From an optimization exercise on the open Yosys and OpenROAD flow, aimed at a short achievable clock period and few clock cycles; shortcuts taken in it are not production practice.
At most, simulation tests tie the RTL to the original design; equivalence was not proved.
Not every run is shown, and edits may drop behaviour that the tests do not exercise.
Function not checked in run 2: the RTL went through the layout flow alone.

<file path="flow/run.sh">
#!/bin/bash
# synth_recipe.tcl (not shown) runs the flow's synth.tcl, then flattens the netlist and writes it again
# the make line also repeats each setting of config.mk as NAME=value (left out here)
make -C /OpenROAD-flow-scripts/flow DESIGN_CONFIG=/design/flow/config.mk WORK_HOME=/design/flow/orfs CLKGATE_MAP_FILE= SYNTH_SCRIPT=/design/flow/synth_recipe.tcl finish
</file>
<file path="flow/config.mk">
export PLATFORM = sky130hd
export DESIGN_NAME = PCPU
export DESIGN_NICKNAME = PCPU
export VERILOG_FILES = /design/flow/design.v
export SDC_FILE = /design/flow/constraint.sdc
export NUM_CORES = 4
export LEC_CHECK = 0
export CAP_MARGIN = 20
export CORE_MARGIN = 2
export CORE_UTILIZATION = 40
export PLACE_DENSITY = 0.6
export SLEW_MARGIN = 20
</file>
<file path="flow/constraint.sdc">
create_clock -name core_clock -period 12.0 [get_ports {clk}]
set_input_delay 2.4000 -clock core_clock [delete_from_list [all_inputs] [get_ports {clk}]]
set_output_delay 2.4000 -clock core_clock [all_outputs]
set_load 0.01 [all_outputs]
</file>
<file path="flow/design.v">
module mux2 #(parameter WIDTH = 32)
             (d0, d1,
              s, y);
    input  [WIDTH-1:0] d0, d1;
    input              s;
    output [WIDTH-1:0] y;
    assign y = ( s == 1'b1 ) ? d1:d0;
endmodule
module mux2_5 #(parameter WIDTH = 5)
             (d0, d1,
              s, y);
    input  [WIDTH-1:0] d0, d1;
    input              s;
    output [WIDTH-1:0] y;
    assign y = ( s == 1'b1 ) ? d1:d0;
endmodule
module mux2_1(d0, d1,
              s, y);
    input  d0, d1;
    input   s;
    output  y;
    assign y = ( s == 1'b1 ) ? d1:d0;
endmodule
module mux4 #(parameter WIDTH = 32)
             (d0, d1, d2, d3,
              s, y);
    input  [WIDTH-1:0] d0, d1, d2, d3;
    input  [1:0] s;
    output [WIDTH-1:0] y;
    reg [WIDTH-1:0] y_r;
    always @( * ) begin
        case ( s )
            2'b00: y_r = d0;
            2'b01: y_r = d1;
            2'b10: y_r = d2;
            2'b11: y_r = d3;
            default: ;
        endcase
    end  
    assign y = y_r;
endmodule
module mux4_5 #(parameter WIDTH = 5)
             (d0, d1, d2, d3,
              s, y);
    input  [WIDTH-1:0] d0, d1, d2, d3;
    input  [1:0] s;
    output [WIDTH-1:0] y;
    reg [WIDTH-1:0] y_r;
    always @( * ) begin
        case ( s )
            2'b00: y_r = d0;
            2'b01: y_r = d1;
            2'b10: y_r = d2;
            2'b11: y_r = d3;
            default: ;
        endcase
    end  
    assign y = y_r;
endmodule
module mux8 #(parameter WIDTH = 8)
             (d0, d1, d2, d3,
              d4, d5, d6, d7,
              s, y);
    input  [WIDTH-1:0] d0, d1, d2, d3;
    input  [WIDTH-1:0] d4, d5, d6, d7;
    input  [2:0]       s;
    output [WIDTH-1:0] y;
    reg [WIDTH-1:0] y_r;
    always @( * ) begin
        case ( s )
            3'd0: y_r = d0;
            3'd1: y_r = d1;
            3'd2: y_r = d2;
            3'd3: y_r = d3;
            3'd4: y_r = d4;
            3'd5: y_r = d5;
            3'd6: y_r = d6;
            3'd7: y_r = d7;
            default: ;
        endcase
    end  
    assign y = y_r;
endmodule
module mux16 #(parameter WIDTH = 8)
             (d0, d1, d2, d3,
              d4, d5, d6, d7,
              d8, d9, d10, d11,
              d12, d13, d14, d15,
              s, y);
    input [WIDTH-1:0] d0, d1, d2, d3;
    input [WIDTH-1:0] d4, d5, d6, d7;
    input [WIDTH-1:0] d8, d9, d10, d11;
    input [WIDTH-1:0] d12, d13, d14, d15;
    input [3:0] s;
    output [WIDTH-1:0] y;
    reg [WIDTH-1:0] y_r;
    always @( * ) begin
        case ( s )
            4'd0:  y_r = d0;
            4'd1:  y_r = d1;
            4'd2:  y_r = d2;
            4'd3:  y_r = d3;
            4'd4:  y_r = d4;
            4'd5:  y_r = d5;
            4'd6:  y_r = d6;
            4'd7:  y_r = d7;
            4'd8:  y_r = d8;
            4'd9:  y_r = d9;
            4'd10: y_r = d10;
            4'd11: y_r = d11;
            4'd12: y_r = d12;
            4'd13: y_r = d13;
            4'd14: y_r = d14;
            4'd15: y_r = d15;
            default: ;
        endcase
    end  
    assign y = y_r;
endmodule
module EXT16( Imm16,EXTOp,Imm32 );
   input  [15:0] Imm16;
   input         EXTOp;
   output [31:0] Imm32;
   assign Imm32 = (EXTOp) ? {{16{Imm16[15]}}, Imm16} : {16'd0, Imm16};  
endmodule
module EXT8( Imm8,EXTOp,Imm32 );
   input  [7:0]  Imm8;
   input         EXTOp;
   output [31:0] Imm32;
   assign Imm32 = (EXTOp) ? {{24{Imm8[7]}}, Imm8} : {24'd0, Imm8};  
endmodule
module alu(
   input  signed [31:0] A, B,
   input         [4:0]  ALUOp,
   output reg signed [31:0] C,
   output Zero
);
   integer    i;
   always @( * )
    begin
      case ( ALUOp )
          5'b00000:  C = A;                           
          5'b00010:  C = A + B;                       
          5'b00110:  C = A - B;                       
          5'b00011:  C = A & B;                       
          5'b00001:   C = A | B;                       
          5'b01101:  C = ~(A | B);                    
          5'b01110:  C = A ^ B;                       
          5'b00111:  C = (A < B) ? 32'd1 : 32'd0;     
          5'b01001:  C = (A > B) ? 32'd1 : 32'd0;     
          5'b01100: C = ({1'b0, A} < {1'b0, B}) ? 32'd1 : 32'd0;  
          5'b01111:  C = {B[15:0],16'b0};             
          5'b00100:  C = B << A[4:0];
          5'b00101:  C = B >>> A[4:0];
          5'b01000:  C = B >> A[4:0];
          5'b10000:  C = A | {16'b0,B[15:0]};
          5'b10010: C = A & {16'b0,B[15:0]};
          5'b10001: C = A ^ {16'b0,B[15:0]};
          5'b10011: C = (A > 0) ? 32'd0 : 32'd1; 
          5'b10100: C = (A >= 0) ? 32'd0 : 32'd1;
          5'b10101: C = (A <= 0) ? 32'd0 : 32'd1;
          5'b10110: C = (A < 0) ? 32'd0 : 32'd1;
          5'b10111:  C = (A != B) ? 32'd0 : 32'd1;
          default:   C = A;                           
      endcase
   end  
   assign Zero = (C == 32'b0);
endmodule
module PC( clk, rst, NPC, PC, PC_Write_Final );
  input              clk;
  input              rst;
  input             PC_Write_Final;
  input       [31:0] NPC;
  output reg  [31:0] PC;
  always @(posedge clk, posedge rst) 
    begin
    if (rst) 
      PC <= 32'h0000_0000;
    else
      begin
        if(PC_Write_Final)
          PC <= NPC;
        else
          PC <= PC;
      end
    end
endmodule
  module RF(   input         clk, 
               input         rst,
               input         RFWr, 
               input  [4:0]  A1, A2, A3, 
               input  [31:0] WD, 
               output [31:0] RD1, RD2,
               input  [4:0]  reg_sel,
               output [31:0] reg_data);
  reg [31:0] rf[0:31];
  integer i;
  always @(negedge clk, posedge rst) 
    if (rst) begin     
      for (i=0; i<32; i=i+1)
        rf[i] <= 0;  
    end
    else 
      if (RFWr) begin 
        rf[A3] <= (A3 != 0) ? WD : 0;
      end
  assign RD1 = (A1 != 0) ? rf[A1] : 0;
  assign RD2 = (A2 != 0) ? rf[A2] : 0;
  assign reg_data = (reg_sel != 0) ? rf[reg_sel] : 0; 
endmodule 
module Adder_PCPlus4(PC_o,PCPlus4);
    input [31:0] PC_o;
	output reg [31:0] PCPlus4;
	always@(*)
		begin
		PCPlus4 = PC_o + 32'd4;
		end
endmodule
module BranchAdd(
    input [31:0] PCPlus4,
    input [31:0] SignEXTOffset,
    output reg [31:0] BranchPC
);
always@(*)
		begin
		BranchPC <= PCPlus4 + (SignEXTOffset << 2);
		end
endmodule
module Branch_Jump_Detect(
    input [1:0] NPCType,
    input Zero,
    output reg [1:0] NextType
);
always@(*)
begin
    case(NPCType)
    2'b00:
    begin
        NextType <= 2'b00;  
    end
    2'b01:
    begin
        if(Zero == 1)  
        begin
            NextType <= 2'b01;
        end
        else  
        begin
            NextType <= 2'b10;  
        end
    end
    2'b10:
    begin
        NextType <= 2'b11;  
    end
    default:
        NextType <= 2'b00;
    endcase
end
endmodule
module JumpAddress(
    input [31:0] IDEXPCPlus4,
    input [31:0] IDEXInstruction,
    input [31:0] GPR_RS,
    input IDEXJumpSrc,
    output reg [31:0] JumpPC
);
always @(*)
begin
    if(IDEXJumpSrc == 0)  
    begin
        JumpPC <= {IDEXPCPlus4[31:28],IDEXInstruction[25:0],2'b00};
    end
    else  
    begin
        JumpPC <= GPR_RS;
    end
end
endmodule
module ForwardUnit(
    input EXMEMRegWrite,
    input [4:0] EXMEMRegRd,
    input [4:0] IDEXRegRs,
    input [4:0] IDEXRegRt,
    input MEMWBRegWrite,
    input MEMWBMemRead,
    input EXMEMMemWrite,
    input [4:0] MEMWBRegRd,
    output reg [1:0] ForwardA,
    output reg [1:0] ForwardB,
    output reg ForwardC
);
always @(*)
    begin
        ForwardA <= 2'b00;
        ForwardB <= 2'b00;
        ForwardC <= 1'b0;
        if(EXMEMRegWrite && (EXMEMRegRd != 5'b0) && (EXMEMRegRd == IDEXRegRs))
            begin
            ForwardA <=  2'b10;
            end
        if(EXMEMRegWrite && (EXMEMRegRd != 5'b0) && (EXMEMRegRd == IDEXRegRt))
            begin
            ForwardB <=  2'b10;
            end
        if(MEMWBRegWrite && (MEMWBRegRd!= 5'b0) &&
        !(EXMEMRegWrite && (EXMEMRegRd != 5'b0) && (EXMEMRegRd == IDEXRegRs)) &&
        (MEMWBRegRd == IDEXRegRs))
            begin
            ForwardA <= 2'b01;
            end
        if(MEMWBRegWrite && (MEMWBRegRd!= 5'b0) &&
        !(EXMEMRegWrite && (EXMEMRegRd != 5'b0) && (EXMEMRegRd == IDEXRegRt)) &&
        (MEMWBRegRd == IDEXRegRt))
            begin
            ForwardB <= 2'b01;
            end 
        if(MEMWBMemRead &&  EXMEMMemWrite && (MEMWBRegRd == EXMEMRegRd) && (MEMWBRegRd != 5'b0))
            begin
            ForwardC <= 1'b1;
            end
    end
endmodule
module Hazard_Detect(
    input [1:0] Nexttype, 
    input IDEXMEMRead,
    input [4:0] IDEXRt,  
    input [4:0] IFIDRs,
    input [4:0] IFIDRt,
    output reg IFIDStall,
    output reg IFIDFlush,
    output reg [1:0] PCSrc,  
    output reg PCWrite,
    output reg IDEXFlush
);
always @(*)
    begin
        PCSrc <= 2'b00;
        IFIDFlush <= 1'b0;
        if(IDEXMEMRead && ((IDEXRt == IFIDRs) || (IDEXRt == IFIDRt)))  
            begin
                PCWrite <= 1'b0;  
                IFIDStall <= 1'b1;
                IDEXFlush <= 1'b1;
            end
        else
            begin
                case(Nexttype)
                    2'b00:
                    begin
                        PCWrite <= 1'b1;
                        PCSrc <= 2'b00;   
                        IFIDStall <= 1'b0;
                        IFIDFlush <= 1'b0;
                        IDEXFlush <= 1'b0;
                    end
                    2'b01:
                    begin
                        PCWrite <= 1'b1;
                        PCSrc <= 2'b00;   
                        IFIDStall <= 1'b0;
                        IFIDFlush <= 1'b0;
                        IDEXFlush <= 1'b1;
                    end
                    2'b10:
                    begin
                        PCWrite <= 1'b1;
                        PCSrc <= 2'b10;   
                        IFIDStall <= 1'b0;
                        IFIDFlush <= 1'b1;
                        IDEXFlush <= 1'b1; 
                    end
                    2'b11:
                    begin
                        PCWrite <= 1'b1;
                        PCSrc <= 2'b01;   
                        IFIDStall <= 1'b0;
                        IFIDFlush <= 1'b1;
                        IDEXFlush <= 1'b1;
                    end
                endcase
            end
    end
endmodule
module Control(clk,rst,Op,Funct,Rs,Rt,PCSrc,NPCType,RegDst,MemRead,MemtoReg,ALUOp,MemWrite,ALUSrc_A,ALUSrc_B,RegWrite,MemWrBits,MemRBits,JumpSrc);
    input clk;
    input rst;
    input [5:0] Op;
    input [4:0] Rs; 
    input [4:0] Rt;  
    input [5:0] Funct;
    output reg  MemRead,MemWrite,RegWrite;
    output reg [1:0] NPCType;
    output reg [4:0] ALUOp;
    output reg [2:0] MemRBits;
    output reg [1:0] MemWrBits;
    output reg [1:0] MemtoReg;
    output reg [1:0] ALUSrc_A;
    output reg [1:0] ALUSrc_B;
    output reg [1:0] RegDst;
    output reg PCSrc;
    output reg JumpSrc;  
    always@(*)
    begin
    {MemRead,MemWrite,RegWrite} <= 3'b0;
    NPCType <= 2'b00;
    ALUOp <= 5'b00000;
    MemRBits <= 3'b0;
    MemWrBits <= 2'b0;
    MemtoReg <= 2'b0;
    ALUSrc_A <= 2'b0;
    ALUSrc_B <= 2'b0;
    RegDst <= 2'b0;
    PCSrc <= 1'b0;
    JumpSrc <= 1'b0;
    if(rst)
    begin
        {MemRead,MemWrite,RegWrite} <= 3'b0;
        NPCType <= 2'b00;
        ALUOp <= 4'b0000;
        MemRBits <= 3'b0;
        MemWrBits <= 2'b0;
        MemtoReg <= 2'b0;
        ALUSrc_A <= 2'b0;
        ALUSrc_B <= 2'b0;
        RegDst <= 2'b0;
        PCSrc <= 1'b0;
    end
    else
    begin
        case(Op)
            6'b000000,
            6'b000000,6'b000000:
            begin
                case(Funct)
                    6'b100000:
                    begin
                        RegWrite <= 1'b1;
                        RegDst <= 2'b01;  
                        MemtoReg <= 2'b00;
                        NPCType <= 2'b00;  
                        ALUOp <= 5'b00010;
                        MemRead <= 1'b0;
                        MemWrite <= 1'b0;
                        PCSrc <= 1'b0;  
                        ALUSrc_A <= 2'b00;  
                        ALUSrc_B <= 2'b00;  
                    end
                    6'b100001:
                    begin
                        RegWrite <= 1'b1;
                        RegDst <= 2'b01;  
                        MemtoReg <= 2'b00;
                        NPCType <= 2'b00;  
                        ALUOp <= 5'b00010;
                        MemRead <= 1'b0;
                        MemWrite <= 1'b0;
                        PCSrc <= 1'b0;  
                        ALUSrc_A <= 2'b00;  
                        ALUSrc_B <= 2'b00;  
                    end
                    6'b100010:
                    begin
                        RegWrite <= 1'b1;
                        RegDst <= 2'b01;  
                        MemtoReg <= 2'b00;
                        NPCType <= 2'b00;  
                        ALUOp <= 5'b00110;
                        MemRead <= 1'b0;
                        MemWrite <= 1'b0;
                        PCSrc <= 1'b0;  
                        ALUSrc_A <= 2'b00;  
                        ALUSrc_B <= 2'b00;  
                    end
                    6'b100011:
                    begin
                        RegWrite <= 1'b1;
                        RegDst <= 2'b01;  
                        MemtoReg <= 2'b00;
                        NPCType <= 2'b00;  
                        ALUOp <= 5'b00110;
                        MemRead <= 1'b0;
                        MemWrite <= 1'b0;
                        PCSrc <= 1'b0;  
                        ALUSrc_A <= 2'b00;  
                        ALUSrc_B <= 2'b00;  
                    end
                    6'b000000:
                    begin
                        RegWrite <= 1'b1;
                        RegDst <= 2'b01;  
                        MemtoReg <= 2'b00;
                        NPCType <= 2'b00;  
                        ALUOp <= 5'b00100;
                        MemRead <= 1'b0;
                        MemWrite <= 1'b0;
                        PCSrc <= 1'b0;  
                        ALUSrc_A <= 2'b01;  
                        ALUSrc_B <= 2'b00;  
                    end
                    6'b000011:
                    begin
                        RegWrite <= 1'b1;
                        RegDst <= 2'b01;  
                        MemtoReg <= 2'b00;
                        NPCType <= 2'b00;  
                        ALUOp <= 5'b00101;
                        MemRead <= 1'b0;
                        MemWrite <= 1'b0;
                        PCSrc <= 1'b0;  
                        ALUSrc_A <= 2'b01;  
                        ALUSrc_B <= 2'b00;  
                    end
                    6'b000010:
                    begin
                        RegWrite <= 1'b1;
                        RegDst <= 2'b01;  
                        MemtoReg <= 2'b00;
                        NPCType <= 2'b00;  
                        ALUOp <= 5'b01000;
                        MemRead <= 1'b0;
                        MemWrite <= 1'b0;
                        PCSrc <= 1'b0;  
                        ALUSrc_A <= 2'b01;  
                        ALUSrc_B <= 2'b00;  
                    end
                    6'b000110:
                    begin
                        RegWrite <= 1'b1;
                        RegDst <= 2'b01;  
                        MemtoReg <= 2'b00;
                        NPCType <= 2'b00;  
                        ALUOp <= 5'b01000;
                        MemRead <= 1'b0;
                        MemWrite <= 1'b0;
                        PCSrc <= 1'b0;  
                        ALUSrc_A <= 2'b00;  
                        ALUSrc_B <= 2'b00;  
                    end
                    6'b000111:
                    begin
                        RegWrite <= 1'b1;
                        RegDst <= 2'b01;  
                        MemtoReg <= 2'b00;
                        NPCType <= 2'b00;  
                        ALUOp <= 5'b00101;
                        MemRead <= 1'b0;
                        MemWrite <= 1'b0;
                        PCSrc <= 1'b0;  
                        ALUSrc_A <= 2'b00;  
                        ALUSrc_B <= 2'b00;  
                    end
                    6'b000100:
                    begin
                        RegWrite <= 1'b1;
                        RegDst <= 2'b01;  
                        MemtoReg <= 2'b00;
                        NPCType <= 2'b00;  
                        ALUOp <= 5'b00100;
                        MemRead <= 1'b0;
                        MemWrite <= 1'b0;
                        PCSrc <= 1'b0;  
                        ALUSrc_A <= 2'b00;  
                        ALUSrc_B <= 2'b00;  
                    end
                    6'b100100:
                    begin
                        RegWrite <= 1'b1;
                        RegDst <= 2'b01;  
                        MemtoReg <= 2'b00;
                        NPCType <= 2'b00;  
                        ALUOp <= 5'b00011;
                        MemRead <= 1'b0;
                        MemWrite <= 1'b0;
                        PCSrc <= 1'b0;  
                        ALUSrc_A <= 2'b00;  
                        ALUSrc_B <= 2'b00;  
                    end
                    6'b100101:
                    begin
                        RegWrite <= 1'b1;
                        RegDst <= 2'b01;  
                        MemtoReg <= 2'b00;
                        NPCType <= 2'b00;  
                        ALUOp <= 5'b00001;
                        MemRead <= 1'b0;
                        MemWrite <= 1'b0;
                        PCSrc <= 1'b0;  
                        ALUSrc_A <= 2'b00;  
                        ALUSrc_B <= 2'b00;  
                    end
                    6'b100110:
                    begin
                        RegWrite <= 1'b1;
                        RegDst <= 2'b01;  
                        MemtoReg <= 2'b00;
                        NPCType <= 2'b00;  
                        ALUOp <= 5'b01110;
                        MemRead <= 1'b0;
                        MemWrite <= 1'b0;
                        PCSrc <= 1'b0;  
                        ALUSrc_A <= 2'b00;  
                        ALUSrc_B <= 2'b00;  
                    end
                    6'b100111:
                    begin
                        RegWrite <= 1'b1;
                        RegDst <= 2'b01;  
                        MemtoReg <= 2'b00;
                        NPCType <= 2'b00;  
                        ALUOp <= 5'b01101;
                        MemRead <= 1'b0;
                        MemWrite <= 1'b0;
                        PCSrc <= 1'b0;  
                        ALUSrc_A <= 2'b00;  
                        ALUSrc_B <= 2'b00;  
                    end
                    6'b101010:
                    begin
                        RegWrite <= 1'b1;
                        RegDst <= 2'b01;  
                        MemtoReg <= 2'b00;
                        NPCType <= 2'b00;  
                        ALUOp <= 5'b00111;
                        MemRead <= 1'b0;
                        MemWrite <= 1'b0;
                        PCSrc <= 1'b0;  
                        ALUSrc_A <= 2'b00;  
                        ALUSrc_B <= 2'b00;  
                    end
                    6'b101011:
                    begin
                        RegWrite <= 1'b1;
                        RegDst <= 2'b01;  
                        MemtoReg <= 2'b00;
                        NPCType <= 2'b00;  
                        ALUOp <= 5'b01100;
                        MemRead <= 1'b0;
                        MemWrite <= 1'b0;
                        PCSrc <= 1'b0;  
                        ALUSrc_A <= 2'b00;  
                        ALUSrc_B <= 2'b00;  
                    end
                    6'b001001:
                    begin
                        RegWrite <= 1'b1;  
                        RegDst <= 2'b01;  
                        MemtoReg <= 2'b10;  
                        NPCType <= 2'b10;  
                        ALUOp <= 5'b00111;
                        MemRead <= 1'b0;
                        MemWrite <= 1'b0;
                        PCSrc <= 1'b0;  
                        ALUSrc_A <= 2'b00;  
                        ALUSrc_B <= 2'b00;  
                        JumpSrc <= 1'b1;  
                    end
                    6'b001000:  
                    begin
                        RegWrite <= 1'b0; 
                        RegDst <= 2'b00;
                        MemtoReg <= 2'b10;  
                        NPCType <= 2'b10;  
                        ALUOp <= 5'b00111;
                        MemRead <= 1'b0;
                        MemWrite <= 1'b0;
                        PCSrc <= 1'b0;  
                        ALUSrc_A <= 2'b00;  
                        ALUSrc_B <= 2'b00;  
                        JumpSrc <= 1'b1;  
                    end
                endcase
            end  
        6'b001000:
        begin
            RegDst <= 2'b00;  
            RegWrite <= 1'b1;
            MemtoReg <= 2'b00;  
            MemWrite <= 1'b0;
            MemRead <= 1'b0;
            PCSrc <= 1'b0;
            ALUSrc_A <= 2'b00 ;  
            ALUSrc_B <= 2'b01 ;  
            NPCType <= 2'b00 ;  
            ALUOp <= 5'b00010;
        end
        6'b001001:
        begin
            RegDst <= 2'b00;  
            RegWrite <= 1'b1;
            MemtoReg <= 2'b00;  
            MemWrite <= 1'b0;
            MemRead <= 1'b0;
            PCSrc <= 1'b0;
            ALUSrc_A <= 2'b00 ;  
            ALUSrc_B <= 2'b01 ;  
            NPCType <= 2'b00 ;  
            ALUOp <= 5'b00010;
        end
        6'b001100:
        begin
            RegDst <= 2'b00;  
            RegWrite <= 1'b1;
            MemtoReg <= 2'b00;  
            MemWrite <= 1'b0;
            MemRead <= 1'b0;
            PCSrc <= 1'b0;
            ALUSrc_A <= 2'b00 ;  
            ALUSrc_B <= 2'b01 ;  
            NPCType <= 2'b00 ;  
            ALUOp <= 5'b10010;
        end
        6'b001101:
        begin
            RegDst <= 2'b00;  
            RegWrite <= 1'b1;
            MemtoReg <= 2'b00;  
            MemWrite <= 1'b0;
            MemRead <= 1'b0;
            PCSrc <= 1'b0;
            ALUSrc_A <= 2'b00 ;  
            ALUSrc_B <= 2'b01 ;  
            NPCType <= 2'b00 ;  
            ALUOp <= 5'b10000;
        end
        6'b001110:
        begin
            RegDst <= 2'b00 ; 
            RegWrite <= 1'b1;
            MemtoReg <= 2'b00;  
            MemWrite <= 1'b0;
            MemRead <= 1'b0;
            PCSrc <= 1'b0;
            ALUSrc_A <= 2'b00 ;  
            ALUSrc_B <= 2'b01 ;  
            NPCType <= 2'b00 ;  
            ALUOp <= 5'b10001;
        end
        6'b001111:
        begin
            RegDst <= 2'b00;  
            RegWrite <= 1'b1;
            MemtoReg <= 2'b00;  
            MemWrite <= 1'b0;
            MemRead <= 1'b0;
            PCSrc <= 1'b0;
            ALUSrc_A <= 2'b00 ;  
            ALUSrc_B <= 2'b01 ;  
            NPCType <= 2'b00 ;  
            ALUOp <= 5'b01111;
        end
        6'b001010:
        begin
            RegDst <= 2'b00 ; 
            RegWrite <= 1'b1;
            MemtoReg <= 2'b00;  
            MemWrite <= 1'b0;
            MemRead <= 1'b0;
            PCSrc <= 1'b0;
            ALUSrc_A <= 2'b00 ;  
            ALUSrc_B <= 2'b01 ;  
            NPCType <= 2'b00 ;  
            ALUOp <= 5'b00111;
        end
        6'b001011:
        begin
            RegDst <= 2'b00;  
            RegWrite <= 1'b1;
            MemtoReg <= 2'b00;  
            MemWrite <= 1'b0;
            MemRead <= 1'b0;
            PCSrc <= 1'b0;
            ALUSrc_A <= 2'b00 ;  
            ALUSrc_B <= 2'b01 ;  
            NPCType <= 2'b00 ;  
            ALUOp <= 5'b01100;
        end
        6'b100011:
        begin
            RegDst <= 2'b00;  
            RegWrite <= 1'b1;
            MemtoReg <= 2'b01;  
            MemWrite <= 1'b0;
            MemRead <= 1'b1;
            MemRBits <= 3'b000;  
            PCSrc <= 1'b0;  
            ALUSrc_A <= 2'b00 ;  
            ALUSrc_B <= 2'b01 ;  
            NPCType <= 2'b00 ;  
            ALUOp <= 5'b00010;  
        end
        6'b100000:
        begin
            RegDst <= 2'b00;  
            RegWrite <= 1'b1;
            MemtoReg <= 2'b01;  
            MemWrite <= 1'b0;
            MemRead <= 1'b1;
            MemRBits <= 3'b011;  
            PCSrc <= 1'b0;  
            ALUSrc_A <= 2'b00 ;  
            ALUSrc_B <= 2'b01 ;  
            NPCType <= 2'b00 ;  
            ALUOp <= 5'b00010;  
        end
        6'b100100:
        begin
            RegDst <= 2'b00;  
            RegWrite <= 1'b1;
            MemtoReg <= 2'b01;  
            MemWrite <= 1'b0;
            MemRead <= 1'b1;
            MemRBits <= 3'b100;  
            PCSrc <= 1'b0;  
            ALUSrc_A <= 2'b00 ;  
            ALUSrc_B <= 2'b01 ;  
            NPCType <= 2'b00 ;  
            ALUOp <= 5'b00010;  
        end
        6'b100001:
        begin
            RegDst <= 2'b00; 
            RegWrite <= 1'b1;
            MemtoReg <= 2'b01;  
            MemWrite <= 1'b0;
            MemRead <= 1'b1;
            MemRBits <= 3'b001;  
            PCSrc <= 1'b0;  
            ALUSrc_A <= 2'b00 ;  
            ALUSrc_B <= 2'b01 ;  
            NPCType <= 2'b00 ;  
            ALUOp <= 5'b00010;  
        end
        6'b100101:
        begin
            RegDst <= 2'b00;  
            RegWrite <= 1'b1;
            MemtoReg <= 2'b01;  
            MemWrite <= 1'b0;
            MemRead <= 1'b1;
            MemRBits <= 3'b010;  
            PCSrc <= 1'b0;  
            ALUSrc_A <= 2'b00 ;  
            ALUSrc_B <= 2'b01 ;  
            NPCType <= 2'b00 ;  
            ALUOp <= 5'b00010;  
        end
        6'b101011:
        begin
            RegWrite <= 1'b0;
            MemWrite <= 1'b1;
            MemRead <= 1'b0;
            MemWrBits <= 2'b00;  
            PCSrc <= 1'b0;  
            ALUSrc_A <= 2'b00 ;  
            ALUSrc_B <= 2'b01 ;  
            NPCType <= 2'b00 ;  
            ALUOp <= 5'b00010;  
        end
        6'b101001:
        begin
            RegWrite <= 1'b0;
            MemWrite <= 1'b1;
            MemRead <= 1'b0;
            MemWrBits <= 2'b01;  
            PCSrc <= 1'b0;  
            ALUSrc_A <= 2'b00 ;  
            ALUSrc_B <= 2'b01 ;  
            NPCType <= 2'b00 ;  
            ALUOp <= 5'b00010;  
        end
        6'b101000:
        begin
            RegWrite <= 1'b0;
            MemWrite <= 1'b1;
            MemRead <= 1'b0;
            MemWrBits <= 2'b10;  
            PCSrc <= 1'b0;  
            ALUSrc_A <= 2'b00 ;  
            ALUSrc_B <= 2'b01 ;  
            NPCType <= 2'b00 ;  
            ALUOp <= 5'b00010;  
        end
        6'b000100:
        begin
            RegWrite <= 1'b0;
            MemWrite <= 1'b0;
            MemRead <= 1'b0;
            PCSrc <= 1'b1;  
            ALUSrc_A <= 2'b00 ;  
            ALUSrc_B <= 2'b00 ;  
            NPCType <= 2'b01 ;  
            ALUOp <= 5'b00110 ;  
        end
        6'b000110:
        begin
            RegWrite <= 1'b0;
            MemWrite <= 1'b0;
            MemRead <= 1'b0;
            PCSrc <= 1'b1;  
            ALUSrc_A <= 2'b00 ;  
            ALUSrc_B <= 2'b00 ;  
            NPCType <= 2'b01 ;  
            ALUOp <= 5'b10101 ;  
        end
        6'b000111:
        begin
            RegWrite <= 1'b0;
            MemWrite <= 1'b0;
            MemRead <= 1'b0;
            PCSrc <= 1'b1;  
            ALUSrc_A <= 2'b00 ;  
            ALUSrc_B <= 2'b00 ;  
            NPCType <= 2'b01 ;  
            ALUOp <= 5'b10011 ;  
        end
        6'b000101:
        begin
            RegWrite <= 1'b0;
            MemWrite <= 1'b0;
            MemRead <= 1'b0;
            PCSrc <= 1'b1;  
            ALUSrc_A <= 2'b00 ;  
            ALUSrc_B <= 2'b00 ;  
            NPCType <= 2'b01 ;  
            ALUOp <= 5'b10111;  
        end
        6'b000001:
        begin
            case(Rt)
                5'b00000:  
                begin
                    RegWrite <= 1'b0;
                    MemWrite <= 1'b0;
                    MemRead <= 1'b0;
                    PCSrc <= 1'b1;  
                    ALUSrc_A <= 2'b00 ;  
                    ALUSrc_B <= 2'b00 ;  
                    NPCType <= 2'b01 ;  
                    ALUOp <= 5'b10110 ; 
                end
                5'b00001:  
                begin
                    RegWrite <= 1'b0;
                    MemWrite <= 1'b0;
                    MemRead <= 1'b0;
                    PCSrc <= 1'b1;  
                    ALUSrc_A <= 2'b00 ;  
                    ALUSrc_B <= 2'b00 ;  
                    NPCType <= 2'b01 ;  
                    ALUOp <= 5'b10100 ; 
                end
            endcase
        end
        6'b000010:
        begin
            RegWrite <= 1'b0;
            MemWrite <= 1'b0;
            MemRead <= 1'b0;
            PCSrc <= 1'b0;  
            ALUSrc_A <= 2'b00 ;  
            ALUSrc_B <= 2'b00 ;  
            NPCType <= 2'b10 ;  
            ALUOp <= 5'b00000 ;   
            JumpSrc <= 1'b0;  
        end
        6'b000011:
        begin
            RegWrite <= 1'b1;
            RegDst <= 2'b10 ;  
            MemtoReg <= 2'b10;  
            MemWrite <= 1'b0;
            MemRead <= 1'b0;
            PCSrc <= 1'b0;  
            ALUSrc_A <= 2'b00 ;  
            ALUSrc_B <= 2'b00 ;  
            NPCType <= 2'b10 ;  
            ALUOp <= 5'b00000 ;   
            JumpSrc <= 1'b0 ;  
        end
        endcase
    end
    end
endmodule
module IFIDReg(clk,rst,IFIDStall,IFIDFlush,PCPlus4_i,PCPlus4_o,Instruction_i,IFIDInstruction);
    input clk;
    input rst;
    input IFIDStall;
    input IFIDFlush;
    input [31:0] PCPlus4_i;
    input [31:0] Instruction_i;
    output reg [31:0] PCPlus4_o;
    output reg [31:0] IFIDInstruction;
    always @(posedge clk) 
    begin
        if(rst)
        begin
            PCPlus4_o <= 32'b0;
            IFIDInstruction <= 32'b0;
        end
        else if(!IFIDStall)
        begin
            if(IFIDFlush)
                begin
                    PCPlus4_o <= 32'b0;
                    IFIDInstruction <= 32'b0;
                end
            else
                begin
                    PCPlus4_o <= PCPlus4_i;
                    IFIDInstruction <= Instruction_i;
                end
        end
    end
endmodule
module IDEXReg(
    input clk,
    input rst,
    input IDEXStall,
    input IDEXFlush,
    input [31:0] RD1_i,
    output reg [31:0] IDEXRD1,
    input [31:0] RD2_i,
    output reg [31:0] IDEXRD2,
    input [31:0] PCPlus4_i,
    output reg [31:0] IDEXPCPlus4,
    input [31:0] SignEXT_i,
    output reg [31:0] IDEXSignEXT,
    input [31:0] Instruction,
    output reg [31:0] IDEXInstruction,
    input [4:0] WriteBackDst, 
    output reg [4:0] IDEXRegRd,
    input RegWrite,
    output reg IDEXRegWrite,
    input [4:0] ALUOp,
    output reg [4:0] IDEXALUOp,
    input MemRead,
    output reg IDEXMemRead,
    input MemWrite,
    output reg IDEXMemWrite,
    input [1:0] NPCType,
    output reg [1:0] IDEXNPCType,
    input [2:0] MemRBits,
    output reg [2:0] IDEXMemRBits,
    input [1:0] MemWrBits,
    output reg [1:0] IDEXMemWrBits,
    input [1:0] MemtoReg,
    output reg [1:0] IDEXMemtoReg,
    input [1:0] ALUSrc_A,
    output reg [1:0] IDEXALUSrc_A,
    input [1:0] ALUSrc_B,
    output reg [1:0] IDEXALUSrc_B,
    input JumpSrc,
    output reg IDEXJumpSrc    
);
always @(posedge clk)
begin
    if(rst)
    begin
        IDEXALUSrc_A <= 2'b0;
        IDEXALUSrc_B <= 2'b0;
        IDEXSignEXT <= 1'b0;
        IDEXRegWrite <= 1'b0;
        IDEXRD2 <= 32'b0;
        IDEXRD1 <= 32'b0;
        IDEXPCPlus4 <= 32'b0;
        IDEXNPCType<= 2'b0;
        IDEXMemWrite <= 1'b0;
        IDEXMemWrBits <= 2'b0;
        IDEXMemtoReg <= 2'b0;
        IDEXMemRead <= 1'b0;
        IDEXMemRBits <= 3'b0;
        IDEXJumpSrc <= 1'b0;
        IDEXInstruction <= 32'b0;
        IDEXALUOp <= 5'b0;
        IDEXRegRd  <= 5'b0;
    end
    else if(!IDEXStall)
    begin
        if(IDEXFlush)
        begin
            IDEXALUSrc_A <= 2'b0;
            IDEXALUSrc_B <= 2'b0;
            IDEXSignEXT <= 1'b0;
            IDEXRegWrite <= 1'b0;
            IDEXRD2 <= 32'b0;
            IDEXRD1 <= 32'b0;
            IDEXPCPlus4 <= 32'b0;
            IDEXNPCType<= 2'b0;
            IDEXMemWrite <= 1'b0;
            IDEXMemWrBits <= 2'b0;
            IDEXMemtoReg <= 2'b0;
            IDEXMemRead <= 1'b0;
            IDEXMemRBits <= 3'b0;
            IDEXJumpSrc <= 1'b0;
            IDEXInstruction <= 32'b0;
            IDEXALUOp <= 5'b0;
            IDEXRegRd  <= 5'b0;
        end
        else
        begin
            IDEXALUSrc_A <= ALUSrc_A;
            IDEXALUSrc_B <= ALUSrc_B;
            IDEXSignEXT <= SignEXT_i;
            IDEXRegWrite <= RegWrite;
            IDEXRD2 <= RD2_i;
            IDEXRD1 <= RD1_i;
            IDEXPCPlus4 <= PCPlus4_i;
            IDEXNPCType<= NPCType;
            IDEXMemWrite <= MemWrite;
            IDEXMemWrBits <= MemWrBits;
            IDEXMemtoReg <= MemtoReg;
            IDEXMemRead <= MemRead;
            IDEXMemRBits <= MemRBits;
            IDEXJumpSrc <= JumpSrc;
            IDEXInstruction <= Instruction;
            IDEXALUOp <= ALUOp;
            IDEXRegRd  <= WriteBackDst;
        end
    end
end
endmodule
module EXMEMReg(
    input clk,
    input rst,
    input EXMEMStall,
    input EXMEMFlush,
    input [31:0] IDEXInstruction,
    output reg [31:0] EXMEMInstruction,
    input [31:0] IDEXPCPlus4,
    output reg [31:0] EXMEMPCPlus4,
    input [31:0] IDEXMemWriteData,
    output reg [31:0] EXMEMMemWriteData,
    input [31:0] ALUResult,
    output reg [31:0] EXMEMALUResult,
    input [4:0] IDEXRegRd,
    output reg [4:0] EXMEMRegRd,
    input IDEXRegWrite,
    output reg EXMEMRegWrite,
    input IDEXMemWrite,
    output reg EXMEMMemWrite,
    input [1:0] IDEXMemWrBits,
    output reg [1:0] EXMEMMemWrBits,
    input IDEXMemRead,
    output reg EXMEMMemRead,
    input [2:0] IDEXMemRBits,
    output reg [2:0] EXMEMMemRBits,
    input [1:0] IDEXMemtoReg,
    output reg [1:0] EXMEMMemtoReg
    );
always @(posedge clk)
    begin
        if(rst)
        begin
        EXMEMRegWrite <= 1'b0;
        EXMEMRegRd <= 5'b0;
        EXMEMPCPlus4 <= 32'b0;
        EXMEMMemWriteData <= 32'b0;
        EXMEMMemWrite<= 1'b0;
        EXMEMMemWrBits<= 2'b0;
        EXMEMMemtoReg<= 2'b0;
        EXMEMMemRead<= 1'b0;
        EXMEMMemRBits<= 3'b0;
        EXMEMInstruction<= 32'b0;
        EXMEMALUResult<= 32'b0;
        end
        else if(!EXMEMStall)
            begin
                if(EXMEMFlush)
                    begin
                        EXMEMRegWrite <= 1'b0;
                        EXMEMRegRd <= 5'b0;
                        EXMEMPCPlus4 <= 32'b0;
                        EXMEMMemWriteData <= 32'b0;
                        EXMEMMemWrite<= 1'b0;
                        EXMEMMemWrBits<= 2'b0;
                        EXMEMMemtoReg<= 2'b0;
                        EXMEMMemRead<= 1'b0;
                        EXMEMMemRBits<= 3'b0;
                        EXMEMInstruction<= 32'b0;
                        EXMEMALUResult<= 32'b0;
                    end
                else
                    begin
                        EXMEMRegWrite <= IDEXRegWrite;
                        EXMEMRegRd <= IDEXRegRd;
                        EXMEMPCPlus4 <= IDEXPCPlus4;
                        EXMEMMemWriteData <= IDEXMemWriteData;
                        EXMEMMemWrite<= IDEXMemWrite;
                        EXMEMMemWrBits<= IDEXMemWrBits;
                        EXMEMMemtoReg<= IDEXMemtoReg;
                        EXMEMMemRead<= IDEXMemRead;
                        EXMEMMemRBits<= IDEXMemRBits;
                        EXMEMInstruction<= IDEXInstruction;
                        EXMEMALUResult<= ALUResult;
                    end
            end
    end
endmodule
module MEMWBReg(
    input clk,
    input rst,
    input MEMWBStall,
    input MEMWBFlush,
    input [31:0] EXMEMInstruction,
    output reg [31:0] MEMWBInstruction,
    input [31:0] EXMEMPCPlus4,
    output reg [31:0] MEMWBPCPlus4,
    input [31:0] EXMEMALUResult,
    output reg [31:0] MEMWBALUResult,
    input [31:0] MemoryData,
    output reg [31:0] MEMWBMemoryData,
    input [4:0] EXMEMRegRd,
    output reg [4:0] MEMWBRegRd,
    input EXMEMRegWrite,
    output reg MEMWBRegWrite,
    input [1:0] EXMEMMemtoReg,
    output reg [1:0] MEMWBMemtoReg,
    input EXMEMMemRead,
    output reg MEMWBMemRead
);
always @(posedge clk)
    begin
        if(rst)
        begin
        MEMWBInstruction <= 32'b0;
        MEMWBPCPlus4  <= 32'b0;
        MEMWBALUResult  <= 32'b0;
        MEMWBMemoryData  <= 32'b0;
        MEMWBRegRd  <= 5'b0;
        MEMWBRegWrite  <= 1'b0;
        MEMWBMemtoReg  <= 2'b0;
        MEMWBMemRead <= 1'b0;
        end
        else if(!MEMWBStall)
        begin
            if(MEMWBFlush)
                begin
                    MEMWBInstruction <= 32'b0;
                    MEMWBPCPlus4  <= 32'b0;
                    MEMWBALUResult  <= 32'b0;
                    MEMWBMemoryData  <= 32'b0;
                    MEMWBRegRd  <= 5'b0;
                    MEMWBRegWrite  <= 1'b0;
                    MEMWBMemtoReg  <= 2'b0;
                    MEMWBMemRead <= 1'b0;
                end
            else
                begin
                    MEMWBInstruction <= EXMEMInstruction;
                    MEMWBPCPlus4 <= EXMEMPCPlus4;
                    MEMWBALUResult <= EXMEMALUResult;
                    MEMWBMemoryData <= MemoryData;
                    MEMWBRegRd <= EXMEMRegRd;
                    MEMWBRegWrite <= EXMEMRegWrite;
                    MEMWBMemtoReg <= EXMEMMemtoReg;
                    MEMWBMemRead <= EXMEMMemRead;
                end
        end
    end
endmodule
module PCPU(
    input clk,
    input reset,
    input MIO_ready,
    input [31:0]inst_in,
	input [31:0]Data_in,	
	input INT,
	output mem_w,
	output[31:0]PC_out,
	output[31:0]Addr_out,
	output[31:0]Data_out, 
	output CPU_MIO
);
    wire [1:0] NextType;
    wire IDEXFlush;
    wire [31:0] PCPlus4;
    wire [31:0] JumpPC;
    wire [31:0] IDEXPCPlus4; 
    wire [1:0] PCSrc1;
    wire [31:0] NPC_First;
    mux4 MUX_NPC1(
        .d0(PCPlus4),
        .d1(JumpPC),
        .d2(IDEXPCPlus4),
        .d3(32'b0),
        .s(PCSrc1),
        .y(NPC_First)
        );
    wire [31:0] BranchPC;
    wire [31:0] NPC;
    wire PCSrc2;
    mux2 MUX_NPC2(
        .d0(NPC_First),
        .d1(BranchPC),
        .s(PCSrc2 & (NextType == 2'b00)),
        .y(NPC)
        );
    wire [31:0] PC_o;
    wire PCWrite;
    PC my_PC(
        .clk(clk),
        .rst(reset),
        .NPC(NPC),
        .PC(PC_o),
        .PC_Write_Final(PCWrite)
        );
    wire [31:0] Instruction;
   Adder_PCPlus4 PCAdder4(
       .PC_o(PC_o),
       .PCPlus4(PCPlus4)
       );
   wire IFIDStall;
   wire IFIDFlush;
   wire [31:0] IFIDInstruction;
   wire [31:0] IFIDPCPlus4;
   IFIDReg IFIDReg(
       .clk(clk),
       .rst(reset),
       .IFIDStall(IFIDStall),
       .IFIDFlush(IFIDFlush),
       .PCPlus4_i(PCPlus4),
       .Instruction_i(Instruction),
       .PCPlus4_o(IFIDPCPlus4),
       .IFIDInstruction(IFIDInstruction)
       );
    wire [4:0] MEMWBRegRd;
    wire [31:0]WriteDataFinal;
    wire [31:0] ReadData1;
    wire [31:0] ReadData2;
    wire MEMWBRegWrite;
     RF my_RF(
         .clk(clk),
         .rst(reset),
         .RFWr(MEMWBRegWrite),
         .A1(IFIDInstruction[25:21]),
         .A2(IFIDInstruction[20:16]),
         .A3(MEMWBRegRd),
         .WD(WriteDataFinal),
         .RD1(ReadData1),
         .RD2(ReadData2),
         .reg_sel(5'b0),
         .reg_data()
         );
    wire [1:0] RegDst; 
    wire [4:0] RegDstIn;
    mux4_5 MUX_RegDst(
        .d0(IFIDInstruction[20:16]),
        .d1(IFIDInstruction[15:11]),
        .d2(5'b11111),
        .d3(5'b0),
        .s(RegDst),
        .y(RegDstIn)
        );
    wire [31:0] SignEXTOffset;
    EXT16 EXTOffset(
        .Imm16(IFIDInstruction[15:0]),
        .EXTOp(1'b1),
        .Imm32(SignEXTOffset)
        );
    BranchAdd BranchAdd(.PCPlus4(IFIDPCPlus4),.SignEXTOffset(SignEXTOffset),.BranchPC(BranchPC));
    wire MemRead;
    wire [1:0] MemtoReg;
    wire [4:0] ALUOp;
    wire MemWrite;
    wire [1:0] Sig_ALUSrcA;
    wire [1:0] Sig_ALUSrcB;
    wire [1:0] MemWrBits;
    wire [2:0] MemRBits;
    wire [1:0] NPCType;
    wire JumpSrc;
    wire RegWrite;
    Control Control(
        .clk(clk),
        .rst(reset),
        .Op(IFIDInstruction[31:26]),
        .Funct(IFIDInstruction[5:0]),
        .Rs(IFIDInstruction[25:21]),
        .Rt(IFIDInstruction[20:16]),
        .PCSrc(PCSrc2),
        .NPCType(NPCType),
        .JumpSrc(JumpSrc),
        .RegDst(RegDst),
        .MemRead(MemRead),
        .MemtoReg(MemtoReg),
        .ALUOp(ALUOp),
        .MemWrite(MemWrite),
        .ALUSrc_A(Sig_ALUSrcA),
        .ALUSrc_B(Sig_ALUSrcB),
        .RegWrite(RegWrite),
        .MemWrBits(MemWrBits),
        .MemRBits(MemRBits)
        );
    wire [31:0] IDEXInstruction;
    wire IDEXMemRead ;
    Hazard_Detect Hazard_Detect(
        .Nexttype(NextType),
        .IDEXMEMRead(IDEXMemRead),
        .IDEXRt(IDEXInstruction[20:16]),
        .IFIDRs(IFIDInstruction[25:21]),
        .IFIDRt(IFIDInstruction[20:16]),
        .IFIDStall(IFIDStall),
        .IFIDFlush(IFIDFlush),
        .PCSrc(PCSrc1),
        .PCWrite(PCWrite),
        .IDEXFlush(IDEXFlush)
        );
    wire IDEXStall;
    assign IDEXStall = 1'b0;
    wire [31:0] IDEXRD1;
    wire [31:0] IDEXRD2;
    wire [1:0] IDEXALUSrc_A ;
    wire [1:0] IDEXALUSrc_B;
    wire [31:0] IDEXSignEXT;  
    wire [1:0] IDEXNPCType ;
    wire IDEXMemWrite ;
    wire [1:0] IDEXMemWrBits; 
    wire [1:0] IDEXMemtoReg ;
    wire [2:0] IDEXMemRBits; 
    wire IDEXJumpSrc ;
    wire [4:0] IDEXALUOp ;
    wire [4:0] IDEXRegRd ;
    wire IDEXRegWrite;
    IDEXReg IDEXReg(
        .clk(clk),
        .rst(reset),
        .IDEXStall(IDEXStall),
        .IDEXFlush(IDEXFlush),
        .RD1_i(ReadData1),
        .IDEXRD1(IDEXRD1),
        .RD2_i(ReadData2),
        .IDEXRD2(IDEXRD2),
        .PCPlus4_i(IFIDPCPlus4),
        .IDEXPCPlus4(IDEXPCPlus4),
        .SignEXT_i(SignEXTOffset),
        .IDEXSignEXT(IDEXSignEXT),
        .Instruction(IFIDInstruction),
        .IDEXInstruction(IDEXInstruction),
        .WriteBackDst(RegDstIn),
        .IDEXRegRd(IDEXRegRd),
        .RegWrite(RegWrite),
        .IDEXRegWrite(IDEXRegWrite),
        .ALUOp(ALUOp),
        .IDEXALUOp(IDEXALUOp),
        .MemRead(MemRead),
        .IDEXMemRead(IDEXMemRead),
        .MemWrite(MemWrite),
        .IDEXMemWrite(IDEXMemWrite),
        .NPCType(NPCType),
        .IDEXNPCType(IDEXNPCType),
        .MemRBits(MemRBits),
        .IDEXMemRBits(IDEXMemRBits),
        .MemWrBits(MemWrBits),
        .IDEXMemWrBits(IDEXMemWrBits),
        .MemtoReg(MemtoReg),
        .IDEXMemtoReg(IDEXMemtoReg),
        .ALUSrc_A(Sig_ALUSrcA),
        .IDEXALUSrc_A(IDEXALUSrc_A),
        .ALUSrc_B(Sig_ALUSrcB),
        .IDEXALUSrc_B(IDEXALUSrc_B),
        .JumpSrc(JumpSrc),
        .IDEXJumpSrc(IDEXJumpSrc)
        );
    wire [1:0] ForwardA;
    wire  [31:0] ALUSrcA_First;
    wire [31:0] EXMEMALUResult;
    mux4 MUX_ForwardA(
        .d0(IDEXRD1),
        .d1(WriteDataFinal),
        .d2(EXMEMALUResult),
        .d3(32'b0),
        .s(ForwardA),
        .y(ALUSrcA_First)
        );
    wire [31:0] ALUSrcAData;
    mux4 MUX_ALUSrcA(
        .d0(ALUSrcA_First),
        .d1({27'b0,IDEXInstruction[10:6]}),
        .d2(32'b0),
        .d3(32'b0),
        .s(IDEXALUSrc_A),
        .y(ALUSrcAData)
        );
   JumpAddress JumpAddress(
       .IDEXPCPlus4(IDEXPCPlus4),
       .IDEXInstruction(IDEXInstruction),
       .GPR_RS(ALUSrcA_First),
       .IDEXJumpSrc(IDEXJumpSrc),
       .JumpPC(JumpPC)
       );
    wire [1:0] ForwardB;
    wire [31:0] ALUSrcB_First;
    mux4 MUX_ForwardB(
        .d0(IDEXRD2),
        .d1(WriteDataFinal),
        .d2(EXMEMALUResult),
        .d3(32'b0),
        .s(ForwardB),
        .y(ALUSrcB_First)
        );
    wire [31:0] ALUSrcBData;
    mux4 MUX_ALUSrcB(
        .d0(ALUSrcB_First),
        .d1(IDEXSignEXT),
        .d2(32'b0),
        .d3(32'b0),
        .s(IDEXALUSrc_B),
        .y(ALUSrcBData)
        );
    wire Zero;
    wire [31:0] ALUResult;
    alu ALU(
        .A(ALUSrcAData),
        .B(ALUSrcBData),
        .ALUOp(IDEXALUOp),
        .C(ALUResult),
        .Zero(Zero)
        );
    Branch_Jump_Detect Branch_Jump_Detect(
        .NPCType(IDEXNPCType),
        .Zero(Zero),
        .NextType(NextType)
        );
    wire EXMEMRegWrite;
    wire [4:0] EXMEMRegRd;
    wire ForwardC;
    wire MEMWBMemRead;
    wire EXMEMMemWrite;
    ForwardUnit ForwardUnit(
        .EXMEMRegWrite(EXMEMRegWrite),
        .EXMEMRegRd(EXMEMRegRd),
        .IDEXRegRs(IDEXInstruction[25:21]),
        .IDEXRegRt(IDEXInstruction[20:16]),
        .MEMWBRegWrite(MEMWBRegWrite),
        .MEMWBRegRd(MEMWBRegRd),
        .ForwardA(ForwardA),
        .ForwardB(ForwardB),
        .ForwardC(ForwardC),
        .MEMWBMemRead(MEMWBMemRead),
        .EXMEMMemWrite(EXMEMMemWrite)
        );
    wire EXMEMStall;
    assign EXMEMStall = 1'b0;
    wire EXMEMFlush;
    assign EXMEMFlush = 1'b0;
    wire [31:0] EXMEMInstruction;
    wire [31:0] EXMEMPCPlus4;
    wire [31:0] EXMEMMemWriteData;
    wire [1:0] EXMEMMemWrBits;
    wire EXMEMMemRead;
    wire [2:0] EXMEMMemRBits;
    wire [1:0] EXMEMMemtoReg;
    EXMEMReg EXMEMReg(
     .clk(clk),
     .rst(reset),
     .EXMEMStall(EXMEMStall),
     .EXMEMFlush(EXMEMFlush),
     .IDEXInstruction(IDEXInstruction),
     .EXMEMInstruction(EXMEMInstruction),
     .IDEXPCPlus4(IDEXPCPlus4),
     .EXMEMPCPlus4(EXMEMPCPlus4),
     .IDEXMemWriteData(ALUSrcB_First),  
     .EXMEMMemWriteData(EXMEMMemWriteData),
     .ALUResult(ALUResult),
     .EXMEMALUResult(EXMEMALUResult),
     .IDEXRegRd(IDEXRegRd),
     .EXMEMRegRd(EXMEMRegRd),
     .IDEXRegWrite(IDEXRegWrite),
     .EXMEMRegWrite(EXMEMRegWrite),
     .IDEXMemWrite(IDEXMemWrite),
     .EXMEMMemWrite(EXMEMMemWrite),
     .IDEXMemWrBits(IDEXMemWrBits),
     .EXMEMMemWrBits(EXMEMMemWrBits),
     .IDEXMemRead(IDEXMemRead),
     .EXMEMMemRead(EXMEMMemRead),
     .IDEXMemRBits(IDEXMemRBits),
     .EXMEMMemRBits(EXMEMMemRBits),
     .IDEXMemtoReg(IDEXMemtoReg),
     .EXMEMMemtoReg(EXMEMMemtoReg)
    );
    wire [31:0] EXMEMMemWriteDataFinal;
    mux2 MUX_ForwardC(
        .d0(EXMEMMemWriteData),
        .d1(WriteDataFinal),
        .s(ForwardC),
        .y(EXMEMMemWriteDataFinal)
        );
    wire [31:0] EXMEMMemReadData;
    wire MEMWBStall;
    assign MEMWBStall = 1'b0;
    wire MEMWBFlush;
    assign MEMWBFlush = 1'b0;
    wire [31:0] MEMWBInstruction;
    wire [31:0] MEMWBPCPlus4;
    wire [31:0] MEMWBALUResult;
    wire [31:0] MEMWBMemoryData;
    wire [1:0] MEMWBMemtoReg;
    MEMWBReg MEMWBReg(
        .clk(clk),
        .rst(reset),
        .MEMWBStall(MEMWBStall),
        .MEMWBFlush(MEMWBFlush),
        .EXMEMInstruction(EXMEMInstruction),
        .MEMWBInstruction(MEMWBInstruction),
        .EXMEMPCPlus4(EXMEMPCPlus4),
        .MEMWBPCPlus4(MEMWBPCPlus4),
        .EXMEMALUResult(EXMEMALUResult),
        .MEMWBALUResult(MEMWBALUResult),
        .MemoryData(EXMEMMemReadData),
        .MEMWBMemoryData(MEMWBMemoryData),
        .EXMEMRegRd(EXMEMRegRd),
        .MEMWBRegRd(MEMWBRegRd),
        .EXMEMRegWrite(EXMEMRegWrite),
        .MEMWBRegWrite(MEMWBRegWrite),
        .EXMEMMemtoReg(EXMEMMemtoReg),
        .MEMWBMemtoReg(MEMWBMemtoReg),
        .EXMEMMemRead(EXMEMMemRead),
        .MEMWBMemRead(MEMWBMemRead)
        );
    mux4 MUX_MemtoReg(
        .d0(MEMWBALUResult),
        .d1(MEMWBMemoryData),
        .d2(MEMWBPCPlus4),
        .d3(32'b0),
        .s(MEMWBMemtoReg),
        .y(WriteDataFinal)
        );
    assign EXMEMMemReadData = Data_in;
    assign Instruction = inst_in;
    assign PC_out = PC_o;
    assign mem_w = EXMEMMemWrite;
    assign Addr_out = EXMEMALUResult;
    assign Data_out = EXMEMMemWriteDataFinal;
    assign CPU_MIO = 1'b0;
endmodule
</file>
==> flow_summary_export.csv, run 1 <==
group,metric,value,unit
route,dr_wl_met3,59210,um
route,via_per_inst,7.016,
floorplan,die_area,193500,um^2
synth,yosys_warnings,17,
run_status,status,"complete, no violations",
setup_path,crit_type,"reg2reg",
timing,period_minus_slack,11.03,ns
route,dr.pass1.iters,10,
synth,synth_enable_flop_cells,0,
grt,grt_max_degree,116,
final_layout,final_util,45.69,%
floorplan,die-height,439.8,um
flow_run,drv_cap,0,
timing,tightestPinTransition,1.350,ns
setup_path,worstPathRequired,12.73,ns
timing,worst_slack,0.9676,ns
timing,fin_tns_setup,0,ns
synth,synthTopCellsByArea,"dfrtn_1 33%, dfxtp_1 11%, o21ai_0 8.0%, nand2_1 6.9%, a22o_1 4.0%",
synth,syn_inst,8736,
synth,seq_area_frac_synth,44.71,%
timing,maxSlewHeadroom,9.291,%
synth,async_reset_ff_share,71.06,%
route,drt-total-wl,406700,um
clock_tree,cts_root_buf,"clkbuf_16",
place,port_buffers,162,
final_layout,largest_reg_flops,992,
setup_path,critPathLaunchType,"register",
setup_path,critPathMostFrequentCell,"or4_1",
min_path,hold_path_class,"reg2reg",
setup_path,r2r_slack,0.97,ns
grt,grt_usage,40.86,%
clock_tree,cts_resized,0,
setup_path,reg2regPathDepth,26,
grt,antenna_found_initial,17,
timing,slew_viol_final,0,
setup_path,crit_start,"MEMWBReg.MEMWBRegRd[0]$_SDFF_PP0_",
route,topRoutingLayerUsed,"met5",
Testbench counts for the RTL of run 1, summed over its fixed seeds: cycles 117,420.
## run 1: through the flow
stage | cells | hold WS [ns]
6_report | 11180 | 0.4301
5_1_grt | 11150 | 0.4516
4_1_cts | 11150 | 0.4291
3_5_place_dp | 10870 | 0.4195
3_3_place_gp | 10870 | 0.4204
2_1_floorplan | 8736 | 0.3999
## run 1: cell type report
class                           count  area, um^2  area share [%]
Clock buffer                      223        4488           5.219
Tap cell                         2495        3122           3.630
Sequential cell                  1441       33980           39.51
Antenna cell                       31       77.57         0.09021
Timing Repair Buffer              434        3847           4.474
Clock inverter                     56       630.6          0.7333
Inverter                          127       484.2          0.5631
Multi-Input combinational cell   6375       39360           45.78
## run 1: logic make-up (layout without fill, tap and decap cells)
group                    Yosys count  in the layout  synth area share, %
AO/OA/AOI/OAI                   3125           3125                27.88
AND/OR/NAND/NOR                 2819           2819                16.66
flip-flops                      1441           1441                44.71
buffers and inverters            920            840                4.644
multiplexers                     199            199                2.753
adder cells (fa/ha/maj)          132            132                2.203
XOR/XNOR                          99             99                1.141
other                              1             32             0.004936
## run 1: worst min-delay path, stage by stage (launching register included)
cell and delay [ns]:
dfxtp_1 0.31, inv_1 0.05, nor2_1 0.03
## run 1: worst min-delay path by stage
stage	start	to	slack, ns	depth (start not counted)
2_1_floorplan	IDEXReg.IDEXPCPlus4[1]$_SDFF_PP0_	EXMEMReg.EXMEMPCPlus4[1]$_SDFF_PP0_	0.40	2
5_1_grt	IDEXReg.IDEXPCPlus4[1]$_SDFF_PP0_	EXMEMReg.EXMEMPCPlus4[1]$_SDFF_PP0_	0.45	2
3_5_place_dp	IDEXReg.IDEXPCPlus4[1]$_SDFF_PP0_	EXMEMReg.EXMEMPCPlus4[1]$_SDFF_PP0_	0.42	2
3_3_place_gp	EXMEMReg.EXMEMPCPlus4[8]$_SDFF_PP0_	MEMWBReg.MEMWBPCPlus4[8]$_SDFF_PP0_	0.42	1
6_report	IDEXReg.IDEXPCPlus4[1]$_SDFF_PP0_	EXMEMReg.EXMEMPCPlus4[1]$_SDFF_PP0_	0.43	2
4_1_cts	IDEXReg.IDEXPCPlus4[1]$_SDFF_PP0_	EXMEMReg.EXMEMPCPlus4[1]$_SDFF_PP0_	0.43	2
## run 1: cells in the final DEF (no fill, tap or decap), drive strengths merged, types with 42 or more instances in the layout
master         count
and3              86
buf              272
o211ai            55
a221oi           347
a22oi            299
a22o             346
inv              135
nand2           1400
nor3             179
nand4            112
nand2b            46
xnor2             60
nor2b            162
and2              42
dfrtn            992
mux2i            158
nand3            216
nor2             449
ha               129
a211oi            56
o21ai           1248
a222oi            65
a21oi            271
clkbuf           224
clkdlybuf4s50    161
dfxtp            417
## run 1: routing by layer
metal	vias to the layer above	global-route usage [%]
met5	-	1.315
met4	14	30.09
met3	2000	16.57
met2	6787	55.42
met1	37860	51.70
li1	31800	-
run_1/zoom.png
Region (90, 90) to (130, 130) um. Cells in gray, sequential cells in the stronger gray; small squares are vias.
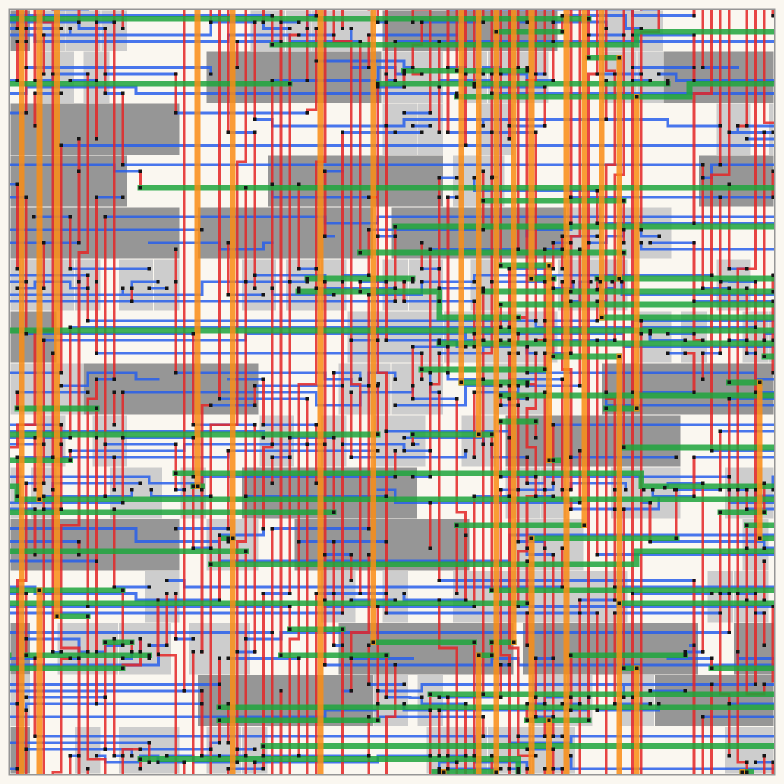
| layer | color |
|---|---|
| met3 | green |
| met2 | red |
| met1 | blue |
| met4 | orange |
most frequent: nand2_1 (26), o21ai_0 (22), dfrtn_1 (19)
cells with their middle in the window: 102
sequential cells in the window: 19
netlist names of flops here include: my_RF.rf (19)

run_1/cell_classes.png
The bar under the picture is 100 um long.
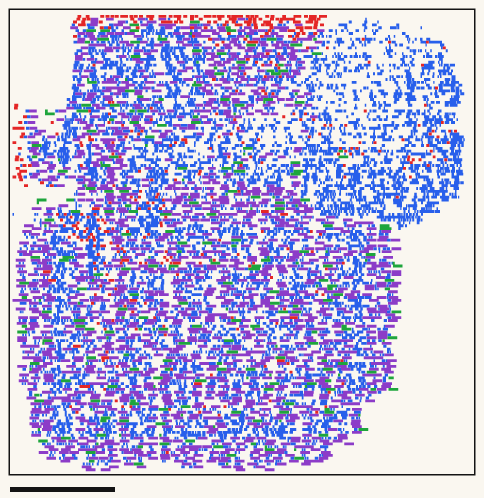
| class | color | cells |
|---|---|---|
| other buffers and delay cells | red | 434 |
| flip-flops | purple | 1441 |
| all other logic | blue | 6502 |
| clock drivers and dummy loads | green | 279 |

run_1/wire_density.png
The bar under the picture is 100 um long. The die is cut into 22 by 22 equal tiles; dark blue is low, red is high, scaled to the fullest tile. Values are wire area over tile area, all layers added.
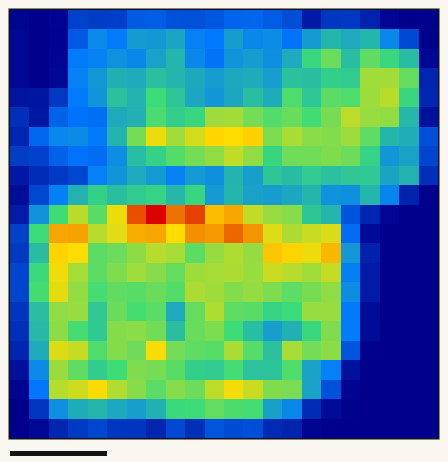
densest ninth of the die: center
emptiest ninth of the die: south-east
fullest tile: 1.1
tiles over half the peak: 37%

run_1/final_worst_path.png
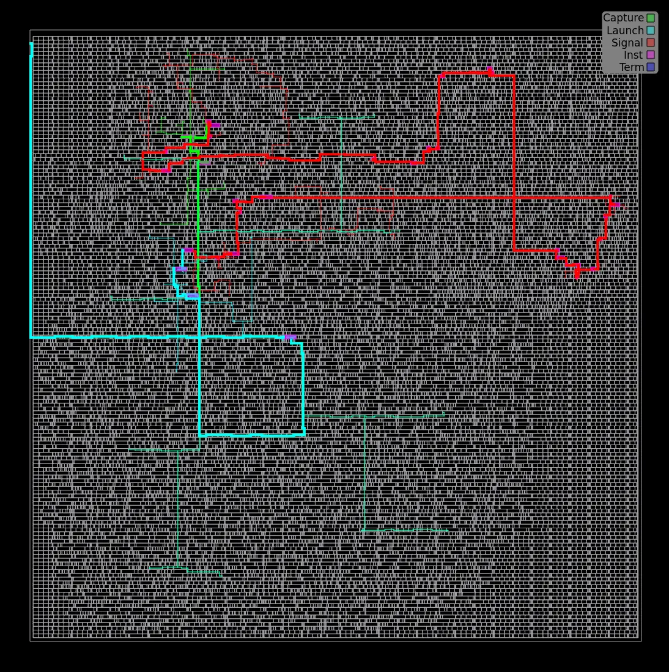

## Run 2: files that changed since run 1, shown whole
==> flow/design.v <==
module PCPU(
    input clk,
    input reset,
    input MIO_ready,
    input [31:0]inst_in,
    input [31:0]Data_in,
    input INT,
    output mem_w,
    output[31:0]PC_out,
    output[31:0]Addr_out,
    output[31:0]Data_out,
    output CPU_MIO
);
    reg  [31:0] pc;
    reg  [31:0] ir;           
    reg  [31:0] id_pc4;
    reg  [4:0]  ex_rd;        
    reg         ex_load, ex_store;
    reg         ex_br;        
    reg  [2:0]  ex_brt;       
    reg  [31:0] ex_pc4;
    reg  [31:0] ex_a, ex_b, ex_sd;
    reg  [4:0]  ex_sh;
    reg         ex_shv;
    reg         ex_fa, ex_fb, ex_fsd, ex_fsdl;
    reg         ex_sub;
    reg         op_add, op_slt, op_sltu, op_and, op_or, op_xor, op_nor,
                op_sll, op_srl, op_sra, op_b;
    reg  [4:0]  mem_rd;
    reg         mem_load, mem_store;
    reg  [31:0] mem_res, mem_sd;
    reg  [31:0] rf [1:31];
    wire [31:0] wb_data = mem_load ? Data_in : mem_res;
    integer k;
    always @(posedge clk)
        for (k = 1; k < 32; k = k + 1)
            if (mem_rd == k) rf[k] <= wb_data;
    assign mem_w    = mem_store;
    assign Addr_out = mem_res;
    assign Data_out = mem_sd;
    assign CPU_MIO  = 1'b0;
    wire [31:0] a  = ex_fa ? mem_res : ex_a;
    wire [31:0] b  = ex_fb ? mem_res : ex_b;
    wire [31:0] sd = ex_fsdl ? Data_in : (ex_fsd ? mem_res : ex_sd);
    wire [31:0] bx  = b ^ {32{ex_sub}};
    wire [31:0] sum = a + bx + {31'b0, ex_sub};
    wire        lt  = (a[31] ^ b[31]) ? a[31] : sum[31];
    wire        ltu = (a[31] ^ b[31]) ? b[31] : sum[31];
    wire [4:0]  sha = ex_shv ? a[4:0] : ex_sh;
    wire [31:0] shl = b << sha;
    wire [32:0] shx = $signed({op_sra & b[31], b}) >>> sha;
    wire [31:0] shr = shx[31:0];
    wire [31:0] res =
          ({32{op_add}}  & sum)
        | ({32{op_slt}}  & {31'b0, lt})
        | ({32{op_sltu}} & {31'b0, ltu})
        | ({32{op_and}}  & (a & b))
        | ({32{op_or}}   & (a | b))
        | ({32{op_xor}}  & (a ^ b))
        | ({32{op_nor}}  & ~(a | b))
        | ({32{op_sll}}  & shl)
        | ({32{op_srl | op_sra}} & shr)
        | ({32{op_b}}    & b);
    wire a_zero = (a == 32'b0);
    reg  ex_taken;
    always @(*) begin
        case (ex_brt)
            3'd0: ex_taken = (a == b);             
            3'd1: ex_taken = (a != b);             
            3'd2: ex_taken = a[31] | a_zero;       
            3'd3: ex_taken = ~a[31] & ~a_zero;     
            3'd4: ex_taken = a[31];                
            default: ex_taken = ~a[31];            
        endcase
    end
    wire ex_redirect = ex_br & ~ex_taken;    
    wire [5:0]  op = ir[31:26];
    wire [5:0]  fn = ir[5:0];
    wire [4:0]  rs = ir[25:21];
    wire [4:0]  rt = ir[20:16];
    wire [4:0]  rdf = ir[15:11];
    wire [15:0] imm = ir[15:0];
    wire rtype   = (op == 6'h00);
    wire f_add   = rtype & (fn == 6'h20 || fn == 6'h21);
    wire f_sub   = rtype & (fn == 6'h22 || fn == 6'h23);
    wire f_and   = rtype & (fn == 6'h24);
    wire f_or    = rtype & (fn == 6'h25);
    wire f_xor   = rtype & (fn == 6'h26);
    wire f_nor   = rtype & (fn == 6'h27);
    wire f_slt   = rtype & (fn == 6'h2a);
    wire f_sltu  = rtype & (fn == 6'h2b);
    wire f_sll   = rtype & (fn == 6'h00);
    wire f_srl   = rtype & (fn == 6'h02);
    wire f_sra   = rtype & (fn == 6'h03);
    wire f_sllv  = rtype & (fn == 6'h04);
    wire f_srlv  = rtype & (fn == 6'h06);
    wire f_srav  = rtype & (fn == 6'h07);
    wire f_jr    = rtype & (fn == 6'h08);
    wire f_jalr  = rtype & (fn == 6'h09);
    wire r_alu   = f_add | f_sub | f_and | f_or | f_xor | f_nor | f_slt | f_sltu |
                   f_sll | f_srl | f_sra | f_sllv | f_srlv | f_srav;
    wire i_addi  = (op == 6'h08) | (op == 6'h09);
    wire i_slti  = (op == 6'h0a);
    wire i_sltiu = (op == 6'h0b);
    wire i_andi  = (op == 6'h0c);
    wire i_ori   = (op == 6'h0d);
    wire i_xori  = (op == 6'h0e);
    wire i_lui   = (op == 6'h0f);
    wire i_imm   = i_addi | i_slti | i_sltiu | i_andi | i_ori | i_xori | i_lui;
    wire i_load  = (op == 6'h23) | (op == 6'h20) | (op == 6'h24) | (op == 6'h21) | (op == 6'h25);
    wire i_store = (op == 6'h2b) | (op == 6'h28) | (op == 6'h29);
    wire b_beq   = (op == 6'h04);
    wire b_bne   = (op == 6'h05);
    wire b_blez  = (op == 6'h06);
    wire b_bgtz  = (op == 6'h07);
    wire b_rimm  = (op == 6'h01);
    wire i_br    = b_beq | b_bne | b_blez | b_bgtz | b_rimm;
    wire i_jal   = (op == 6'h03);
    wire i_j     = (op == 6'h02);
    wire i_jr    = f_jr | f_jalr;
    wire [2:0] brt = b_beq ? 3'd0 : b_bne ? 3'd1 : b_blez ? 3'd2 : b_bgtz ? 3'd3 :
                     rt[0] ? 3'd5 : 3'd4;
    wire uses_rs = ~(i_j | i_jal | i_lui | f_sll | f_srl | f_sra);
    wire uses_rt = r_alu | b_beq | b_bne;       
    wire rs_nz = (rs != 5'd0);
    wire rt_nz = (rt != 5'd0);
    wire [4:0] dest = (r_alu | f_jalr) ? rdf :
                      (i_imm | i_load) ? rt :
                      i_jal ? 5'd31 : 5'd0;
    wire [31:0] rf_rs = rs_nz ? rf[rs] : 32'b0;
    wire [31:0] rf_rt = rt_nz ? rf[rt] : 32'b0;
    wire byp_rs = rs_nz & (mem_rd == rs);
    wire byp_rt = rt_nz & (mem_rd == rt);
    wire [31:0] rsv_n = byp_rs ? mem_res : rf_rs;
    wire [31:0] rtv_n = byp_rt ? mem_res : rf_rt;
    wire [31:0] rsv   = byp_rs ? wb_data : rf_rs;
    wire [31:0] rtv   = byp_rt ? wb_data : rf_rt;
    wire dep_ex_rs  = rs_nz & (ex_rd == rs);
    wire dep_ex_rt  = rt_nz & (ex_rd == rt);
    wire dep_ml_rs  = rs_nz & mem_load & (mem_rd == rs);
    wire dep_ml_rt  = rt_nz & mem_load & (mem_rd == rt);
    wire load_use = ex_load & ((uses_rs & dep_ex_rs) | (uses_rt & dep_ex_rt));
    wire jr_haz   = i_jr & (dep_ex_rs | dep_ml_rs);
    wire id_stall = load_use | jr_haz;
    wire br_defer = (dep_ex_rs | dep_ml_rs) | (uses_rt & (dep_ex_rt | dep_ml_rt));
    wire rsn_zero = (rsv_n == 32'b0);
    reg  id_taken;
    always @(*) begin
        case (brt)
            3'd0: id_taken = (rsv_n == rtv_n);
            3'd1: id_taken = (rsv_n != rtv_n);
            3'd2: id_taken = rsv_n[31] | rsn_zero;
            3'd3: id_taken = ~rsv_n[31] & ~rsn_zero;
            3'd4: id_taken = rsv_n[31];
            default: id_taken = ~rsv_n[31];
        endcase
    end
    wire id_br_nt    = i_br & ~br_defer & ~id_taken;
    wire id_redirect = ~id_stall & (id_br_nt | i_jr);
    wire [31:0] id_target = i_jr ? rsv_n : id_pc4;
    wire [31:0] sext = {{16{imm[15]}}, imm};
    wire [31:0] zext = {16'b0, imm};
    wire [31:0] bsel = (i_addi | i_slti | i_sltiu | i_load | i_store) ? sext :
                       (i_andi | i_ori | i_xori) ? zext :
                       i_lui ? {imm, 16'b0} :
                       (i_jal | f_jalr) ? id_pc4 : rtv;
    wire b_is_rt = ~(i_imm | i_load | i_store | i_jal | f_jalr);
    wire [31:0] pc4 = pc + 32'd4;
    wire [5:0]  fop = inst_in[31:26];
    wire f_isbr = (fop == 6'h01) | (fop == 6'h04) | (fop == 6'h05) |
                  (fop == 6'h06) | (fop == 6'h07);
    wire f_isj  = (fop == 6'h02) | (fop == 6'h03);
    wire [16:0] lo    = {1'b0, pc4[17:2]} + {1'b0, inst_in[15:0]};
    wire [13:0] hi0   = pc4[31:18];
    wire [13:0] hip1  = pc4[31:18] + 14'd1;
    wire [13:0] him1  = pc4[31:18] - 14'd1;
    wire [13:0] hi    = inst_in[15] ? (lo[16] ? hi0 : him1) : (lo[16] ? hip1 : hi0);
    wire [31:0] brtgt = {hi, lo[15:0], 2'b00};
    wire [31:0] jtgt  = {pc4[31:28], inst_in[25:0], 2'b00};
    wire [31:0] npc = ex_redirect ? ex_pc4 :
                      id_stall    ? pc :
                      id_redirect ? id_target :
                      f_isj       ? jtgt :
                      f_isbr      ? brtgt : pc4;
    assign PC_out = pc;
    wire flush_if = ex_redirect | id_redirect;
    wire bubble_id = ex_redirect | id_stall;
    always @(posedge clk or posedge reset) begin
        if (reset) begin
            pc <= 32'b0;
            ir <= 32'b0;
        end else begin
            pc <= npc;
            if (flush_if)
                ir <= 32'b0;
            else if (!id_stall)
                ir <= inst_in;
        end
    end
    always @(posedge clk)
        if (!id_stall) id_pc4 <= pc4;
    always @(posedge clk or posedge reset) begin
        if (reset) begin
            ex_rd <= 5'b0; ex_load <= 1'b0; ex_store <= 1'b0; ex_br <= 1'b0;
        end else if (bubble_id) begin
            ex_rd <= 5'b0; ex_load <= 1'b0; ex_store <= 1'b0; ex_br <= 1'b0;
        end else begin
            ex_rd <= dest; ex_load <= i_load; ex_store <= i_store;
            ex_br <= i_br & br_defer;
        end
    end
    always @(posedge clk) begin
        ex_brt  <= brt;
        ex_pc4  <= id_pc4;
        ex_a    <= rsv;
        ex_b    <= bsel;
        ex_sd   <= rtv;
        ex_sh   <= ir[10:6];
        ex_shv  <= f_sllv | f_srlv | f_srav;
        ex_fa   <= uses_rs & dep_ex_rs;
        ex_fb   <= b_is_rt & dep_ex_rt;
        ex_fsd  <= dep_ex_rt & ~ex_load;
        ex_fsdl <= dep_ex_rt & ex_load;
        ex_sub  <= f_sub | f_slt | f_sltu | i_slti | i_sltiu;
        op_add  <= f_add | i_addi | i_load | i_store | f_sub;
        op_slt  <= f_slt | i_slti;
        op_sltu <= f_sltu | i_sltiu;
        op_and  <= f_and | i_andi;
        op_or   <= f_or | i_ori;
        op_xor  <= f_xor | i_xori;
        op_nor  <= f_nor;
        op_sll  <= f_sll | f_sllv;
        op_srl  <= f_srl | f_srlv;
        op_sra  <= f_sra | f_srav;
        op_b    <= i_lui | i_jal | f_jalr;
    end
    always @(posedge clk or posedge reset) begin
        if (reset) begin
            mem_rd <= 5'b0; mem_load <= 1'b0; mem_store <= 1'b0;
        end else begin
            mem_rd <= ex_rd; mem_load <= ex_load; mem_store <= ex_store;
        end
    end
    always @(posedge clk) begin
        mem_res <= res;
        mem_sd  <= sd;
    end
endmodule
==> flow/config.mk <==
export PLATFORM = sky130hd
export DESIGN_NAME = PCPU
export DESIGN_NICKNAME = PCPU
export VERILOG_FILES = /design/flow/design.v
export SDC_FILE = /design/flow/constraint.sdc
export NUM_CORES = 4
export LEC_CHECK = 0
export ABC_CLOCK_PERIOD_IN_PS = 3000
export CAP_MARGIN = 20
export CORE_MARGIN = 2
export CORE_UTILIZATION = 40
export PLACE_DENSITY = 0.6
export SETUP_SLACK_MARGIN = 5
export SLEW_MARGIN = 20
run_2/final_worst_path.png
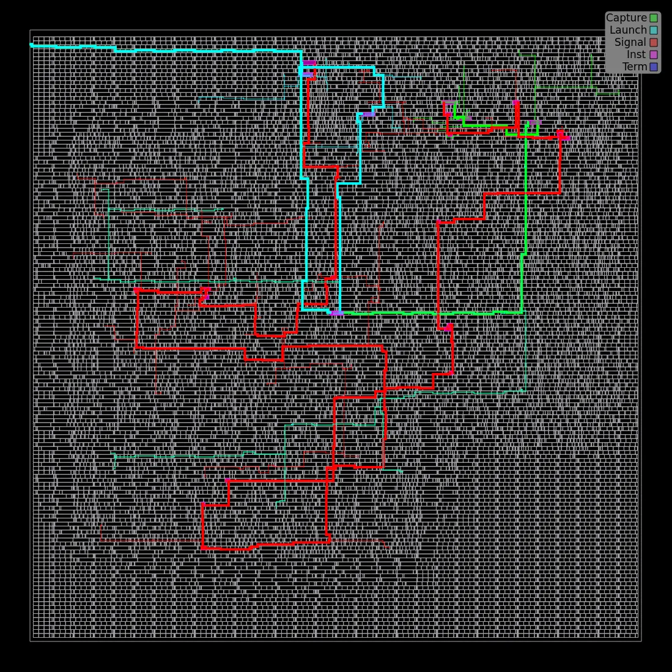
setup TNS: 0 ns
Finished Layout Cells: 8709
Final Core Density: 46.43%
Final min period: 7.306 ns
final setup margin: 4.694 ns

run_2/cell_classes.png
The bar under the picture is 100 um long.
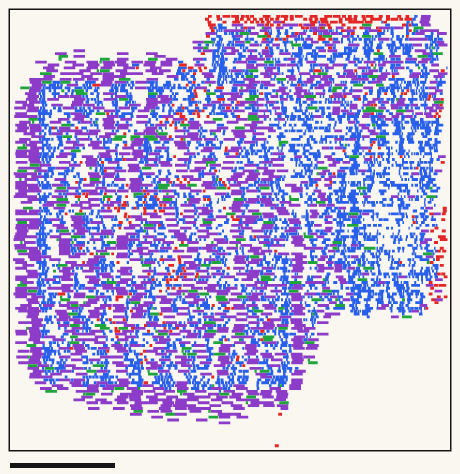
| class | color | cells |
|---|---|---|
| clock drivers and dummy loads | green | 268 |
| other buffers and delay cells | red | 404 |
| all other logic | blue | 4431 |
| flip-flops | purple | 1320 |

==> flow_summary_export.csv, run 2 <==
group,metric,value,unit
grt,antenna_found_initial,56,
route,ant_nets,0,
grt,grt_max_degree,107,
setup_path,worstPathRequired,12.79,ns
synth,seq_area_frac_synth,54.04,%
synth,syn_inst,6245,
timing,rsz0062_at_grt,"false",
grt,overflow,0,
route,dr.pass1.iters,19,
grt,grt_usage,41.79,%
synth,async_reset_ff_share,5.985,%
setup_path,critPathLaunchType,"register",
route,dr_wl_met3,66110,um
route,via_per_inst,7.621,
flow_run,drv_cap,0,
min_path,hold_path_class,"reg2reg",
timing,fmax,0.1369,GHz
clock_tree,cts_tree,"done",
setup_path,crit_type,"reg2reg",
place,dp_cells,8356,
final_layout,final_common_cell,"edfxtp_1",
timing,maxSlewHeadroom,17.12,%
final_layout,final_cell_mix,"1024 x edfxtp_1, 730 x and3_1, 433 x nand2_1, 319 x a21oi_1, 319 x a22oi_1",
route,drtIter0Drc,14880,
synth,synthTopCellsByArea,"edfxtp_1 45%, and3_1 6.7%, dfxtp_1 6.3%, a22oi_1 3.5%, mux2i_1 3.3%",
timing,tightestPinTransition,1.240,ns
synth,yosys_warnings,34,
route,topRoutingLayerUsed,"met5",
timing,slew_viol_final,0,
route,drt-total-wl,379600,um
timing,timing_hold_violations_final,0,
timing,setup_viol,0,
clock_tree,cts_root_buf,"clkbuf_16",
final_layout,largest_reg_flops,992,
route,wire_per_inst,43.58,um
clock_tree,clock_path_buffers,3,
floorplan,die-height,418.1,um
run_status,status,"complete, no violations",
place,routabilityCongestion,1.059,
place,port_buffers,162,
floorplan,die_area,174800,um^2
synth,synth_enable_flop_cells,1024,
synth,synth_area_per_cell,10.98,um^2
run_2/wire_density.png
The bar under the picture is 100 um long. The die is cut into 21 by 21 equal tiles; dark blue is low, red is high, scaled to the fullest tile. Values are wire area over tile area, all layers added.
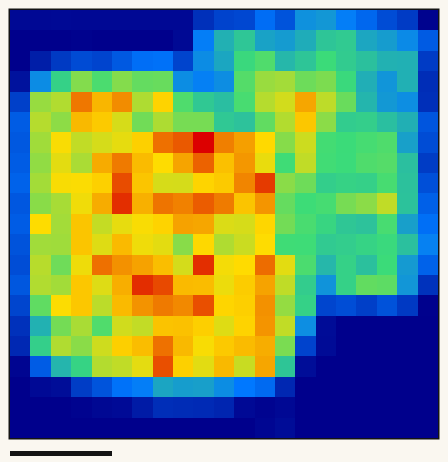
nearly empty tiles: 19%
emptiest ninth of the die: south-east
tiles over half the peak: 47%
densest ninth of the die: center

## run 2: changes by cell type after synthesis, moves of 354 or more
cell / delta
o21ai_0: -1010
and3_1: +646
edfxtp_1: +1024
nand2_1: -966
clkbuf_1: -354
dfrtn_1: -992
## run 2: worst max-delay path, cell delays in order, from the launching register on
cell and delay [ns]:
dfrtp_2 0.66, buf_4 0.55, or3b_2 0.74, nor2_4 0.53, buf_4 0.57, a2111oi_0 0.28
nand4_1 0.20, o21a_1 0.48, a21oi_1 0.16, xnor2_1 0.19, nor4_2 0.49, nand4_1 0.44
o211a_1 0.42, o31ai_4 0.51, nand2_4 0.30, a221oi_1 0.38, mux2_2 0.21
## run 2: metrics by stage
stage	setup WS, ns	hold WS, ns
6_report	4.694	0.3484
3_3_place_gp	3.597	0.3337
3_5_place_dp	3.528	0.3471
2_1_floorplan	6.386	0.3312
5_1_grt	5.103	0.3686
4_1_cts	5.001	0.3504
## run 2: cell type report
type	instances	area, um^2	share of cell area [%]
diodes	68	170.2	0.2158
clock buffers	180	3864	4.899
clock inverters	88	1050	1.331
inverters	113	425.4	0.5394
multi-input cells	4318	29910	37.92
flip-flops and latches	1320	37100	47.05
well taps	2218	2775	3.519
repair buffers	404	3568	4.525
## run 2: worst paths after layout
path | endpoint | depth (start not counted) | start | slack, ns
min | mem_store$_DFF_PP0_ | 0 | ex_store$_DFF_PP0_ | 0.35
min in group asynchronous | ir[5]$_DFFE_PP0P_ | 2 | reset | 1.87
max in group asynchronous | ir[22]$_DFFE_PP0P_ | 3 | reset | 8.81
max reg2reg | pc[14]$_DFFE_PP0P_ | 16 | ir[19]$_DFFE_PP0P_ | 4.69
min reg2reg | mem_store$_DFF_PP0_ | 0 | ex_store$_DFF_PP0_ | 0.35
max | pc[14]$_DFFE_PP0P_ | 16 | ir[19]$_DFFE_PP0P_ | 4.69
## run 2: layer usage
layer / vias to the layer above / track usage, %
met1: 31940 / 49.40
met3: 2294 / 21.02
met4: 36 / 32.02
met2: 7449 / 57.15
met5: - / 2.445
li1: 24650 / -
## run 2: cells by family (layout without fill, tap and decap cells)
family                     count (synthesis)  count (layout)  share of synthesized area (%)
AOI/OAI and AO/OA                       1633            1633                          17.02
xor gates and xnor gates                 153             153                          1.953
adders and majority gates                115             115                          2.119
buffers and inverters                    608             785                          3.666
DFF                                     1320            1320                          54.04
muxes                                    294             294                          4.425
other                                      1              69                       0.005466
and+or+nand+nor                         2121            2122                          16.77
## run 2: repair_timing
action / CTS / global route
buffers inserted: 3 / 12
gates cloned: 0 / 1
gates resized for setup: 32 / 22
setup endpoints to repair: 64 / 62
pin swaps: 2 / 5
run_2/metal_stack.png
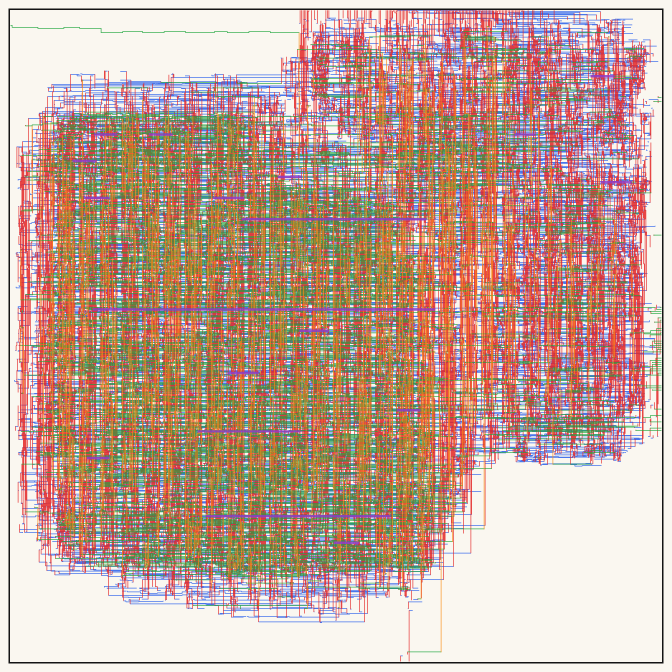

--- run 3 (changed files replaced; the others as in run 2) ---
removed: flow/run.sh
==> flow/design.v <==
module PCPU(
    input clk,
    input reset,
    input MIO_ready,
    input [31:0]inst_in,
    input [31:0]Data_in,
    input INT,
    output mem_w,
    output[31:0]PC_out,
    output[31:0]Addr_out,
    output[31:0]Data_out,
    output CPU_MIO
);
    function [32:0] ks_add32(input [31:0] x, input [31:0] y, input ci);
        reg [31:0] g, p, gn, pn;
        integer i, d;
        begin
            g = x & y;
            p = x ^ y;
            g[0] = g[0] | (p[0] & ci);
            for (d = 1; d < 32; d = d * 2) begin
                gn = g; pn = p;
                for (i = d; i < 32; i = i + 1) begin
                    gn[i] = g[i] | (p[i] & g[i-d]);
                    pn[i] = p[i] & p[i-d];
                end
                g = gn; p = pn;
            end
            ks_add32 = {g[31], (x ^ y) ^ {g[30:0], ci}};
        end
    endfunction
    function [16:0] ks_add16(input [15:0] x, input [15:0] y);
        reg [15:0] g, p, gn, pn;
        integer i, d;
        begin
            g = x & y;
            p = x ^ y;
            for (d = 1; d < 16; d = d * 2) begin
                gn = g; pn = p;
                for (i = d; i < 16; i = i + 1) begin
                    gn[i] = g[i] | (p[i] & g[i-d]);
                    pn[i] = p[i] & p[i-d];
                end
                g = gn; p = pn;
            end
            ks_add16 = {g[15], (x ^ y) ^ {g[14:0], 1'b0}};
        end
    endfunction
    reg  [31:0] pc;
    reg         id_v;         
    reg  [31:0] ir;
    reg  [31:0] id_pc4;
    reg  [31:0] id_ptgt;      
    reg  [31:0] id_rs_r, id_rt_r;    
    reg         bm_rs, bm_rt;        
    reg         bw_rs, bw_rt;        
    reg  [31:0] ras [0:3];
    reg  [1:0]  ras_p;        
    reg  [4:0]  ex_rd;        
    reg         ex_load, ex_store;
    reg         ex_br;        
    reg         ex_push, ex_pop;      
    reg         ex_fast;      
    reg  [2:0]  ex_brt;       
    reg  [31:0] ex_pc4;
    reg  [31:0] ex_a, ex_b, ex_sd;
    reg  [4:0]  ex_sh;
    reg         ex_shv;
    reg         ex_fa, ex_fb, ex_fsd, ex_fsdl;
    reg         ex_sub;
    reg         op_add, op_slt, op_sltu, op_and, op_or, op_xor, op_nor,
                op_sll, op_srl, op_sra, op_b;
    reg  [4:0]  mem_rd;
    reg         mem_load, mem_store;
    reg  [31:0] mem_res, mem_sd, mem_addr;
    reg  [31:0] wb_val;
    reg  [31:0] rf [1:31];
    wire [31:0] wb_data = mem_load ? Data_in : mem_res;
    integer k;
    always @(posedge clk)
        for (k = 1; k < 32; k = k + 1)
            if (mem_rd == k) rf[k] <= wb_data;
    always @(posedge clk) wb_val <= wb_data;
    assign mem_w    = mem_store;
    assign Addr_out = mem_addr;
    assign Data_out = mem_sd;
    assign CPU_MIO  = 1'b0;
    wire [31:0] a  = ex_fa ? mem_res : ex_a;
    wire [31:0] bx = ex_fb ? (mem_res ^ {32{ex_sub}}) : ex_b;
    wire [31:0] b  = bx;              
    wire [31:0] sd = ex_fsdl ? Data_in : (ex_fsd ? mem_res : ex_sd);
    wire [32:0] sumc = ks_add32(a, bx, ex_sub);
    wire [31:0] sum  = sumc[31:0];
    wire        lt   = (a[31] ^ ~bx[31]) ? a[31] : sum[31];
    wire        ltu  = (a[31] ^ ~bx[31]) ? ~bx[31] : sum[31];
    wire [4:0]  sha  = ex_shv ? a[4:0] : ex_sh;
    wire [31:0] shl  = b << sha;
    wire signed [32:0] shi = {op_sra & b[31], b};
    wire signed [32:0] shx = shi >>> sha;
    wire [31:0] shr  = shx[31:0];
    wire [31:0] res =
          ({32{op_add}}  & sum)
        | ({32{op_slt}}  & {31'b0, lt})
        | ({32{op_sltu}} & {31'b0, ltu})
        | ({32{op_and}}  & (a & b))
        | ({32{op_or}}   & (a | b))
        | ({32{op_xor}}  & (a ^ b))
        | ({32{op_nor}}  & ~(a | b))
        | ({32{op_sll}}  & shl)
        | ({32{op_srl | op_sra}} & shr)
        | ({32{op_b}}    & b);
    wire [31:0] fres = op_b ? b : (a | b);
    wire a_zero = ex_fa ? (mem_res == 32'b0) : (ex_a == 32'b0);
    wire a_neg  = ex_fa ? mem_res[31] : ex_a[31];
    wire ab_eq  = (ex_fa & ex_fb) | (ex_fa ? (mem_res == ex_b) :
                                     ex_fb ? (ex_a == mem_res) : (ex_a == ex_b));
    reg  ex_taken;
    always @(*) begin
        case (ex_brt)
            3'd0: ex_taken = ab_eq;                
            3'd1: ex_taken = ~ab_eq;               
            3'd2: ex_taken = a_neg | a_zero;       
            3'd3: ex_taken = ~a_neg & ~a_zero;     
            3'd4: ex_taken = a_neg;                
            default: ex_taken = ~a_neg;            
        endcase
    end
    wire ex_redirect = ex_br & ~ex_taken;    
    wire [5:0]  op = ir[31:26];
    wire [5:0]  fn = ir[5:0];
    wire [4:0]  rs = ir[25:21];
    wire [4:0]  rt = ir[20:16];
    wire [4:0]  rdf = ir[15:11];
    wire [15:0] imm = ir[15:0];
    wire rtype   = (op == 6'h00);
    wire f_add   = rtype & (fn == 6'h20 || fn == 6'h21);
    wire f_sub   = rtype & (fn == 6'h22 || fn == 6'h23);
    wire f_and   = rtype & (fn == 6'h24);
    wire f_or    = rtype & (fn == 6'h25);
    wire f_xor   = rtype & (fn == 6'h26);
    wire f_nor   = rtype & (fn == 6'h27);
    wire f_slt   = rtype & (fn == 6'h2a);
    wire f_sltu  = rtype & (fn == 6'h2b);
    wire f_sll   = rtype & (fn == 6'h00);
    wire f_srl   = rtype & (fn == 6'h02);
    wire f_sra   = rtype & (fn == 6'h03);
    wire f_sllv  = rtype & (fn == 6'h04);
    wire f_srlv  = rtype & (fn == 6'h06);
    wire f_srav  = rtype & (fn == 6'h07);
    wire f_jr    = id_v & rtype & (fn == 6'h08);
    wire f_jalr  = id_v & rtype & (fn == 6'h09);
    wire r_alu   = f_add | f_sub | f_and | f_or | f_xor | f_nor | f_slt | f_sltu |
                   f_sll | f_srl | f_sra | f_sllv | f_srlv | f_srav;
    wire i_addi  = (op == 6'h08) | (op == 6'h09);
    wire i_slti  = (op == 6'h0a);
    wire i_sltiu = (op == 6'h0b);
    wire i_andi  = (op == 6'h0c);
    wire i_ori   = (op == 6'h0d);
    wire i_xori  = (op == 6'h0e);
    wire i_lui   = (op == 6'h0f);
    wire i_imm   = i_addi | i_slti | i_sltiu | i_andi | i_ori | i_xori | i_lui;
    wire i_ld    = (op == 6'h23) | (op == 6'h20) | (op == 6'h24) | (op == 6'h21) | (op == 6'h25);
    wire i_st    = (op == 6'h2b) | (op == 6'h28) | (op == 6'h29);
    wire i_load  = id_v & i_ld;
    wire i_store = id_v & i_st;
    wire b_beq   = (op == 6'h04);
    wire b_bne   = (op == 6'h05);
    wire b_blez  = (op == 6'h06);
    wire b_bgtz  = (op == 6'h07);
    wire b_rimm  = (op == 6'h01);
    wire i_br    = id_v & (b_beq | b_bne | b_blez | b_bgtz | b_rimm);
    wire i_jal   = id_v & (op == 6'h03);
    wire i_j     = (op == 6'h02);
    wire i_jr    = f_jr | f_jalr;
    wire [2:0] brt = b_beq ? 3'd0 : b_bne ? 3'd1 : b_blez ? 3'd2 : b_bgtz ? 3'd3 :
                     rt[0] ? 3'd5 : 3'd4;
    wire uses_rs = id_v & ~(i_j | i_jal | i_lui | f_sll | f_srl | f_sra);
    wire uses_rt = id_v & (r_alu | b_beq | b_bne);    
    wire rs_nz = (rs != 5'd0);
    wire rt_nz = (rt != 5'd0);
    wire [4:0] dest = ~id_v ? 5'd0 :
                      (r_alu | f_jalr) ? rdf :
                      (i_imm | i_ld) ? rt :
                      i_jal ? 5'd31 : 5'd0;
    wire [31:0] rs_w  = bw_rs ? wb_val : id_rs_r;
    wire [31:0] rt_w  = bw_rt ? wb_val : id_rt_r;
    wire [31:0] rsv_n = bm_rs ? mem_res : rs_w;
    wire [31:0] rtv_n = bm_rt ? mem_res : rt_w;
    wire [31:0] rsv   = bm_rs ? wb_data : rs_w;
    wire [31:0] rtv   = bm_rt ? wb_data : rt_w;
    wire dep_ex_rs  = rs_nz & (ex_rd == rs);
    wire dep_ex_rt  = rt_nz & (ex_rd == rt);
    wire dep_ml_rs  = bm_rs & mem_load;
    wire dep_ml_rt  = bm_rt & mem_load;
    wire load_use = ex_load & ((uses_rs & dep_ex_rs) | (uses_rt & dep_ex_rt));
    wire jr_haz   = i_jr & ((dep_ex_rs & ~ex_fast) | dep_ml_rs);
    wire id_stall = load_use | jr_haz;
    wire br_defer = (dep_ex_rs | dep_ml_rs) | ((b_beq | b_bne) & (dep_ex_rt | dep_ml_rt));
    wire rsn_zero = (rsv_n == 32'b0);
    reg  id_taken;
    always @(*) begin
        case (brt)
            3'd0: id_taken = (rsv_n == rtv_n);
            3'd1: id_taken = (rsv_n != rtv_n);
            3'd2: id_taken = rsv_n[31] | rsn_zero;
            3'd3: id_taken = ~rsv_n[31] & ~rsn_zero;
            3'd4: id_taken = rsv_n[31];
            default: id_taken = ~rsv_n[31];
        endcase
    end
    wire id_br_nt    = i_br & ~br_defer & ~id_taken;
    wire jr_miss     = f_jalr | dep_ex_rs | (rsv_n != id_ptgt);
    wire id_redirect = ~id_stall & (id_br_nt | (i_jr & jr_miss));
    wire [31:0] jr_tgt    = dep_ex_rs ? fres : rsv_n;
    wire [31:0] id_target = i_jr ? jr_tgt : id_pc4;
    wire [31:0] sext = {{16{imm[15]}}, imm};
    wire [31:0] zext = {16'b0, imm};
    wire [31:0] bsel = (i_addi | i_slti | i_sltiu | i_ld | i_st) ? sext :
                       (i_andi | i_ori | i_xori) ? zext :
                       i_lui ? {imm, 16'b0} :
                       (i_jal | f_jalr) ? id_pc4 : rtv;
    wire id_sub  = f_sub | f_slt | f_sltu | i_slti | i_sltiu;
    wire b_is_rt = ~(i_imm | i_ld | i_st | i_jal | f_jalr);
    wire [31:0] pc4 = pc + 32'd4;
    wire [5:0]  fop = inst_in[31:26];
    wire [4:0]  f_rs = inst_in[25:21];
    wire [4:0]  f_rt = inst_in[20:16];
    wire f_isbr = (fop == 6'h01) | (fop == 6'h04) | (fop == 6'h05) |
                  (fop == 6'h06) | (fop == 6'h07);
    wire f_isj  = (fop == 6'h02) | (fop == 6'h03);
    wire f_isjr = (fop == 6'h00) & (inst_in[5:0] == 6'h08);
    wire [31:0] f_rsv = (f_rs == 5'd0) ? 32'b0 : rf[f_rs];
    wire [31:0] f_rtv = (f_rt == 5'd0) ? 32'b0 : rf[f_rt];
    wire [31:0] ras_top = ras[ras_p];
    wire [16:0] lo    = ks_add16(pc4[17:2], inst_in[15:0]);
    wire [13:0] hi0   = pc4[31:18];
    wire [13:0] hip1  = pc4[31:18] + 14'd1;
    wire [13:0] him1  = pc4[31:18] - 14'd1;
    wire [13:0] hi    = inst_in[15] ? (lo[16] ? hi0 : him1) : (lo[16] ? hip1 : hi0);
    wire [31:0] brtgt = {hi, lo[15:0], 2'b00};
    wire [31:0] jtgt  = {pc4[31:28], inst_in[25:0], 2'b00};
    wire [31:0] npc_e  = ex_redirect ? ex_pc4 :
                         id_stall    ? pc :
                         id_redirect ? id_target : pc4;
    wire [31:0] f_tgt  = f_isj ? jtgt : f_isbr ? brtgt : ras_top;
    wire        f_take = (f_isj | f_isbr | f_isjr) & ~(ex_redirect | id_stall | id_redirect);
    wire [31:0] npc    = f_take ? f_tgt : npc_e;
    assign PC_out = pc;
    wire flush_if  = ex_redirect | id_redirect;
    wire bubble_id = ex_redirect | id_stall;
    always @(posedge clk or posedge reset) begin
        if (reset) begin
            pc   <= 32'b0;
            id_v <= 1'b0;
        end else begin
            pc <= npc;
            if (flush_if)
                id_v <= 1'b0;
            else if (!id_stall)
                id_v <= 1'b1;
        end
    end
    always @(posedge clk) begin
        if (!id_stall) begin
            ir      <= inst_in;
            id_pc4  <= pc4;
            id_ptgt <= ras_top;
            id_rs_r <= f_rsv;
            id_rt_r <= f_rtv;
            bm_rs   <= (f_rs != 5'd0) & (ex_rd == f_rs);
            bm_rt   <= (f_rt != 5'd0) & (ex_rd == f_rt);
            bw_rs   <= (f_rs != 5'd0) & (mem_rd == f_rs);
            bw_rt   <= (f_rt != 5'd0) & (mem_rd == f_rt);
        end else begin
            id_rs_r <= rsv;
            id_rt_r <= rtv;
            bm_rs   <= dep_ex_rs;
            bm_rt   <= dep_ex_rt;
            bw_rs   <= 1'b0;
            bw_rt   <= 1'b0;
        end
    end
    integer j;
    always @(posedge clk or posedge reset) begin
        if (reset) begin
            ras_p <= 2'd0;
            for (j = 0; j < 4; j = j + 1) ras[j] <= 32'b0;
        end else if (ex_push) begin
            ras_p <= ras_p + 2'd1;
            ras[ras_p + 2'd1] <= ex_pc4;
        end else if (ex_pop)
            ras_p <= ras_p - 2'd1;
    end
    always @(posedge clk or posedge reset) begin
        if (reset) begin
            ex_rd <= 5'b0; ex_load <= 1'b0; ex_store <= 1'b0; ex_br <= 1'b0;
            ex_push <= 1'b0; ex_pop <= 1'b0;
        end else if (bubble_id) begin
            ex_rd <= 5'b0; ex_load <= 1'b0; ex_store <= 1'b0; ex_br <= 1'b0;
            ex_push <= 1'b0; ex_pop <= 1'b0;
        end else begin
            ex_rd <= dest; ex_load <= i_load; ex_store <= i_store;
            ex_br <= i_br & br_defer;
            ex_push <= i_jal | f_jalr; ex_pop <= f_jr;
        end
    end
    always @(posedge clk) begin
        ex_brt  <= brt;
        ex_pc4  <= id_pc4;
        ex_a    <= rsv;
        ex_b    <= bsel ^ {32{id_sub}};
        ex_sd   <= rtv;
        ex_sh   <= ir[10:6];
        ex_shv  <= f_sllv | f_srlv | f_srav;
        ex_fa   <= dep_ex_rs;
        ex_fb   <= b_is_rt & dep_ex_rt;
        ex_fsd  <= dep_ex_rt & ~ex_load;
        ex_fsdl <= dep_ex_rt & ex_load;
        ex_sub  <= id_sub;
        op_add  <= f_add | i_addi | i_ld | i_st | f_sub;
        op_slt  <= f_slt | i_slti;
        op_sltu <= f_sltu | i_sltiu;
        op_and  <= f_and | i_andi;
        op_or   <= f_or | i_ori;
        op_xor  <= f_xor | i_xori;
        op_nor  <= f_nor;
        op_sll  <= f_sll | f_sllv;
        op_srl  <= f_srl | f_srlv;
        op_sra  <= f_sra | f_srav;
        op_b    <= i_lui | i_jal | f_jalr;
        ex_fast <= f_or | i_ori | i_lui | i_jal | f_jalr;
    end
    always @(posedge clk or posedge reset) begin
        if (reset) begin
            mem_rd <= 5'b0; mem_load <= 1'b0; mem_store <= 1'b0;
        end else begin
            mem_rd <= ex_rd; mem_load <= ex_load; mem_store <= ex_store;
        end
    end
    always @(posedge clk) begin
        mem_res  <= res;
        mem_addr <= sum;
        mem_sd   <= sd;
    end
endmodule
==> flow/flow/run.sh <==
#!/bin/bash
set -euo pipefail
MARGIN="${MARGIN:-8.3}"
sed "s|\"\${@:-finish}\"|SETUP_SLACK_MARGIN=${MARGIN} \"\${@:-finish}\"|" standard.sh > standard_tight.sh
grep -q "SETUP_SLACK_MARGIN=${MARGIN}" standard_tight.sh
bash standard_tight.sh > flow_make.log 2>&1
==> flow/standard.sh <==
#!/bin/bash
# synth_recipe.tcl (not shown) runs the flow's synth.tcl, then flattens the netlist and writes it again
# the make line also repeats each setting of config.mk as NAME=value (left out here)
make -C /OpenROAD-flow-scripts/flow DESIGN_CONFIG=/design/flow/config.mk WORK_HOME=/design/flow/orfs CLKGATE_MAP_FILE= SYNTH_SCRIPT=/design/flow/synth_recipe.tcl "${@:-finish}"
==> flow/config.mk <==
export PLATFORM = sky130hd
export DESIGN_NAME = PCPU
export DESIGN_NICKNAME = PCPU
export VERILOG_FILES = /design/flow/design.v
export SDC_FILE = /design/flow/constraint.sdc
export NUM_CORES = 4
export LEC_CHECK = 0
export ABC_CLOCK_PERIOD_IN_PS = 3000
export CAP_MARGIN = 20
export CORE_MARGIN = 2
export CORE_UTILIZATION = 40
export PLACE_DENSITY = 0.55
export SLEW_MARGIN = 20
run_3/metal_stack.png
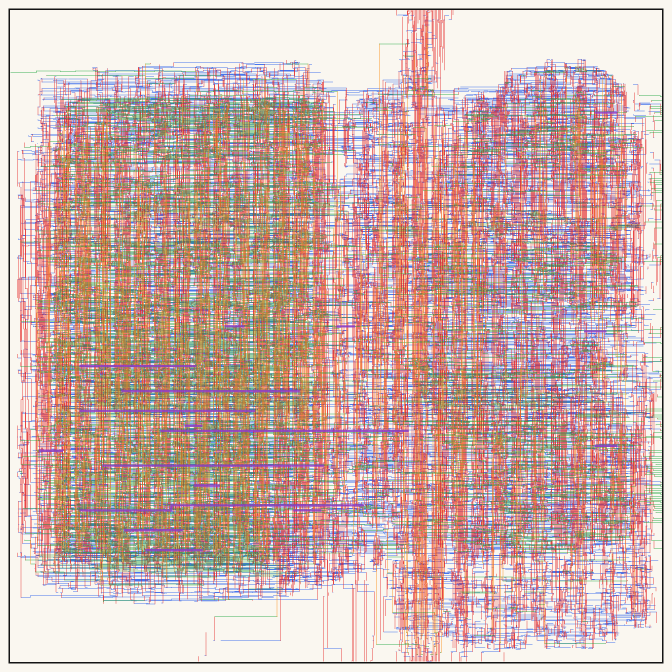
| layer | color | wire length |
|---|---|---|
| met5 | purple | 1030 um |
| met3 | green | 65.1 mm |
| met1 | blue | 142 mm |
| met4 | orange | 45.3 mm |
| met2 | red | 171 mm |

run_3/wire_density.png
The bar under the picture is 100 um long. The die is cut into 22 by 22 equal tiles; dark blue is low, red is high, scaled to the fullest tile. Values are wire area over tile area, all layers added.
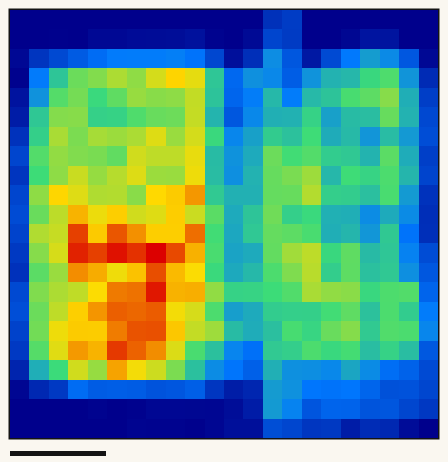
fullest tile: 1.0
mean over tiles: 0.41
nearly empty tiles: 12%
emptiest ninth of the die: north-east
densest ninth of the die: west
tiles over half the peak: 38%

==> flow_summary_export.csv, run 3 <==
group,metric,value,unit
timing,timing_hold_violations_final,0,
grt,grt_usage,39.57,%
setup_path,reg2regPathDepth,20,
synth,synth_ff_type,"edfxtp_1",
timing,rsz0062_at_grt,"true",
route,via_per_inst,7.149,
setup_path,r2r_slack,7.39,ns
final_layout,drive_above_1_share,26.85,%
floorplan,die_area,198800,um^2
synth,seq_area_frac_synth,56.57,%
synth,yosys_warnings,35,
run_status,status,"complete, no violations",
route,drt-total-wl,424000,um
final_layout,final_cell_mix,"1088 x edfxtp_1, 571 x a22oi_1, 450 x buf_4, 418 x nand2_1, 379 x a21oi_1",
setup_path,crit_type,"reg2reg",
min_path,hold_path_class,"reg2reg",
grt,antenna_found_initial,36,
route,ant_nets,0,
setup_path,crit_start,"ex_sub$_DFF_P_",
route,drtIter0Drc,15390,
setup_path,reg2reg_to,"mem_res[31]$_DFF_P_",
timing,slew_viol_final,0,
synth,synth_area_per_cell,11.31,um^2
synth,synthTopCellsByArea,"edfxtp_1 42%, dfxtp_1 9.0%, a22oi_1 5.9%, dfrtp_1 5.8%, mux2i_1 3.7%",
grt,overflow,0,
setup_path,r2r-start,"ex_sub$_DFF_P_",
flow_run,drv_cap,0,
setup_path,worstPathRequired,12.68,ns
timing,tightestPinTransition,1.308,ns
clock_tree,cts_tree,"done",
floorplan,die-height,445.9,um
setup_path,endpoint,"mem_res[31]$_DFF_P_",
synth,synth_enable_flop_cells,1088,
final_layout,final_common_cell,"edfxtp_1",
route,dr.pass1.iters,13,
timing,worst_slack,7.391,ns
final_layout,largest_reg_flops,992,
place,port_buffers,162,
clock_tree,clock_latency,0.91,ns
timing,fmax,0.2170,GHz
clock_tree,clock_path_buffers,3,
timing,maxSlewHeadroom,12.68,%
place,routabilityCongestion,1.007,
setup_path,critPathLaunchType,"register",
Testbench counts for the RTL of run 3, summed over its fixed seeds: cycles 95,458.
run_3/zoom.png
Region (91, 91) to (131, 131) um. Cells in gray, sequential cells in the stronger gray; small squares are vias.
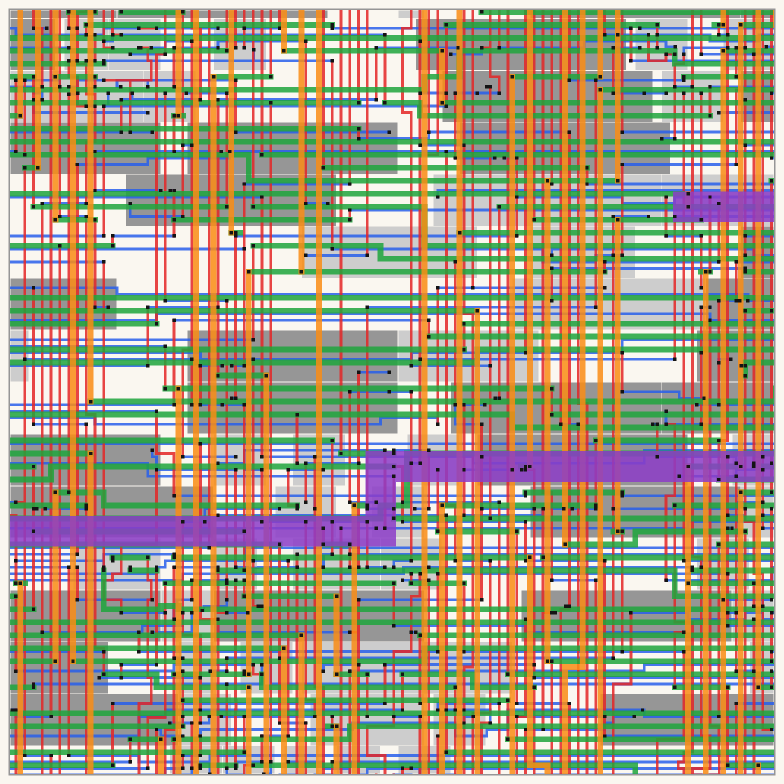
| layer | color |
|---|---|
| met3 | green |
| met2 | red |
| met5 | purple |
| met1 | blue |
| met4 | orange |
most frequent: edfxtp_1 (20), a22oi_1 (16), buf_4 (5)
sequential cells in the window: 20
netlist names of flops here include: rf (20)
cells with their middle in the window: 61

## run 3: cell types whose count changed after synthesis, moves of 100 or more
cell	previous run	this run
dfrtp_1	79	180
dfxtp_1	217	350
and3_1	732	24
a2111oi_0	204	4
a22oi_1	319	613
a21oi_1	325	442
o31ai_1	16	116
## run 3: per-stage QoR
step                      instance area, um^2  hold WS (ns)  instances  utilization [%]
after floorplan                         80180        0.3312       6907                -
after global placement                  83690        0.3412       9271            43.06
after detailed placement                83700        0.3433       9271            43.06
after CTS                               96940        0.3530       9978            49.87
after global routing                   101600        0.3599      10220            52.29
final                                  101700        0.3463      10250            52.32
## run 3: cell families (layout without fill, tap and decap cells)
kind of cell / after synthesis / count (layout) / synth area share [%]
muxes: 424 / 424 / 5.683
DFF: 1618 / 1618 / 56.57
and+or+nand+nor: 1654 / 1657 / 10.50
adders and majority gates: 93 / 93 / 1.538
other: 1 / 26 / 0.004801
buffers and inverters: 721 / 1487 / 3.567
AOI/OAI and AO/OA: 2110 / 2113 / 18.94
xor gates and xnor gates: 286 / 286 / 3.207
## run 3: critical path: stages, from the launching register on
cell,delay (ns)
dfxtp_4,0.39
buf_12,0.17
xnor2_4,0.13
a21oi_4,0.29
ha_4,0.26
a21o_1,0.17
a21oi_2,0.19
nor2b_2,0.08
o21a_2,0.26
a31o_4,0.24
a311o_1,0.37
a31oi_4,0.28
o22ai_4,0.11
o31a_1,0.28
nor2_2,0.17
o21a_1,0.19
fa_1,0.19
inv_2,0.04
a222oi_1,0.24
and3_1,0.27
nand3_1,0.09
## run 3: worst min-delay path by stage
stage / startpoint / cells past startpoint / endpoint / slack [ns]
2_1_floorplan: ex_store$_DFF_PP0_ / 0 / mem_store$_DFF_PP0_ / 0.33
3_3_place_gp: ex_store$_DFF_PP0_ / 0 / mem_store$_DFF_PP0_ / 0.34
3_5_place_dp: ex_store$_DFF_PP0_ / 0 / mem_store$_DFF_PP0_ / 0.34
4_1_cts: ex_store$_DFF_PP0_ / 0 / mem_store$_DFF_PP0_ / 0.35
5_1_grt: ex_store$_DFF_PP0_ / 0 / mem_store$_DFF_PP0_ / 0.36
6_report: ex_store$_DFF_PP0_ / 0 / mem_store$_DFF_PP0_ / 0.35
## run 3: what timing repair did
action | in CTS | in global routing
hold endpoints to repair | 0 | 0
gates resized for setup | 1333 | 403
setup endpoints to repair | 348 | 337
pin swaps | 242 | 308
gates cloned | 34 | 35
buffers inserted | 347 | 200
## run 3: layout make-up
class / instances / area (um^2)
Inverter: 186 / 748.2
Tap cell: 2542 / 3181
Sequential cell: 1618 / 44310
Fill cell: 16570 / 92680
Multi-Input combinational cell: 4574 / 35820
Timing Repair inverter: 4 / 30.03
Timing Repair Buffer: 971 / 11670
Clock buffer: 220 / 4659
Clock inverter: 106 / 1214
Antenna cell: 25 / 62.56
## run 3: layer usage
layer | up-vias | GRT usage [%] | wire length [um] | part of all wire [%]
li1 | 28180 | - | - | -
met2 | 7480 | 56.98 | 170900 | 40
met1 | 35290 | 48.63 | 141700 | 33
met3 | 2262 | 13.90 | 65130 | 15
met5 | - | 0.7082 | 1032 | 0.24
met4 | 36 | 29.68 | 45250 | 11
run_3/cell_classes.png
The bar under the picture is 100 um long.
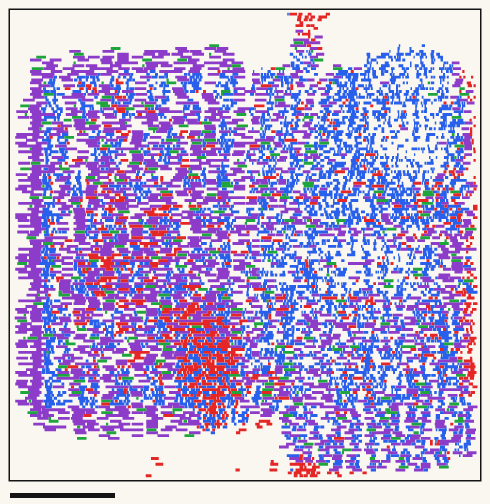

==> run 4: a larger rewrite; changed files in full <==
==> flow/design.v <==
module PCPU(
    input clk,
    input reset,
    input MIO_ready,
    input [31:0]inst_in,
    input [31:0]Data_in,
    input INT,
    output mem_w,
    output[31:0]PC_out,
    output[31:0]Addr_out,
    output[31:0]Data_out,
    output CPU_MIO
);
    reg  [31:0] pc;
    reg         id_v;         
    reg  [31:0] ir;
    reg  [31:0] id_pc4;
    reg  [31:0] id_ptgt;      
    reg  [31:0] id_rs_r, id_rt_r;    
    reg         bm_rs, bm_rt;        
    reg         bw_rs, bw_rt;        
    reg  [31:0] ras [0:3];
    reg  [1:0]  ras_p;        
    reg  [4:0]  ex_rd;        
    reg         ex_load, ex_store;
    reg         ex_br;        
    reg         ex_push, ex_pop;      
    reg         ex_fast;      
    reg  [2:0]  ex_brt;       
    reg  [31:0] ex_pc4;
    reg  [31:0] ex_a, ex_b, ex_sd;
    reg  [4:0]  ex_sh;
    reg         ex_shv;
    reg         ex_fa, ex_fb, ex_fsd, ex_fsdl;
    reg         ex_sub;
    reg         op_add, op_slt, op_sltu, op_and, op_or, op_xor, op_nor,
                op_sll, op_srl, op_sra, op_b;
    reg  [4:0]  mem_rd;
    reg         mem_load, mem_store;
    reg  [31:0] mem_res, mem_sd, mem_addr;
    reg  [31:0] wb_val;
    reg  [31:0] rf [1:31];
    wire [31:0] wb_data = mem_load ? Data_in : mem_res;
    integer k;
    always @(posedge clk)
        for (k = 1; k < 32; k = k + 1)
            if (mem_rd == k) rf[k] <= wb_data;
    always @(posedge clk) wb_val <= wb_data;
    assign mem_w    = mem_store;
    assign Addr_out = mem_addr;
    assign Data_out = mem_sd;
    assign CPU_MIO  = 1'b0;
    wire [31:0] a  = ex_fa ? mem_res : ex_a;
    wire [31:0] bx = ex_fb ? (mem_res ^ {32{ex_sub}}) : ex_b;
    wire [31:0] b  = bx;              
    wire [31:0] sd = ex_fsdl ? Data_in : (ex_fsd ? mem_res : ex_sd);
    wire [31:0] sum, res;
    pcpu_alu alu (
        .ex_a(ex_a), .ex_b(ex_b), .mem_res(mem_res),
        .ex_fa(ex_fa), .ex_fb(ex_fb), .ex_sub(ex_sub), .ex_shv(ex_shv), .ex_sh(ex_sh),
        .op_add(op_add), .op_slt(op_slt), .op_sltu(op_sltu), .op_and(op_and),
        .op_or(op_or), .op_xor(op_xor), .op_nor(op_nor), .op_sll(op_sll),
        .op_srl(op_srl), .op_sra(op_sra), .op_b(op_b),
        .sum(sum), .res(res));
    wire [31:0] fres = op_b ? b : (a | b);
    wire a_zero = ex_fa ? (mem_res == 32'b0) : (ex_a == 32'b0);
    wire a_neg  = ex_fa ? mem_res[31] : ex_a[31];
    wire ab_eq  = (ex_fa & ex_fb) | (ex_fa ? (mem_res == ex_b) :
                                     ex_fb ? (ex_a == mem_res) : (ex_a == ex_b));
    reg  ex_taken;
    always @(*) begin
        case (ex_brt)
            3'd0: ex_taken = ab_eq;                
            3'd1: ex_taken = ~ab_eq;               
            3'd2: ex_taken = a_neg | a_zero;       
            3'd3: ex_taken = ~a_neg & ~a_zero;     
            3'd4: ex_taken = a_neg;                
            default: ex_taken = ~a_neg;            
        endcase
    end
    wire ex_redirect = ex_br & ~ex_taken;    
    wire [5:0]  op = ir[31:26];
    wire [5:0]  fn = ir[5:0];
    wire [4:0]  rs = ir[25:21];
    wire [4:0]  rt = ir[20:16];
    wire [4:0]  rdf = ir[15:11];
    wire [15:0] imm = ir[15:0];
    wire rtype   = (op == 6'h00);
    wire f_add   = rtype & (fn == 6'h20 || fn == 6'h21);
    wire f_sub   = rtype & (fn == 6'h22 || fn == 6'h23);
    wire f_and   = rtype & (fn == 6'h24);
    wire f_or    = rtype & (fn == 6'h25);
    wire f_xor   = rtype & (fn == 6'h26);
    wire f_nor   = rtype & (fn == 6'h27);
    wire f_slt   = rtype & (fn == 6'h2a);
    wire f_sltu  = rtype & (fn == 6'h2b);
    wire f_sll   = rtype & (fn == 6'h00);
    wire f_srl   = rtype & (fn == 6'h02);
    wire f_sra   = rtype & (fn == 6'h03);
    wire f_sllv  = rtype & (fn == 6'h04);
    wire f_srlv  = rtype & (fn == 6'h06);
    wire f_srav  = rtype & (fn == 6'h07);
    wire f_jr    = id_v & rtype & (fn == 6'h08);
    wire f_jalr  = id_v & rtype & (fn == 6'h09);
    wire r_alu   = f_add | f_sub | f_and | f_or | f_xor | f_nor | f_slt | f_sltu |
                   f_sll | f_srl | f_sra | f_sllv | f_srlv | f_srav;
    wire i_addi  = (op == 6'h08) | (op == 6'h09);
    wire i_slti  = (op == 6'h0a);
    wire i_sltiu = (op == 6'h0b);
    wire i_andi  = (op == 6'h0c);
    wire i_ori   = (op == 6'h0d);
    wire i_xori  = (op == 6'h0e);
    wire i_lui   = (op == 6'h0f);
    wire i_imm   = i_addi | i_slti | i_sltiu | i_andi | i_ori | i_xori | i_lui;
    wire i_ld    = (op == 6'h23) | (op == 6'h20) | (op == 6'h24) | (op == 6'h21) | (op == 6'h25);
    wire i_st    = (op == 6'h2b) | (op == 6'h28) | (op == 6'h29);
    wire i_load  = id_v & i_ld;
    wire i_store = id_v & i_st;
    wire b_beq   = (op == 6'h04);
    wire b_bne   = (op == 6'h05);
    wire b_blez  = (op == 6'h06);
    wire b_bgtz  = (op == 6'h07);
    wire b_rimm  = (op == 6'h01);
    wire i_br    = id_v & (b_beq | b_bne | b_blez | b_bgtz | b_rimm);
    wire i_jal   = id_v & (op == 6'h03);
    wire i_j     = (op == 6'h02);
    wire i_jr    = f_jr | f_jalr;
    wire [2:0] brt = b_beq ? 3'd0 : b_bne ? 3'd1 : b_blez ? 3'd2 : b_bgtz ? 3'd3 :
                     rt[0] ? 3'd5 : 3'd4;
    wire uses_rs = id_v & ~(i_j | i_jal | i_lui | f_sll | f_srl | f_sra);
    wire uses_rt = id_v & (r_alu | b_beq | b_bne);    
    wire rs_nz = (rs != 5'd0);
    wire rt_nz = (rt != 5'd0);
    wire [4:0] dest = ~id_v ? 5'd0 :
                      (r_alu | f_jalr) ? rdf :
                      (i_imm | i_ld) ? rt :
                      i_jal ? 5'd31 : 5'd0;
    wire [31:0] rs_w  = bw_rs ? wb_val : id_rs_r;
    wire [31:0] rt_w  = bw_rt ? wb_val : id_rt_r;
    wire [31:0] rsv_n = bm_rs ? mem_res : rs_w;
    wire [31:0] rtv_n = bm_rt ? mem_res : rt_w;
    wire [31:0] rsv   = bm_rs ? wb_data : rs_w;
    wire [31:0] rtv   = bm_rt ? wb_data : rt_w;
    wire dep_ex_rs  = rs_nz & (ex_rd == rs);
    wire dep_ex_rt  = rt_nz & (ex_rd == rt);
    wire dep_ml_rs  = bm_rs & mem_load;
    wire dep_ml_rt  = bm_rt & mem_load;
    wire load_use = ex_load & ((uses_rs & dep_ex_rs) | (uses_rt & dep_ex_rt));
    wire jr_haz   = i_jr & ((dep_ex_rs & ~ex_fast) | dep_ml_rs);
    wire id_stall = load_use | jr_haz;
    wire br_defer = (dep_ex_rs | dep_ml_rs) | ((b_beq | b_bne) & (dep_ex_rt | dep_ml_rt));
    wire s_rs_m = bm_rs, s_rs_w = ~bm_rs & bw_rs, s_rs_r = ~bm_rs & ~bw_rs;
    wire s_rt_m = bm_rt, s_rt_w = ~bm_rt & bw_rt, s_rt_r = ~bm_rt & ~bw_rt;
    wire eq_rr = (id_rs_r == id_rt_r);
    wire eq_rw = (id_rs_r == wb_val);
    wire eq_rm = (id_rs_r == mem_res);
    wire eq_wr = (wb_val  == id_rt_r);
    wire eq_wm = (wb_val  == mem_res);
    wire eq_mr = (mem_res == id_rt_r);
    wire id_eq = s_rs_r ? (s_rt_r ? eq_rr : s_rt_w ? eq_rw : eq_rm) :
                 s_rs_w ? (s_rt_r ? eq_wr : s_rt_w ? 1'b1  : eq_wm) :
                          (s_rt_r ? eq_mr : s_rt_w ? eq_wm : 1'b1);
    wire rsn_zero = s_rs_r ? (id_rs_r == 32'b0) : s_rs_w ? (wb_val == 32'b0) : (mem_res == 32'b0);
    wire rsn_neg  = rsv_n[31];
    reg  id_taken;
    always @(*) begin
        case (brt)
            3'd0: id_taken = id_eq;
            3'd1: id_taken = ~id_eq;
            3'd2: id_taken = rsn_neg | rsn_zero;
            3'd3: id_taken = ~rsn_neg & ~rsn_zero;
            3'd4: id_taken = rsn_neg;
            default: id_taken = ~rsn_neg;
        endcase
    end
    wire id_br_nt    = i_br & ~br_defer & ~id_taken;
    wire pt_ne = s_rs_r ? (id_rs_r != id_ptgt) : s_rs_w ? (wb_val != id_ptgt) : (mem_res != id_ptgt);
    wire jr_miss     = f_jalr | dep_ex_rs | pt_ne;
    wire id_redirect = ~id_stall & (id_br_nt | (i_jr & jr_miss));
    wire [31:0] jr_tgt    = dep_ex_rs ? fres : rsv_n;
    wire [31:0] id_target = i_jr ? jr_tgt : id_pc4;
    wire [31:0] sext = {{16{imm[15]}}, imm};
    wire [31:0] zext = {16'b0, imm};
    wire [31:0] bsel = (i_addi | i_slti | i_sltiu | i_ld | i_st) ? sext :
                       (i_andi | i_ori | i_xori) ? zext :
                       i_lui ? {imm, 16'b0} :
                       (i_jal | f_jalr) ? id_pc4 : rtv;
    wire id_sub  = f_sub | f_slt | f_sltu | i_slti | i_sltiu;
    wire b_is_rt = ~(i_imm | i_ld | i_st | i_jal | f_jalr);
    wire [31:0] pc4 = pc + 32'd4;
    wire [5:0]  fop = inst_in[31:26];
    wire [4:0]  f_rs = inst_in[25:21];
    wire [4:0]  f_rt = inst_in[20:16];
    wire [32*32-1:0] rf_flat;
    assign rf_flat[31:0] = 32'b0;
    genvar gi;
    generate
        for (gi = 1; gi < 32; gi = gi + 1) begin : rff
            assign rf_flat[gi*32 +: 32] = rf[gi];
        end
    endgenerate
    wire [31:0] f_rsv, f_rtv;
    pcpu_rfread rd_rs (.rf(rf_flat), .ra(f_rs), .rd(f_rsv));
    pcpu_rfread rd_rt (.rf(rf_flat), .ra(f_rt), .rd(f_rtv));
    wire [31:0] ras_top = ras[ras_p];
    wire [31:0] npc_e  = ex_redirect ? ex_pc4 :
                         id_stall    ? pc :
                         id_redirect ? id_target : pc4;
    wire [31:0] npc;
    pcpu_npc npcg (.inst(inst_in), .pc4(pc4), .ras_top(ras_top), .npc_e(npc_e),
                   .blk(ex_redirect | id_stall | id_redirect), .npc(npc));
    assign PC_out = pc;
    wire flush_if  = ex_redirect | id_redirect;
    wire bubble_id = ex_redirect | id_stall;
    always @(posedge clk or posedge reset) begin
        if (reset) begin
            pc   <= 32'b0;
            id_v <= 1'b0;
        end else begin
            pc <= npc;
            if (flush_if)
                id_v <= 1'b0;
            else if (!id_stall)
                id_v <= 1'b1;
        end
    end
    always @(posedge clk) begin
        if (!id_stall) begin
            ir      <= inst_in;
            id_pc4  <= pc4;
            id_ptgt <= ras_top;
            id_rs_r <= f_rsv;
            id_rt_r <= f_rtv;
            bm_rs   <= (f_rs != 5'd0) & (ex_rd == f_rs);
            bm_rt   <= (f_rt != 5'd0) & (ex_rd == f_rt);
            bw_rs   <= (f_rs != 5'd0) & (mem_rd == f_rs);
            bw_rt   <= (f_rt != 5'd0) & (mem_rd == f_rt);
        end else begin
            id_rs_r <= rsv;
            id_rt_r <= rtv;
            bm_rs   <= dep_ex_rs;
            bm_rt   <= dep_ex_rt;
            bw_rs   <= 1'b0;
            bw_rt   <= 1'b0;
        end
    end
    integer j;
    always @(posedge clk or posedge reset) begin
        if (reset) begin
            ras_p <= 2'd0;
            for (j = 0; j < 4; j = j + 1) ras[j] <= 32'b0;
        end else if (ex_push) begin
            ras_p <= ras_p + 2'd1;
            ras[ras_p + 2'd1] <= ex_pc4;
        end else if (ex_pop)
            ras_p <= ras_p - 2'd1;
    end
    always @(posedge clk or posedge reset) begin
        if (reset) begin
            ex_rd <= 5'b0; ex_load <= 1'b0; ex_store <= 1'b0; ex_br <= 1'b0;
            ex_push <= 1'b0; ex_pop <= 1'b0;
        end else if (bubble_id) begin
            ex_rd <= 5'b0; ex_load <= 1'b0; ex_store <= 1'b0; ex_br <= 1'b0;
            ex_push <= 1'b0; ex_pop <= 1'b0;
        end else begin
            ex_rd <= dest; ex_load <= i_load; ex_store <= i_store;
            ex_br <= i_br & br_defer;
            ex_push <= i_jal | f_jalr; ex_pop <= f_jr;
        end
    end
    always @(posedge clk) begin
        ex_brt  <= brt;
        ex_pc4  <= id_pc4;
        ex_a    <= rsv;
        ex_b    <= bsel ^ {32{id_sub}};
        ex_sd   <= rtv;
        ex_sh   <= ir[10:6];
        ex_shv  <= f_sllv | f_srlv | f_srav;
        ex_fa   <= dep_ex_rs;
        ex_fb   <= b_is_rt & dep_ex_rt;
        ex_fsd  <= dep_ex_rt & ~ex_load;
        ex_fsdl <= dep_ex_rt & ex_load;
        ex_sub  <= id_sub;
        op_add  <= f_add | i_addi | i_ld | i_st | f_sub;
        op_slt  <= f_slt | i_slti;
        op_sltu <= f_sltu | i_sltiu;
        op_and  <= f_and | i_andi;
        op_or   <= f_or | i_ori;
        op_xor  <= f_xor | i_xori;
        op_nor  <= f_nor;
        op_sll  <= f_sll | f_sllv;
        op_srl  <= f_srl | f_srlv;
        op_sra  <= f_sra | f_srav;
        op_b    <= i_lui | i_jal | f_jalr;
        ex_fast <= f_or | i_ori | i_lui | i_jal | f_jalr;
    end
    always @(posedge clk or posedge reset) begin
        if (reset) begin
            mem_rd <= 5'b0; mem_load <= 1'b0; mem_store <= 1'b0;
        end else begin
            mem_rd <= ex_rd; mem_load <= ex_load; mem_store <= ex_store;
        end
    end
    always @(posedge clk) begin
        mem_res  <= res;
        mem_addr <= sum;
        mem_sd   <= sd;
    end
endmodule
module pcpu_alu(
    input  [31:0] ex_a, ex_b, mem_res,
    input         ex_fa, ex_fb, ex_sub, ex_shv,
    input  [4:0]  ex_sh,
    input         op_add, op_slt, op_sltu, op_and, op_or, op_xor, op_nor,
                  op_sll, op_srl, op_sra, op_b,
    output [31:0] sum, res
);
    function [32:0] ks_add32(input [31:0] x, input [31:0] y, input ci);
        reg [31:0] g, p, gn, pn;
        integer i, d;
        begin
            g = x & y;
            p = x ^ y;
            g[0] = g[0] | (p[0] & ci);
            for (d = 1; d < 32; d = d * 2) begin
                gn = g; pn = p;
                for (i = d; i < 32; i = i + 1) begin
                    gn[i] = g[i] | (p[i] & g[i-d]);
                    pn[i] = p[i] & p[i-d];
                end
                g = gn; p = pn;
            end
            ks_add32 = {g[31], (x ^ y) ^ {g[30:0], ci}};
        end
    endfunction
    function [16:0] ks_add16(input [15:0] x, input [15:0] y);
        reg [15:0] g, p, gn, pn;
        integer i, d;
        begin
            g = x & y;
            p = x ^ y;
            for (d = 1; d < 16; d = d * 2) begin
                gn = g; pn = p;
                for (i = d; i < 16; i = i + 1) begin
                    gn[i] = g[i] | (p[i] & g[i-d]);
                    pn[i] = p[i] & p[i-d];
                end
                g = gn; p = pn;
            end
            ks_add16 = {g[15], (x ^ y) ^ {g[14:0], 1'b0}};
        end
    endfunction
    wire [31:0] a  = ex_fa ? mem_res : ex_a;
    wire [31:0] mbx = mem_res ^ {32{ex_sub}};
    wire [31:0] bx  = ex_fb ? mbx : ex_b;
    wire [31:0] b   = bx;             
    wire [32:0] sum_rr = ks_add32(ex_a,    ex_b, ex_sub);
    wire [32:0] sum_mr = ks_add32(mem_res, ex_b, ex_sub);
    wire [32:0] sum_rm = ks_add32(ex_a,    mbx,  ex_sub);
    wire [32:0] sum_mm = ks_add32(mem_res, mbx,  ex_sub);
    assign sum = ex_fa ? (ex_fb ? sum_mm[31:0] : sum_mr[31:0]) :
                         (ex_fb ? sum_rm[31:0] : sum_rr[31:0]);
    wire        lt   = (a[31] ^ ~bx[31]) ? a[31] : sum[31];
    wire        ltu  = (a[31] ^ ~bx[31]) ? ~bx[31] : sum[31];
    wire [4:0]  sha  = ex_shv ? a[4:0] : ex_sh;
    wire [31:0] shl  = b << sha;
    wire signed [32:0] shi = {op_sra & b[31], b};
    wire signed [32:0] shx = shi >>> sha;
    wire [31:0] shr  = shx[31:0];
    assign res =
          ({32{op_add}}  & sum)
        | ({32{op_slt}}  & {31'b0, lt})
        | ({32{op_sltu}} & {31'b0, ltu})
        | ({32{op_and}}  & (a & b))
        | ({32{op_or}}   & (a | b))
        | ({32{op_xor}}  & (a ^ b))
        | ({32{op_nor}}  & ~(a | b))
        | ({32{op_sll}}  & shl)
        | ({32{op_srl | op_sra}} & shr)
        | ({32{op_b}}    & b);
endmodule
module pcpu_npc(
    input  [31:0] inst, pc4, ras_top, npc_e,
    input         blk,
    output [31:0] npc
);
    function [32:0] ks_add32(input [31:0] x, input [31:0] y, input ci);
        reg [31:0] g, p, gn, pn;
        integer i, d;
        begin
            g = x & y;
            p = x ^ y;
            g[0] = g[0] | (p[0] & ci);
            for (d = 1; d < 32; d = d * 2) begin
                gn = g; pn = p;
                for (i = d; i < 32; i = i + 1) begin
                    gn[i] = g[i] | (p[i] & g[i-d]);
                    pn[i] = p[i] & p[i-d];
                end
                g = gn; p = pn;
            end
            ks_add32 = {g[31], (x ^ y) ^ {g[30:0], ci}};
        end
    endfunction
    function [16:0] ks_add16(input [15:0] x, input [15:0] y);
        reg [15:0] g, p, gn, pn;
        integer i, d;
        begin
            g = x & y;
            p = x ^ y;
            for (d = 1; d < 16; d = d * 2) begin
                gn = g; pn = p;
                for (i = d; i < 16; i = i + 1) begin
                    gn[i] = g[i] | (p[i] & g[i-d]);
                    pn[i] = p[i] & p[i-d];
                end
                g = gn; p = pn;
            end
            ks_add16 = {g[15], (x ^ y) ^ {g[14:0], 1'b0}};
        end
    endfunction
    wire [5:0] fop = inst[31:26];
    wire f_isbr = (fop == 6'h01) | (fop == 6'h04) | (fop == 6'h05) |
                  (fop == 6'h06) | (fop == 6'h07);
    wire f_isj  = (fop == 6'h02) | (fop == 6'h03);
    wire f_isjr = (fop == 6'h00) & (inst[5:0] == 6'h08);
    wire [16:0] lo    = ks_add16(pc4[17:2], inst[15:0]);
    wire [13:0] hi0   = pc4[31:18];
    wire [13:0] hip1  = pc4[31:18] + 14'd1;
    wire [13:0] him1  = pc4[31:18] - 14'd1;
    wire [31:0] jtgt  = {pc4[31:28], inst[25:0], 2'b00};
    wire        f_take = (f_isj | f_isbr | f_isjr) & ~blk;
    wire        f_brt  = f_take & f_isbr & ~f_isj;      
    wire [31:0] npc_o  = ~f_take ? npc_e : f_isj ? jtgt : ras_top;
    wire [13:0] hi_c1  = inst[15] ? hi0 : hip1;
    wire [13:0] hi_c0  = inst[15] ? him1 : hi0;
    wire [13:0] npc_h1 = f_brt ? hi_c1 : npc_o[31:18];
    wire [13:0] npc_h0 = f_brt ? hi_c0 : npc_o[31:18];
    assign npc = {lo[16] ? npc_h1 : npc_h0,
                  f_brt ? lo[15:0] : npc_o[17:2],
                  f_brt ? 2'b00 : npc_o[1:0]};
endmodule
module pcpu_rfread(
    input  [32*32-1:0] rf,
    input  [4:0]       ra,
    output [31:0]      rd
);
    assign rd = rf[ra*32 +: 32];
endmodule
==> flow/flow/run.sh <==
#!/bin/bash
set -euo pipefail
MARGIN="${MARGIN:-8.0}"
sed "s|\"\${@:-finish}\"|SETUP_SLACK_MARGIN=${MARGIN} MATCH_CELL_FOOTPRINT=0 \"\${@:-finish}\"|" standard.sh > standard_tight.sh
grep -q "SETUP_SLACK_MARGIN=${MARGIN} MATCH_CELL_FOOTPRINT=0" standard_tight.sh
bash standard_tight.sh > flow_make.log 2>&1
==> flow/config.mk <==
export PLATFORM = sky130hd
export DESIGN_NAME = PCPU
export DESIGN_NICKNAME = PCPU
export VERILOG_FILES = /design/flow/design.v
export SDC_FILE = /design/flow/constraint.sdc
export NUM_CORES = 4
export LEC_CHECK = 0
export ABC_CLOCK_PERIOD_IN_PS = 3000
export CAP_MARGIN = 20
export CORE_MARGIN = 2
export CORE_UTILIZATION = 40
export PLACE_DENSITY = 0.55
export SLEW_MARGIN = 20
export SYNTH_HIERARCHICAL = 1
run_4/cell_classes.png
The bar under the picture is 100 um long.
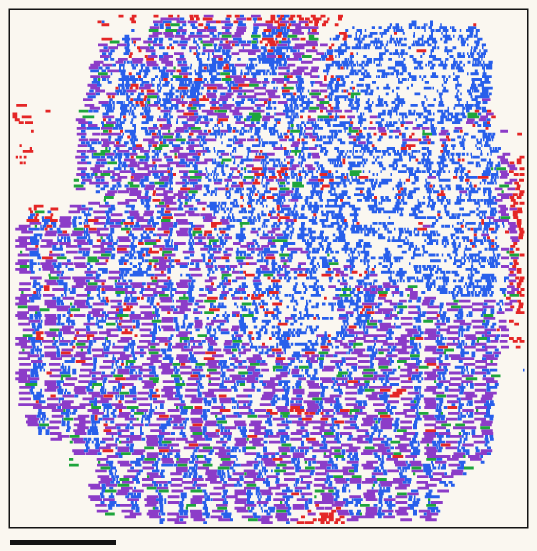
| class | color | cells |
|---|---|---|
| clock drivers and dummy loads | green | 338 |
| other buffers and delay cells | red | 621 |
| flip-flops | purple | 1618 |
| all other logic | blue | 6463 |

run_4/metal_stack.png
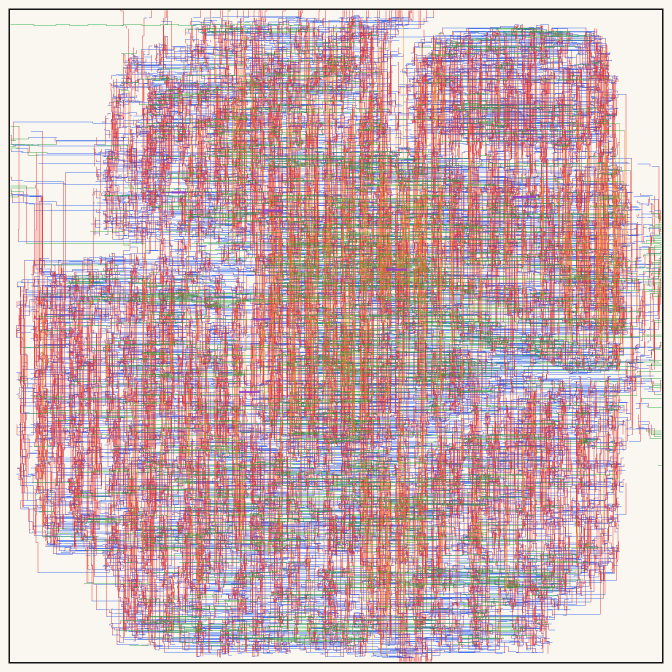
| layer | color | wire length |
|---|---|---|
| met2 | red | 186 mm |
| met4 | orange | 27.5 mm |
| met1 | blue | 169 mm |
| met3 | green | 47.0 mm |
| met5 | purple | 78.2 um |

==> flow_summary_export.csv, run 4 <==
group,metric,value,unit
min_path,hold_path_class,"reg2reg",
setup_path,r2r-start,"id_rs_r[16]$_DFF_P_",
final_layout,instances_no_fill,12190,
place,dp_cells,11570,
grt,antenna_found_initial,41,
route,drt-total-wl,429700,um
final_layout,drive_above_1_share,16.36,%
grt,overflow,0,
route,ant_nets,0,
timing,slew_viol_final,0,
final_layout,final_cell_mix,"1403 x mux2i_1, 1088 x edfxtp_1, 610 x nand2_1, 508 x a21oi_1, 332 x dfxtp_1",
timing,rsz0062_at_grt,"true",
min_path,hold-path-cell-count,0,
setup_path,reg2reg_to,"pc[31]$_DFF_PP0_",
setup_path,r2r_slack,7.60,ns
synth,yosys_warnings,11,
setup_path,reg2regPathDepth,17,
synth,seq_area_frac_synth,47.03,%
final_layout,fill_cells,21090,
grt,grt_max_degree,181,
floorplan,die_area,238700,um^2
route,via_per_inst,6.410,
grt,grt_usage,34.18,%
synth,synth_area_per_cell,10.93,um^2
route,dr.pass1.iters,8,
clock_tree,clock_path_buffers,3,
setup_path,critPathLaunchType,"register",
final_layout,largest_reg_flops,992,
timing,tightestPinTransition,1.391,ns
run_status,status,"complete, no violations",
final_layout,final_common_cell,"mux2i_1",
timing,timing_hold_violations_final,0,
min_path,hold_start,"ex_store$_DFF_PP0_",
min_path,min_to,"mem_store$_DFF_PP0_",
floorplan,die-height,488.6,um
clock_tree,cts_tree,"done",
timing,fmax,0.2270,GHz
setup_path,worstPathRequired,12.76,ns
setup_path,crit_type,"reg2reg",
synth,synth_enable_flop_cells,1088,
Testbench counts for the RTL of run 4, summed over its fixed seeds: cycles 95,458.
run_4/wire_density.png
The bar under the picture is 100 um long. The die is cut into 24 by 24 equal tiles; dark blue is low, red is high, scaled to the fullest tile. Values are wire area over tile area, all layers added.
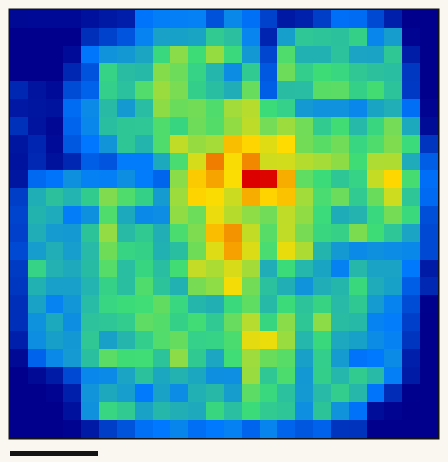
emptiest ninth of the die: north-west
nearly empty tiles: 8.5%
mean over tiles: 0.31
densest ninth of the die: center

==> run 4: cell count changes in the layout (fill, tap and decap cells not counted), sizes merged, moves of 124 or more <==
cell	before	now
mux2	132	265
mux2i	292	1421
nand3	149	273
a22oi	613	226
buf	887	406
nand2	430	622
nand4	211	83
xnor2	156	310
==> run 4: logic make-up after synthesis <==
| group | count (synthesis) | synth area share, % |
|---|---|---|
| fa+ha+maj | 215 | 2.912 |
| flops | 1618 | 47.03 |
| xor+xnor | 482 | 4.502 |
| simple gates | 1854 | 9.451 |
| mux | 1703 | 18.73 |
| buf+inv | 840 | 4.110 |
| other cells | 1 | 0.003992 |
| compound gates | 1883 | 13.26 |
==> run 4: layer usage <==
layer	track usage [%]	vias to the layer above	wire [um]
met3	8.081	1176	47010
met1	45.03	39080	169400
met5	0	-	78
met4	19.63	12	27460
li1	-	32950	-
met2	51.27	4917	185700
==> run 4: repair_timing <==
item,4_1_cts,5_1_grt
cloned,51,20
pin swaps,57,69
setup endpoints to repair,310,174
setup buffers,113,76
resized for setup,540,204
==> run 4: per-stage QoR <==
step	setup WS [ns]	hold WS, ns	util (%)	cell area (um^2)
finish	7.595	0.3657	47.88	111500
global route	7.683	0.3861	47.86	111500
CTS	7.770	0.3642	46.93	109300
detailed placement	5.622	0.3365	42.53	99090
global placement	5.613	0.3340	42.52	99060
floorplan	7.291	0.3312	-	94330
==> run 4: cell type report <==
type / count / area [um^2] / share of cell area [%]
Antenna cell: 18 / 45.04 / 0.04038
Clock buffer: 247 / 5064 / 4.539
Clock inverter: 91 / 1110 / 0.9949
Inverter: 252 / 963.4 / 0.8637
Multi-Input combinational cell: 6209 / 48530 / 43.51
Sequential cell: 1618 / 44250 / 39.67
Tap cell: 3132 / 3919 / 3.513
Timing Repair Buffer: 621 / 7645 / 6.853
Timing Repair inverter: 2 / 15.01 / 0.01346
==> run 4: worst max path at each step <==
stage                        start                   to  slack [ns]  cells after the start
4_1_cts           bw_rs$_SDFF_PN0_     pc[19]$_DFF_PP0_        7.77                     18
6_report       id_rs_r[16]$_DFF_P_     pc[31]$_DFF_PP0_        7.60                     17
3_5_place_dp           inst_in[23]  id_rs_r[21]$_DFF_P_        5.62                      9
2_1_floorplan                reset      ex_br$_DFF_PP0_        7.29                      1
5_1_grt           bw_rt$_SDFF_PN0_     pc[21]$_DFF_PP0_        7.68                     19
3_3_place_gp           inst_in[23]   id_rs_r[9]$_DFF_P_        5.61                      9
==> run 4: Yosys stat by module, one instance, submodules excluded <==
module       copies in the design  cells inside  flip-flops and latches
pcpu_alu                        1          1980                       0
pcpu_rfread                     2          1158                       0
pcpu_npc                        1           356                       0
PCPU                            1          3944                    1618
==> run 4: critical path, stage by stage (launching register included) <==
cell and delay [ns]:
dfxtp_1 0.43, nor4_1 0.80, nand2_1 0.13, nor3_1 0.47
a2111oi_0 0.21, xnor2_1 0.18, o311a_1 0.32, o221a_4 0.13
a21oi_4 0.21, buf_12 0.14, nand2b_4 0.06, nand2b_4 0.16
buf_6 0.15, a21o_4 0.20, buf_12 0.16, buf_4 0.16
a21oi_2 0.23, nand3_1 0.11
run_4/final_worst_path.png
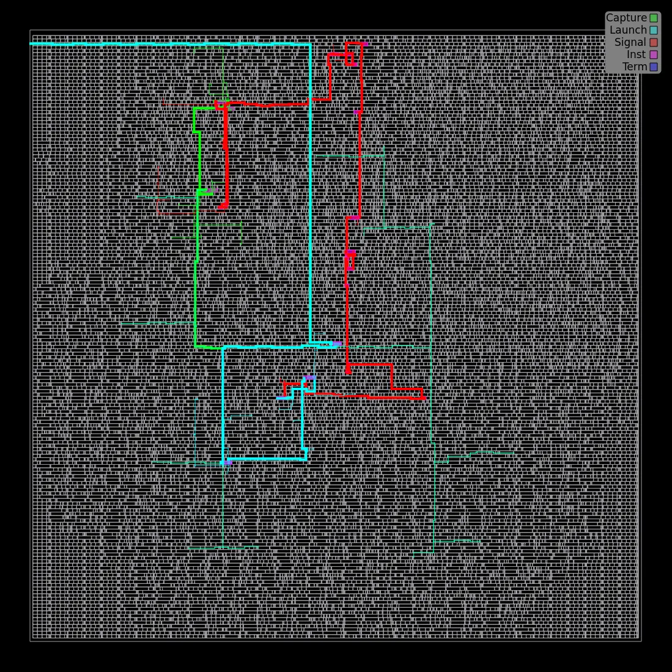

## Run 5: what changed since run 4
--- a/flow/design.v
+++ b/flow/design.v
@@ -33,4 +33,6 @@
     reg         ex_shv;
     reg         ex_fa, ex_fb, ex_fsd, ex_fsdl;
+    reg  [3:0]  ex_fsel;      
+    reg  [3:0]  ex_asel;      
     reg         ex_sub;
     reg         op_add, op_slt, op_sltu, op_and, op_or, op_xor, op_nor,
@@ -59,13 +61,18 @@
         .ex_a(ex_a), .ex_b(ex_b), .mem_res(mem_res),
         .ex_fa(ex_fa), .ex_fb(ex_fb), .ex_sub(ex_sub), .ex_shv(ex_shv), .ex_sh(ex_sh),
-        .op_add(op_add), .op_slt(op_slt), .op_sltu(op_sltu), .op_and(op_and),
+        .fsel(ex_fsel), .asel(ex_asel), .op_slt(op_slt), .op_sltu(op_sltu), .op_and(op_and),
         .op_or(op_or), .op_xor(op_xor), .op_nor(op_nor), .op_sll(op_sll),
         .op_srl(op_srl), .op_sra(op_sra), .op_b(op_b),
         .sum(sum), .res(res));
     wire [31:0] fres = op_b ? b : (a | b);
-    wire a_zero = ex_fa ? (mem_res == 32'b0) : (ex_a == 32'b0);
+    wire xz_m, xz_r, xe_mr, xe_rm, xe_rr;
+    pcpu_eq32 x_zm (.x(mem_res), .y(32'b0),   .eq(xz_m));
+    pcpu_eq32 x_zr (.x(ex_a),    .y(32'b0),   .eq(xz_r));
+    pcpu_eq32 x_mr (.x(mem_res), .y(ex_b),    .eq(xe_mr));
+    pcpu_eq32 x_rm (.x(ex_a),    .y(mem_res), .eq(xe_rm));
+    pcpu_eq32 x_rr (.x(ex_a),    .y(ex_b),    .eq(xe_rr));
+    wire a_zero = ex_fa ? xz_m : xz_r;
     wire a_neg  = ex_fa ? mem_res[31] : ex_a[31];
-    wire ab_eq  = (ex_fa & ex_fb) | (ex_fa ? (mem_res == ex_b) :
-                                     ex_fb ? (ex_a == mem_res) : (ex_a == ex_b));
+    wire ab_eq  = (ex_fa & ex_fb) | (ex_fa ? xe_mr : ex_fb ? xe_rm : xe_rr);
     reg  ex_taken;
     always @(*) begin
@@ -152,14 +159,22 @@
     wire s_rs_m = bm_rs, s_rs_w = ~bm_rs & bw_rs, s_rs_r = ~bm_rs & ~bw_rs;
     wire s_rt_m = bm_rt, s_rt_w = ~bm_rt & bw_rt, s_rt_r = ~bm_rt & ~bw_rt;
-    wire eq_rr = (id_rs_r == id_rt_r);
-    wire eq_rw = (id_rs_r == wb_val);
-    wire eq_rm = (id_rs_r == mem_res);
-    wire eq_wr = (wb_val  == id_rt_r);
-    wire eq_wm = (wb_val  == mem_res);
-    wire eq_mr = (mem_res == id_rt_r);
+    wire eq_rr, eq_rw, eq_rm, eq_wr, eq_wm, eq_mr;
+    pcpu_eq32 c_rr (.x(id_rs_r), .y(id_rt_r), .eq(eq_rr));
+    pcpu_eq32 c_rw (.x(id_rs_r), .y(wb_val),  .eq(eq_rw));
+    pcpu_eq32 c_rm (.x(id_rs_r), .y(mem_res), .eq(eq_rm));
+    pcpu_eq32 c_wr (.x(wb_val),  .y(id_rt_r), .eq(eq_wr));
+    pcpu_eq32 c_wm (.x(wb_val),  .y(mem_res), .eq(eq_wm));
+    pcpu_eq32 c_mr (.x(mem_res), .y(id_rt_r), .eq(eq_mr));
+    wire z_r, z_w, z_m, p_r, p_w, p_m;
+    pcpu_eq32 c_zr (.x(id_rs_r), .y(32'b0),   .eq(z_r));
+    pcpu_eq32 c_zw (.x(wb_val),  .y(32'b0),   .eq(z_w));
+    pcpu_eq32 c_zm (.x(mem_res), .y(32'b0),   .eq(z_m));
+    pcpu_eq32 c_pr (.x(id_rs_r), .y(id_ptgt), .eq(p_r));
+    pcpu_eq32 c_pw (.x(wb_val),  .y(id_ptgt), .eq(p_w));
+    pcpu_eq32 c_pm (.x(mem_res), .y(id_ptgt), .eq(p_m));
     wire id_eq = s_rs_r ? (s_rt_r ? eq_rr : s_rt_w ? eq_rw : eq_rm) :
                  s_rs_w ? (s_rt_r ? eq_wr : s_rt_w ? 1'b1  : eq_wm) :
                           (s_rt_r ? eq_mr : s_rt_w ? eq_wm : 1'b1);
-    wire rsn_zero = s_rs_r ? (id_rs_r == 32'b0) : s_rs_w ? (wb_val == 32'b0) : (mem_res == 32'b0);
+    wire rsn_zero = s_rs_r ? z_r : s_rs_w ? z_w : z_m;
     wire rsn_neg  = rsv_n[31];
     reg  id_taken;
@@ -175,5 +190,27 @@
     end
     wire id_br_nt    = i_br & ~br_defer & ~id_taken;
-    wire pt_ne = s_rs_r ? (id_rs_r != id_ptgt) : s_rs_w ? (wb_val != id_ptgt) : (mem_res != id_ptgt);
+    wire go   = ~id_stall & i_br & ~br_defer;
+    wire go_q = go & b_beq, go_n = go & b_bne;
+    wire go_lez = go & (brt == 3'd2), go_gtz = go & (brt == 3'd3);
+    wire go_ltz = go & (brt == 3'd4), go_gez = go & (brt == 3'd5);
+    wire go_j = ~id_stall & i_jr;
+    wire p_rr = s_rs_r & s_rt_r, p_rw = s_rs_r & s_rt_w, p_rm = s_rs_r & s_rt_m;
+    wire p_wr = s_rs_w & s_rt_r, p_ww = s_rs_w & s_rt_w, p_wm = s_rs_w & s_rt_m;
+    wire p_mr = s_rs_m & s_rt_r, p_mw = s_rs_m & s_rt_w, p_mm = s_rs_m & s_rt_m;
+    wire [11:0] late = {p_m, p_w, p_r, z_m, z_w, z_r, eq_mr, eq_wm, eq_wr, eq_rm, eq_rw, eq_rr};
+    wire [11:0] c1 = {3'b000,
+                      {go_gtz & s_rs_m, go_gtz & s_rs_w, go_gtz & s_rs_r},
+                      {go_n & p_mr, go_n & (p_wm | p_mw), go_n & p_wr,
+                       go_n & p_rm, go_n & p_rw, go_n & p_rr}};
+    wire [11:0] c0 = {{go_j & s_rs_m, go_j & s_rs_w, go_j & s_rs_r},
+                      {go_lez & ~rsn_neg & s_rs_m, go_lez & ~rsn_neg & s_rs_w,
+                       go_lez & ~rsn_neg & s_rs_r},
+                      {go_q & p_mr, go_q & (p_wm | p_mw), go_q & p_wr,
+                       go_q & p_rm, go_q & p_rw, go_q & p_rr}};
+    wire e_id = (go_n & (p_ww | p_mm)) | (go_gtz & rsn_neg) | (go_ltz & ~rsn_neg) |
+                (go_gez & rsn_neg) | (go_j & (f_jalr | dep_ex_rs));
+    wire blk;
+    pcpu_redir redir (.e(e_id | ex_redirect | id_stall), .c1(c1), .c0(c0), .l(late), .r(blk));
+    wire pt_ne = ~(s_rs_r ? p_r : s_rs_w ? p_w : p_m);
     wire jr_miss     = f_jalr | dep_ex_rs | pt_ne;
     wire id_redirect = ~id_stall & (id_br_nt | (i_jr & jr_miss));
@@ -188,4 +225,6 @@
     wire id_sub  = f_sub | f_slt | f_sltu | i_slti | i_sltiu;
     wire b_is_rt = ~(i_imm | i_ld | i_st | i_jal | f_jalr);
+    wire id_fb   = b_is_rt & dep_ex_rt;
+    wire id_add  = f_add | i_addi | i_ld | i_st | f_sub;
     wire [31:0] pc4 = pc + 32'd4;
     wire [5:0]  fop = inst_in[31:26];
@@ -205,9 +244,8 @@
     wire [31:0] ras_top = ras[ras_p];
     wire [31:0] npc_e  = ex_redirect ? ex_pc4 :
-                         id_stall    ? pc :
-                         id_redirect ? id_target : pc4;
+                         id_stall    ? pc : id_target;
     wire [31:0] npc;
     pcpu_npc npcg (.inst(inst_in), .pc4(pc4), .ras_top(ras_top), .npc_e(npc_e),
-                   .blk(ex_redirect | id_stall | id_redirect), .npc(npc));
+                   .blk(blk), .npc(npc));
     assign PC_out = pc;
     wire flush_if  = ex_redirect | id_redirect;
@@ -279,8 +317,11 @@
         ex_fa   <= dep_ex_rs;
         ex_fb   <= b_is_rt & dep_ex_rt;
+        ex_fsel <= {dep_ex_rs & id_fb, ~dep_ex_rs & id_fb, dep_ex_rs & ~id_fb, ~dep_ex_rs & ~id_fb};
+        ex_asel <= {4{id_add}} &
+                   {dep_ex_rs & id_fb, ~dep_ex_rs & id_fb, dep_ex_rs & ~id_fb, ~dep_ex_rs & ~id_fb};
         ex_fsd  <= dep_ex_rt & ~ex_load;
         ex_fsdl <= dep_ex_rt & ex_load;
         ex_sub  <= id_sub;
-        op_add  <= f_add | i_addi | i_ld | i_st | f_sub;
+        op_add  <= id_add;
         op_slt  <= f_slt | i_slti;
         op_sltu <= f_sltu | i_sltiu;
@@ -312,55 +353,39 @@
     input         ex_fa, ex_fb, ex_sub, ex_shv,
     input  [4:0]  ex_sh,
-    input         op_add, op_slt, op_sltu, op_and, op_or, op_xor, op_nor,
+    input  [3:0]  fsel, asel,
+    input         op_slt, op_sltu, op_and, op_or, op_xor, op_nor,
                   op_sll, op_srl, op_sra, op_b,
     output [31:0] sum, res
 );
-    function [32:0] ks_add32(input [31:0] x, input [31:0] y, input ci);
-        reg [31:0] g, p, gn, pn;
-        integer i, d;
-        begin
-            g = x & y;
-            p = x ^ y;
-            g[0] = g[0] | (p[0] & ci);
-            for (d = 1; d < 32; d = d * 2) begin
-                gn = g; pn = p;
-                for (i = d; i < 32; i = i + 1) begin
-                    gn[i] = g[i] | (p[i] & g[i-d]);
-                    pn[i] = p[i] & p[i-d];
-                end
-                g = gn; p = pn;
-            end
-            ks_add32 = {g[31], (x ^ y) ^ {g[30:0], ci}};
-        end
-    endfunction
-    function [16:0] ks_add16(input [15:0] x, input [15:0] y);
-        reg [15:0] g, p, gn, pn;
-        integer i, d;
-        begin
-            g = x & y;
-            p = x ^ y;
-            for (d = 1; d < 16; d = d * 2) begin
-                gn = g; pn = p;
-                for (i = d; i < 16; i = i + 1) begin
-                    gn[i] = g[i] | (p[i] & g[i-d]);
-                    pn[i] = p[i] & p[i-d];
-                end
-                g = gn; p = pn;
-            end
-            ks_add16 = {g[15], (x ^ y) ^ {g[14:0], 1'b0}};
-        end
-    endfunction
-    wire [31:0] a  = ex_fa ? mem_res : ex_a;
     wire [31:0] mbx = mem_res ^ {32{ex_sub}};
-    wire [31:0] bx  = ex_fb ? mbx : ex_b;
-    wire [31:0] b   = bx;             
-    wire [32:0] sum_rr = ks_add32(ex_a,    ex_b, ex_sub);
-    wire [32:0] sum_mr = ks_add32(mem_res, ex_b, ex_sub);
-    wire [32:0] sum_rm = ks_add32(ex_a,    mbx,  ex_sub);
-    wire [32:0] sum_mm = ks_add32(mem_res, mbx,  ex_sub);
-    assign sum = ex_fa ? (ex_fb ? sum_mm[31:0] : sum_mr[31:0]) :
-                         (ex_fb ? sum_rm[31:0] : sum_rr[31:0]);
-    wire        lt   = (a[31] ^ ~bx[31]) ? a[31] : sum[31];
-    wire        ltu  = (a[31] ^ ~bx[31]) ? ~bx[31] : sum[31];
+    wire [31:0] sum_rr, sum_mr, sum_rm, sum_mm;
+    pcpu_add32 a_rr (.x(ex_a),    .y(ex_b), .ci(ex_sub), .s(sum_rr));
+    pcpu_add32 a_mr (.x(mem_res), .y(ex_b), .ci(ex_sub), .s(sum_mr));
+    pcpu_add32 a_rm (.x(ex_a),    .y(mbx),  .ci(ex_sub), .s(sum_rm));
+    pcpu_add32 a_mm (.x(mem_res), .y(mbx),  .ci(ex_sub), .s(sum_mm));
+    assign sum = ({32{fsel[0]}} & sum_rr) | ({32{fsel[1]}} & sum_mr) |
+                 ({32{fsel[2]}} & sum_rm) | ({32{fsel[3]}} & sum_mm);
+    wire [31:0] res_o;
+    pcpu_alu_o other (.ex_a(ex_a), .ex_b(ex_b), .mem_res(mem_res), .mbx(mbx),
+        .ex_fa(ex_fa), .ex_fb(ex_fb), .ex_shv(ex_shv), .ex_sh(ex_sh),
+        .op_and(op_and), .op_or(op_or), .op_xor(op_xor), .op_nor(op_nor),
+        .op_sll(op_sll), .op_srl(op_srl), .op_sra(op_sra), .op_b(op_b), .res_o(res_o));
+    wire        a31 = ex_fa ? mem_res[31] : ex_a[31];
+    wire        b31 = ~(ex_fb ? mbx[31] : ex_b[31]);
+    wire        lt  = (a31 ^ b31) ? a31 : sum[31];
+    wire        ltu = (a31 ^ b31) ? b31 : sum[31];
+    assign res = ({32{asel[0]}} & sum_rr) | ({32{asel[1]}} & sum_mr) |
+                 ({32{asel[2]}} & sum_rm) | ({32{asel[3]}} & sum_mm) |
+                 res_o | {31'b0, (op_slt & lt) | (op_sltu & ltu)};
+endmodule
+module pcpu_alu_o(
+    input  [31:0] ex_a, ex_b, mem_res, mbx,
+    input         ex_fa, ex_fb, ex_shv,
+    input  [4:0]  ex_sh,
+    input         op_and, op_or, op_xor, op_nor, op_sll, op_srl, op_sra, op_b,
+    output [31:0] res_o
+);
+    wire [31:0] a  = ex_fa ? mem_res : ex_a;
+    wire [31:0] b  = ex_fb ? mbx : ex_b;       
     wire [4:0]  sha  = ex_shv ? a[4:0] : ex_sh;
     wire [31:0] shl  = b << sha;
@@ -368,9 +393,6 @@
     wire signed [32:0] shx = shi >>> sha;
     wire [31:0] shr  = shx[31:0];
-    assign res =
-          ({32{op_add}}  & sum)
-        | ({32{op_slt}}  & {31'b0, lt})
-        | ({32{op_sltu}} & {31'b0, ltu})
-        | ({32{op_and}}  & (a & b))
+    assign res_o =
+          ({32{op_and}}  & (a & b))
         | ({32{op_or}}   & (a | b))
         | ({32{op_xor}}  & (a ^ b))
@@ -430,14 +452,14 @@
     wire [13:0] him1  = pc4[31:18] - 14'd1;
     wire [31:0] jtgt  = {pc4[31:28], inst[25:0], 2'b00};
-    wire        f_take = (f_isj | f_isbr | f_isjr) & ~blk;
-    wire        f_brt  = f_take & f_isbr & ~f_isj;      
-    wire [31:0] npc_o  = ~f_take ? npc_e : f_isj ? jtgt : ras_top;
+    wire        f_brt  = f_isbr & ~f_isj;      
+    wire [31:0] npc_o  = f_isj ? jtgt : f_isjr ? ras_top : pc4;
     wire [13:0] hi_c1  = inst[15] ? hi0 : hip1;
     wire [13:0] hi_c0  = inst[15] ? him1 : hi0;
     wire [13:0] npc_h1 = f_brt ? hi_c1 : npc_o[31:18];
     wire [13:0] npc_h0 = f_brt ? hi_c0 : npc_o[31:18];
-    assign npc = {lo[16] ? npc_h1 : npc_h0,
-                  f_brt ? lo[15:0] : npc_o[17:2],
-                  f_brt ? 2'b00 : npc_o[1:0]};
+    wire [31:0] npc_p  = {lo[16] ? npc_h1 : npc_h0,
+                          f_brt ? lo[15:0] : npc_o[17:2],
+                          f_brt ? 2'b00 : npc_o[1:0]};
+    assign npc = blk ? npc_e : npc_p;
 endmodule
 module pcpu_rfread(
@@ -448,2 +470,37 @@
     assign rd = rf[ra*32 +: 32];
 endmodule
+module pcpu_eq32(
+    input  [31:0] x, y,
+    output        eq
+);
+    assign eq = (x == y);
+endmodule
+module pcpu_add32(
+    input  [31:0] x, y,
+    input         ci,
+    output [31:0] s
+);
+    reg [31:0] g, p, gn, pn;
+    integer i, d;
+    always @(*) begin
+        g = x & y;
+        p = x ^ y;
+        g[0] = g[0] | (p[0] & ci);
+        for (d = 1; d < 32; d = d * 2) begin
+            gn = g; pn = p;
+            for (i = d; i < 32; i = i + 1) begin
+                gn[i] = g[i] | (p[i] & g[i-d]);
+                pn[i] = p[i] & p[i-d];
+            end
+            g = gn; p = pn;
+        end
+    end
+    assign s = (x ^ y) ^ {g[30:0], ci};
+endmodule
+module pcpu_redir(
+    input         e,
+    input  [11:0] c1, c0, l,
+    output        r
+);
+    assign r = e | (|(c1 & l)) | (|(c0 & ~l));
+endmodule
run_5/final_worst_path.png
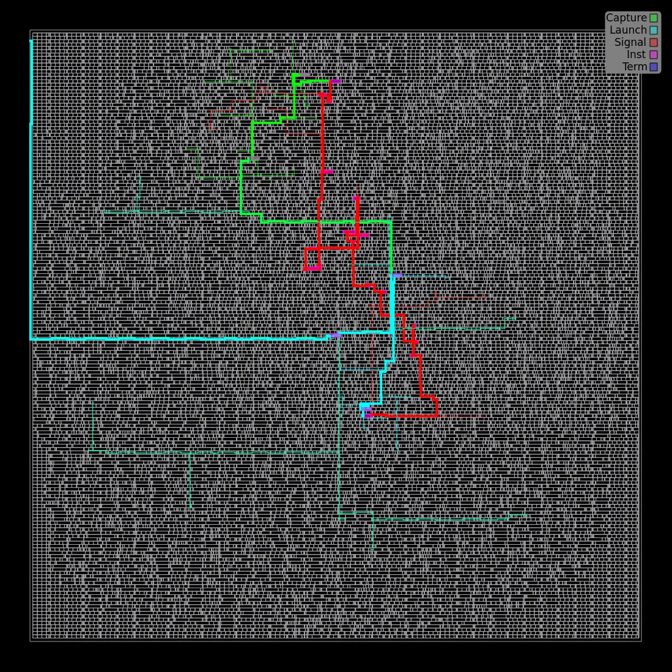
Final Core Density: 47.06%
final setup margin: 7.764 ns
Finished Layout Cells: 12.70k

run_5/cell_classes.png
The bar under the picture is 100 um long.
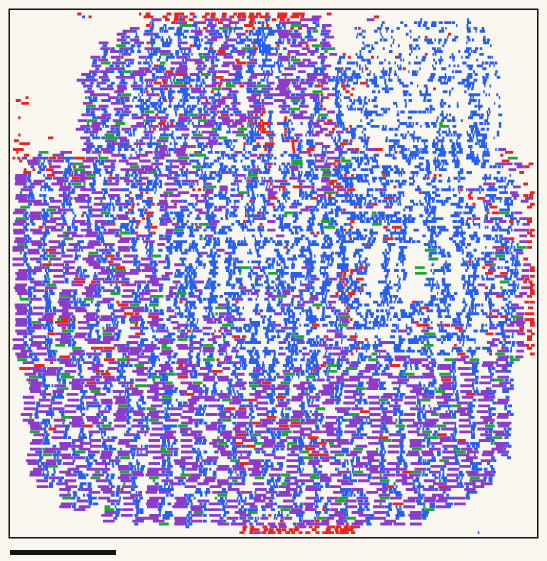
| class | color | cells |
|---|---|---|
| other buffers and delay cells | red | 566 |
| clock drivers and dummy loads | green | 343 |
| flip-flops | purple | 1625 |
| all other logic | blue | 6941 |

run_5/zoom.png
Region (104, 104) to (144, 144) um. Cells in gray, sequential cells in the stronger gray; small squares are vias.
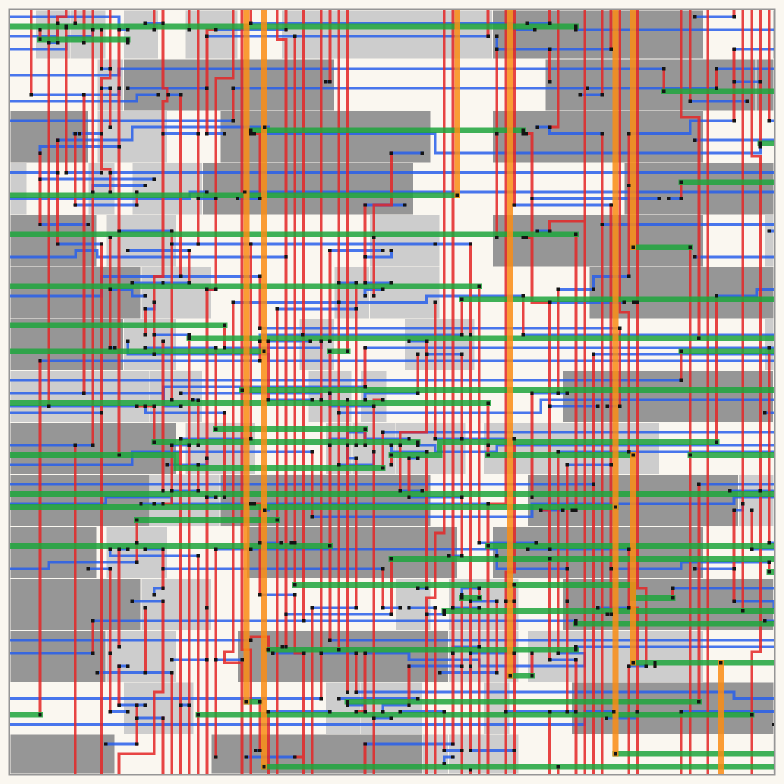
| layer | color |
|---|---|
| met2 | red |
| met3 | green |
| met4 | orange |
| met1 | blue |
sequential cells in the window: 23
cells with their middle in the window: 64
most frequent: edfxtp_1 (23), mux2i_1 (17), nand2_1 (4)
netlist names of flops here include: rf (23)

==> flow_summary_export.csv, run 5 <==
group,metric,value,unit
route,drt-total-wl,445700,um
clock_tree,clock_sinks,1625,
timing,tightestPinTransition,1.209,ns
run_status,status,"complete, no violations",
final_layout,fill_cells,22200,
synth,synth_enable_flop_cells,1088,
setup_path,slowest_stage,"dfxtp_2",
setup_path,critPathMostFrequentCell,"mux2i_1",
grt,antenna_found_initial,33,
final_layout,final_common_cell,"mux2i_1",
final_layout,largest_reg_flops,992,
route,ant_nets,0,
floorplan,rows,181,
synth,seq_area_frac_synth,45.50,%
synth,synth_area_per_cell,10.95,um^2
place,placed_area,103100,um^2
setup_path,r2r_slack,7.76,ns
setup_path,critPathMaxFanout,7,
setup_path,crit_type,"reg2reg",
setup_path,path_buf_inv,3,
clock_tree,cts_tree,"done",
final_layout,post-route-cell-area,114300,um^2
timing,hold_ws,0.3510,ns
floorplan,die-height,497.5,um
final_layout,drive_above_1_share,14.05,%
min_path,hold_path_class,"reg2reg",
timing,fmax,0.2361,GHz
setup_path,slowest_delay,0.62,ns
route,via_per_inst,6.386,
timing,slew_viol_final,0,
route,dr.pass1.iters,10,
floorplan,die_area,247500,um^2
timing,timing_hold_violations_final,0,
grt,grt_usage,34.32,%
synth,yosys_warnings,11,
setup_path,critPathLaunchType,"register",
timing,maxSlewHeadroom,18.54,%
clock_tree,clock_path_buffers,3,
setup_path,worstPathRequired,12.83,ns
setup_path,crit_chain,"xor2_1, nor4_1, nand4_1, nor2_1, mux2i_1, mux2i_1, xor2_1, a221oi_4, clkbuf_16, nor3_4, o2111ai_2, a2111oi_4, nand4_1, buf_6, buf_16, or3_1, mux2i_1, a221o_1",
final_layout,final_cell_mix,"1348 x mux2i_1, 1088 x edfxtp_1, 680 x xor2_1, 667 x nand2_1, 473 x a21oi_1",
grt,grt_max_degree,77,
timing,period_share,35.30,%
timing,rsz0062_at_grt,"true",
Testbench counts for the RTL of run 5, summed over its fixed seeds: cycles 95,458.
-- run 5: changes by cell type in the layout (fill, tap and decap cells not counted), moves of 57 or more --
| cell | change |
|---|---|
| conb_1 | +163 |
| xnor2_1 | -178 |
| a211oi_1 | +69 |
| nor4_1 | +121 |
| o21ai_0 | -121 |
| dfxtp_1 | -58 |
| inv_1 | -99 |
| xor2_1 | +514 |
| mux2_1 | +61 |
| a22oi_1 | +83 |
| mux2_2 | -96 |
| nand2_1 | +57 |
-- run 5: worst paths after layout --
kind | startpoint | to | depth (start not counted)
min | ex_store$_DFF_PP0_ | mem_store$_DFF_PP0_ | 0
max | ex_a[29]$_DFF_P_ | pc[9]$_DFF_PP0_ | 18
max in group asynchronous | reset | pc[27]$_DFF_PP0_ | 4
min reg2reg | ex_store$_DFF_PP0_ | mem_store$_DFF_PP0_ | 0
max reg2reg | ex_a[29]$_DFF_P_ | pc[9]$_DFF_PP0_ | 18
min in group asynchronous | reset | pc[18]$_DFF_PP0_ | 3
-- run 5: worst reg2reg max path: cells and delay by family (launching register included) --
kind | cells | cell delay (ns)
simple gates | 6 | 1.39
compound gates | 4 | 0.67
flops | 1 | 0.62
mux | 3 | 0.53
buf+inv | 3 | 0.53
xor+xnor | 2 | 0.45
-- run 5: area by class of cell --
cell class	count	area [um^2]	share of cell area, %
Clock inverter	86	922.1	0.8071
Sequential cell	1625	44530	38.97
Clock buffer	257	5114	4.476
Multi-Input combinational cell	6787	52250	45.73
Tap cell	3202	4006	3.507
Inverter	154	600.6	0.5257
Antenna cell	18	45.04	0.03942
Timing Repair Buffer	566	6793	5.945
-- run 5: routing by layer --
layer  track usage (%)  wire (um)  vias to the layer above
met1             45.43     179800                    41000
met3             6.009      39410                     1100
met4             20.32      31060                       10
met2             52.60     195400                     4546
li1                  -          -                    34410
met5                 0         69                        -
-- run 5: modules after synthesis, one instance, submodules excluded --
module / cell area (um^2) / copies in the design / cells inside
pcpu_eq32: 346.6 / 17 / 43
pcpu_rfread: 8887 / 2 / 1158
PCPU: 56550 / 1 / 3379
pcpu_add32: 1634 / 4 / 222
pcpu_redir: 165.2 / 1 / 21
pcpu_npc: 2470 / 1 / 377
pcpu_alu: 1679 / 1 / 262
pcpu_alu_o: 6337 / 1 / 920
-- run 5: cells by family after synthesis --
group,after synthesis,share of synthesized area [%]
adder cells (fa/ha/maj),217,2.857
multiplexers,1625,17.10
other,1,0.003850
buffers and inverters,719,3.622
AO/OA/AOI/OAI,1914,13.72
AND/OR/NAND/NOR,1967,9.757
XOR/XNOR,826,7.435
flip-flops,1625,45.50
-- run 5: through the flow --
| stage | utilization (%) | instances | setup WS, ns |
|---|---|---|---|
| 3_3_place_gp | 42.46 | 12120 | 5.509 |
| 4_1_cts | 46.61 | 12640 | 7.803 |
| 3_5_place_dp | 42.47 | 12120 | 5.558 |
| 5_1_grt | 47.05 | 12690 | 7.666 |
| 6_report | 47.06 | 12700 | 7.764 |
| 2_1_floorplan | - | 9121 | 7.291 |
-- run 5: what timing repair did --
| item | in CTS | in global routing |
|---|---|---|
| hold buffers | 0 | 0 |
| setup endpoints to repair | 377 | 155 |
| buffers inserted | 134 | 25 |
| gates resized for setup | 602 | 142 |
| cloned | 42 | 11 |
| pin swaps | 45 | 33 |
run_5/metal_stack.png
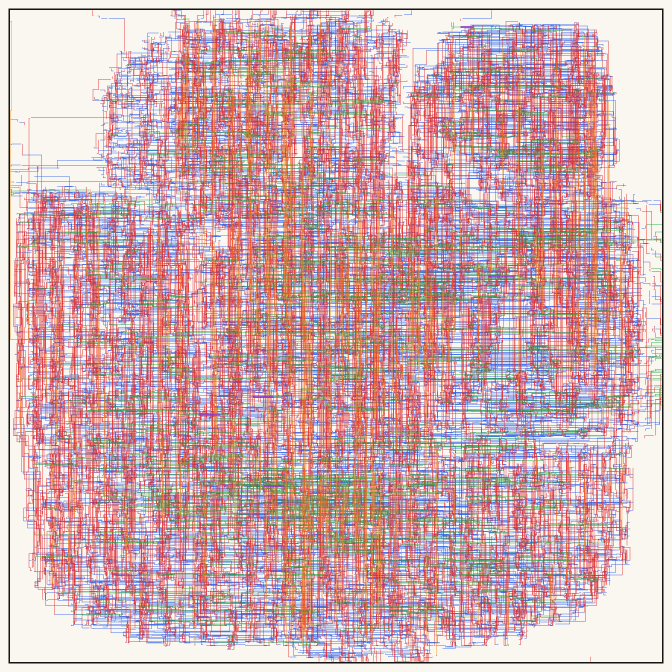

## Run 6: what changed since run 5
==> flow/flow/run.sh (replaced) <==
#!/bin/bash
set -euo pipefail
MARGIN="${MARGIN:-8.4}"
sed "s|\"\${@:-finish}\"|SETUP_SLACK_MARGIN=${MARGIN} MATCH_CELL_FOOTPRINT=0 \"\${@:-finish}\"|" standard.sh > standard_tight.sh
grep -q "SETUP_SLACK_MARGIN=${MARGIN} MATCH_CELL_FOOTPRINT=0" standard_tight.sh
bash standard_tight.sh > flow_make.log 2>&1
run_6/metal_stack.png
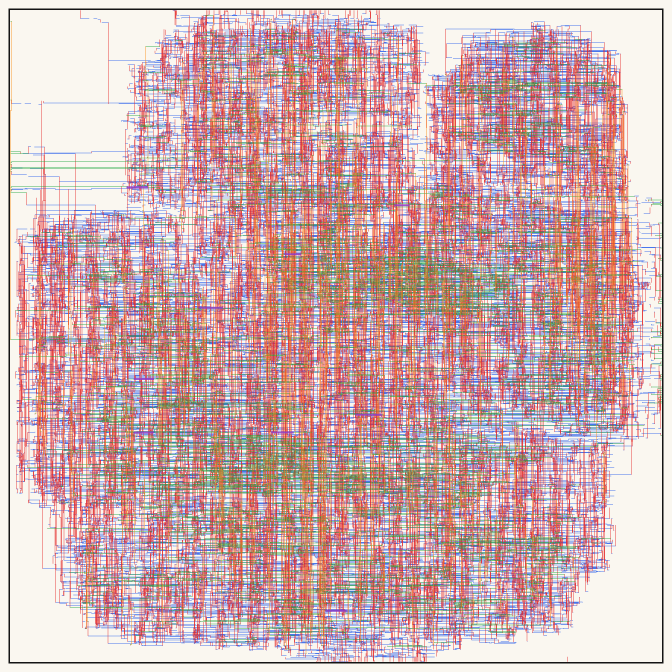
| layer | color | wire length |
|---|---|---|
| met3 | green | 49.1 mm |
| met1 | blue | 176 mm |
| met4 | orange | 34.2 mm |
| met2 | red | 194 mm |
| met5 | purple | 129 um |

run_6/cell_classes.png
The bar under the picture is 100 um long.
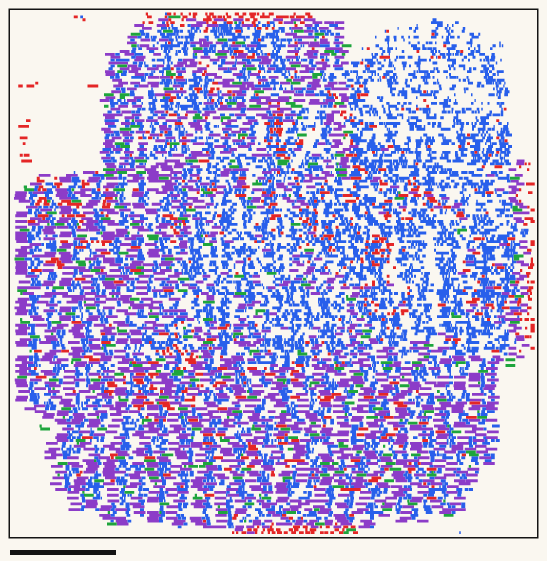
| class | color | cells |
|---|---|---|
| other buffers and delay cells | red | 776 |
| clock drivers and dummy loads | green | 343 |
| all other logic | blue | 6959 |
| flip-flops | purple | 1625 |

==> flow_summary_export.csv, run 6 <==
group,metric,value,unit
run_status,status,"complete, no violations",
timing,period_share,35.40,%
timing,slew_viol_final,0,
setup_path,critPathMaxFanout,6,
route,ant_nets,0,
synth,seq_area_frac_synth,45.50,%
final_layout,final_cell_mix,"1338 x mux2i_1, 1088 x edfxtp_1, 677 x xor2_1, 661 x nand2_1, 456 x a21oi_1",
synth,yosys_warnings,11,
clock_tree,clock_sinks,1625,
timing,fmax,0.2354,GHz
grt,grt_max_degree,125,
synth,synth_area_per_cell,10.95,um^2
setup_path,reg2regPathDepth,19,
final_layout,multi_input_area,53610,um^2
route,dr.pass1.iters,8,
setup_path,worstPathRequired,12.75,ns
final_layout,largest_reg_flops,992,
timing,maxSlewHeadroom,19.41,%
floorplan,rows,181,
route,via_per_inst,6.436,
final_layout,final_common_cell,"mux2i_1",
setup_path,crit_type,"reg2reg",
min_path,hold_path_class,"reg2reg",
final_layout,seq_area,44600,um^2
floorplan,die_area,247500,um^2
grt,grt_first_pass_wirelength,612100,um
timing,rsz0062_at_grt,"true",
clock_tree,cts_tree,"done",
final_layout,post-route-cell-area,118200,um^2
synth,synth_enable_flop_cells,1088,
min_path,hold-path-cell-count,0,
final_layout,fill_cells,21790,
final_layout,nets,9830,
floorplan,die-height,497.5,um
floorplan,start_util,40.12,%
run_6/zoom.png
Region (104, 104) to (144, 144) um. Cells in gray, sequential cells in the stronger gray; small squares are vias.
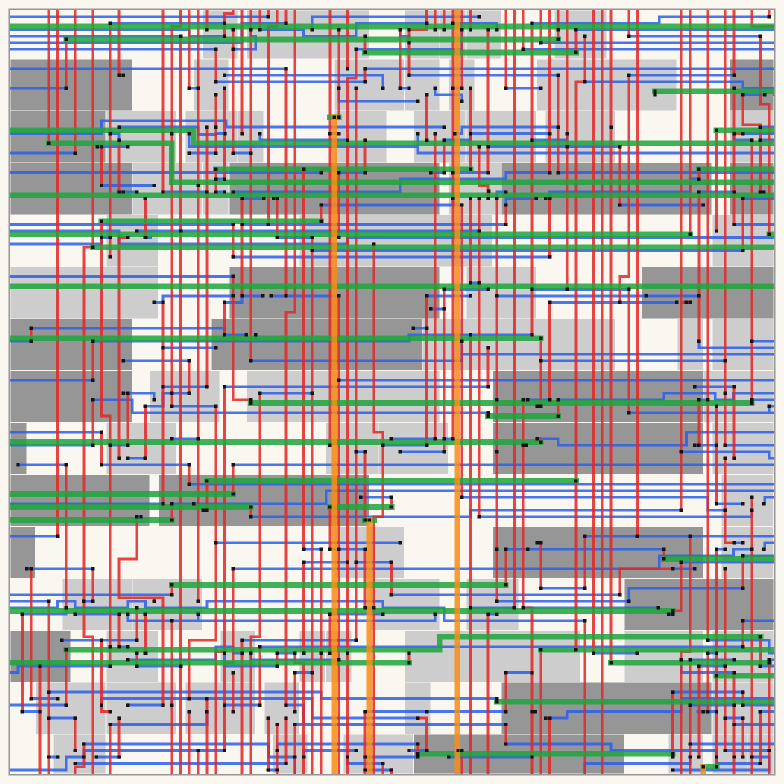
| layer | color |
|---|---|
| met4 | orange |
| met1 | blue |
| met2 | red |
| met3 | green |
sequential cells in the window: 17
netlist names of flops here include: rf (17)
cells with their middle in the window: 78
most frequent: mux2i_1 (19), edfxtp_1 (17), a22oi_1 (8)

-- run 6: cell types whose count changed in the layout (fill, tap and decap cells not counted), sizes merged, moves of 2 or more --
cell	delta
dlymetal6s2s	-84
buf	+284
bufinv	+3
clkinv	-3
clkdlybuf4s50	-22
diode	+2
clkinvlp	+4
mux2	+19
clkbuf	+28
-- run 6: kinds of logic (layout without fill, tap and decap cells) --
kind of cell / Yosys count / count (layout) / share of synthesized area (%)
flops: 1625 / 1625 / 45.50
compound gates: 1914 / 1914 / 13.72
buf+inv: 719 / 1273 / 3.622
simple gates: 1967 / 1974 / 9.757
xor+xnor: 826 / 826 / 7.435
fa+ha+maj: 217 / 217 / 2.857
mux: 1625 / 1646 / 17.10
other cells: 1 / 248 / 0.003850
-- run 6: worst max-delay path: stages (launching register included) --
cell	delay (ns)
dfxtp_2	0.64
xor2_1	0.13
nor4_1	0.35
nand4_1	0.14
nor2_1	0.16
mux2i_2	0.12
mux2i_2	0.29
xor2_2	0.23
a221oi_4	0.11
nor3_4	0.23
o2111ai_2	0.18
a2111oi_2	0.37
nand4_1	0.15
buf_6	0.16
clkbuf_16	0.18
nor2_4	0.20
buf_12	0.14
o211ai_1	0.08
o22ai_1	0.17
a21oi_1	0.06
-- run 6: worst paths after layout --
check / start / endpoint / slack [ns]
max in group asynchronous: reset / pc[3]$_DFF_PP0_ / 8.63
min in group asynchronous: reset / ras[3][13]$_DFFE_PP0P_ / 2.15
worst min-delay path: ex_store$_DFF_PP0_ / mem_store$_DFF_PP0_ / 0.35
worst max-delay path: ex_b[15]$_DFF_P_ / pc[26]$_DFF_PP0_ / 7.75
worst max register to register: ex_b[15]$_DFF_P_ / pc[26]$_DFF_PP0_ / 7.75
worst min register to register: ex_store$_DFF_PP0_ / mem_store$_DFF_PP0_ / 0.35
-- run 6: metal layers --
layer  global-route usage (%)  up-vias  wire, um
met1                    45.28    41740    175700
met4                    22.25       18     34230
met2                    51.92     5286    194400
li1                         -    34890         -
met3                    7.773     1258     49070
met5                        0        -       128
-- run 6: cell type report --
type / instances / share of cell area (%)
multi-input combinational: 6805 / 45.37
sequential: 1625 / 37.74
timing repair buffer: 776 / 7.747
clock buffer: 253 / 4.330
tap: 3202 / 3.391
clock inverter: 90 / 0.8662
inverter: 154 / 0.5136
antenna: 20 / 0.04236
-- run 6: modules after synthesis, one instance, submodules excluded, excerpt --
module       cell area (um^2)  cells inside  copies in the design  flip-flops and latches
pcpu_add32               1634           222                     4                       0
PCPU                    56550          3379                     1                    1625
pcpu_alu                 1679           262                     1                       0
pcpu_rfread              8887          1158                     2                       0
pcpu_eq32               346.6            43                    17                       0
pcpu_alu_o               6337           920                     1                       0
pcpu_npc                 2470           377                     1                       0
-- run 6: what timing repair did --
action / CTS / global route
resized for setup: 1123 / 316
setup endpoints to repair: 426 / 346
endpoints found under the hold margin: 0 / 0
pin swaps: 75 / 72
hold buffers: 0 / 0
gates cloned: 74 / 20
buffers inserted: 217 / 123
-- run 6: per-stage QoR --
step                utilization (%)  setup slack, ns  instances
global placement              42.50            5.121      12130
global route                  48.66            7.730      12910
CTS                           47.50            7.907      12760
finish                        48.67            7.753      12930
detailed placement            42.51            5.048      12130
floorplan                         -            7.291       9121
run_6/wire_density.png
The bar under the picture is 100 um long. The die is cut into 25 by 25 equal tiles; dark blue is low, red is high, scaled to the fullest tile. Values are wire area over tile area, all layers added.
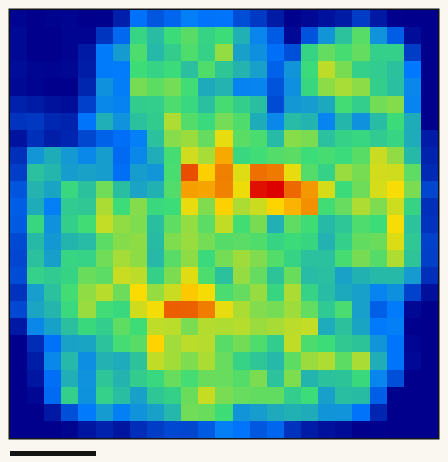

## Run 7: what changed since run 6
--- a/flow/design.v
+++ b/flow/design.v
@@ -198,10 +198,14 @@
     wire p_wr = s_rs_w & s_rt_r, p_ww = s_rs_w & s_rt_w, p_wm = s_rs_w & s_rt_m;
     wire p_mr = s_rs_m & s_rt_r, p_mw = s_rs_m & s_rt_w, p_mm = s_rs_m & s_rt_m;
-    wire [11:0] late = {p_m, p_w, p_r, z_m, z_w, z_r, eq_mr, eq_wm, eq_wr, eq_rm, eq_rw, eq_rr};
-    wire [11:0] c1 = {3'b000,
+    wire p_f;
+    pcpu_eq32 c_pf (.x(fres), .y(id_ptgt), .eq(p_f));
+    wire [12:0] late = {p_f, p_m, p_w, p_r, z_m, z_w, z_r, eq_mr, eq_wm, eq_wr, eq_rm, eq_rw, eq_rr};
+    wire [12:0] c1 = {4'b0000,
                       {go_gtz & s_rs_m, go_gtz & s_rs_w, go_gtz & s_rs_r},
                       {go_n & p_mr, go_n & (p_wm | p_mw), go_n & p_wr,
                        go_n & p_rm, go_n & p_rw, go_n & p_rr}};
-    wire [11:0] c0 = {{go_j & s_rs_m, go_j & s_rs_w, go_j & s_rs_r},
+    wire go_jr = go_j & ~dep_ex_rs;      
+    wire [12:0] c0 = {go_j & dep_ex_rs,   
+                      {go_jr & s_rs_m, go_jr & s_rs_w, go_jr & s_rs_r},
                       {go_lez & ~rsn_neg & s_rs_m, go_lez & ~rsn_neg & s_rs_w,
                        go_lez & ~rsn_neg & s_rs_r},
@@ -209,9 +213,9 @@
                        go_q & p_rm, go_q & p_rw, go_q & p_rr}};
     wire e_id = (go_n & (p_ww | p_mm)) | (go_gtz & rsn_neg) | (go_ltz & ~rsn_neg) |
-                (go_gez & rsn_neg) | (go_j & (f_jalr | dep_ex_rs));
+                (go_gez & rsn_neg);
     wire blk;
     pcpu_redir redir (.e(e_id | ex_redirect | id_stall), .c1(c1), .c0(c0), .l(late), .r(blk));
     wire pt_ne = ~(s_rs_r ? p_r : s_rs_w ? p_w : p_m);
-    wire jr_miss     = f_jalr | dep_ex_rs | pt_ne;
+    wire jr_miss     = dep_ex_rs ? ~p_f : pt_ne;
     wire id_redirect = ~id_stall & (id_br_nt | (i_jr & jr_miss));
     wire [31:0] jr_tgt    = dep_ex_rs ? fres : rsv_n;
@@ -243,8 +247,11 @@
     pcpu_rfread rd_rt (.rf(rf_flat), .ra(f_rt), .rd(f_rtv));
     wire [31:0] ras_top = ras[ras_p];
+    wire [31:0] jalr_pred = (dep_ex_rs ? fres : rsv_n) | zext;
+    wire        f_isjalr  = (inst_in[31:26] == 6'h00) & (inst_in[5:0] == 6'h09);
+    wire [31:0] jr_pred   = f_isjalr ? jalr_pred : ras_top;
     wire [31:0] npc_e  = ex_redirect ? ex_pc4 :
                          id_stall    ? pc : id_target;
     wire [31:0] npc;
-    pcpu_npc npcg (.inst(inst_in), .pc4(pc4), .ras_top(ras_top), .npc_e(npc_e),
+    pcpu_npc npcg (.inst(inst_in), .pc4(pc4), .ras_top(jr_pred), .npc_e(npc_e),
                    .blk(blk), .npc(npc));
     assign PC_out = pc;
@@ -267,5 +274,5 @@
             ir      <= inst_in;
             id_pc4  <= pc4;
-            id_ptgt <= ras_top;
+            id_ptgt <= jr_pred;
             id_rs_r <= f_rsv;
             id_rt_r <= f_rtv;
@@ -446,5 +453,5 @@
                   (fop == 6'h06) | (fop == 6'h07);
     wire f_isj  = (fop == 6'h02) | (fop == 6'h03);
-    wire f_isjr = (fop == 6'h00) & (inst[5:0] == 6'h08);
+    wire f_isjr = (fop == 6'h00) & ((inst[5:0] == 6'h08) | (inst[5:0] == 6'h09));
     wire [16:0] lo    = ks_add16(pc4[17:2], inst[15:0]);
     wire [13:0] hi0   = pc4[31:18];
@@ -500,5 +507,5 @@
 module pcpu_redir(
     input         e,
-    input  [11:0] c1, c0, l,
+    input  [12:0] c1, c0, l,
     output        r
 );
==> flow/flow/run.sh (replaced) <==
#!/bin/bash
set -euo pipefail
MARGIN="${MARGIN:-8.0}"
sed "s|\"\${@:-finish}\"|SETUP_SLACK_MARGIN=${MARGIN} MATCH_CELL_FOOTPRINT=0 \"\${@:-finish}\"|" standard.sh > standard_tight.sh
grep -q "SETUP_SLACK_MARGIN=${MARGIN} MATCH_CELL_FOOTPRINT=0" standard_tight.sh
bash standard_tight.sh > flow_make.log 2>&1
run_7/wire_density.png
The bar under the picture is 100 um long. The die is cut into 25 by 25 equal tiles; dark blue is low, red is high, scaled to the fullest tile. Values are wire area over tile area, all layers added.
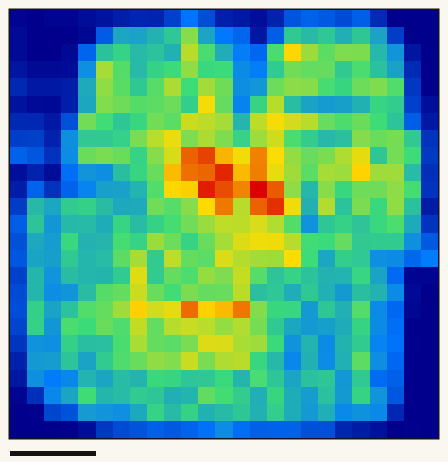
tiles over half the peak: 34%
nearly empty tiles: 7.5%
densest ninth of the die: center
fullest tile: 0.74

run_7/final_worst_path.png
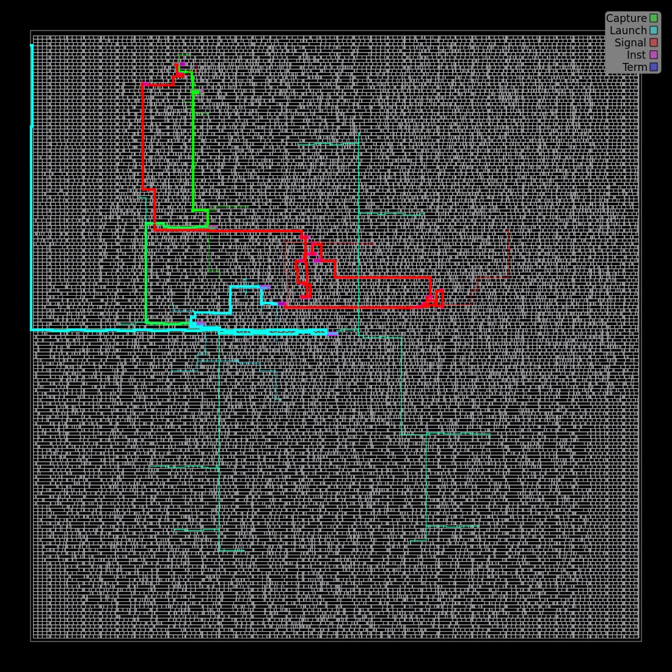
final setup margin: 7.739 ns
Final min period: 4.261 ns

run_7/cell_classes.png
The bar under the picture is 100 um long.
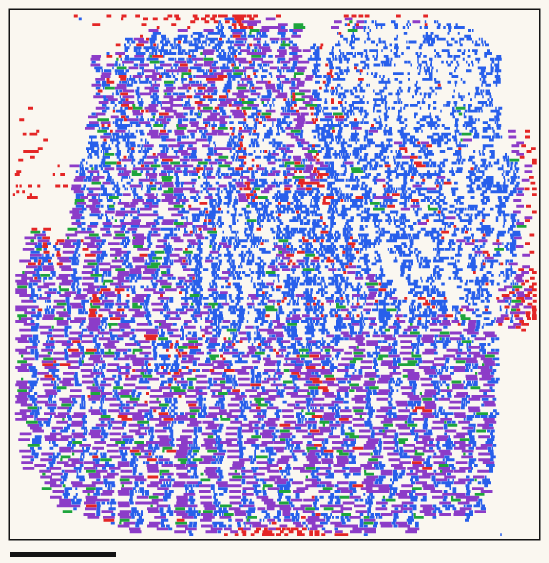
| class | color | cells |
|---|---|---|
| other buffers and delay cells | red | 589 |
| flip-flops | purple | 1625 |
| clock drivers and dummy loads | green | 351 |
| all other logic | blue | 7101 |

==> flow_summary_export.csv, run 7 <==
group,metric,value,unit
grt,grt_first_pass_wirelength,598000,um
setup_path,endpoint,"pc[14]$_DFF_PP0_",
clock_tree,cts_hold_buf,0,
synth,seq_area_frac_synth,45.15,%
final_layout,post-route-cell-area,115900,um^2
final_layout,final_cell_mix,"1337 x mux2i_1, 1088 x edfxtp_1, 733 x xor2_1, 692 x nand2_1, 457 x a21oi_1",
synth,synth_enable_flop_cells,1088,
place,dp_cells,12260,
setup_path,slowest_stage,"or4_1",
final_layout,final_common_cell,"mux2i_1",
final_layout,instances_no_fill,12880,
synth,async_reset_ff_share,11.08,%
setup_path,crit_start,"ex_a[15]$_DFF_P_",
synth,yosys_warnings,11,
floorplan,rows,181,
grt,grt_max_degree,178,
setup_path,slowest_delay,0.50,ns
floorplan,start_util,40.28,%
place,pre_cts_ws,5.446,ns
timing,rsz0062_at_grt,"true",
route,via_per_inst,6.344,
timing,fmax,0.2347,GHz
synth,netlist_area,98160,um^2
route,dr.pass1.iters,9,
setup_path,reg2reg_to,"pc[14]$_DFF_PP0_",
min_path,hold_start,"ex_store$_DFF_PP0_",
setup_path,crit_type,"reg2reg",
run_status,status,"complete, no violations",
timing,period_share,35.51,%
timing,maxSlewHeadroom,16.21,%
synth,synth_area_per_cell,10.82,um^2
setup_path,reg2regPathDepth,16,
floorplan,die-height,499.4,um
final_layout,largest_reg_flops,992,
floorplan,die_area,249400,um^2
route,ant_nets,0,
setup_path,crit_chain,"xor2_1, nor4_1, nand4_1, nor2_1, mux2_4, nor4_4, a211o_1, o221a_4, a211o_1, a21oi_2, nand4_1, or3_4, buf_12, buf_8, or4_1, nand3_1",
clock_tree,clock_sinks,1625,
final_layout,nets,9788,
final_layout,multi_input_area,53300,um^2
timing,slew_viol_final,0,
route,drc,0,
setup_path,r2r-start,"ex_a[15]$_DFF_P_",
setup_path,worstPathRequired,12.77,ns
clock_tree,cts_tree,"done",
setup_path,critPathMaxFanout,7,
setup_path,r2r_slack,7.74,ns
final_layout,fill_cells,22050,
min_path,hold_path_class,"reg2reg",
Testbench counts for the RTL of run 7, summed over its fixed seeds: cycles 93,850.
[run 7: changes by cell type after synthesis, moves of 24 or more]
cell	previous run	this run
o221ai_1	18	49
nand2b_1	25	60
o21bai_1	37	9
o21ai_0	179	274
a211oi_1	134	103
o2bb2ai_1	36	3
clkbuf_1	280	305
nor2_1	340	385
a31oi_1	89	116
nor4b_1	34	3
a2111o_1	1	40
xor2_1	697	743
nand2_1	675	706
o31ai_1	42	18
[run 7: through the flow]
step	utilization (%)	hold slack [ns]
final	47.57	0.3634
after global placement	42.53	0.3405
after global routing	47.56	0.3863
after detailed placement	42.54	0.3550
after CTS	47.12	0.3686
after floorplan	-	0.3312
[run 7: worst min-delay path by stage]
stage,to,cells past startpoint
global placement,mem_store$_DFF_PP0_,0
CTS,mem_store$_DFF_PP0_,0
floorplan,mem_store$_DFF_PP0_,0
global route,mem_store$_DFF_PP0_,0
finish,mem_store$_DFF_PP0_,0
detailed placement,mem_store$_DFF_PP0_,0
[run 7: per-module statistics from Yosys (local to each module, per instance), excerpt]
module | flip-flops and latches | cells inside
pcpu_alu_o | 0 | 920
pcpu_eq32 | 0 | 43
pcpu_alu | 0 | 262
pcpu_redir | 0 | 25
pcpu_add32 | 0 | 228
pcpu_rfread | 0 | 1158
[run 7: area by class of cell]
type,count,share of cell area [%]
Multi-Input combinational cell,6960,45.98
Sequential cell,1625,38.43
Timing Repair Buffer,589,6.032
Clock buffer,260,4.640
Tap cell,3202,3.456
Clock inverter,91,0.9649
Inverter,141,0.4695
Antenna cell,12,0.02590
[run 7: routing by layer]
metal	part of all wire, %	routed length (um)	global-route usage [%]	vias to the layer above
met5	0.025	106	0	-
met4	6.6	28650	19.62	16
met3	9.5	40880	7.322	1086
met2	43	187500	50.45	4357
met1	41	175000	43.67	41180
li1	-	-	-	35070
[run 7: what timing repair did]
action                                  4_1_cts  5_1_grt
endpoints found under the setup margin      390      158
hold endpoints to repair                      0        0
resized for setup                           631      179
pin swaps                                    47       23
gates cloned                                 37        6
buffers inserted                            186       29
[run 7: kinds of logic (layout without fill, tap and decap cells)]
kind of cell             Yosys count  count (layout)  share of synthesized area [%]
buffers and inverters            729            1081                          3.624
flip-flops                      1625            1625                          45.15
multiplexers                    1615            1615                          16.86
AO/OA/AOI/OAI                   1988            1989                          13.92
adder cells (fa/ha/maj)          217             217                          2.835
other                              1             241                       0.003820
AND/OR/NAND/NOR                 2028            2037                          9.806
XOR/XNOR                         873             873                          7.797
[run 7: worst max-delay path: cells and delay by family (launching register included)]
family                 cells  cell delay (ns)
AO/OA/AOI/OAI              4             0.96
XOR/XNOR                   1             0.22
buffers and inverters      2             0.30
flip-flops                 1             0.48
multiplexers               1             0.25
AND/OR/NAND/NOR            8             1.95
run_7/metal_stack.png
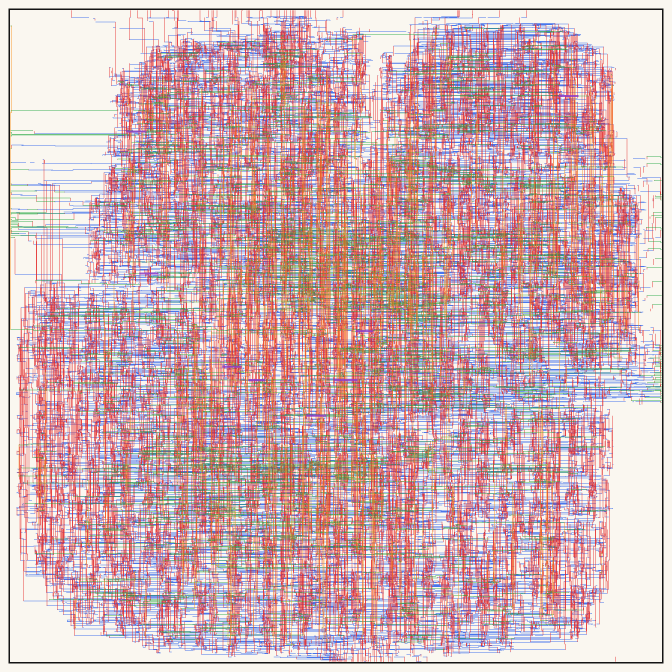

## Run 8: what changed since run 7
--- a/flow/config.mk
+++ b/flow/config.mk
@@ -9,6 +9,6 @@
 export CAP_MARGIN = 20
 export CORE_MARGIN = 2
-export CORE_UTILIZATION = 40
-export PLACE_DENSITY = 0.55
+export CORE_UTILIZATION = 50
+export PLACE_DENSITY = 0.62
 export SLEW_MARGIN = 20
 export SYNTH_HIERARCHICAL = 1
run_8/metal_stack.png
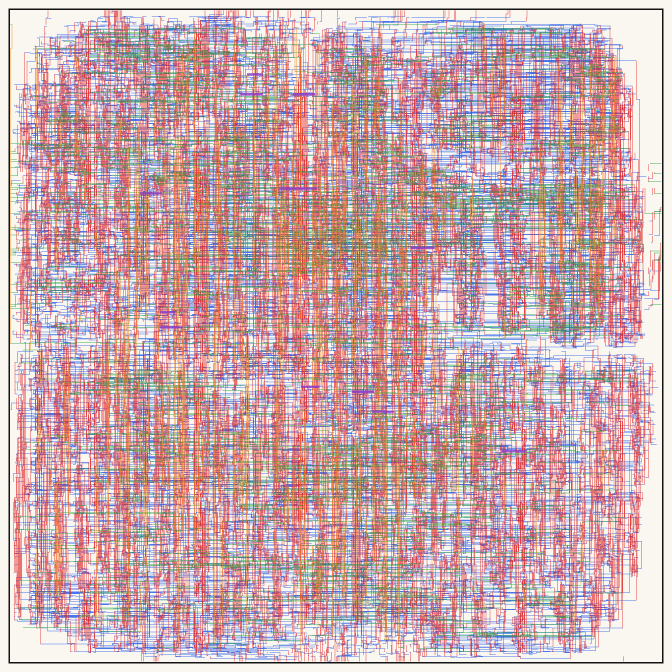
| layer | color | wire length |
|---|---|---|
| met3 | green | 44.7 mm |
| met4 | orange | 28.9 mm |
| met2 | red | 179 mm |
| met5 | purple | 166 um |
| met1 | blue | 160 mm |

run_8/cell_classes.png
The bar under the picture is 100 um long.
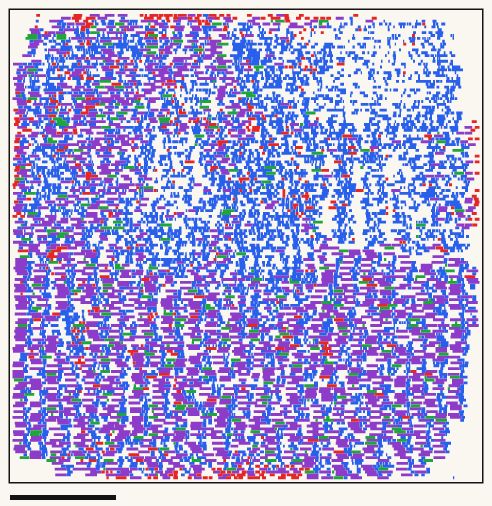
| class | color | cells |
|---|---|---|
| flip-flops | purple | 1625 |
| clock drivers and dummy loads | green | 335 |
| all other logic | blue | 7095 |
| other buffers and delay cells | red | 556 |

==> flow_summary_export.csv, run 8 <==
group,metric,value,unit
run_status,status,"failed layout checks",
run_status,violations,"capacitance limit, slew limit",
timing,maxSlewHeadroom,-0.9750,%
route,ant_nets,0,
final_layout,post-route-cell-area,113900,um^2
floorplan,die_area,199900,um^2
place,pre_cts_ws,5.267,ns
clock_tree,cts_tree,"done",
grt,grt_first_pass_wirelength,572800,um
timing,period_minus_slack,4.345,ns
final_layout,fill_cells,16310,
synth,synth_enable_flop_cells,1088,
setup_path,crit_type,"reg2reg",
synth,yosys_warnings,11,
flow_run,drv_cap,1,
synth,synth_area_per_cell,10.82,um^2
timing,slew_viol_final,1,
clock_tree,cts_hold_buf,0,
synth,seq_area_frac_synth,45.15,%
synth,async_reset_ff_share,11.08,%
grt,grt_max_degree,72,
final_layout,final_cell_mix,"1350 x mux2i_1, 1088 x edfxtp_1, 732 x xor2_1, 692 x nand2_1, 458 x a21oi_1",
setup_path,crit_chain,"buf_12, xor2_1, nor4_1, nand4_1, nor2_2, mux2i_1, mux2i_2, xnor2_2, o221a_4, a211o_1, a21oi_2, nand4_1, or3_4, buf_12, buf_12, nor2_4, buf_12, o21ai_2, a31oi_1, o21ai_1, o221a_2",
run_8/zoom.png
Region (92, 92) to (132, 132) um. Cells in gray, sequential cells in the stronger gray; small squares are vias.
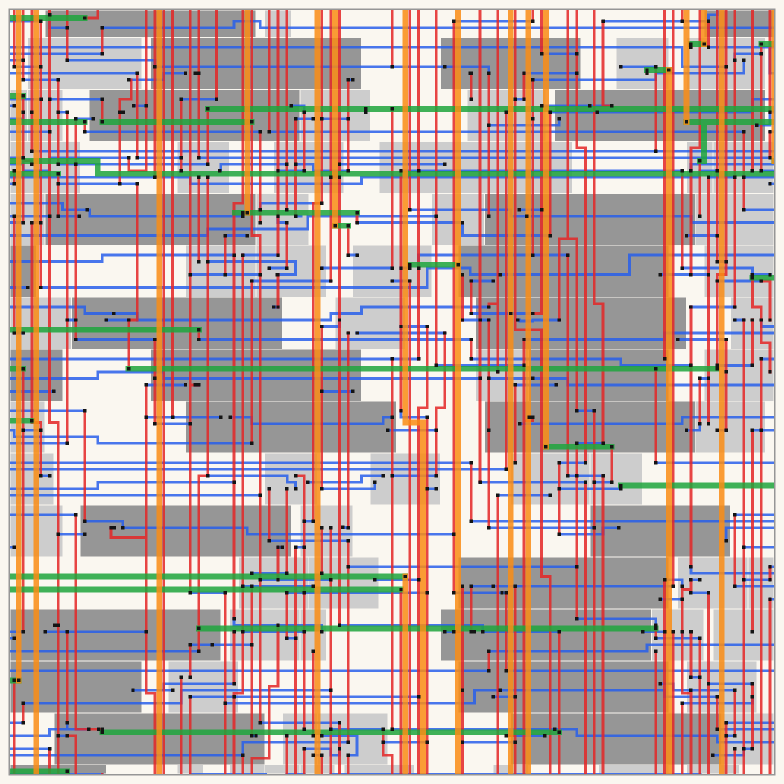
| layer | color |
|---|---|
| met1 | blue |
| met2 | red |
| met4 | orange |
| met3 | green |
most frequent: mux2i_1 (21), edfxtp_1 (20), a22oi_1 (5)
sequential cells in the window: 23
cells with their middle in the window: 67
netlist names of flops here include: rf (20), id_rt_r (2)

## run 8: cell counts after synthesis
Identical to the previous run, type by type.
## run 8: worst max-delay path: cells and delay by family, from the launching register on
family,cells,cell delay [ns]
compound gates,7,1.04
buf+inv,4,0.64
simple gates,6,1.40
flops,1,0.45
mux,2,0.43
xor+xnor,2,0.26
## run 8: per-stage QoR
stage	utilization, %	hold slack (ns)
after global placement	52.78	0.3363
after floorplan	-	0.3312
after global routing	58.38	0.3908
final	58.39	0.3963
after CTS	57.71	0.3930
after detailed placement	52.79	0.3403
## run 8: cells by family (layout without fill, tap and decap cells)
logic type / count (synthesis) / count (layout) / synth area share, %
other: 1 / 243 / 0.003820
and+or+nand+nor: 2028 / 2031 / 9.806
DFF: 1625 / 1625 / 45.15
xor gates and xnor gates: 873 / 873 / 7.797
AOI/OAI and AO/OA: 1988 / 1989 / 13.92
adders and majority gates: 217 / 217 / 2.835
muxes: 1615 / 1615 / 16.86
buffers and inverters: 729 / 1032 / 3.624
## run 8: final cells by class
cell class	instances	area (um^2)	area share, %
diodes	14	35.03	0.03077
clock buffers	237	4931	4.331
clock inverters	98	1142	1.003
inverters	141	544.3	0.4780
multi-input cells	6954	53020	46.57
flip-flops and latches	1625	44580	39.15
well taps	2624	3283	2.883
repair buffers	556	6327	5.557
## run 8: worst paths after layout
kind,start,endpoint,slack (ns),cells past startpoint
max in group asynchronous,reset,pc[4]$_DFF_PP0_,8.27,4
max,mem_res[15]$_DFF_P_,pc[27]$_DFF_PP0_,7.66,21
min in group asynchronous,reset,ras[3][10]$_DFFE_PP0P_,2.14,3
max reg2reg,mem_res[15]$_DFF_P_,pc[27]$_DFF_PP0_,7.66,21
min reg2reg,ex_store$_DFF_PP0_,mem_store$_DFF_PP0_,0.40,0
min,ex_store$_DFF_PP0_,mem_store$_DFF_PP0_,0.40,0
## run 8: what timing repair did
item                                    4_1_cts  5_1_grt
pin swaps                                    48       44
endpoints found under the setup margin      352      165
cloned                                       16        9
buffers inserted                            132       53
gates resized for setup                     629      167
## run 8: per-module statistics from Yosys, one instance, submodules excluded
module       flops+latches  cells inside  area (um^2)  times used
PCPU                  1625          3438        56760           1
pcpu_add32               0           228         1648           4
pcpu_alu                 0           262         1679           1
pcpu_alu_o               0           920         6337           1
pcpu_eq32                0            43        346.6          18
pcpu_npc                 0           429         2610           1
pcpu_redir               0            25        173.9           1
pcpu_rfread              0          1158         8887           2
## run 8: metal layers
metal / vias up / share of wire (%) / GRT usage [%]
met1: 40900 / 39 / 52.65
met2: 5297 / 43 / 59.75
li1: 34950 / - / -
met4: 24 / 7.0 / 24.34
met5: - / 0.040 / 0
met3: 1235 / 11 / 8.671
run_8/final_worst_path.png
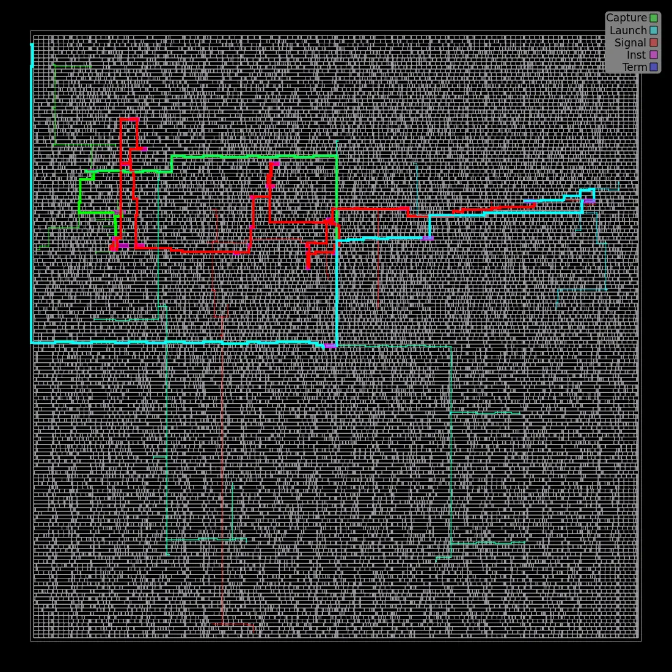

## Run 9: what changed since run 8
==> flow/flow/run.sh (replaced) <==
#!/bin/bash
set -euo pipefail
MARGIN="${MARGIN:-8.2}"
sed "s|\"\${@:-finish}\"|SETUP_SLACK_MARGIN=${MARGIN} MATCH_CELL_FOOTPRINT=0 \"\${@:-finish}\"|" standard.sh > standard_tight.sh
grep -q "SETUP_SLACK_MARGIN=${MARGIN} MATCH_CELL_FOOTPRINT=0" standard_tight.sh
bash standard_tight.sh > flow_make.log 2>&1
--- a/flow/config.mk
+++ b/flow/config.mk
@@ -9,6 +9,6 @@
 export CAP_MARGIN = 20
 export CORE_MARGIN = 2
-export CORE_UTILIZATION = 50
-export PLACE_DENSITY = 0.62
+export CORE_UTILIZATION = 45
+export PLACE_DENSITY = 0.6
 export SLEW_MARGIN = 20
 export SYNTH_HIERARCHICAL = 1
run_9/final_worst_path.png
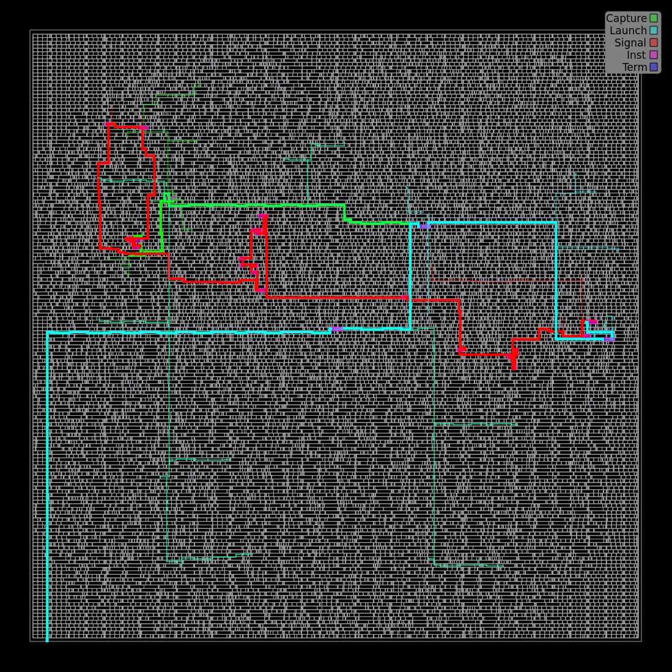
Final min period: 4.191 ns
Final Core Density: 53.62%
final setup margin: 7.809 ns

run_9/cell_classes.png
The bar under the picture is 100 um long.
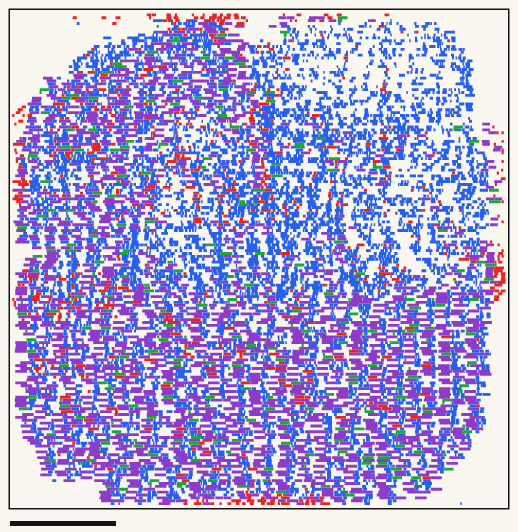
| class | color | cells |
|---|---|---|
| other buffers and delay cells | red | 715 |
| all other logic | blue | 7104 |
| flip-flops | purple | 1625 |
| clock drivers and dummy loads | green | 337 |

run_9/metal_stack.png
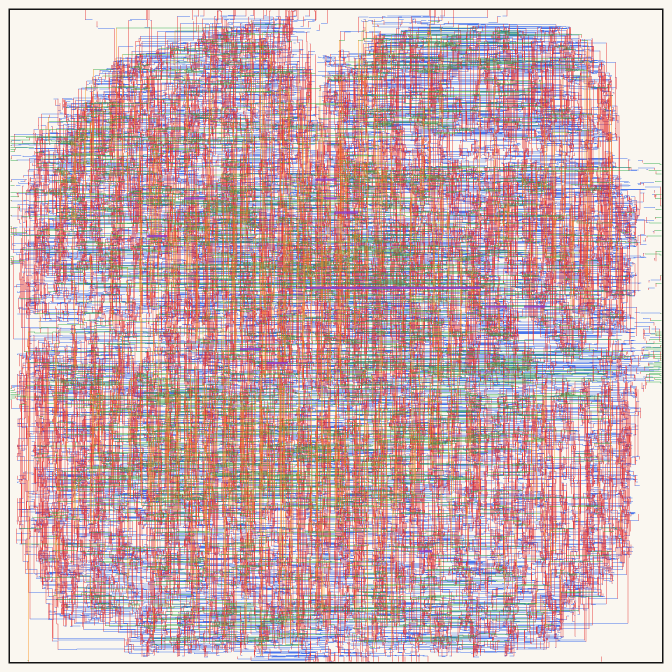
| layer | color | wire length |
|---|---|---|
| met2 | red | 185 mm |
| met3 | green | 51.5 mm |
| met5 | purple | 251 um |
| met1 | blue | 175 mm |
| met4 | orange | 28.5 mm |

==> flow_summary_export.csv, run 9 <==
group,metric,value,unit
synth,syn_inst,9076,
final_layout,fill_cells,18830,
floorplan,die_area,221900,um^2
route,dr.pass1.iters,15,
setup_path,crit_path_end_kind,"register",
synth,synth_enable_flop_cells,1088,
setup_path,critPathMaxFanout,5,
setup_path,crit_type,"reg2reg",
final_layout,final_cell_mix,"1334 x mux2i_1, 1088 x edfxtp_1, 728 x xor2_1, 689 x nand2_1, 450 x a21oi_1",
grt,first_global_vias,80260,
clock_tree,cts_tree,"done",
final_layout,multi_input_area,53740,um^2
final_layout,seq_area,44610,um^2
run_status,status,"complete, no violations",
place,port_buffers,162,
route,ant_nets,0,
grt,grt_max_degree,150,
grt,overflow,0,
clock_tree,clock_latency,0.89,ns
min_path,hold_path_class,"reg2reg",
setup_path,crit_start,"mem_res[28]$_DFF_P_",
synth,synth_area_per_cell,10.82,um^2
timing,timing_hold_violations_final,0,
timing,slew_viol_final,0,
flow_run,drv_cap,0,
grt,grt_first_pass_wirelength,605800,um
synth,synth_ff_type,"edfxtp_1",
final_layout,post-route-cell-area,116300,um^2
clock_tree,cts_hold_buf,0,
setup_path,r2r-start,"mem_res[28]$_DFF_P_",
synth,async_reset_ff_share,11.08,%
min_path,hold_start,"ex_store$_DFF_PP0_",
synth,yosys_warnings,11,
timing,final.setup_skew,0.07139,ns
timing,maxSlewHeadroom,16.99,%
synth,seq_area_frac_synth,45.15,%
[run 9: cell counts after synthesis]
No cell type changed its count.
[run 9: cell families after synthesis]
group           synth area share (%)
flops                          45.15
fa+ha+maj                      2.835
other cells                 0.003820
buf+inv                        3.624
simple gates                   9.806
mux                            16.86
compound gates                 13.92
xor+xnor                       7.797
[run 9: what timing repair did]
action | CTS | global route
buffers inserted | 269 | 53
cloned | 53 | 15
setup endpoints to repair | 410 | 149
pin swaps | 73 | 37
resized for setup | 796 | 178
[run 9: area by class of cell]
cell class / instances / share of cell area, %
inverters: 141 / 0.4754
clock buffers: 249 / 4.327
flip-flops and latches: 1625 / 38.34
repair buffers: 715 / 6.813
diodes: 14 / 0.03011
multi-input cells: 6963 / 46.19
well taps: 2854 / 3.069
clock inverters: 88 / 0.7485
[run 9: modules after synthesis, one instance, submodules excluded]
module | cells inside | copies in the design
PCPU | 3438 | 1
pcpu_add32 | 228 | 4
pcpu_alu | 262 | 1
pcpu_alu_o | 920 | 1
pcpu_eq32 | 43 | 18
pcpu_npc | 429 | 1
pcpu_redir | 25 | 1
pcpu_rfread | 1158 | 2
[run 9: final timing paths]
kind                       cells after the start  slack, ns                  end
min reg2reg                                    0       0.40  mem_store$_DFF_PP0_
max                                           20       7.81     pc[27]$_DFF_PP0_
max reg2reg                                   20       7.81     pc[27]$_DFF_PP0_
min                                            0       0.40  mem_store$_DFF_PP0_
max in group asynchronous                      3       8.57     pc[25]$_DFF_PP0_
min in group asynchronous                      2       2.04     pc[10]$_DFF_PP0_
[run 9: per-layer routing]
metal	global-route usage, %	wire length [um]	up-vias
met5	0	251	-
met3	9.383	51480	1248
li1	-	-	35350
met4	21.28	28540	22
met2	55.62	185400	5487
met1	51.17	174600	42180
[run 9: critical path, stage by stage (launching register included)]
cell     delay (ns)
dfxtp_4        0.40
buf_12         0.14
xor2_1         0.14
nor4_1         0.23
nand4_1        0.30
nor2_4         0.24
mux2_4         0.27
nor4_4         0.05
a211o_1        0.26
o221a_4        0.28
a211o_1        0.24
a21oi_2        0.11
nand4_1        0.11
or3_4          0.39
buf_12         0.17
nor2_4         0.13
buf_12         0.14
o21ai_0        0.09
a31oi_1        0.14
o21ai_0        0.10
o221a_2        0.13
[run 9: per-stage QoR]
step	setup slack (ns)	hold slack, ns	instances
4_1_cts	7.909	0.4136	12570
5_1_grt	7.752	0.4130	12640
2_1_floorplan	7.291	0.3312	9304
3_5_place_dp	5.518	0.4000	11910
6_report	7.809	0.4017	12650
3_3_place_gp	5.525	0.4031	11910
run_9/zoom.png
Region (98, 98) to (138, 138) um. Cells in gray, sequential cells in the stronger gray; small squares are vias.
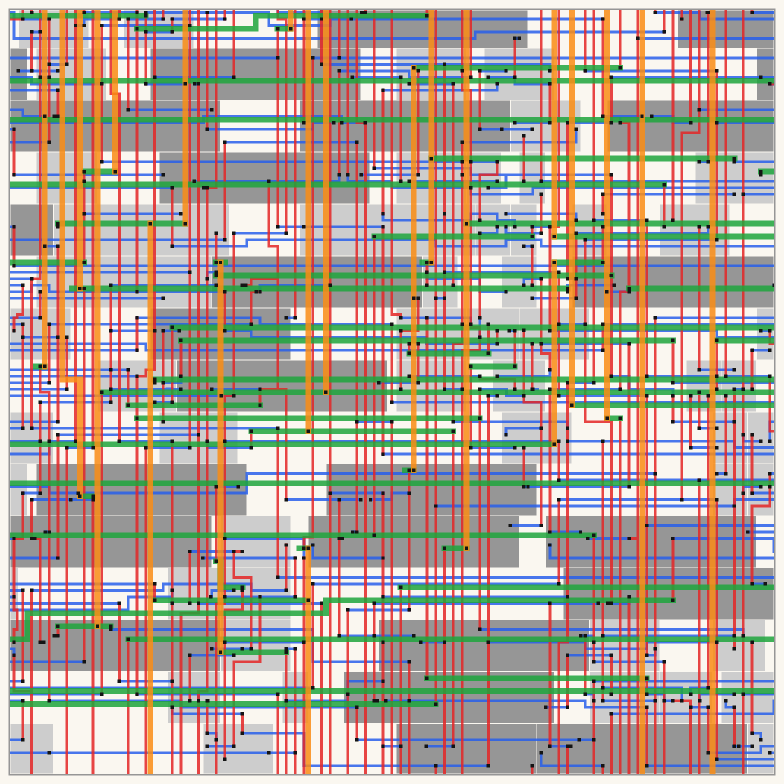

## Run 10: what changed since run 9
--- a/flow/design.v
+++ b/flow/design.v
@@ -20,4 +20,6 @@
     reg         bm_rs, bm_rt;        
     reg         bw_rs, bw_rt;        
+    reg         pd_beq, pd_bne, pd_lez, pd_gtz, pd_rimm, pd_br, pd_jr, pd_jalr,
+                pd_usesrs, pd_usesrt;
     reg  [31:0] ras [0:3];
     reg  [1:0]  ras_p;        
@@ -75,16 +77,15 @@
     wire a_neg  = ex_fa ? mem_res[31] : ex_a[31];
     wire ab_eq  = (ex_fa & ex_fb) | (ex_fa ? xe_mr : ex_fb ? xe_rm : xe_rr);
-    reg  ex_taken;
-    always @(*) begin
-        case (ex_brt)
-            3'd0: ex_taken = ab_eq;                
-            3'd1: ex_taken = ~ab_eq;               
-            3'd2: ex_taken = a_neg | a_zero;       
-            3'd3: ex_taken = ~a_neg & ~a_zero;     
-            3'd4: ex_taken = a_neg;                
-            default: ex_taken = ~a_neg;            
-        endcase
-    end
-    wire ex_redirect = ex_br & ~ex_taken;    
+    wire x_q = ex_br & (ex_brt == 3'd0), x_n = ex_br & (ex_brt == 3'd1);
+    wire x_lez = ex_br & (ex_brt == 3'd2), x_gtz = ex_br & (ex_brt == 3'd3);
+    wire x_ltz = ex_br & (ex_brt == 3'd4), x_gez = ex_br & (ex_brt[2:1] == 2'b11 || ex_brt == 3'd5);
+    wire fx_rr = ~ex_fa & ~ex_fb, fx_mr = ex_fa & ~ex_fb, fx_rm = ~ex_fa & ex_fb, fx_mm = ex_fa & ex_fb;
+    wire [12:0] xl  = {8'b0, xz_m, xz_r, xe_rm, xe_mr, xe_rr};
+    wire [12:0] xc1 = {8'b0, x_gtz & ex_fa, x_gtz & ~ex_fa, x_n & fx_rm, x_n & fx_mr, x_n & fx_rr};
+    wire [12:0] xc0 = {8'b0, x_lez & ~a_neg & ex_fa, x_lez & ~a_neg & ~ex_fa,
+                       x_q & fx_rm, x_q & fx_mr, x_q & fx_rr};
+    wire xe = (x_n & fx_mm) | (x_gtz & a_neg) | (x_ltz & ~a_neg) | (x_gez & a_neg);
+    wire ex_redirect;
+    pcpu_redir xredir (.e(xe), .c1(xc1), .c0(xc0), .l(xl), .r(ex_redirect));
     wire [5:0]  op = ir[31:26];
     wire [5:0]  fn = ir[5:0];
@@ -108,6 +109,6 @@
     wire f_srlv  = rtype & (fn == 6'h06);
     wire f_srav  = rtype & (fn == 6'h07);
-    wire f_jr    = id_v & rtype & (fn == 6'h08);
-    wire f_jalr  = id_v & rtype & (fn == 6'h09);
+    wire f_jr    = id_v & pd_jr;
+    wire f_jalr  = id_v & pd_jalr;
     wire r_alu   = f_add | f_sub | f_and | f_or | f_xor | f_nor | f_slt | f_sltu |
                    f_sll | f_srl | f_sra | f_sllv | f_srlv | f_srav;
@@ -124,10 +125,10 @@
     wire i_load  = id_v & i_ld;
     wire i_store = id_v & i_st;
-    wire b_beq   = (op == 6'h04);
-    wire b_bne   = (op == 6'h05);
-    wire b_blez  = (op == 6'h06);
-    wire b_bgtz  = (op == 6'h07);
-    wire b_rimm  = (op == 6'h01);
-    wire i_br    = id_v & (b_beq | b_bne | b_blez | b_bgtz | b_rimm);
+    wire b_beq   = pd_beq;
+    wire b_bne   = pd_bne;
+    wire b_blez  = pd_lez;
+    wire b_bgtz  = pd_gtz;
+    wire b_rimm  = pd_rimm;
+    wire i_br    = id_v & pd_br;
     wire i_jal   = id_v & (op == 6'h03);
     wire i_j     = (op == 6'h02);
@@ -135,6 +136,6 @@
     wire [2:0] brt = b_beq ? 3'd0 : b_bne ? 3'd1 : b_blez ? 3'd2 : b_bgtz ? 3'd3 :
                      rt[0] ? 3'd5 : 3'd4;
-    wire uses_rs = id_v & ~(i_j | i_jal | i_lui | f_sll | f_srl | f_sra);
-    wire uses_rt = id_v & (r_alu | b_beq | b_bne);    
+    wire uses_rs = id_v & pd_usesrs;
+    wire uses_rt = id_v & pd_usesrt;    
     wire rs_nz = (rs != 5'd0);
     wire rt_nz = (rt != 5'd0);
@@ -214,6 +215,6 @@
     wire e_id = (go_n & (p_ww | p_mm)) | (go_gtz & rsn_neg) | (go_ltz & ~rsn_neg) |
                 (go_gez & rsn_neg);
-    wire blk;
-    pcpu_redir redir (.e(e_id | ex_redirect | id_stall), .c1(c1), .c0(c0), .l(late), .r(blk));
+    wire blk;        
+    pcpu_redir redir (.e(e_id | id_stall), .c1(c1), .c0(c0), .l(late), .r(blk));
     wire pt_ne = ~(s_rs_r ? p_r : s_rs_w ? p_w : p_m);
     wire jr_miss     = dep_ex_rs ? ~p_f : pt_ne;
@@ -235,4 +236,10 @@
     wire [4:0]  f_rs = inst_in[25:21];
     wire [4:0]  f_rt = inst_in[20:16];
+    wire [5:0]  ffn  = inst_in[5:0];
+    wire f_rtype = (fop == 6'h00);
+    wire f_ralu  = f_rtype & ((ffn[5:3] == 3'b100) | (ffn == 6'h2a) | (ffn == 6'h2b) |
+                              (ffn == 6'h00) | (ffn == 6'h02) | (ffn == 6'h03) |
+                              (ffn == 6'h04) | (ffn == 6'h06) | (ffn == 6'h07));
+    wire f_shi   = f_rtype & ((ffn == 6'h00) | (ffn == 6'h02) | (ffn == 6'h03));
     wire [32*32-1:0] rf_flat;
     assign rf_flat[31:0] = 32'b0;
@@ -250,9 +257,10 @@
     wire        f_isjalr  = (inst_in[31:26] == 6'h00) & (inst_in[5:0] == 6'h09);
     wire [31:0] jr_pred   = f_isjalr ? jalr_pred : ras_top;
-    wire [31:0] npc_e  = ex_redirect ? ex_pc4 :
-                         id_stall    ? pc : id_target;
+    wire [31:0] npc_e  = id_stall ? pc : id_target;
     wire [31:0] npc;
+    wire [31:0] npc1;
     pcpu_npc npcg (.inst(inst_in), .pc4(pc4), .ras_top(jr_pred), .npc_e(npc_e),
-                   .blk(blk), .npc(npc));
+                   .blk(blk), .npc(npc1));
+    pcpu_mux32 fin2 (.s(ex_redirect), .d1(ex_pc4), .d0(npc1), .y(npc));
     assign PC_out = pc;
     wire flush_if  = ex_redirect | id_redirect;
@@ -275,4 +283,15 @@
             id_pc4  <= pc4;
             id_ptgt <= jr_pred;
+            pd_beq  <= (fop == 6'h04);
+            pd_bne  <= (fop == 6'h05);
+            pd_lez  <= (fop == 6'h06);
+            pd_gtz  <= (fop == 6'h07);
+            pd_rimm <= (fop == 6'h01);
+            pd_br   <= (fop == 6'h01) | (fop == 6'h04) | (fop == 6'h05) |
+                       (fop == 6'h06) | (fop == 6'h07);
+            pd_jr   <= f_rtype & (ffn == 6'h08);
+            pd_jalr <= f_rtype & (ffn == 6'h09);
+            pd_usesrs <= ~((fop == 6'h02) | (fop == 6'h03) | (fop == 6'h0f) | f_shi);
+            pd_usesrt <= f_ralu | (fop == 6'h04) | (fop == 6'h05);
             id_rs_r <= f_rsv;
             id_rt_r <= f_rtv;
@@ -468,5 +487,5 @@
                           f_brt ? lo[15:0] : npc_o[17:2],
                           f_brt ? 2'b00 : npc_o[1:0]};
-    assign npc = blk ? npc_e : npc_p;
+    pcpu_mux32 fin (.s(blk), .d1(npc_e), .d0(npc_p), .y(npc));
 endmodule
 module pcpu_rfread(
@@ -512,2 +531,9 @@
     assign r = e | (|(c1 & l)) | (|(c0 & ~l));
 endmodule
+module pcpu_mux32(
+    input         s,
+    input  [31:0] d1, d0,
+    output [31:0] y
+);
+    assign y = s ? d1 : d0;
+endmodule
==> flow/flow/run.sh (replaced) <==
#!/bin/bash
set -euo pipefail
MARGIN="${MARGIN:-8.0}"
sed "s|\"\${@:-finish}\"|SETUP_SLACK_MARGIN=${MARGIN} MATCH_CELL_FOOTPRINT=0 \"\${@:-finish}\"|" standard.sh > standard_tight.sh
grep -q "SETUP_SLACK_MARGIN=${MARGIN} MATCH_CELL_FOOTPRINT=0" standard_tight.sh
bash standard_tight.sh > flow_make.log 2>&1
--- a/flow/config.mk
+++ b/flow/config.mk
@@ -9,6 +9,6 @@
 export CAP_MARGIN = 20
 export CORE_MARGIN = 2
-export CORE_UTILIZATION = 45
-export PLACE_DENSITY = 0.6
+export CORE_UTILIZATION = 40
+export PLACE_DENSITY = 0.55
 export SLEW_MARGIN = 20
 export SYNTH_HIERARCHICAL = 1
run_10/zoom.png
Region (105, 105) to (145, 145) um. Cells in gray, sequential cells in the stronger gray; small squares are vias.
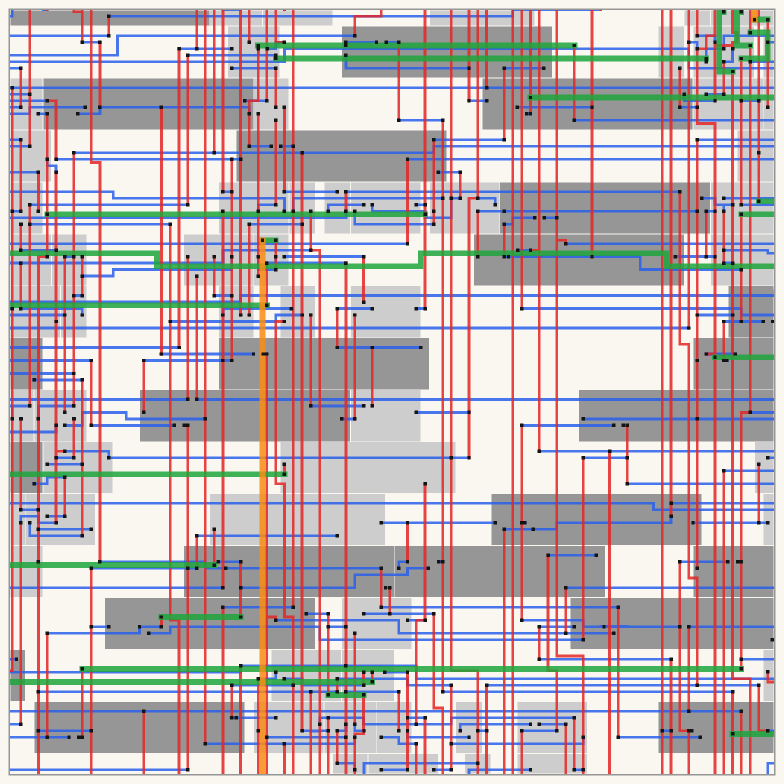
| layer | color |
|---|---|
| met3 | green |
| met2 | red |
| met1 | blue |
| met4 | orange |
most frequent: mux2i_1 (16), edfxtp_1 (16)
cells with their middle in the window: 53
netlist names of flops here include: rf (16)
sequential cells in the window: 16

run_10/metal_stack.png
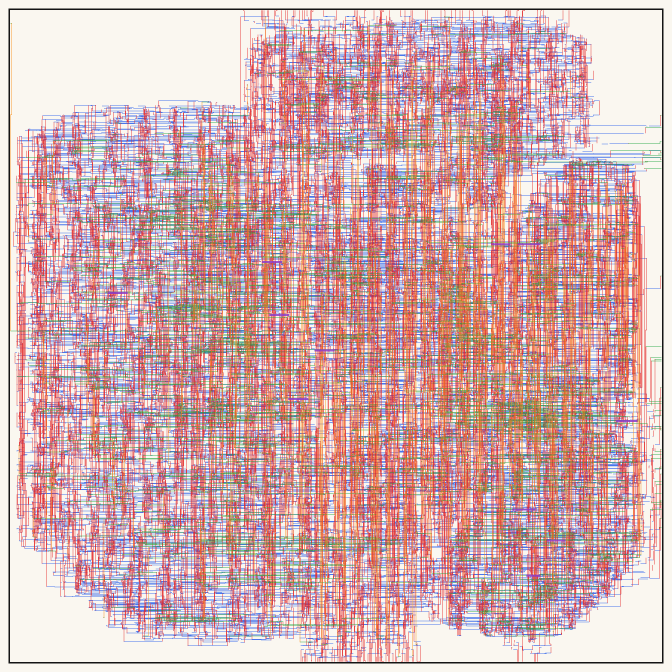
| layer | color | wire length |
|---|---|---|
| met3 | green | 37.2 mm |
| met1 | blue | 167 mm |
| met4 | orange | 41.8 mm |
| met5 | purple | 151 um |
| met2 | red | 198 mm |

run_10/final_worst_path.png
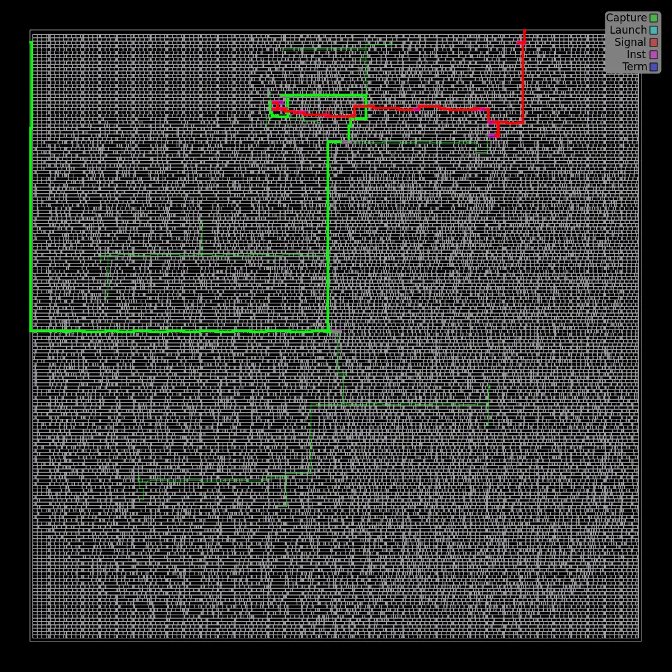
Final min period: 4.329 ns
Final Core Density: 47.42%
Finished Layout Cells: 12.83k
final setup margin: 7.671 ns

==> flow_summary_export.csv, run 10 <==
group,metric,value,unit
run_status,status,"complete, no violations",
final_layout,post-route-cell-area,116600,um^2
floorplan,io_pins,166,
timing,maxSlewHeadroom,11.92,%
timing,final.setup_skew,0.08682,ns
setup_path,cp.arrival,5.03,ns
place,pre_cts_ws,5.678,ns
setup_path,r2r_slack,7.71,ns
grt,overflow,0,
setup_path,crit_type,"in2reg",
synth,synth_area_per_cell,11.01,um^2
synth,synth_enable_flop_cells,1097,
synth,async_reset_ff_share,11.02,%
synth,seq_area_frac_synth,45.05,%
clock_tree,cts_hold_buf,0,
setup_path,crit_path_end_kind,"register",
grt,first_global_vias,77380,
timing,slew_viol_final,0,
synth,syn_inst,8991,
final_layout,final_cell_mix,"1358 x mux2i_1, 1097 x edfxtp_1, 728 x xor2_1, 632 x nand2_1, 496 x a21oi_1",
grt,grt_first_pass_wirelength,599700,um
clock_tree,clock_latency,0.89,ns
clock_tree,cts_tree,"done",
final_layout,top_register,"rf",
synth,yosysTopAreaCellShare,33.28,%
setup_path,critPathMaxFanout,4,
route,ant_nets,0,
timing,timing_hold_violations_final,0,
synth,synth_ff_type,"edfxtp_1",
grt,grt_max_degree,76,
final_layout,fill_cells,22260,
setup_path,reg2reg_to,"pc[20]$_DFF_PP0_",
floorplan,die_area,251500,um^2
setup_path,crit_start,"inst_in[0]",
setup_path,endpoint,"pc[25]$_DFF_PP0_",
clock_tree,clock_path_buffers,3,
clock_tree,cts_made_buffers,184,
synth,yosys_warnings,11,
flow_run,drv_cap,0,
setup_path,r2r-start,"ir[23]$_DFFE_PP_",
route,dr.pass1.iters,9,
Testbench counts for the RTL of run 10, summed over its fixed seeds: cycles 93,850.
-- run 10: cell count changes after synthesis, sizes merged, moves of 21 or more --
cell    change
o221ai     -31
a21o       +35
mux2i      +26
a21oi      +39
xnor2      -21
nand2      -68
a2111o     -39
a22oi      -23
clkbuf     -40
o21ai      -24
nor2       -69
mux2       +68
-- run 10: worst max-delay path, stage by stage --
cell       delay (ns)
buf_12           0.11
ha_4             0.16
fa_2             0.39
a211oi_2         0.25
or3_4            0.20
a21oi_4          0.09
buf_6            0.15
or4_4            0.53
o2111ai_2        0.10
nand3_1          0.11
mux2_4           0.27
mux2_4           0.26
-- run 10: per-layer routing --
metal / share of wire, % / track usage (%) / vias up
met2: 45 / 52.88 / 4349
met3: 8.4 / 5.998 / 1180
li1: - / - / 34790
met4: 9.4 / 26.11 / 22
met1: 38 / 40.77 / 40800
met5: 0.034 / 0 / -
-- run 10: what timing repair did --
item                                    CTS  global route
pin swaps                                30            50
endpoints found under the setup margin  414           124
buffers inserted                         94            52
resized for setup                       611           268
cloned                                   35            20
-- run 10: cells by family (layout without fill, tap and decap cells) --
family	count (synthesis)	in the layout	share of synthesized area (%)
simple gates	1906	1913	9.266
other cells	1	272	0.003788
compound gates	1962	1964	13.71
buf+inv	701	1038	3.551
fa+ha+maj	217	217	2.811
flops	1634	1634	45.05
xor+xnor	861	861	7.626
mux	1709	1715	17.99
-- run 10: through the flow --
stage	cells	hold slack, ns	utilization, %
after global placement	12280	0.3389	42.67
after detailed placement	12280	0.3511	42.67
after floorplan	9248	0.3312	-
after global routing	12820	0.3367	47.41
after CTS	12750	0.3137	46.55
final	12830	0.3108	47.42
-- run 10: layout make-up --
cell class	instances	area [um^2]	share of cell area [%]
Sequential cell	1634	44740	38.36
Tap cell	3220	4029	3.455
Clock buffer	238	5004	4.291
Timing Repair Buffer	560	6628	5.683
Inverter	136	523.0	0.4485
Multi-Input combinational cell	6928	54520	46.75
Clock inverter	103	1139	0.9764
Antenna cell	14	35.03	0.03004
Timing Repair inverter	1	5.005	0.004292
-- run 10: worst min path at each step --
stage                       start             endpoint  slack, ns  cells after the start
6_report       ex_store$_DFF_PP0_  mem_store$_DFF_PP0_       0.31                      0
5_1_grt        ex_store$_DFF_PP0_  mem_store$_DFF_PP0_       0.34                      0
4_1_cts        ex_store$_DFF_PP0_  mem_store$_DFF_PP0_       0.31                      0
3_5_place_dp   ex_store$_DFF_PP0_  mem_store$_DFF_PP0_       0.35                      0
3_3_place_gp   ex_store$_DFF_PP0_  mem_store$_DFF_PP0_       0.34                      0
2_1_floorplan  ex_store$_DFF_PP0_  mem_store$_DFF_PP0_       0.33                      0
-- run 10: Yosys stat by module, one instance, submodules excluded --
module | copies in the design | cells inside
pcpu_npc | 1 | 354
pcpu_eq32 | 18 | 43
pcpu_add32 | 4 | 214
pcpu_rfread | 2 | 1158
pcpu_alu_o | 1 | 920
pcpu_alu | 1 | 262
PCPU | 1 | 3387
pcpu_mux32 | 2 | 36
pcpu_redir | 2 | 25

afterwards: timing with drivers on the ports:
How much do the figures lean on ideal ports? The routed layouts below were timed once more, with nothing changed but the port constraints. Step 1 sets driving cells, clkbuf_16 on the clock port and buf_2 on the other inputs (assumed; they add their load-dependent delay and slew). Step 2 moves the port delays by t, midway between the first and last clock arrival at a register: inputs arrive t later, outputs are due t later. That takes back most of the time a late clock gives input paths. Three values: ideal ports, drivers, drivers and shift; two values: the first two.
| run | t (ns) | setup WS [ns] | worst setup path at the end | cell pins on the clock port's net |
|---|---|---|---|---|
| run 2 | 0.930 | 4.694 / 4.694 / 4.694 | register to register | 1 |
| run 3 | 0.952 | 7.391 / 7.391 / 6.552 | input to register | 1 |
| run 4 | 0.970 | 7.595 / 7.595 / 6.889 | input to register | 1 |
| run 5 | 0.948 | 7.764 / 7.764 / 6.919 | input to register | 1 |
| run 6 | 0.949 | 7.753 / 7.753 / 6.987 | input to register | 1 |
| run 7 | 0.953 | 7.739 / 7.739 / 6.817 | input to register | 1 |
| run 8 | 0.944 | 7.655 / 7.655 / 6.714 | input to register | 1 |
| run 9 | 0.959 | 7.809 / 7.809 / 6.966 | input to register | 1 |
| run 10 | 0.941 | 7.671 / 7.706 / 6.772 | input to register | 1 |
The setup slack of run 8, which loses most, moves by 0.000 ns with the drivers and by -0.941 ns with both steps.
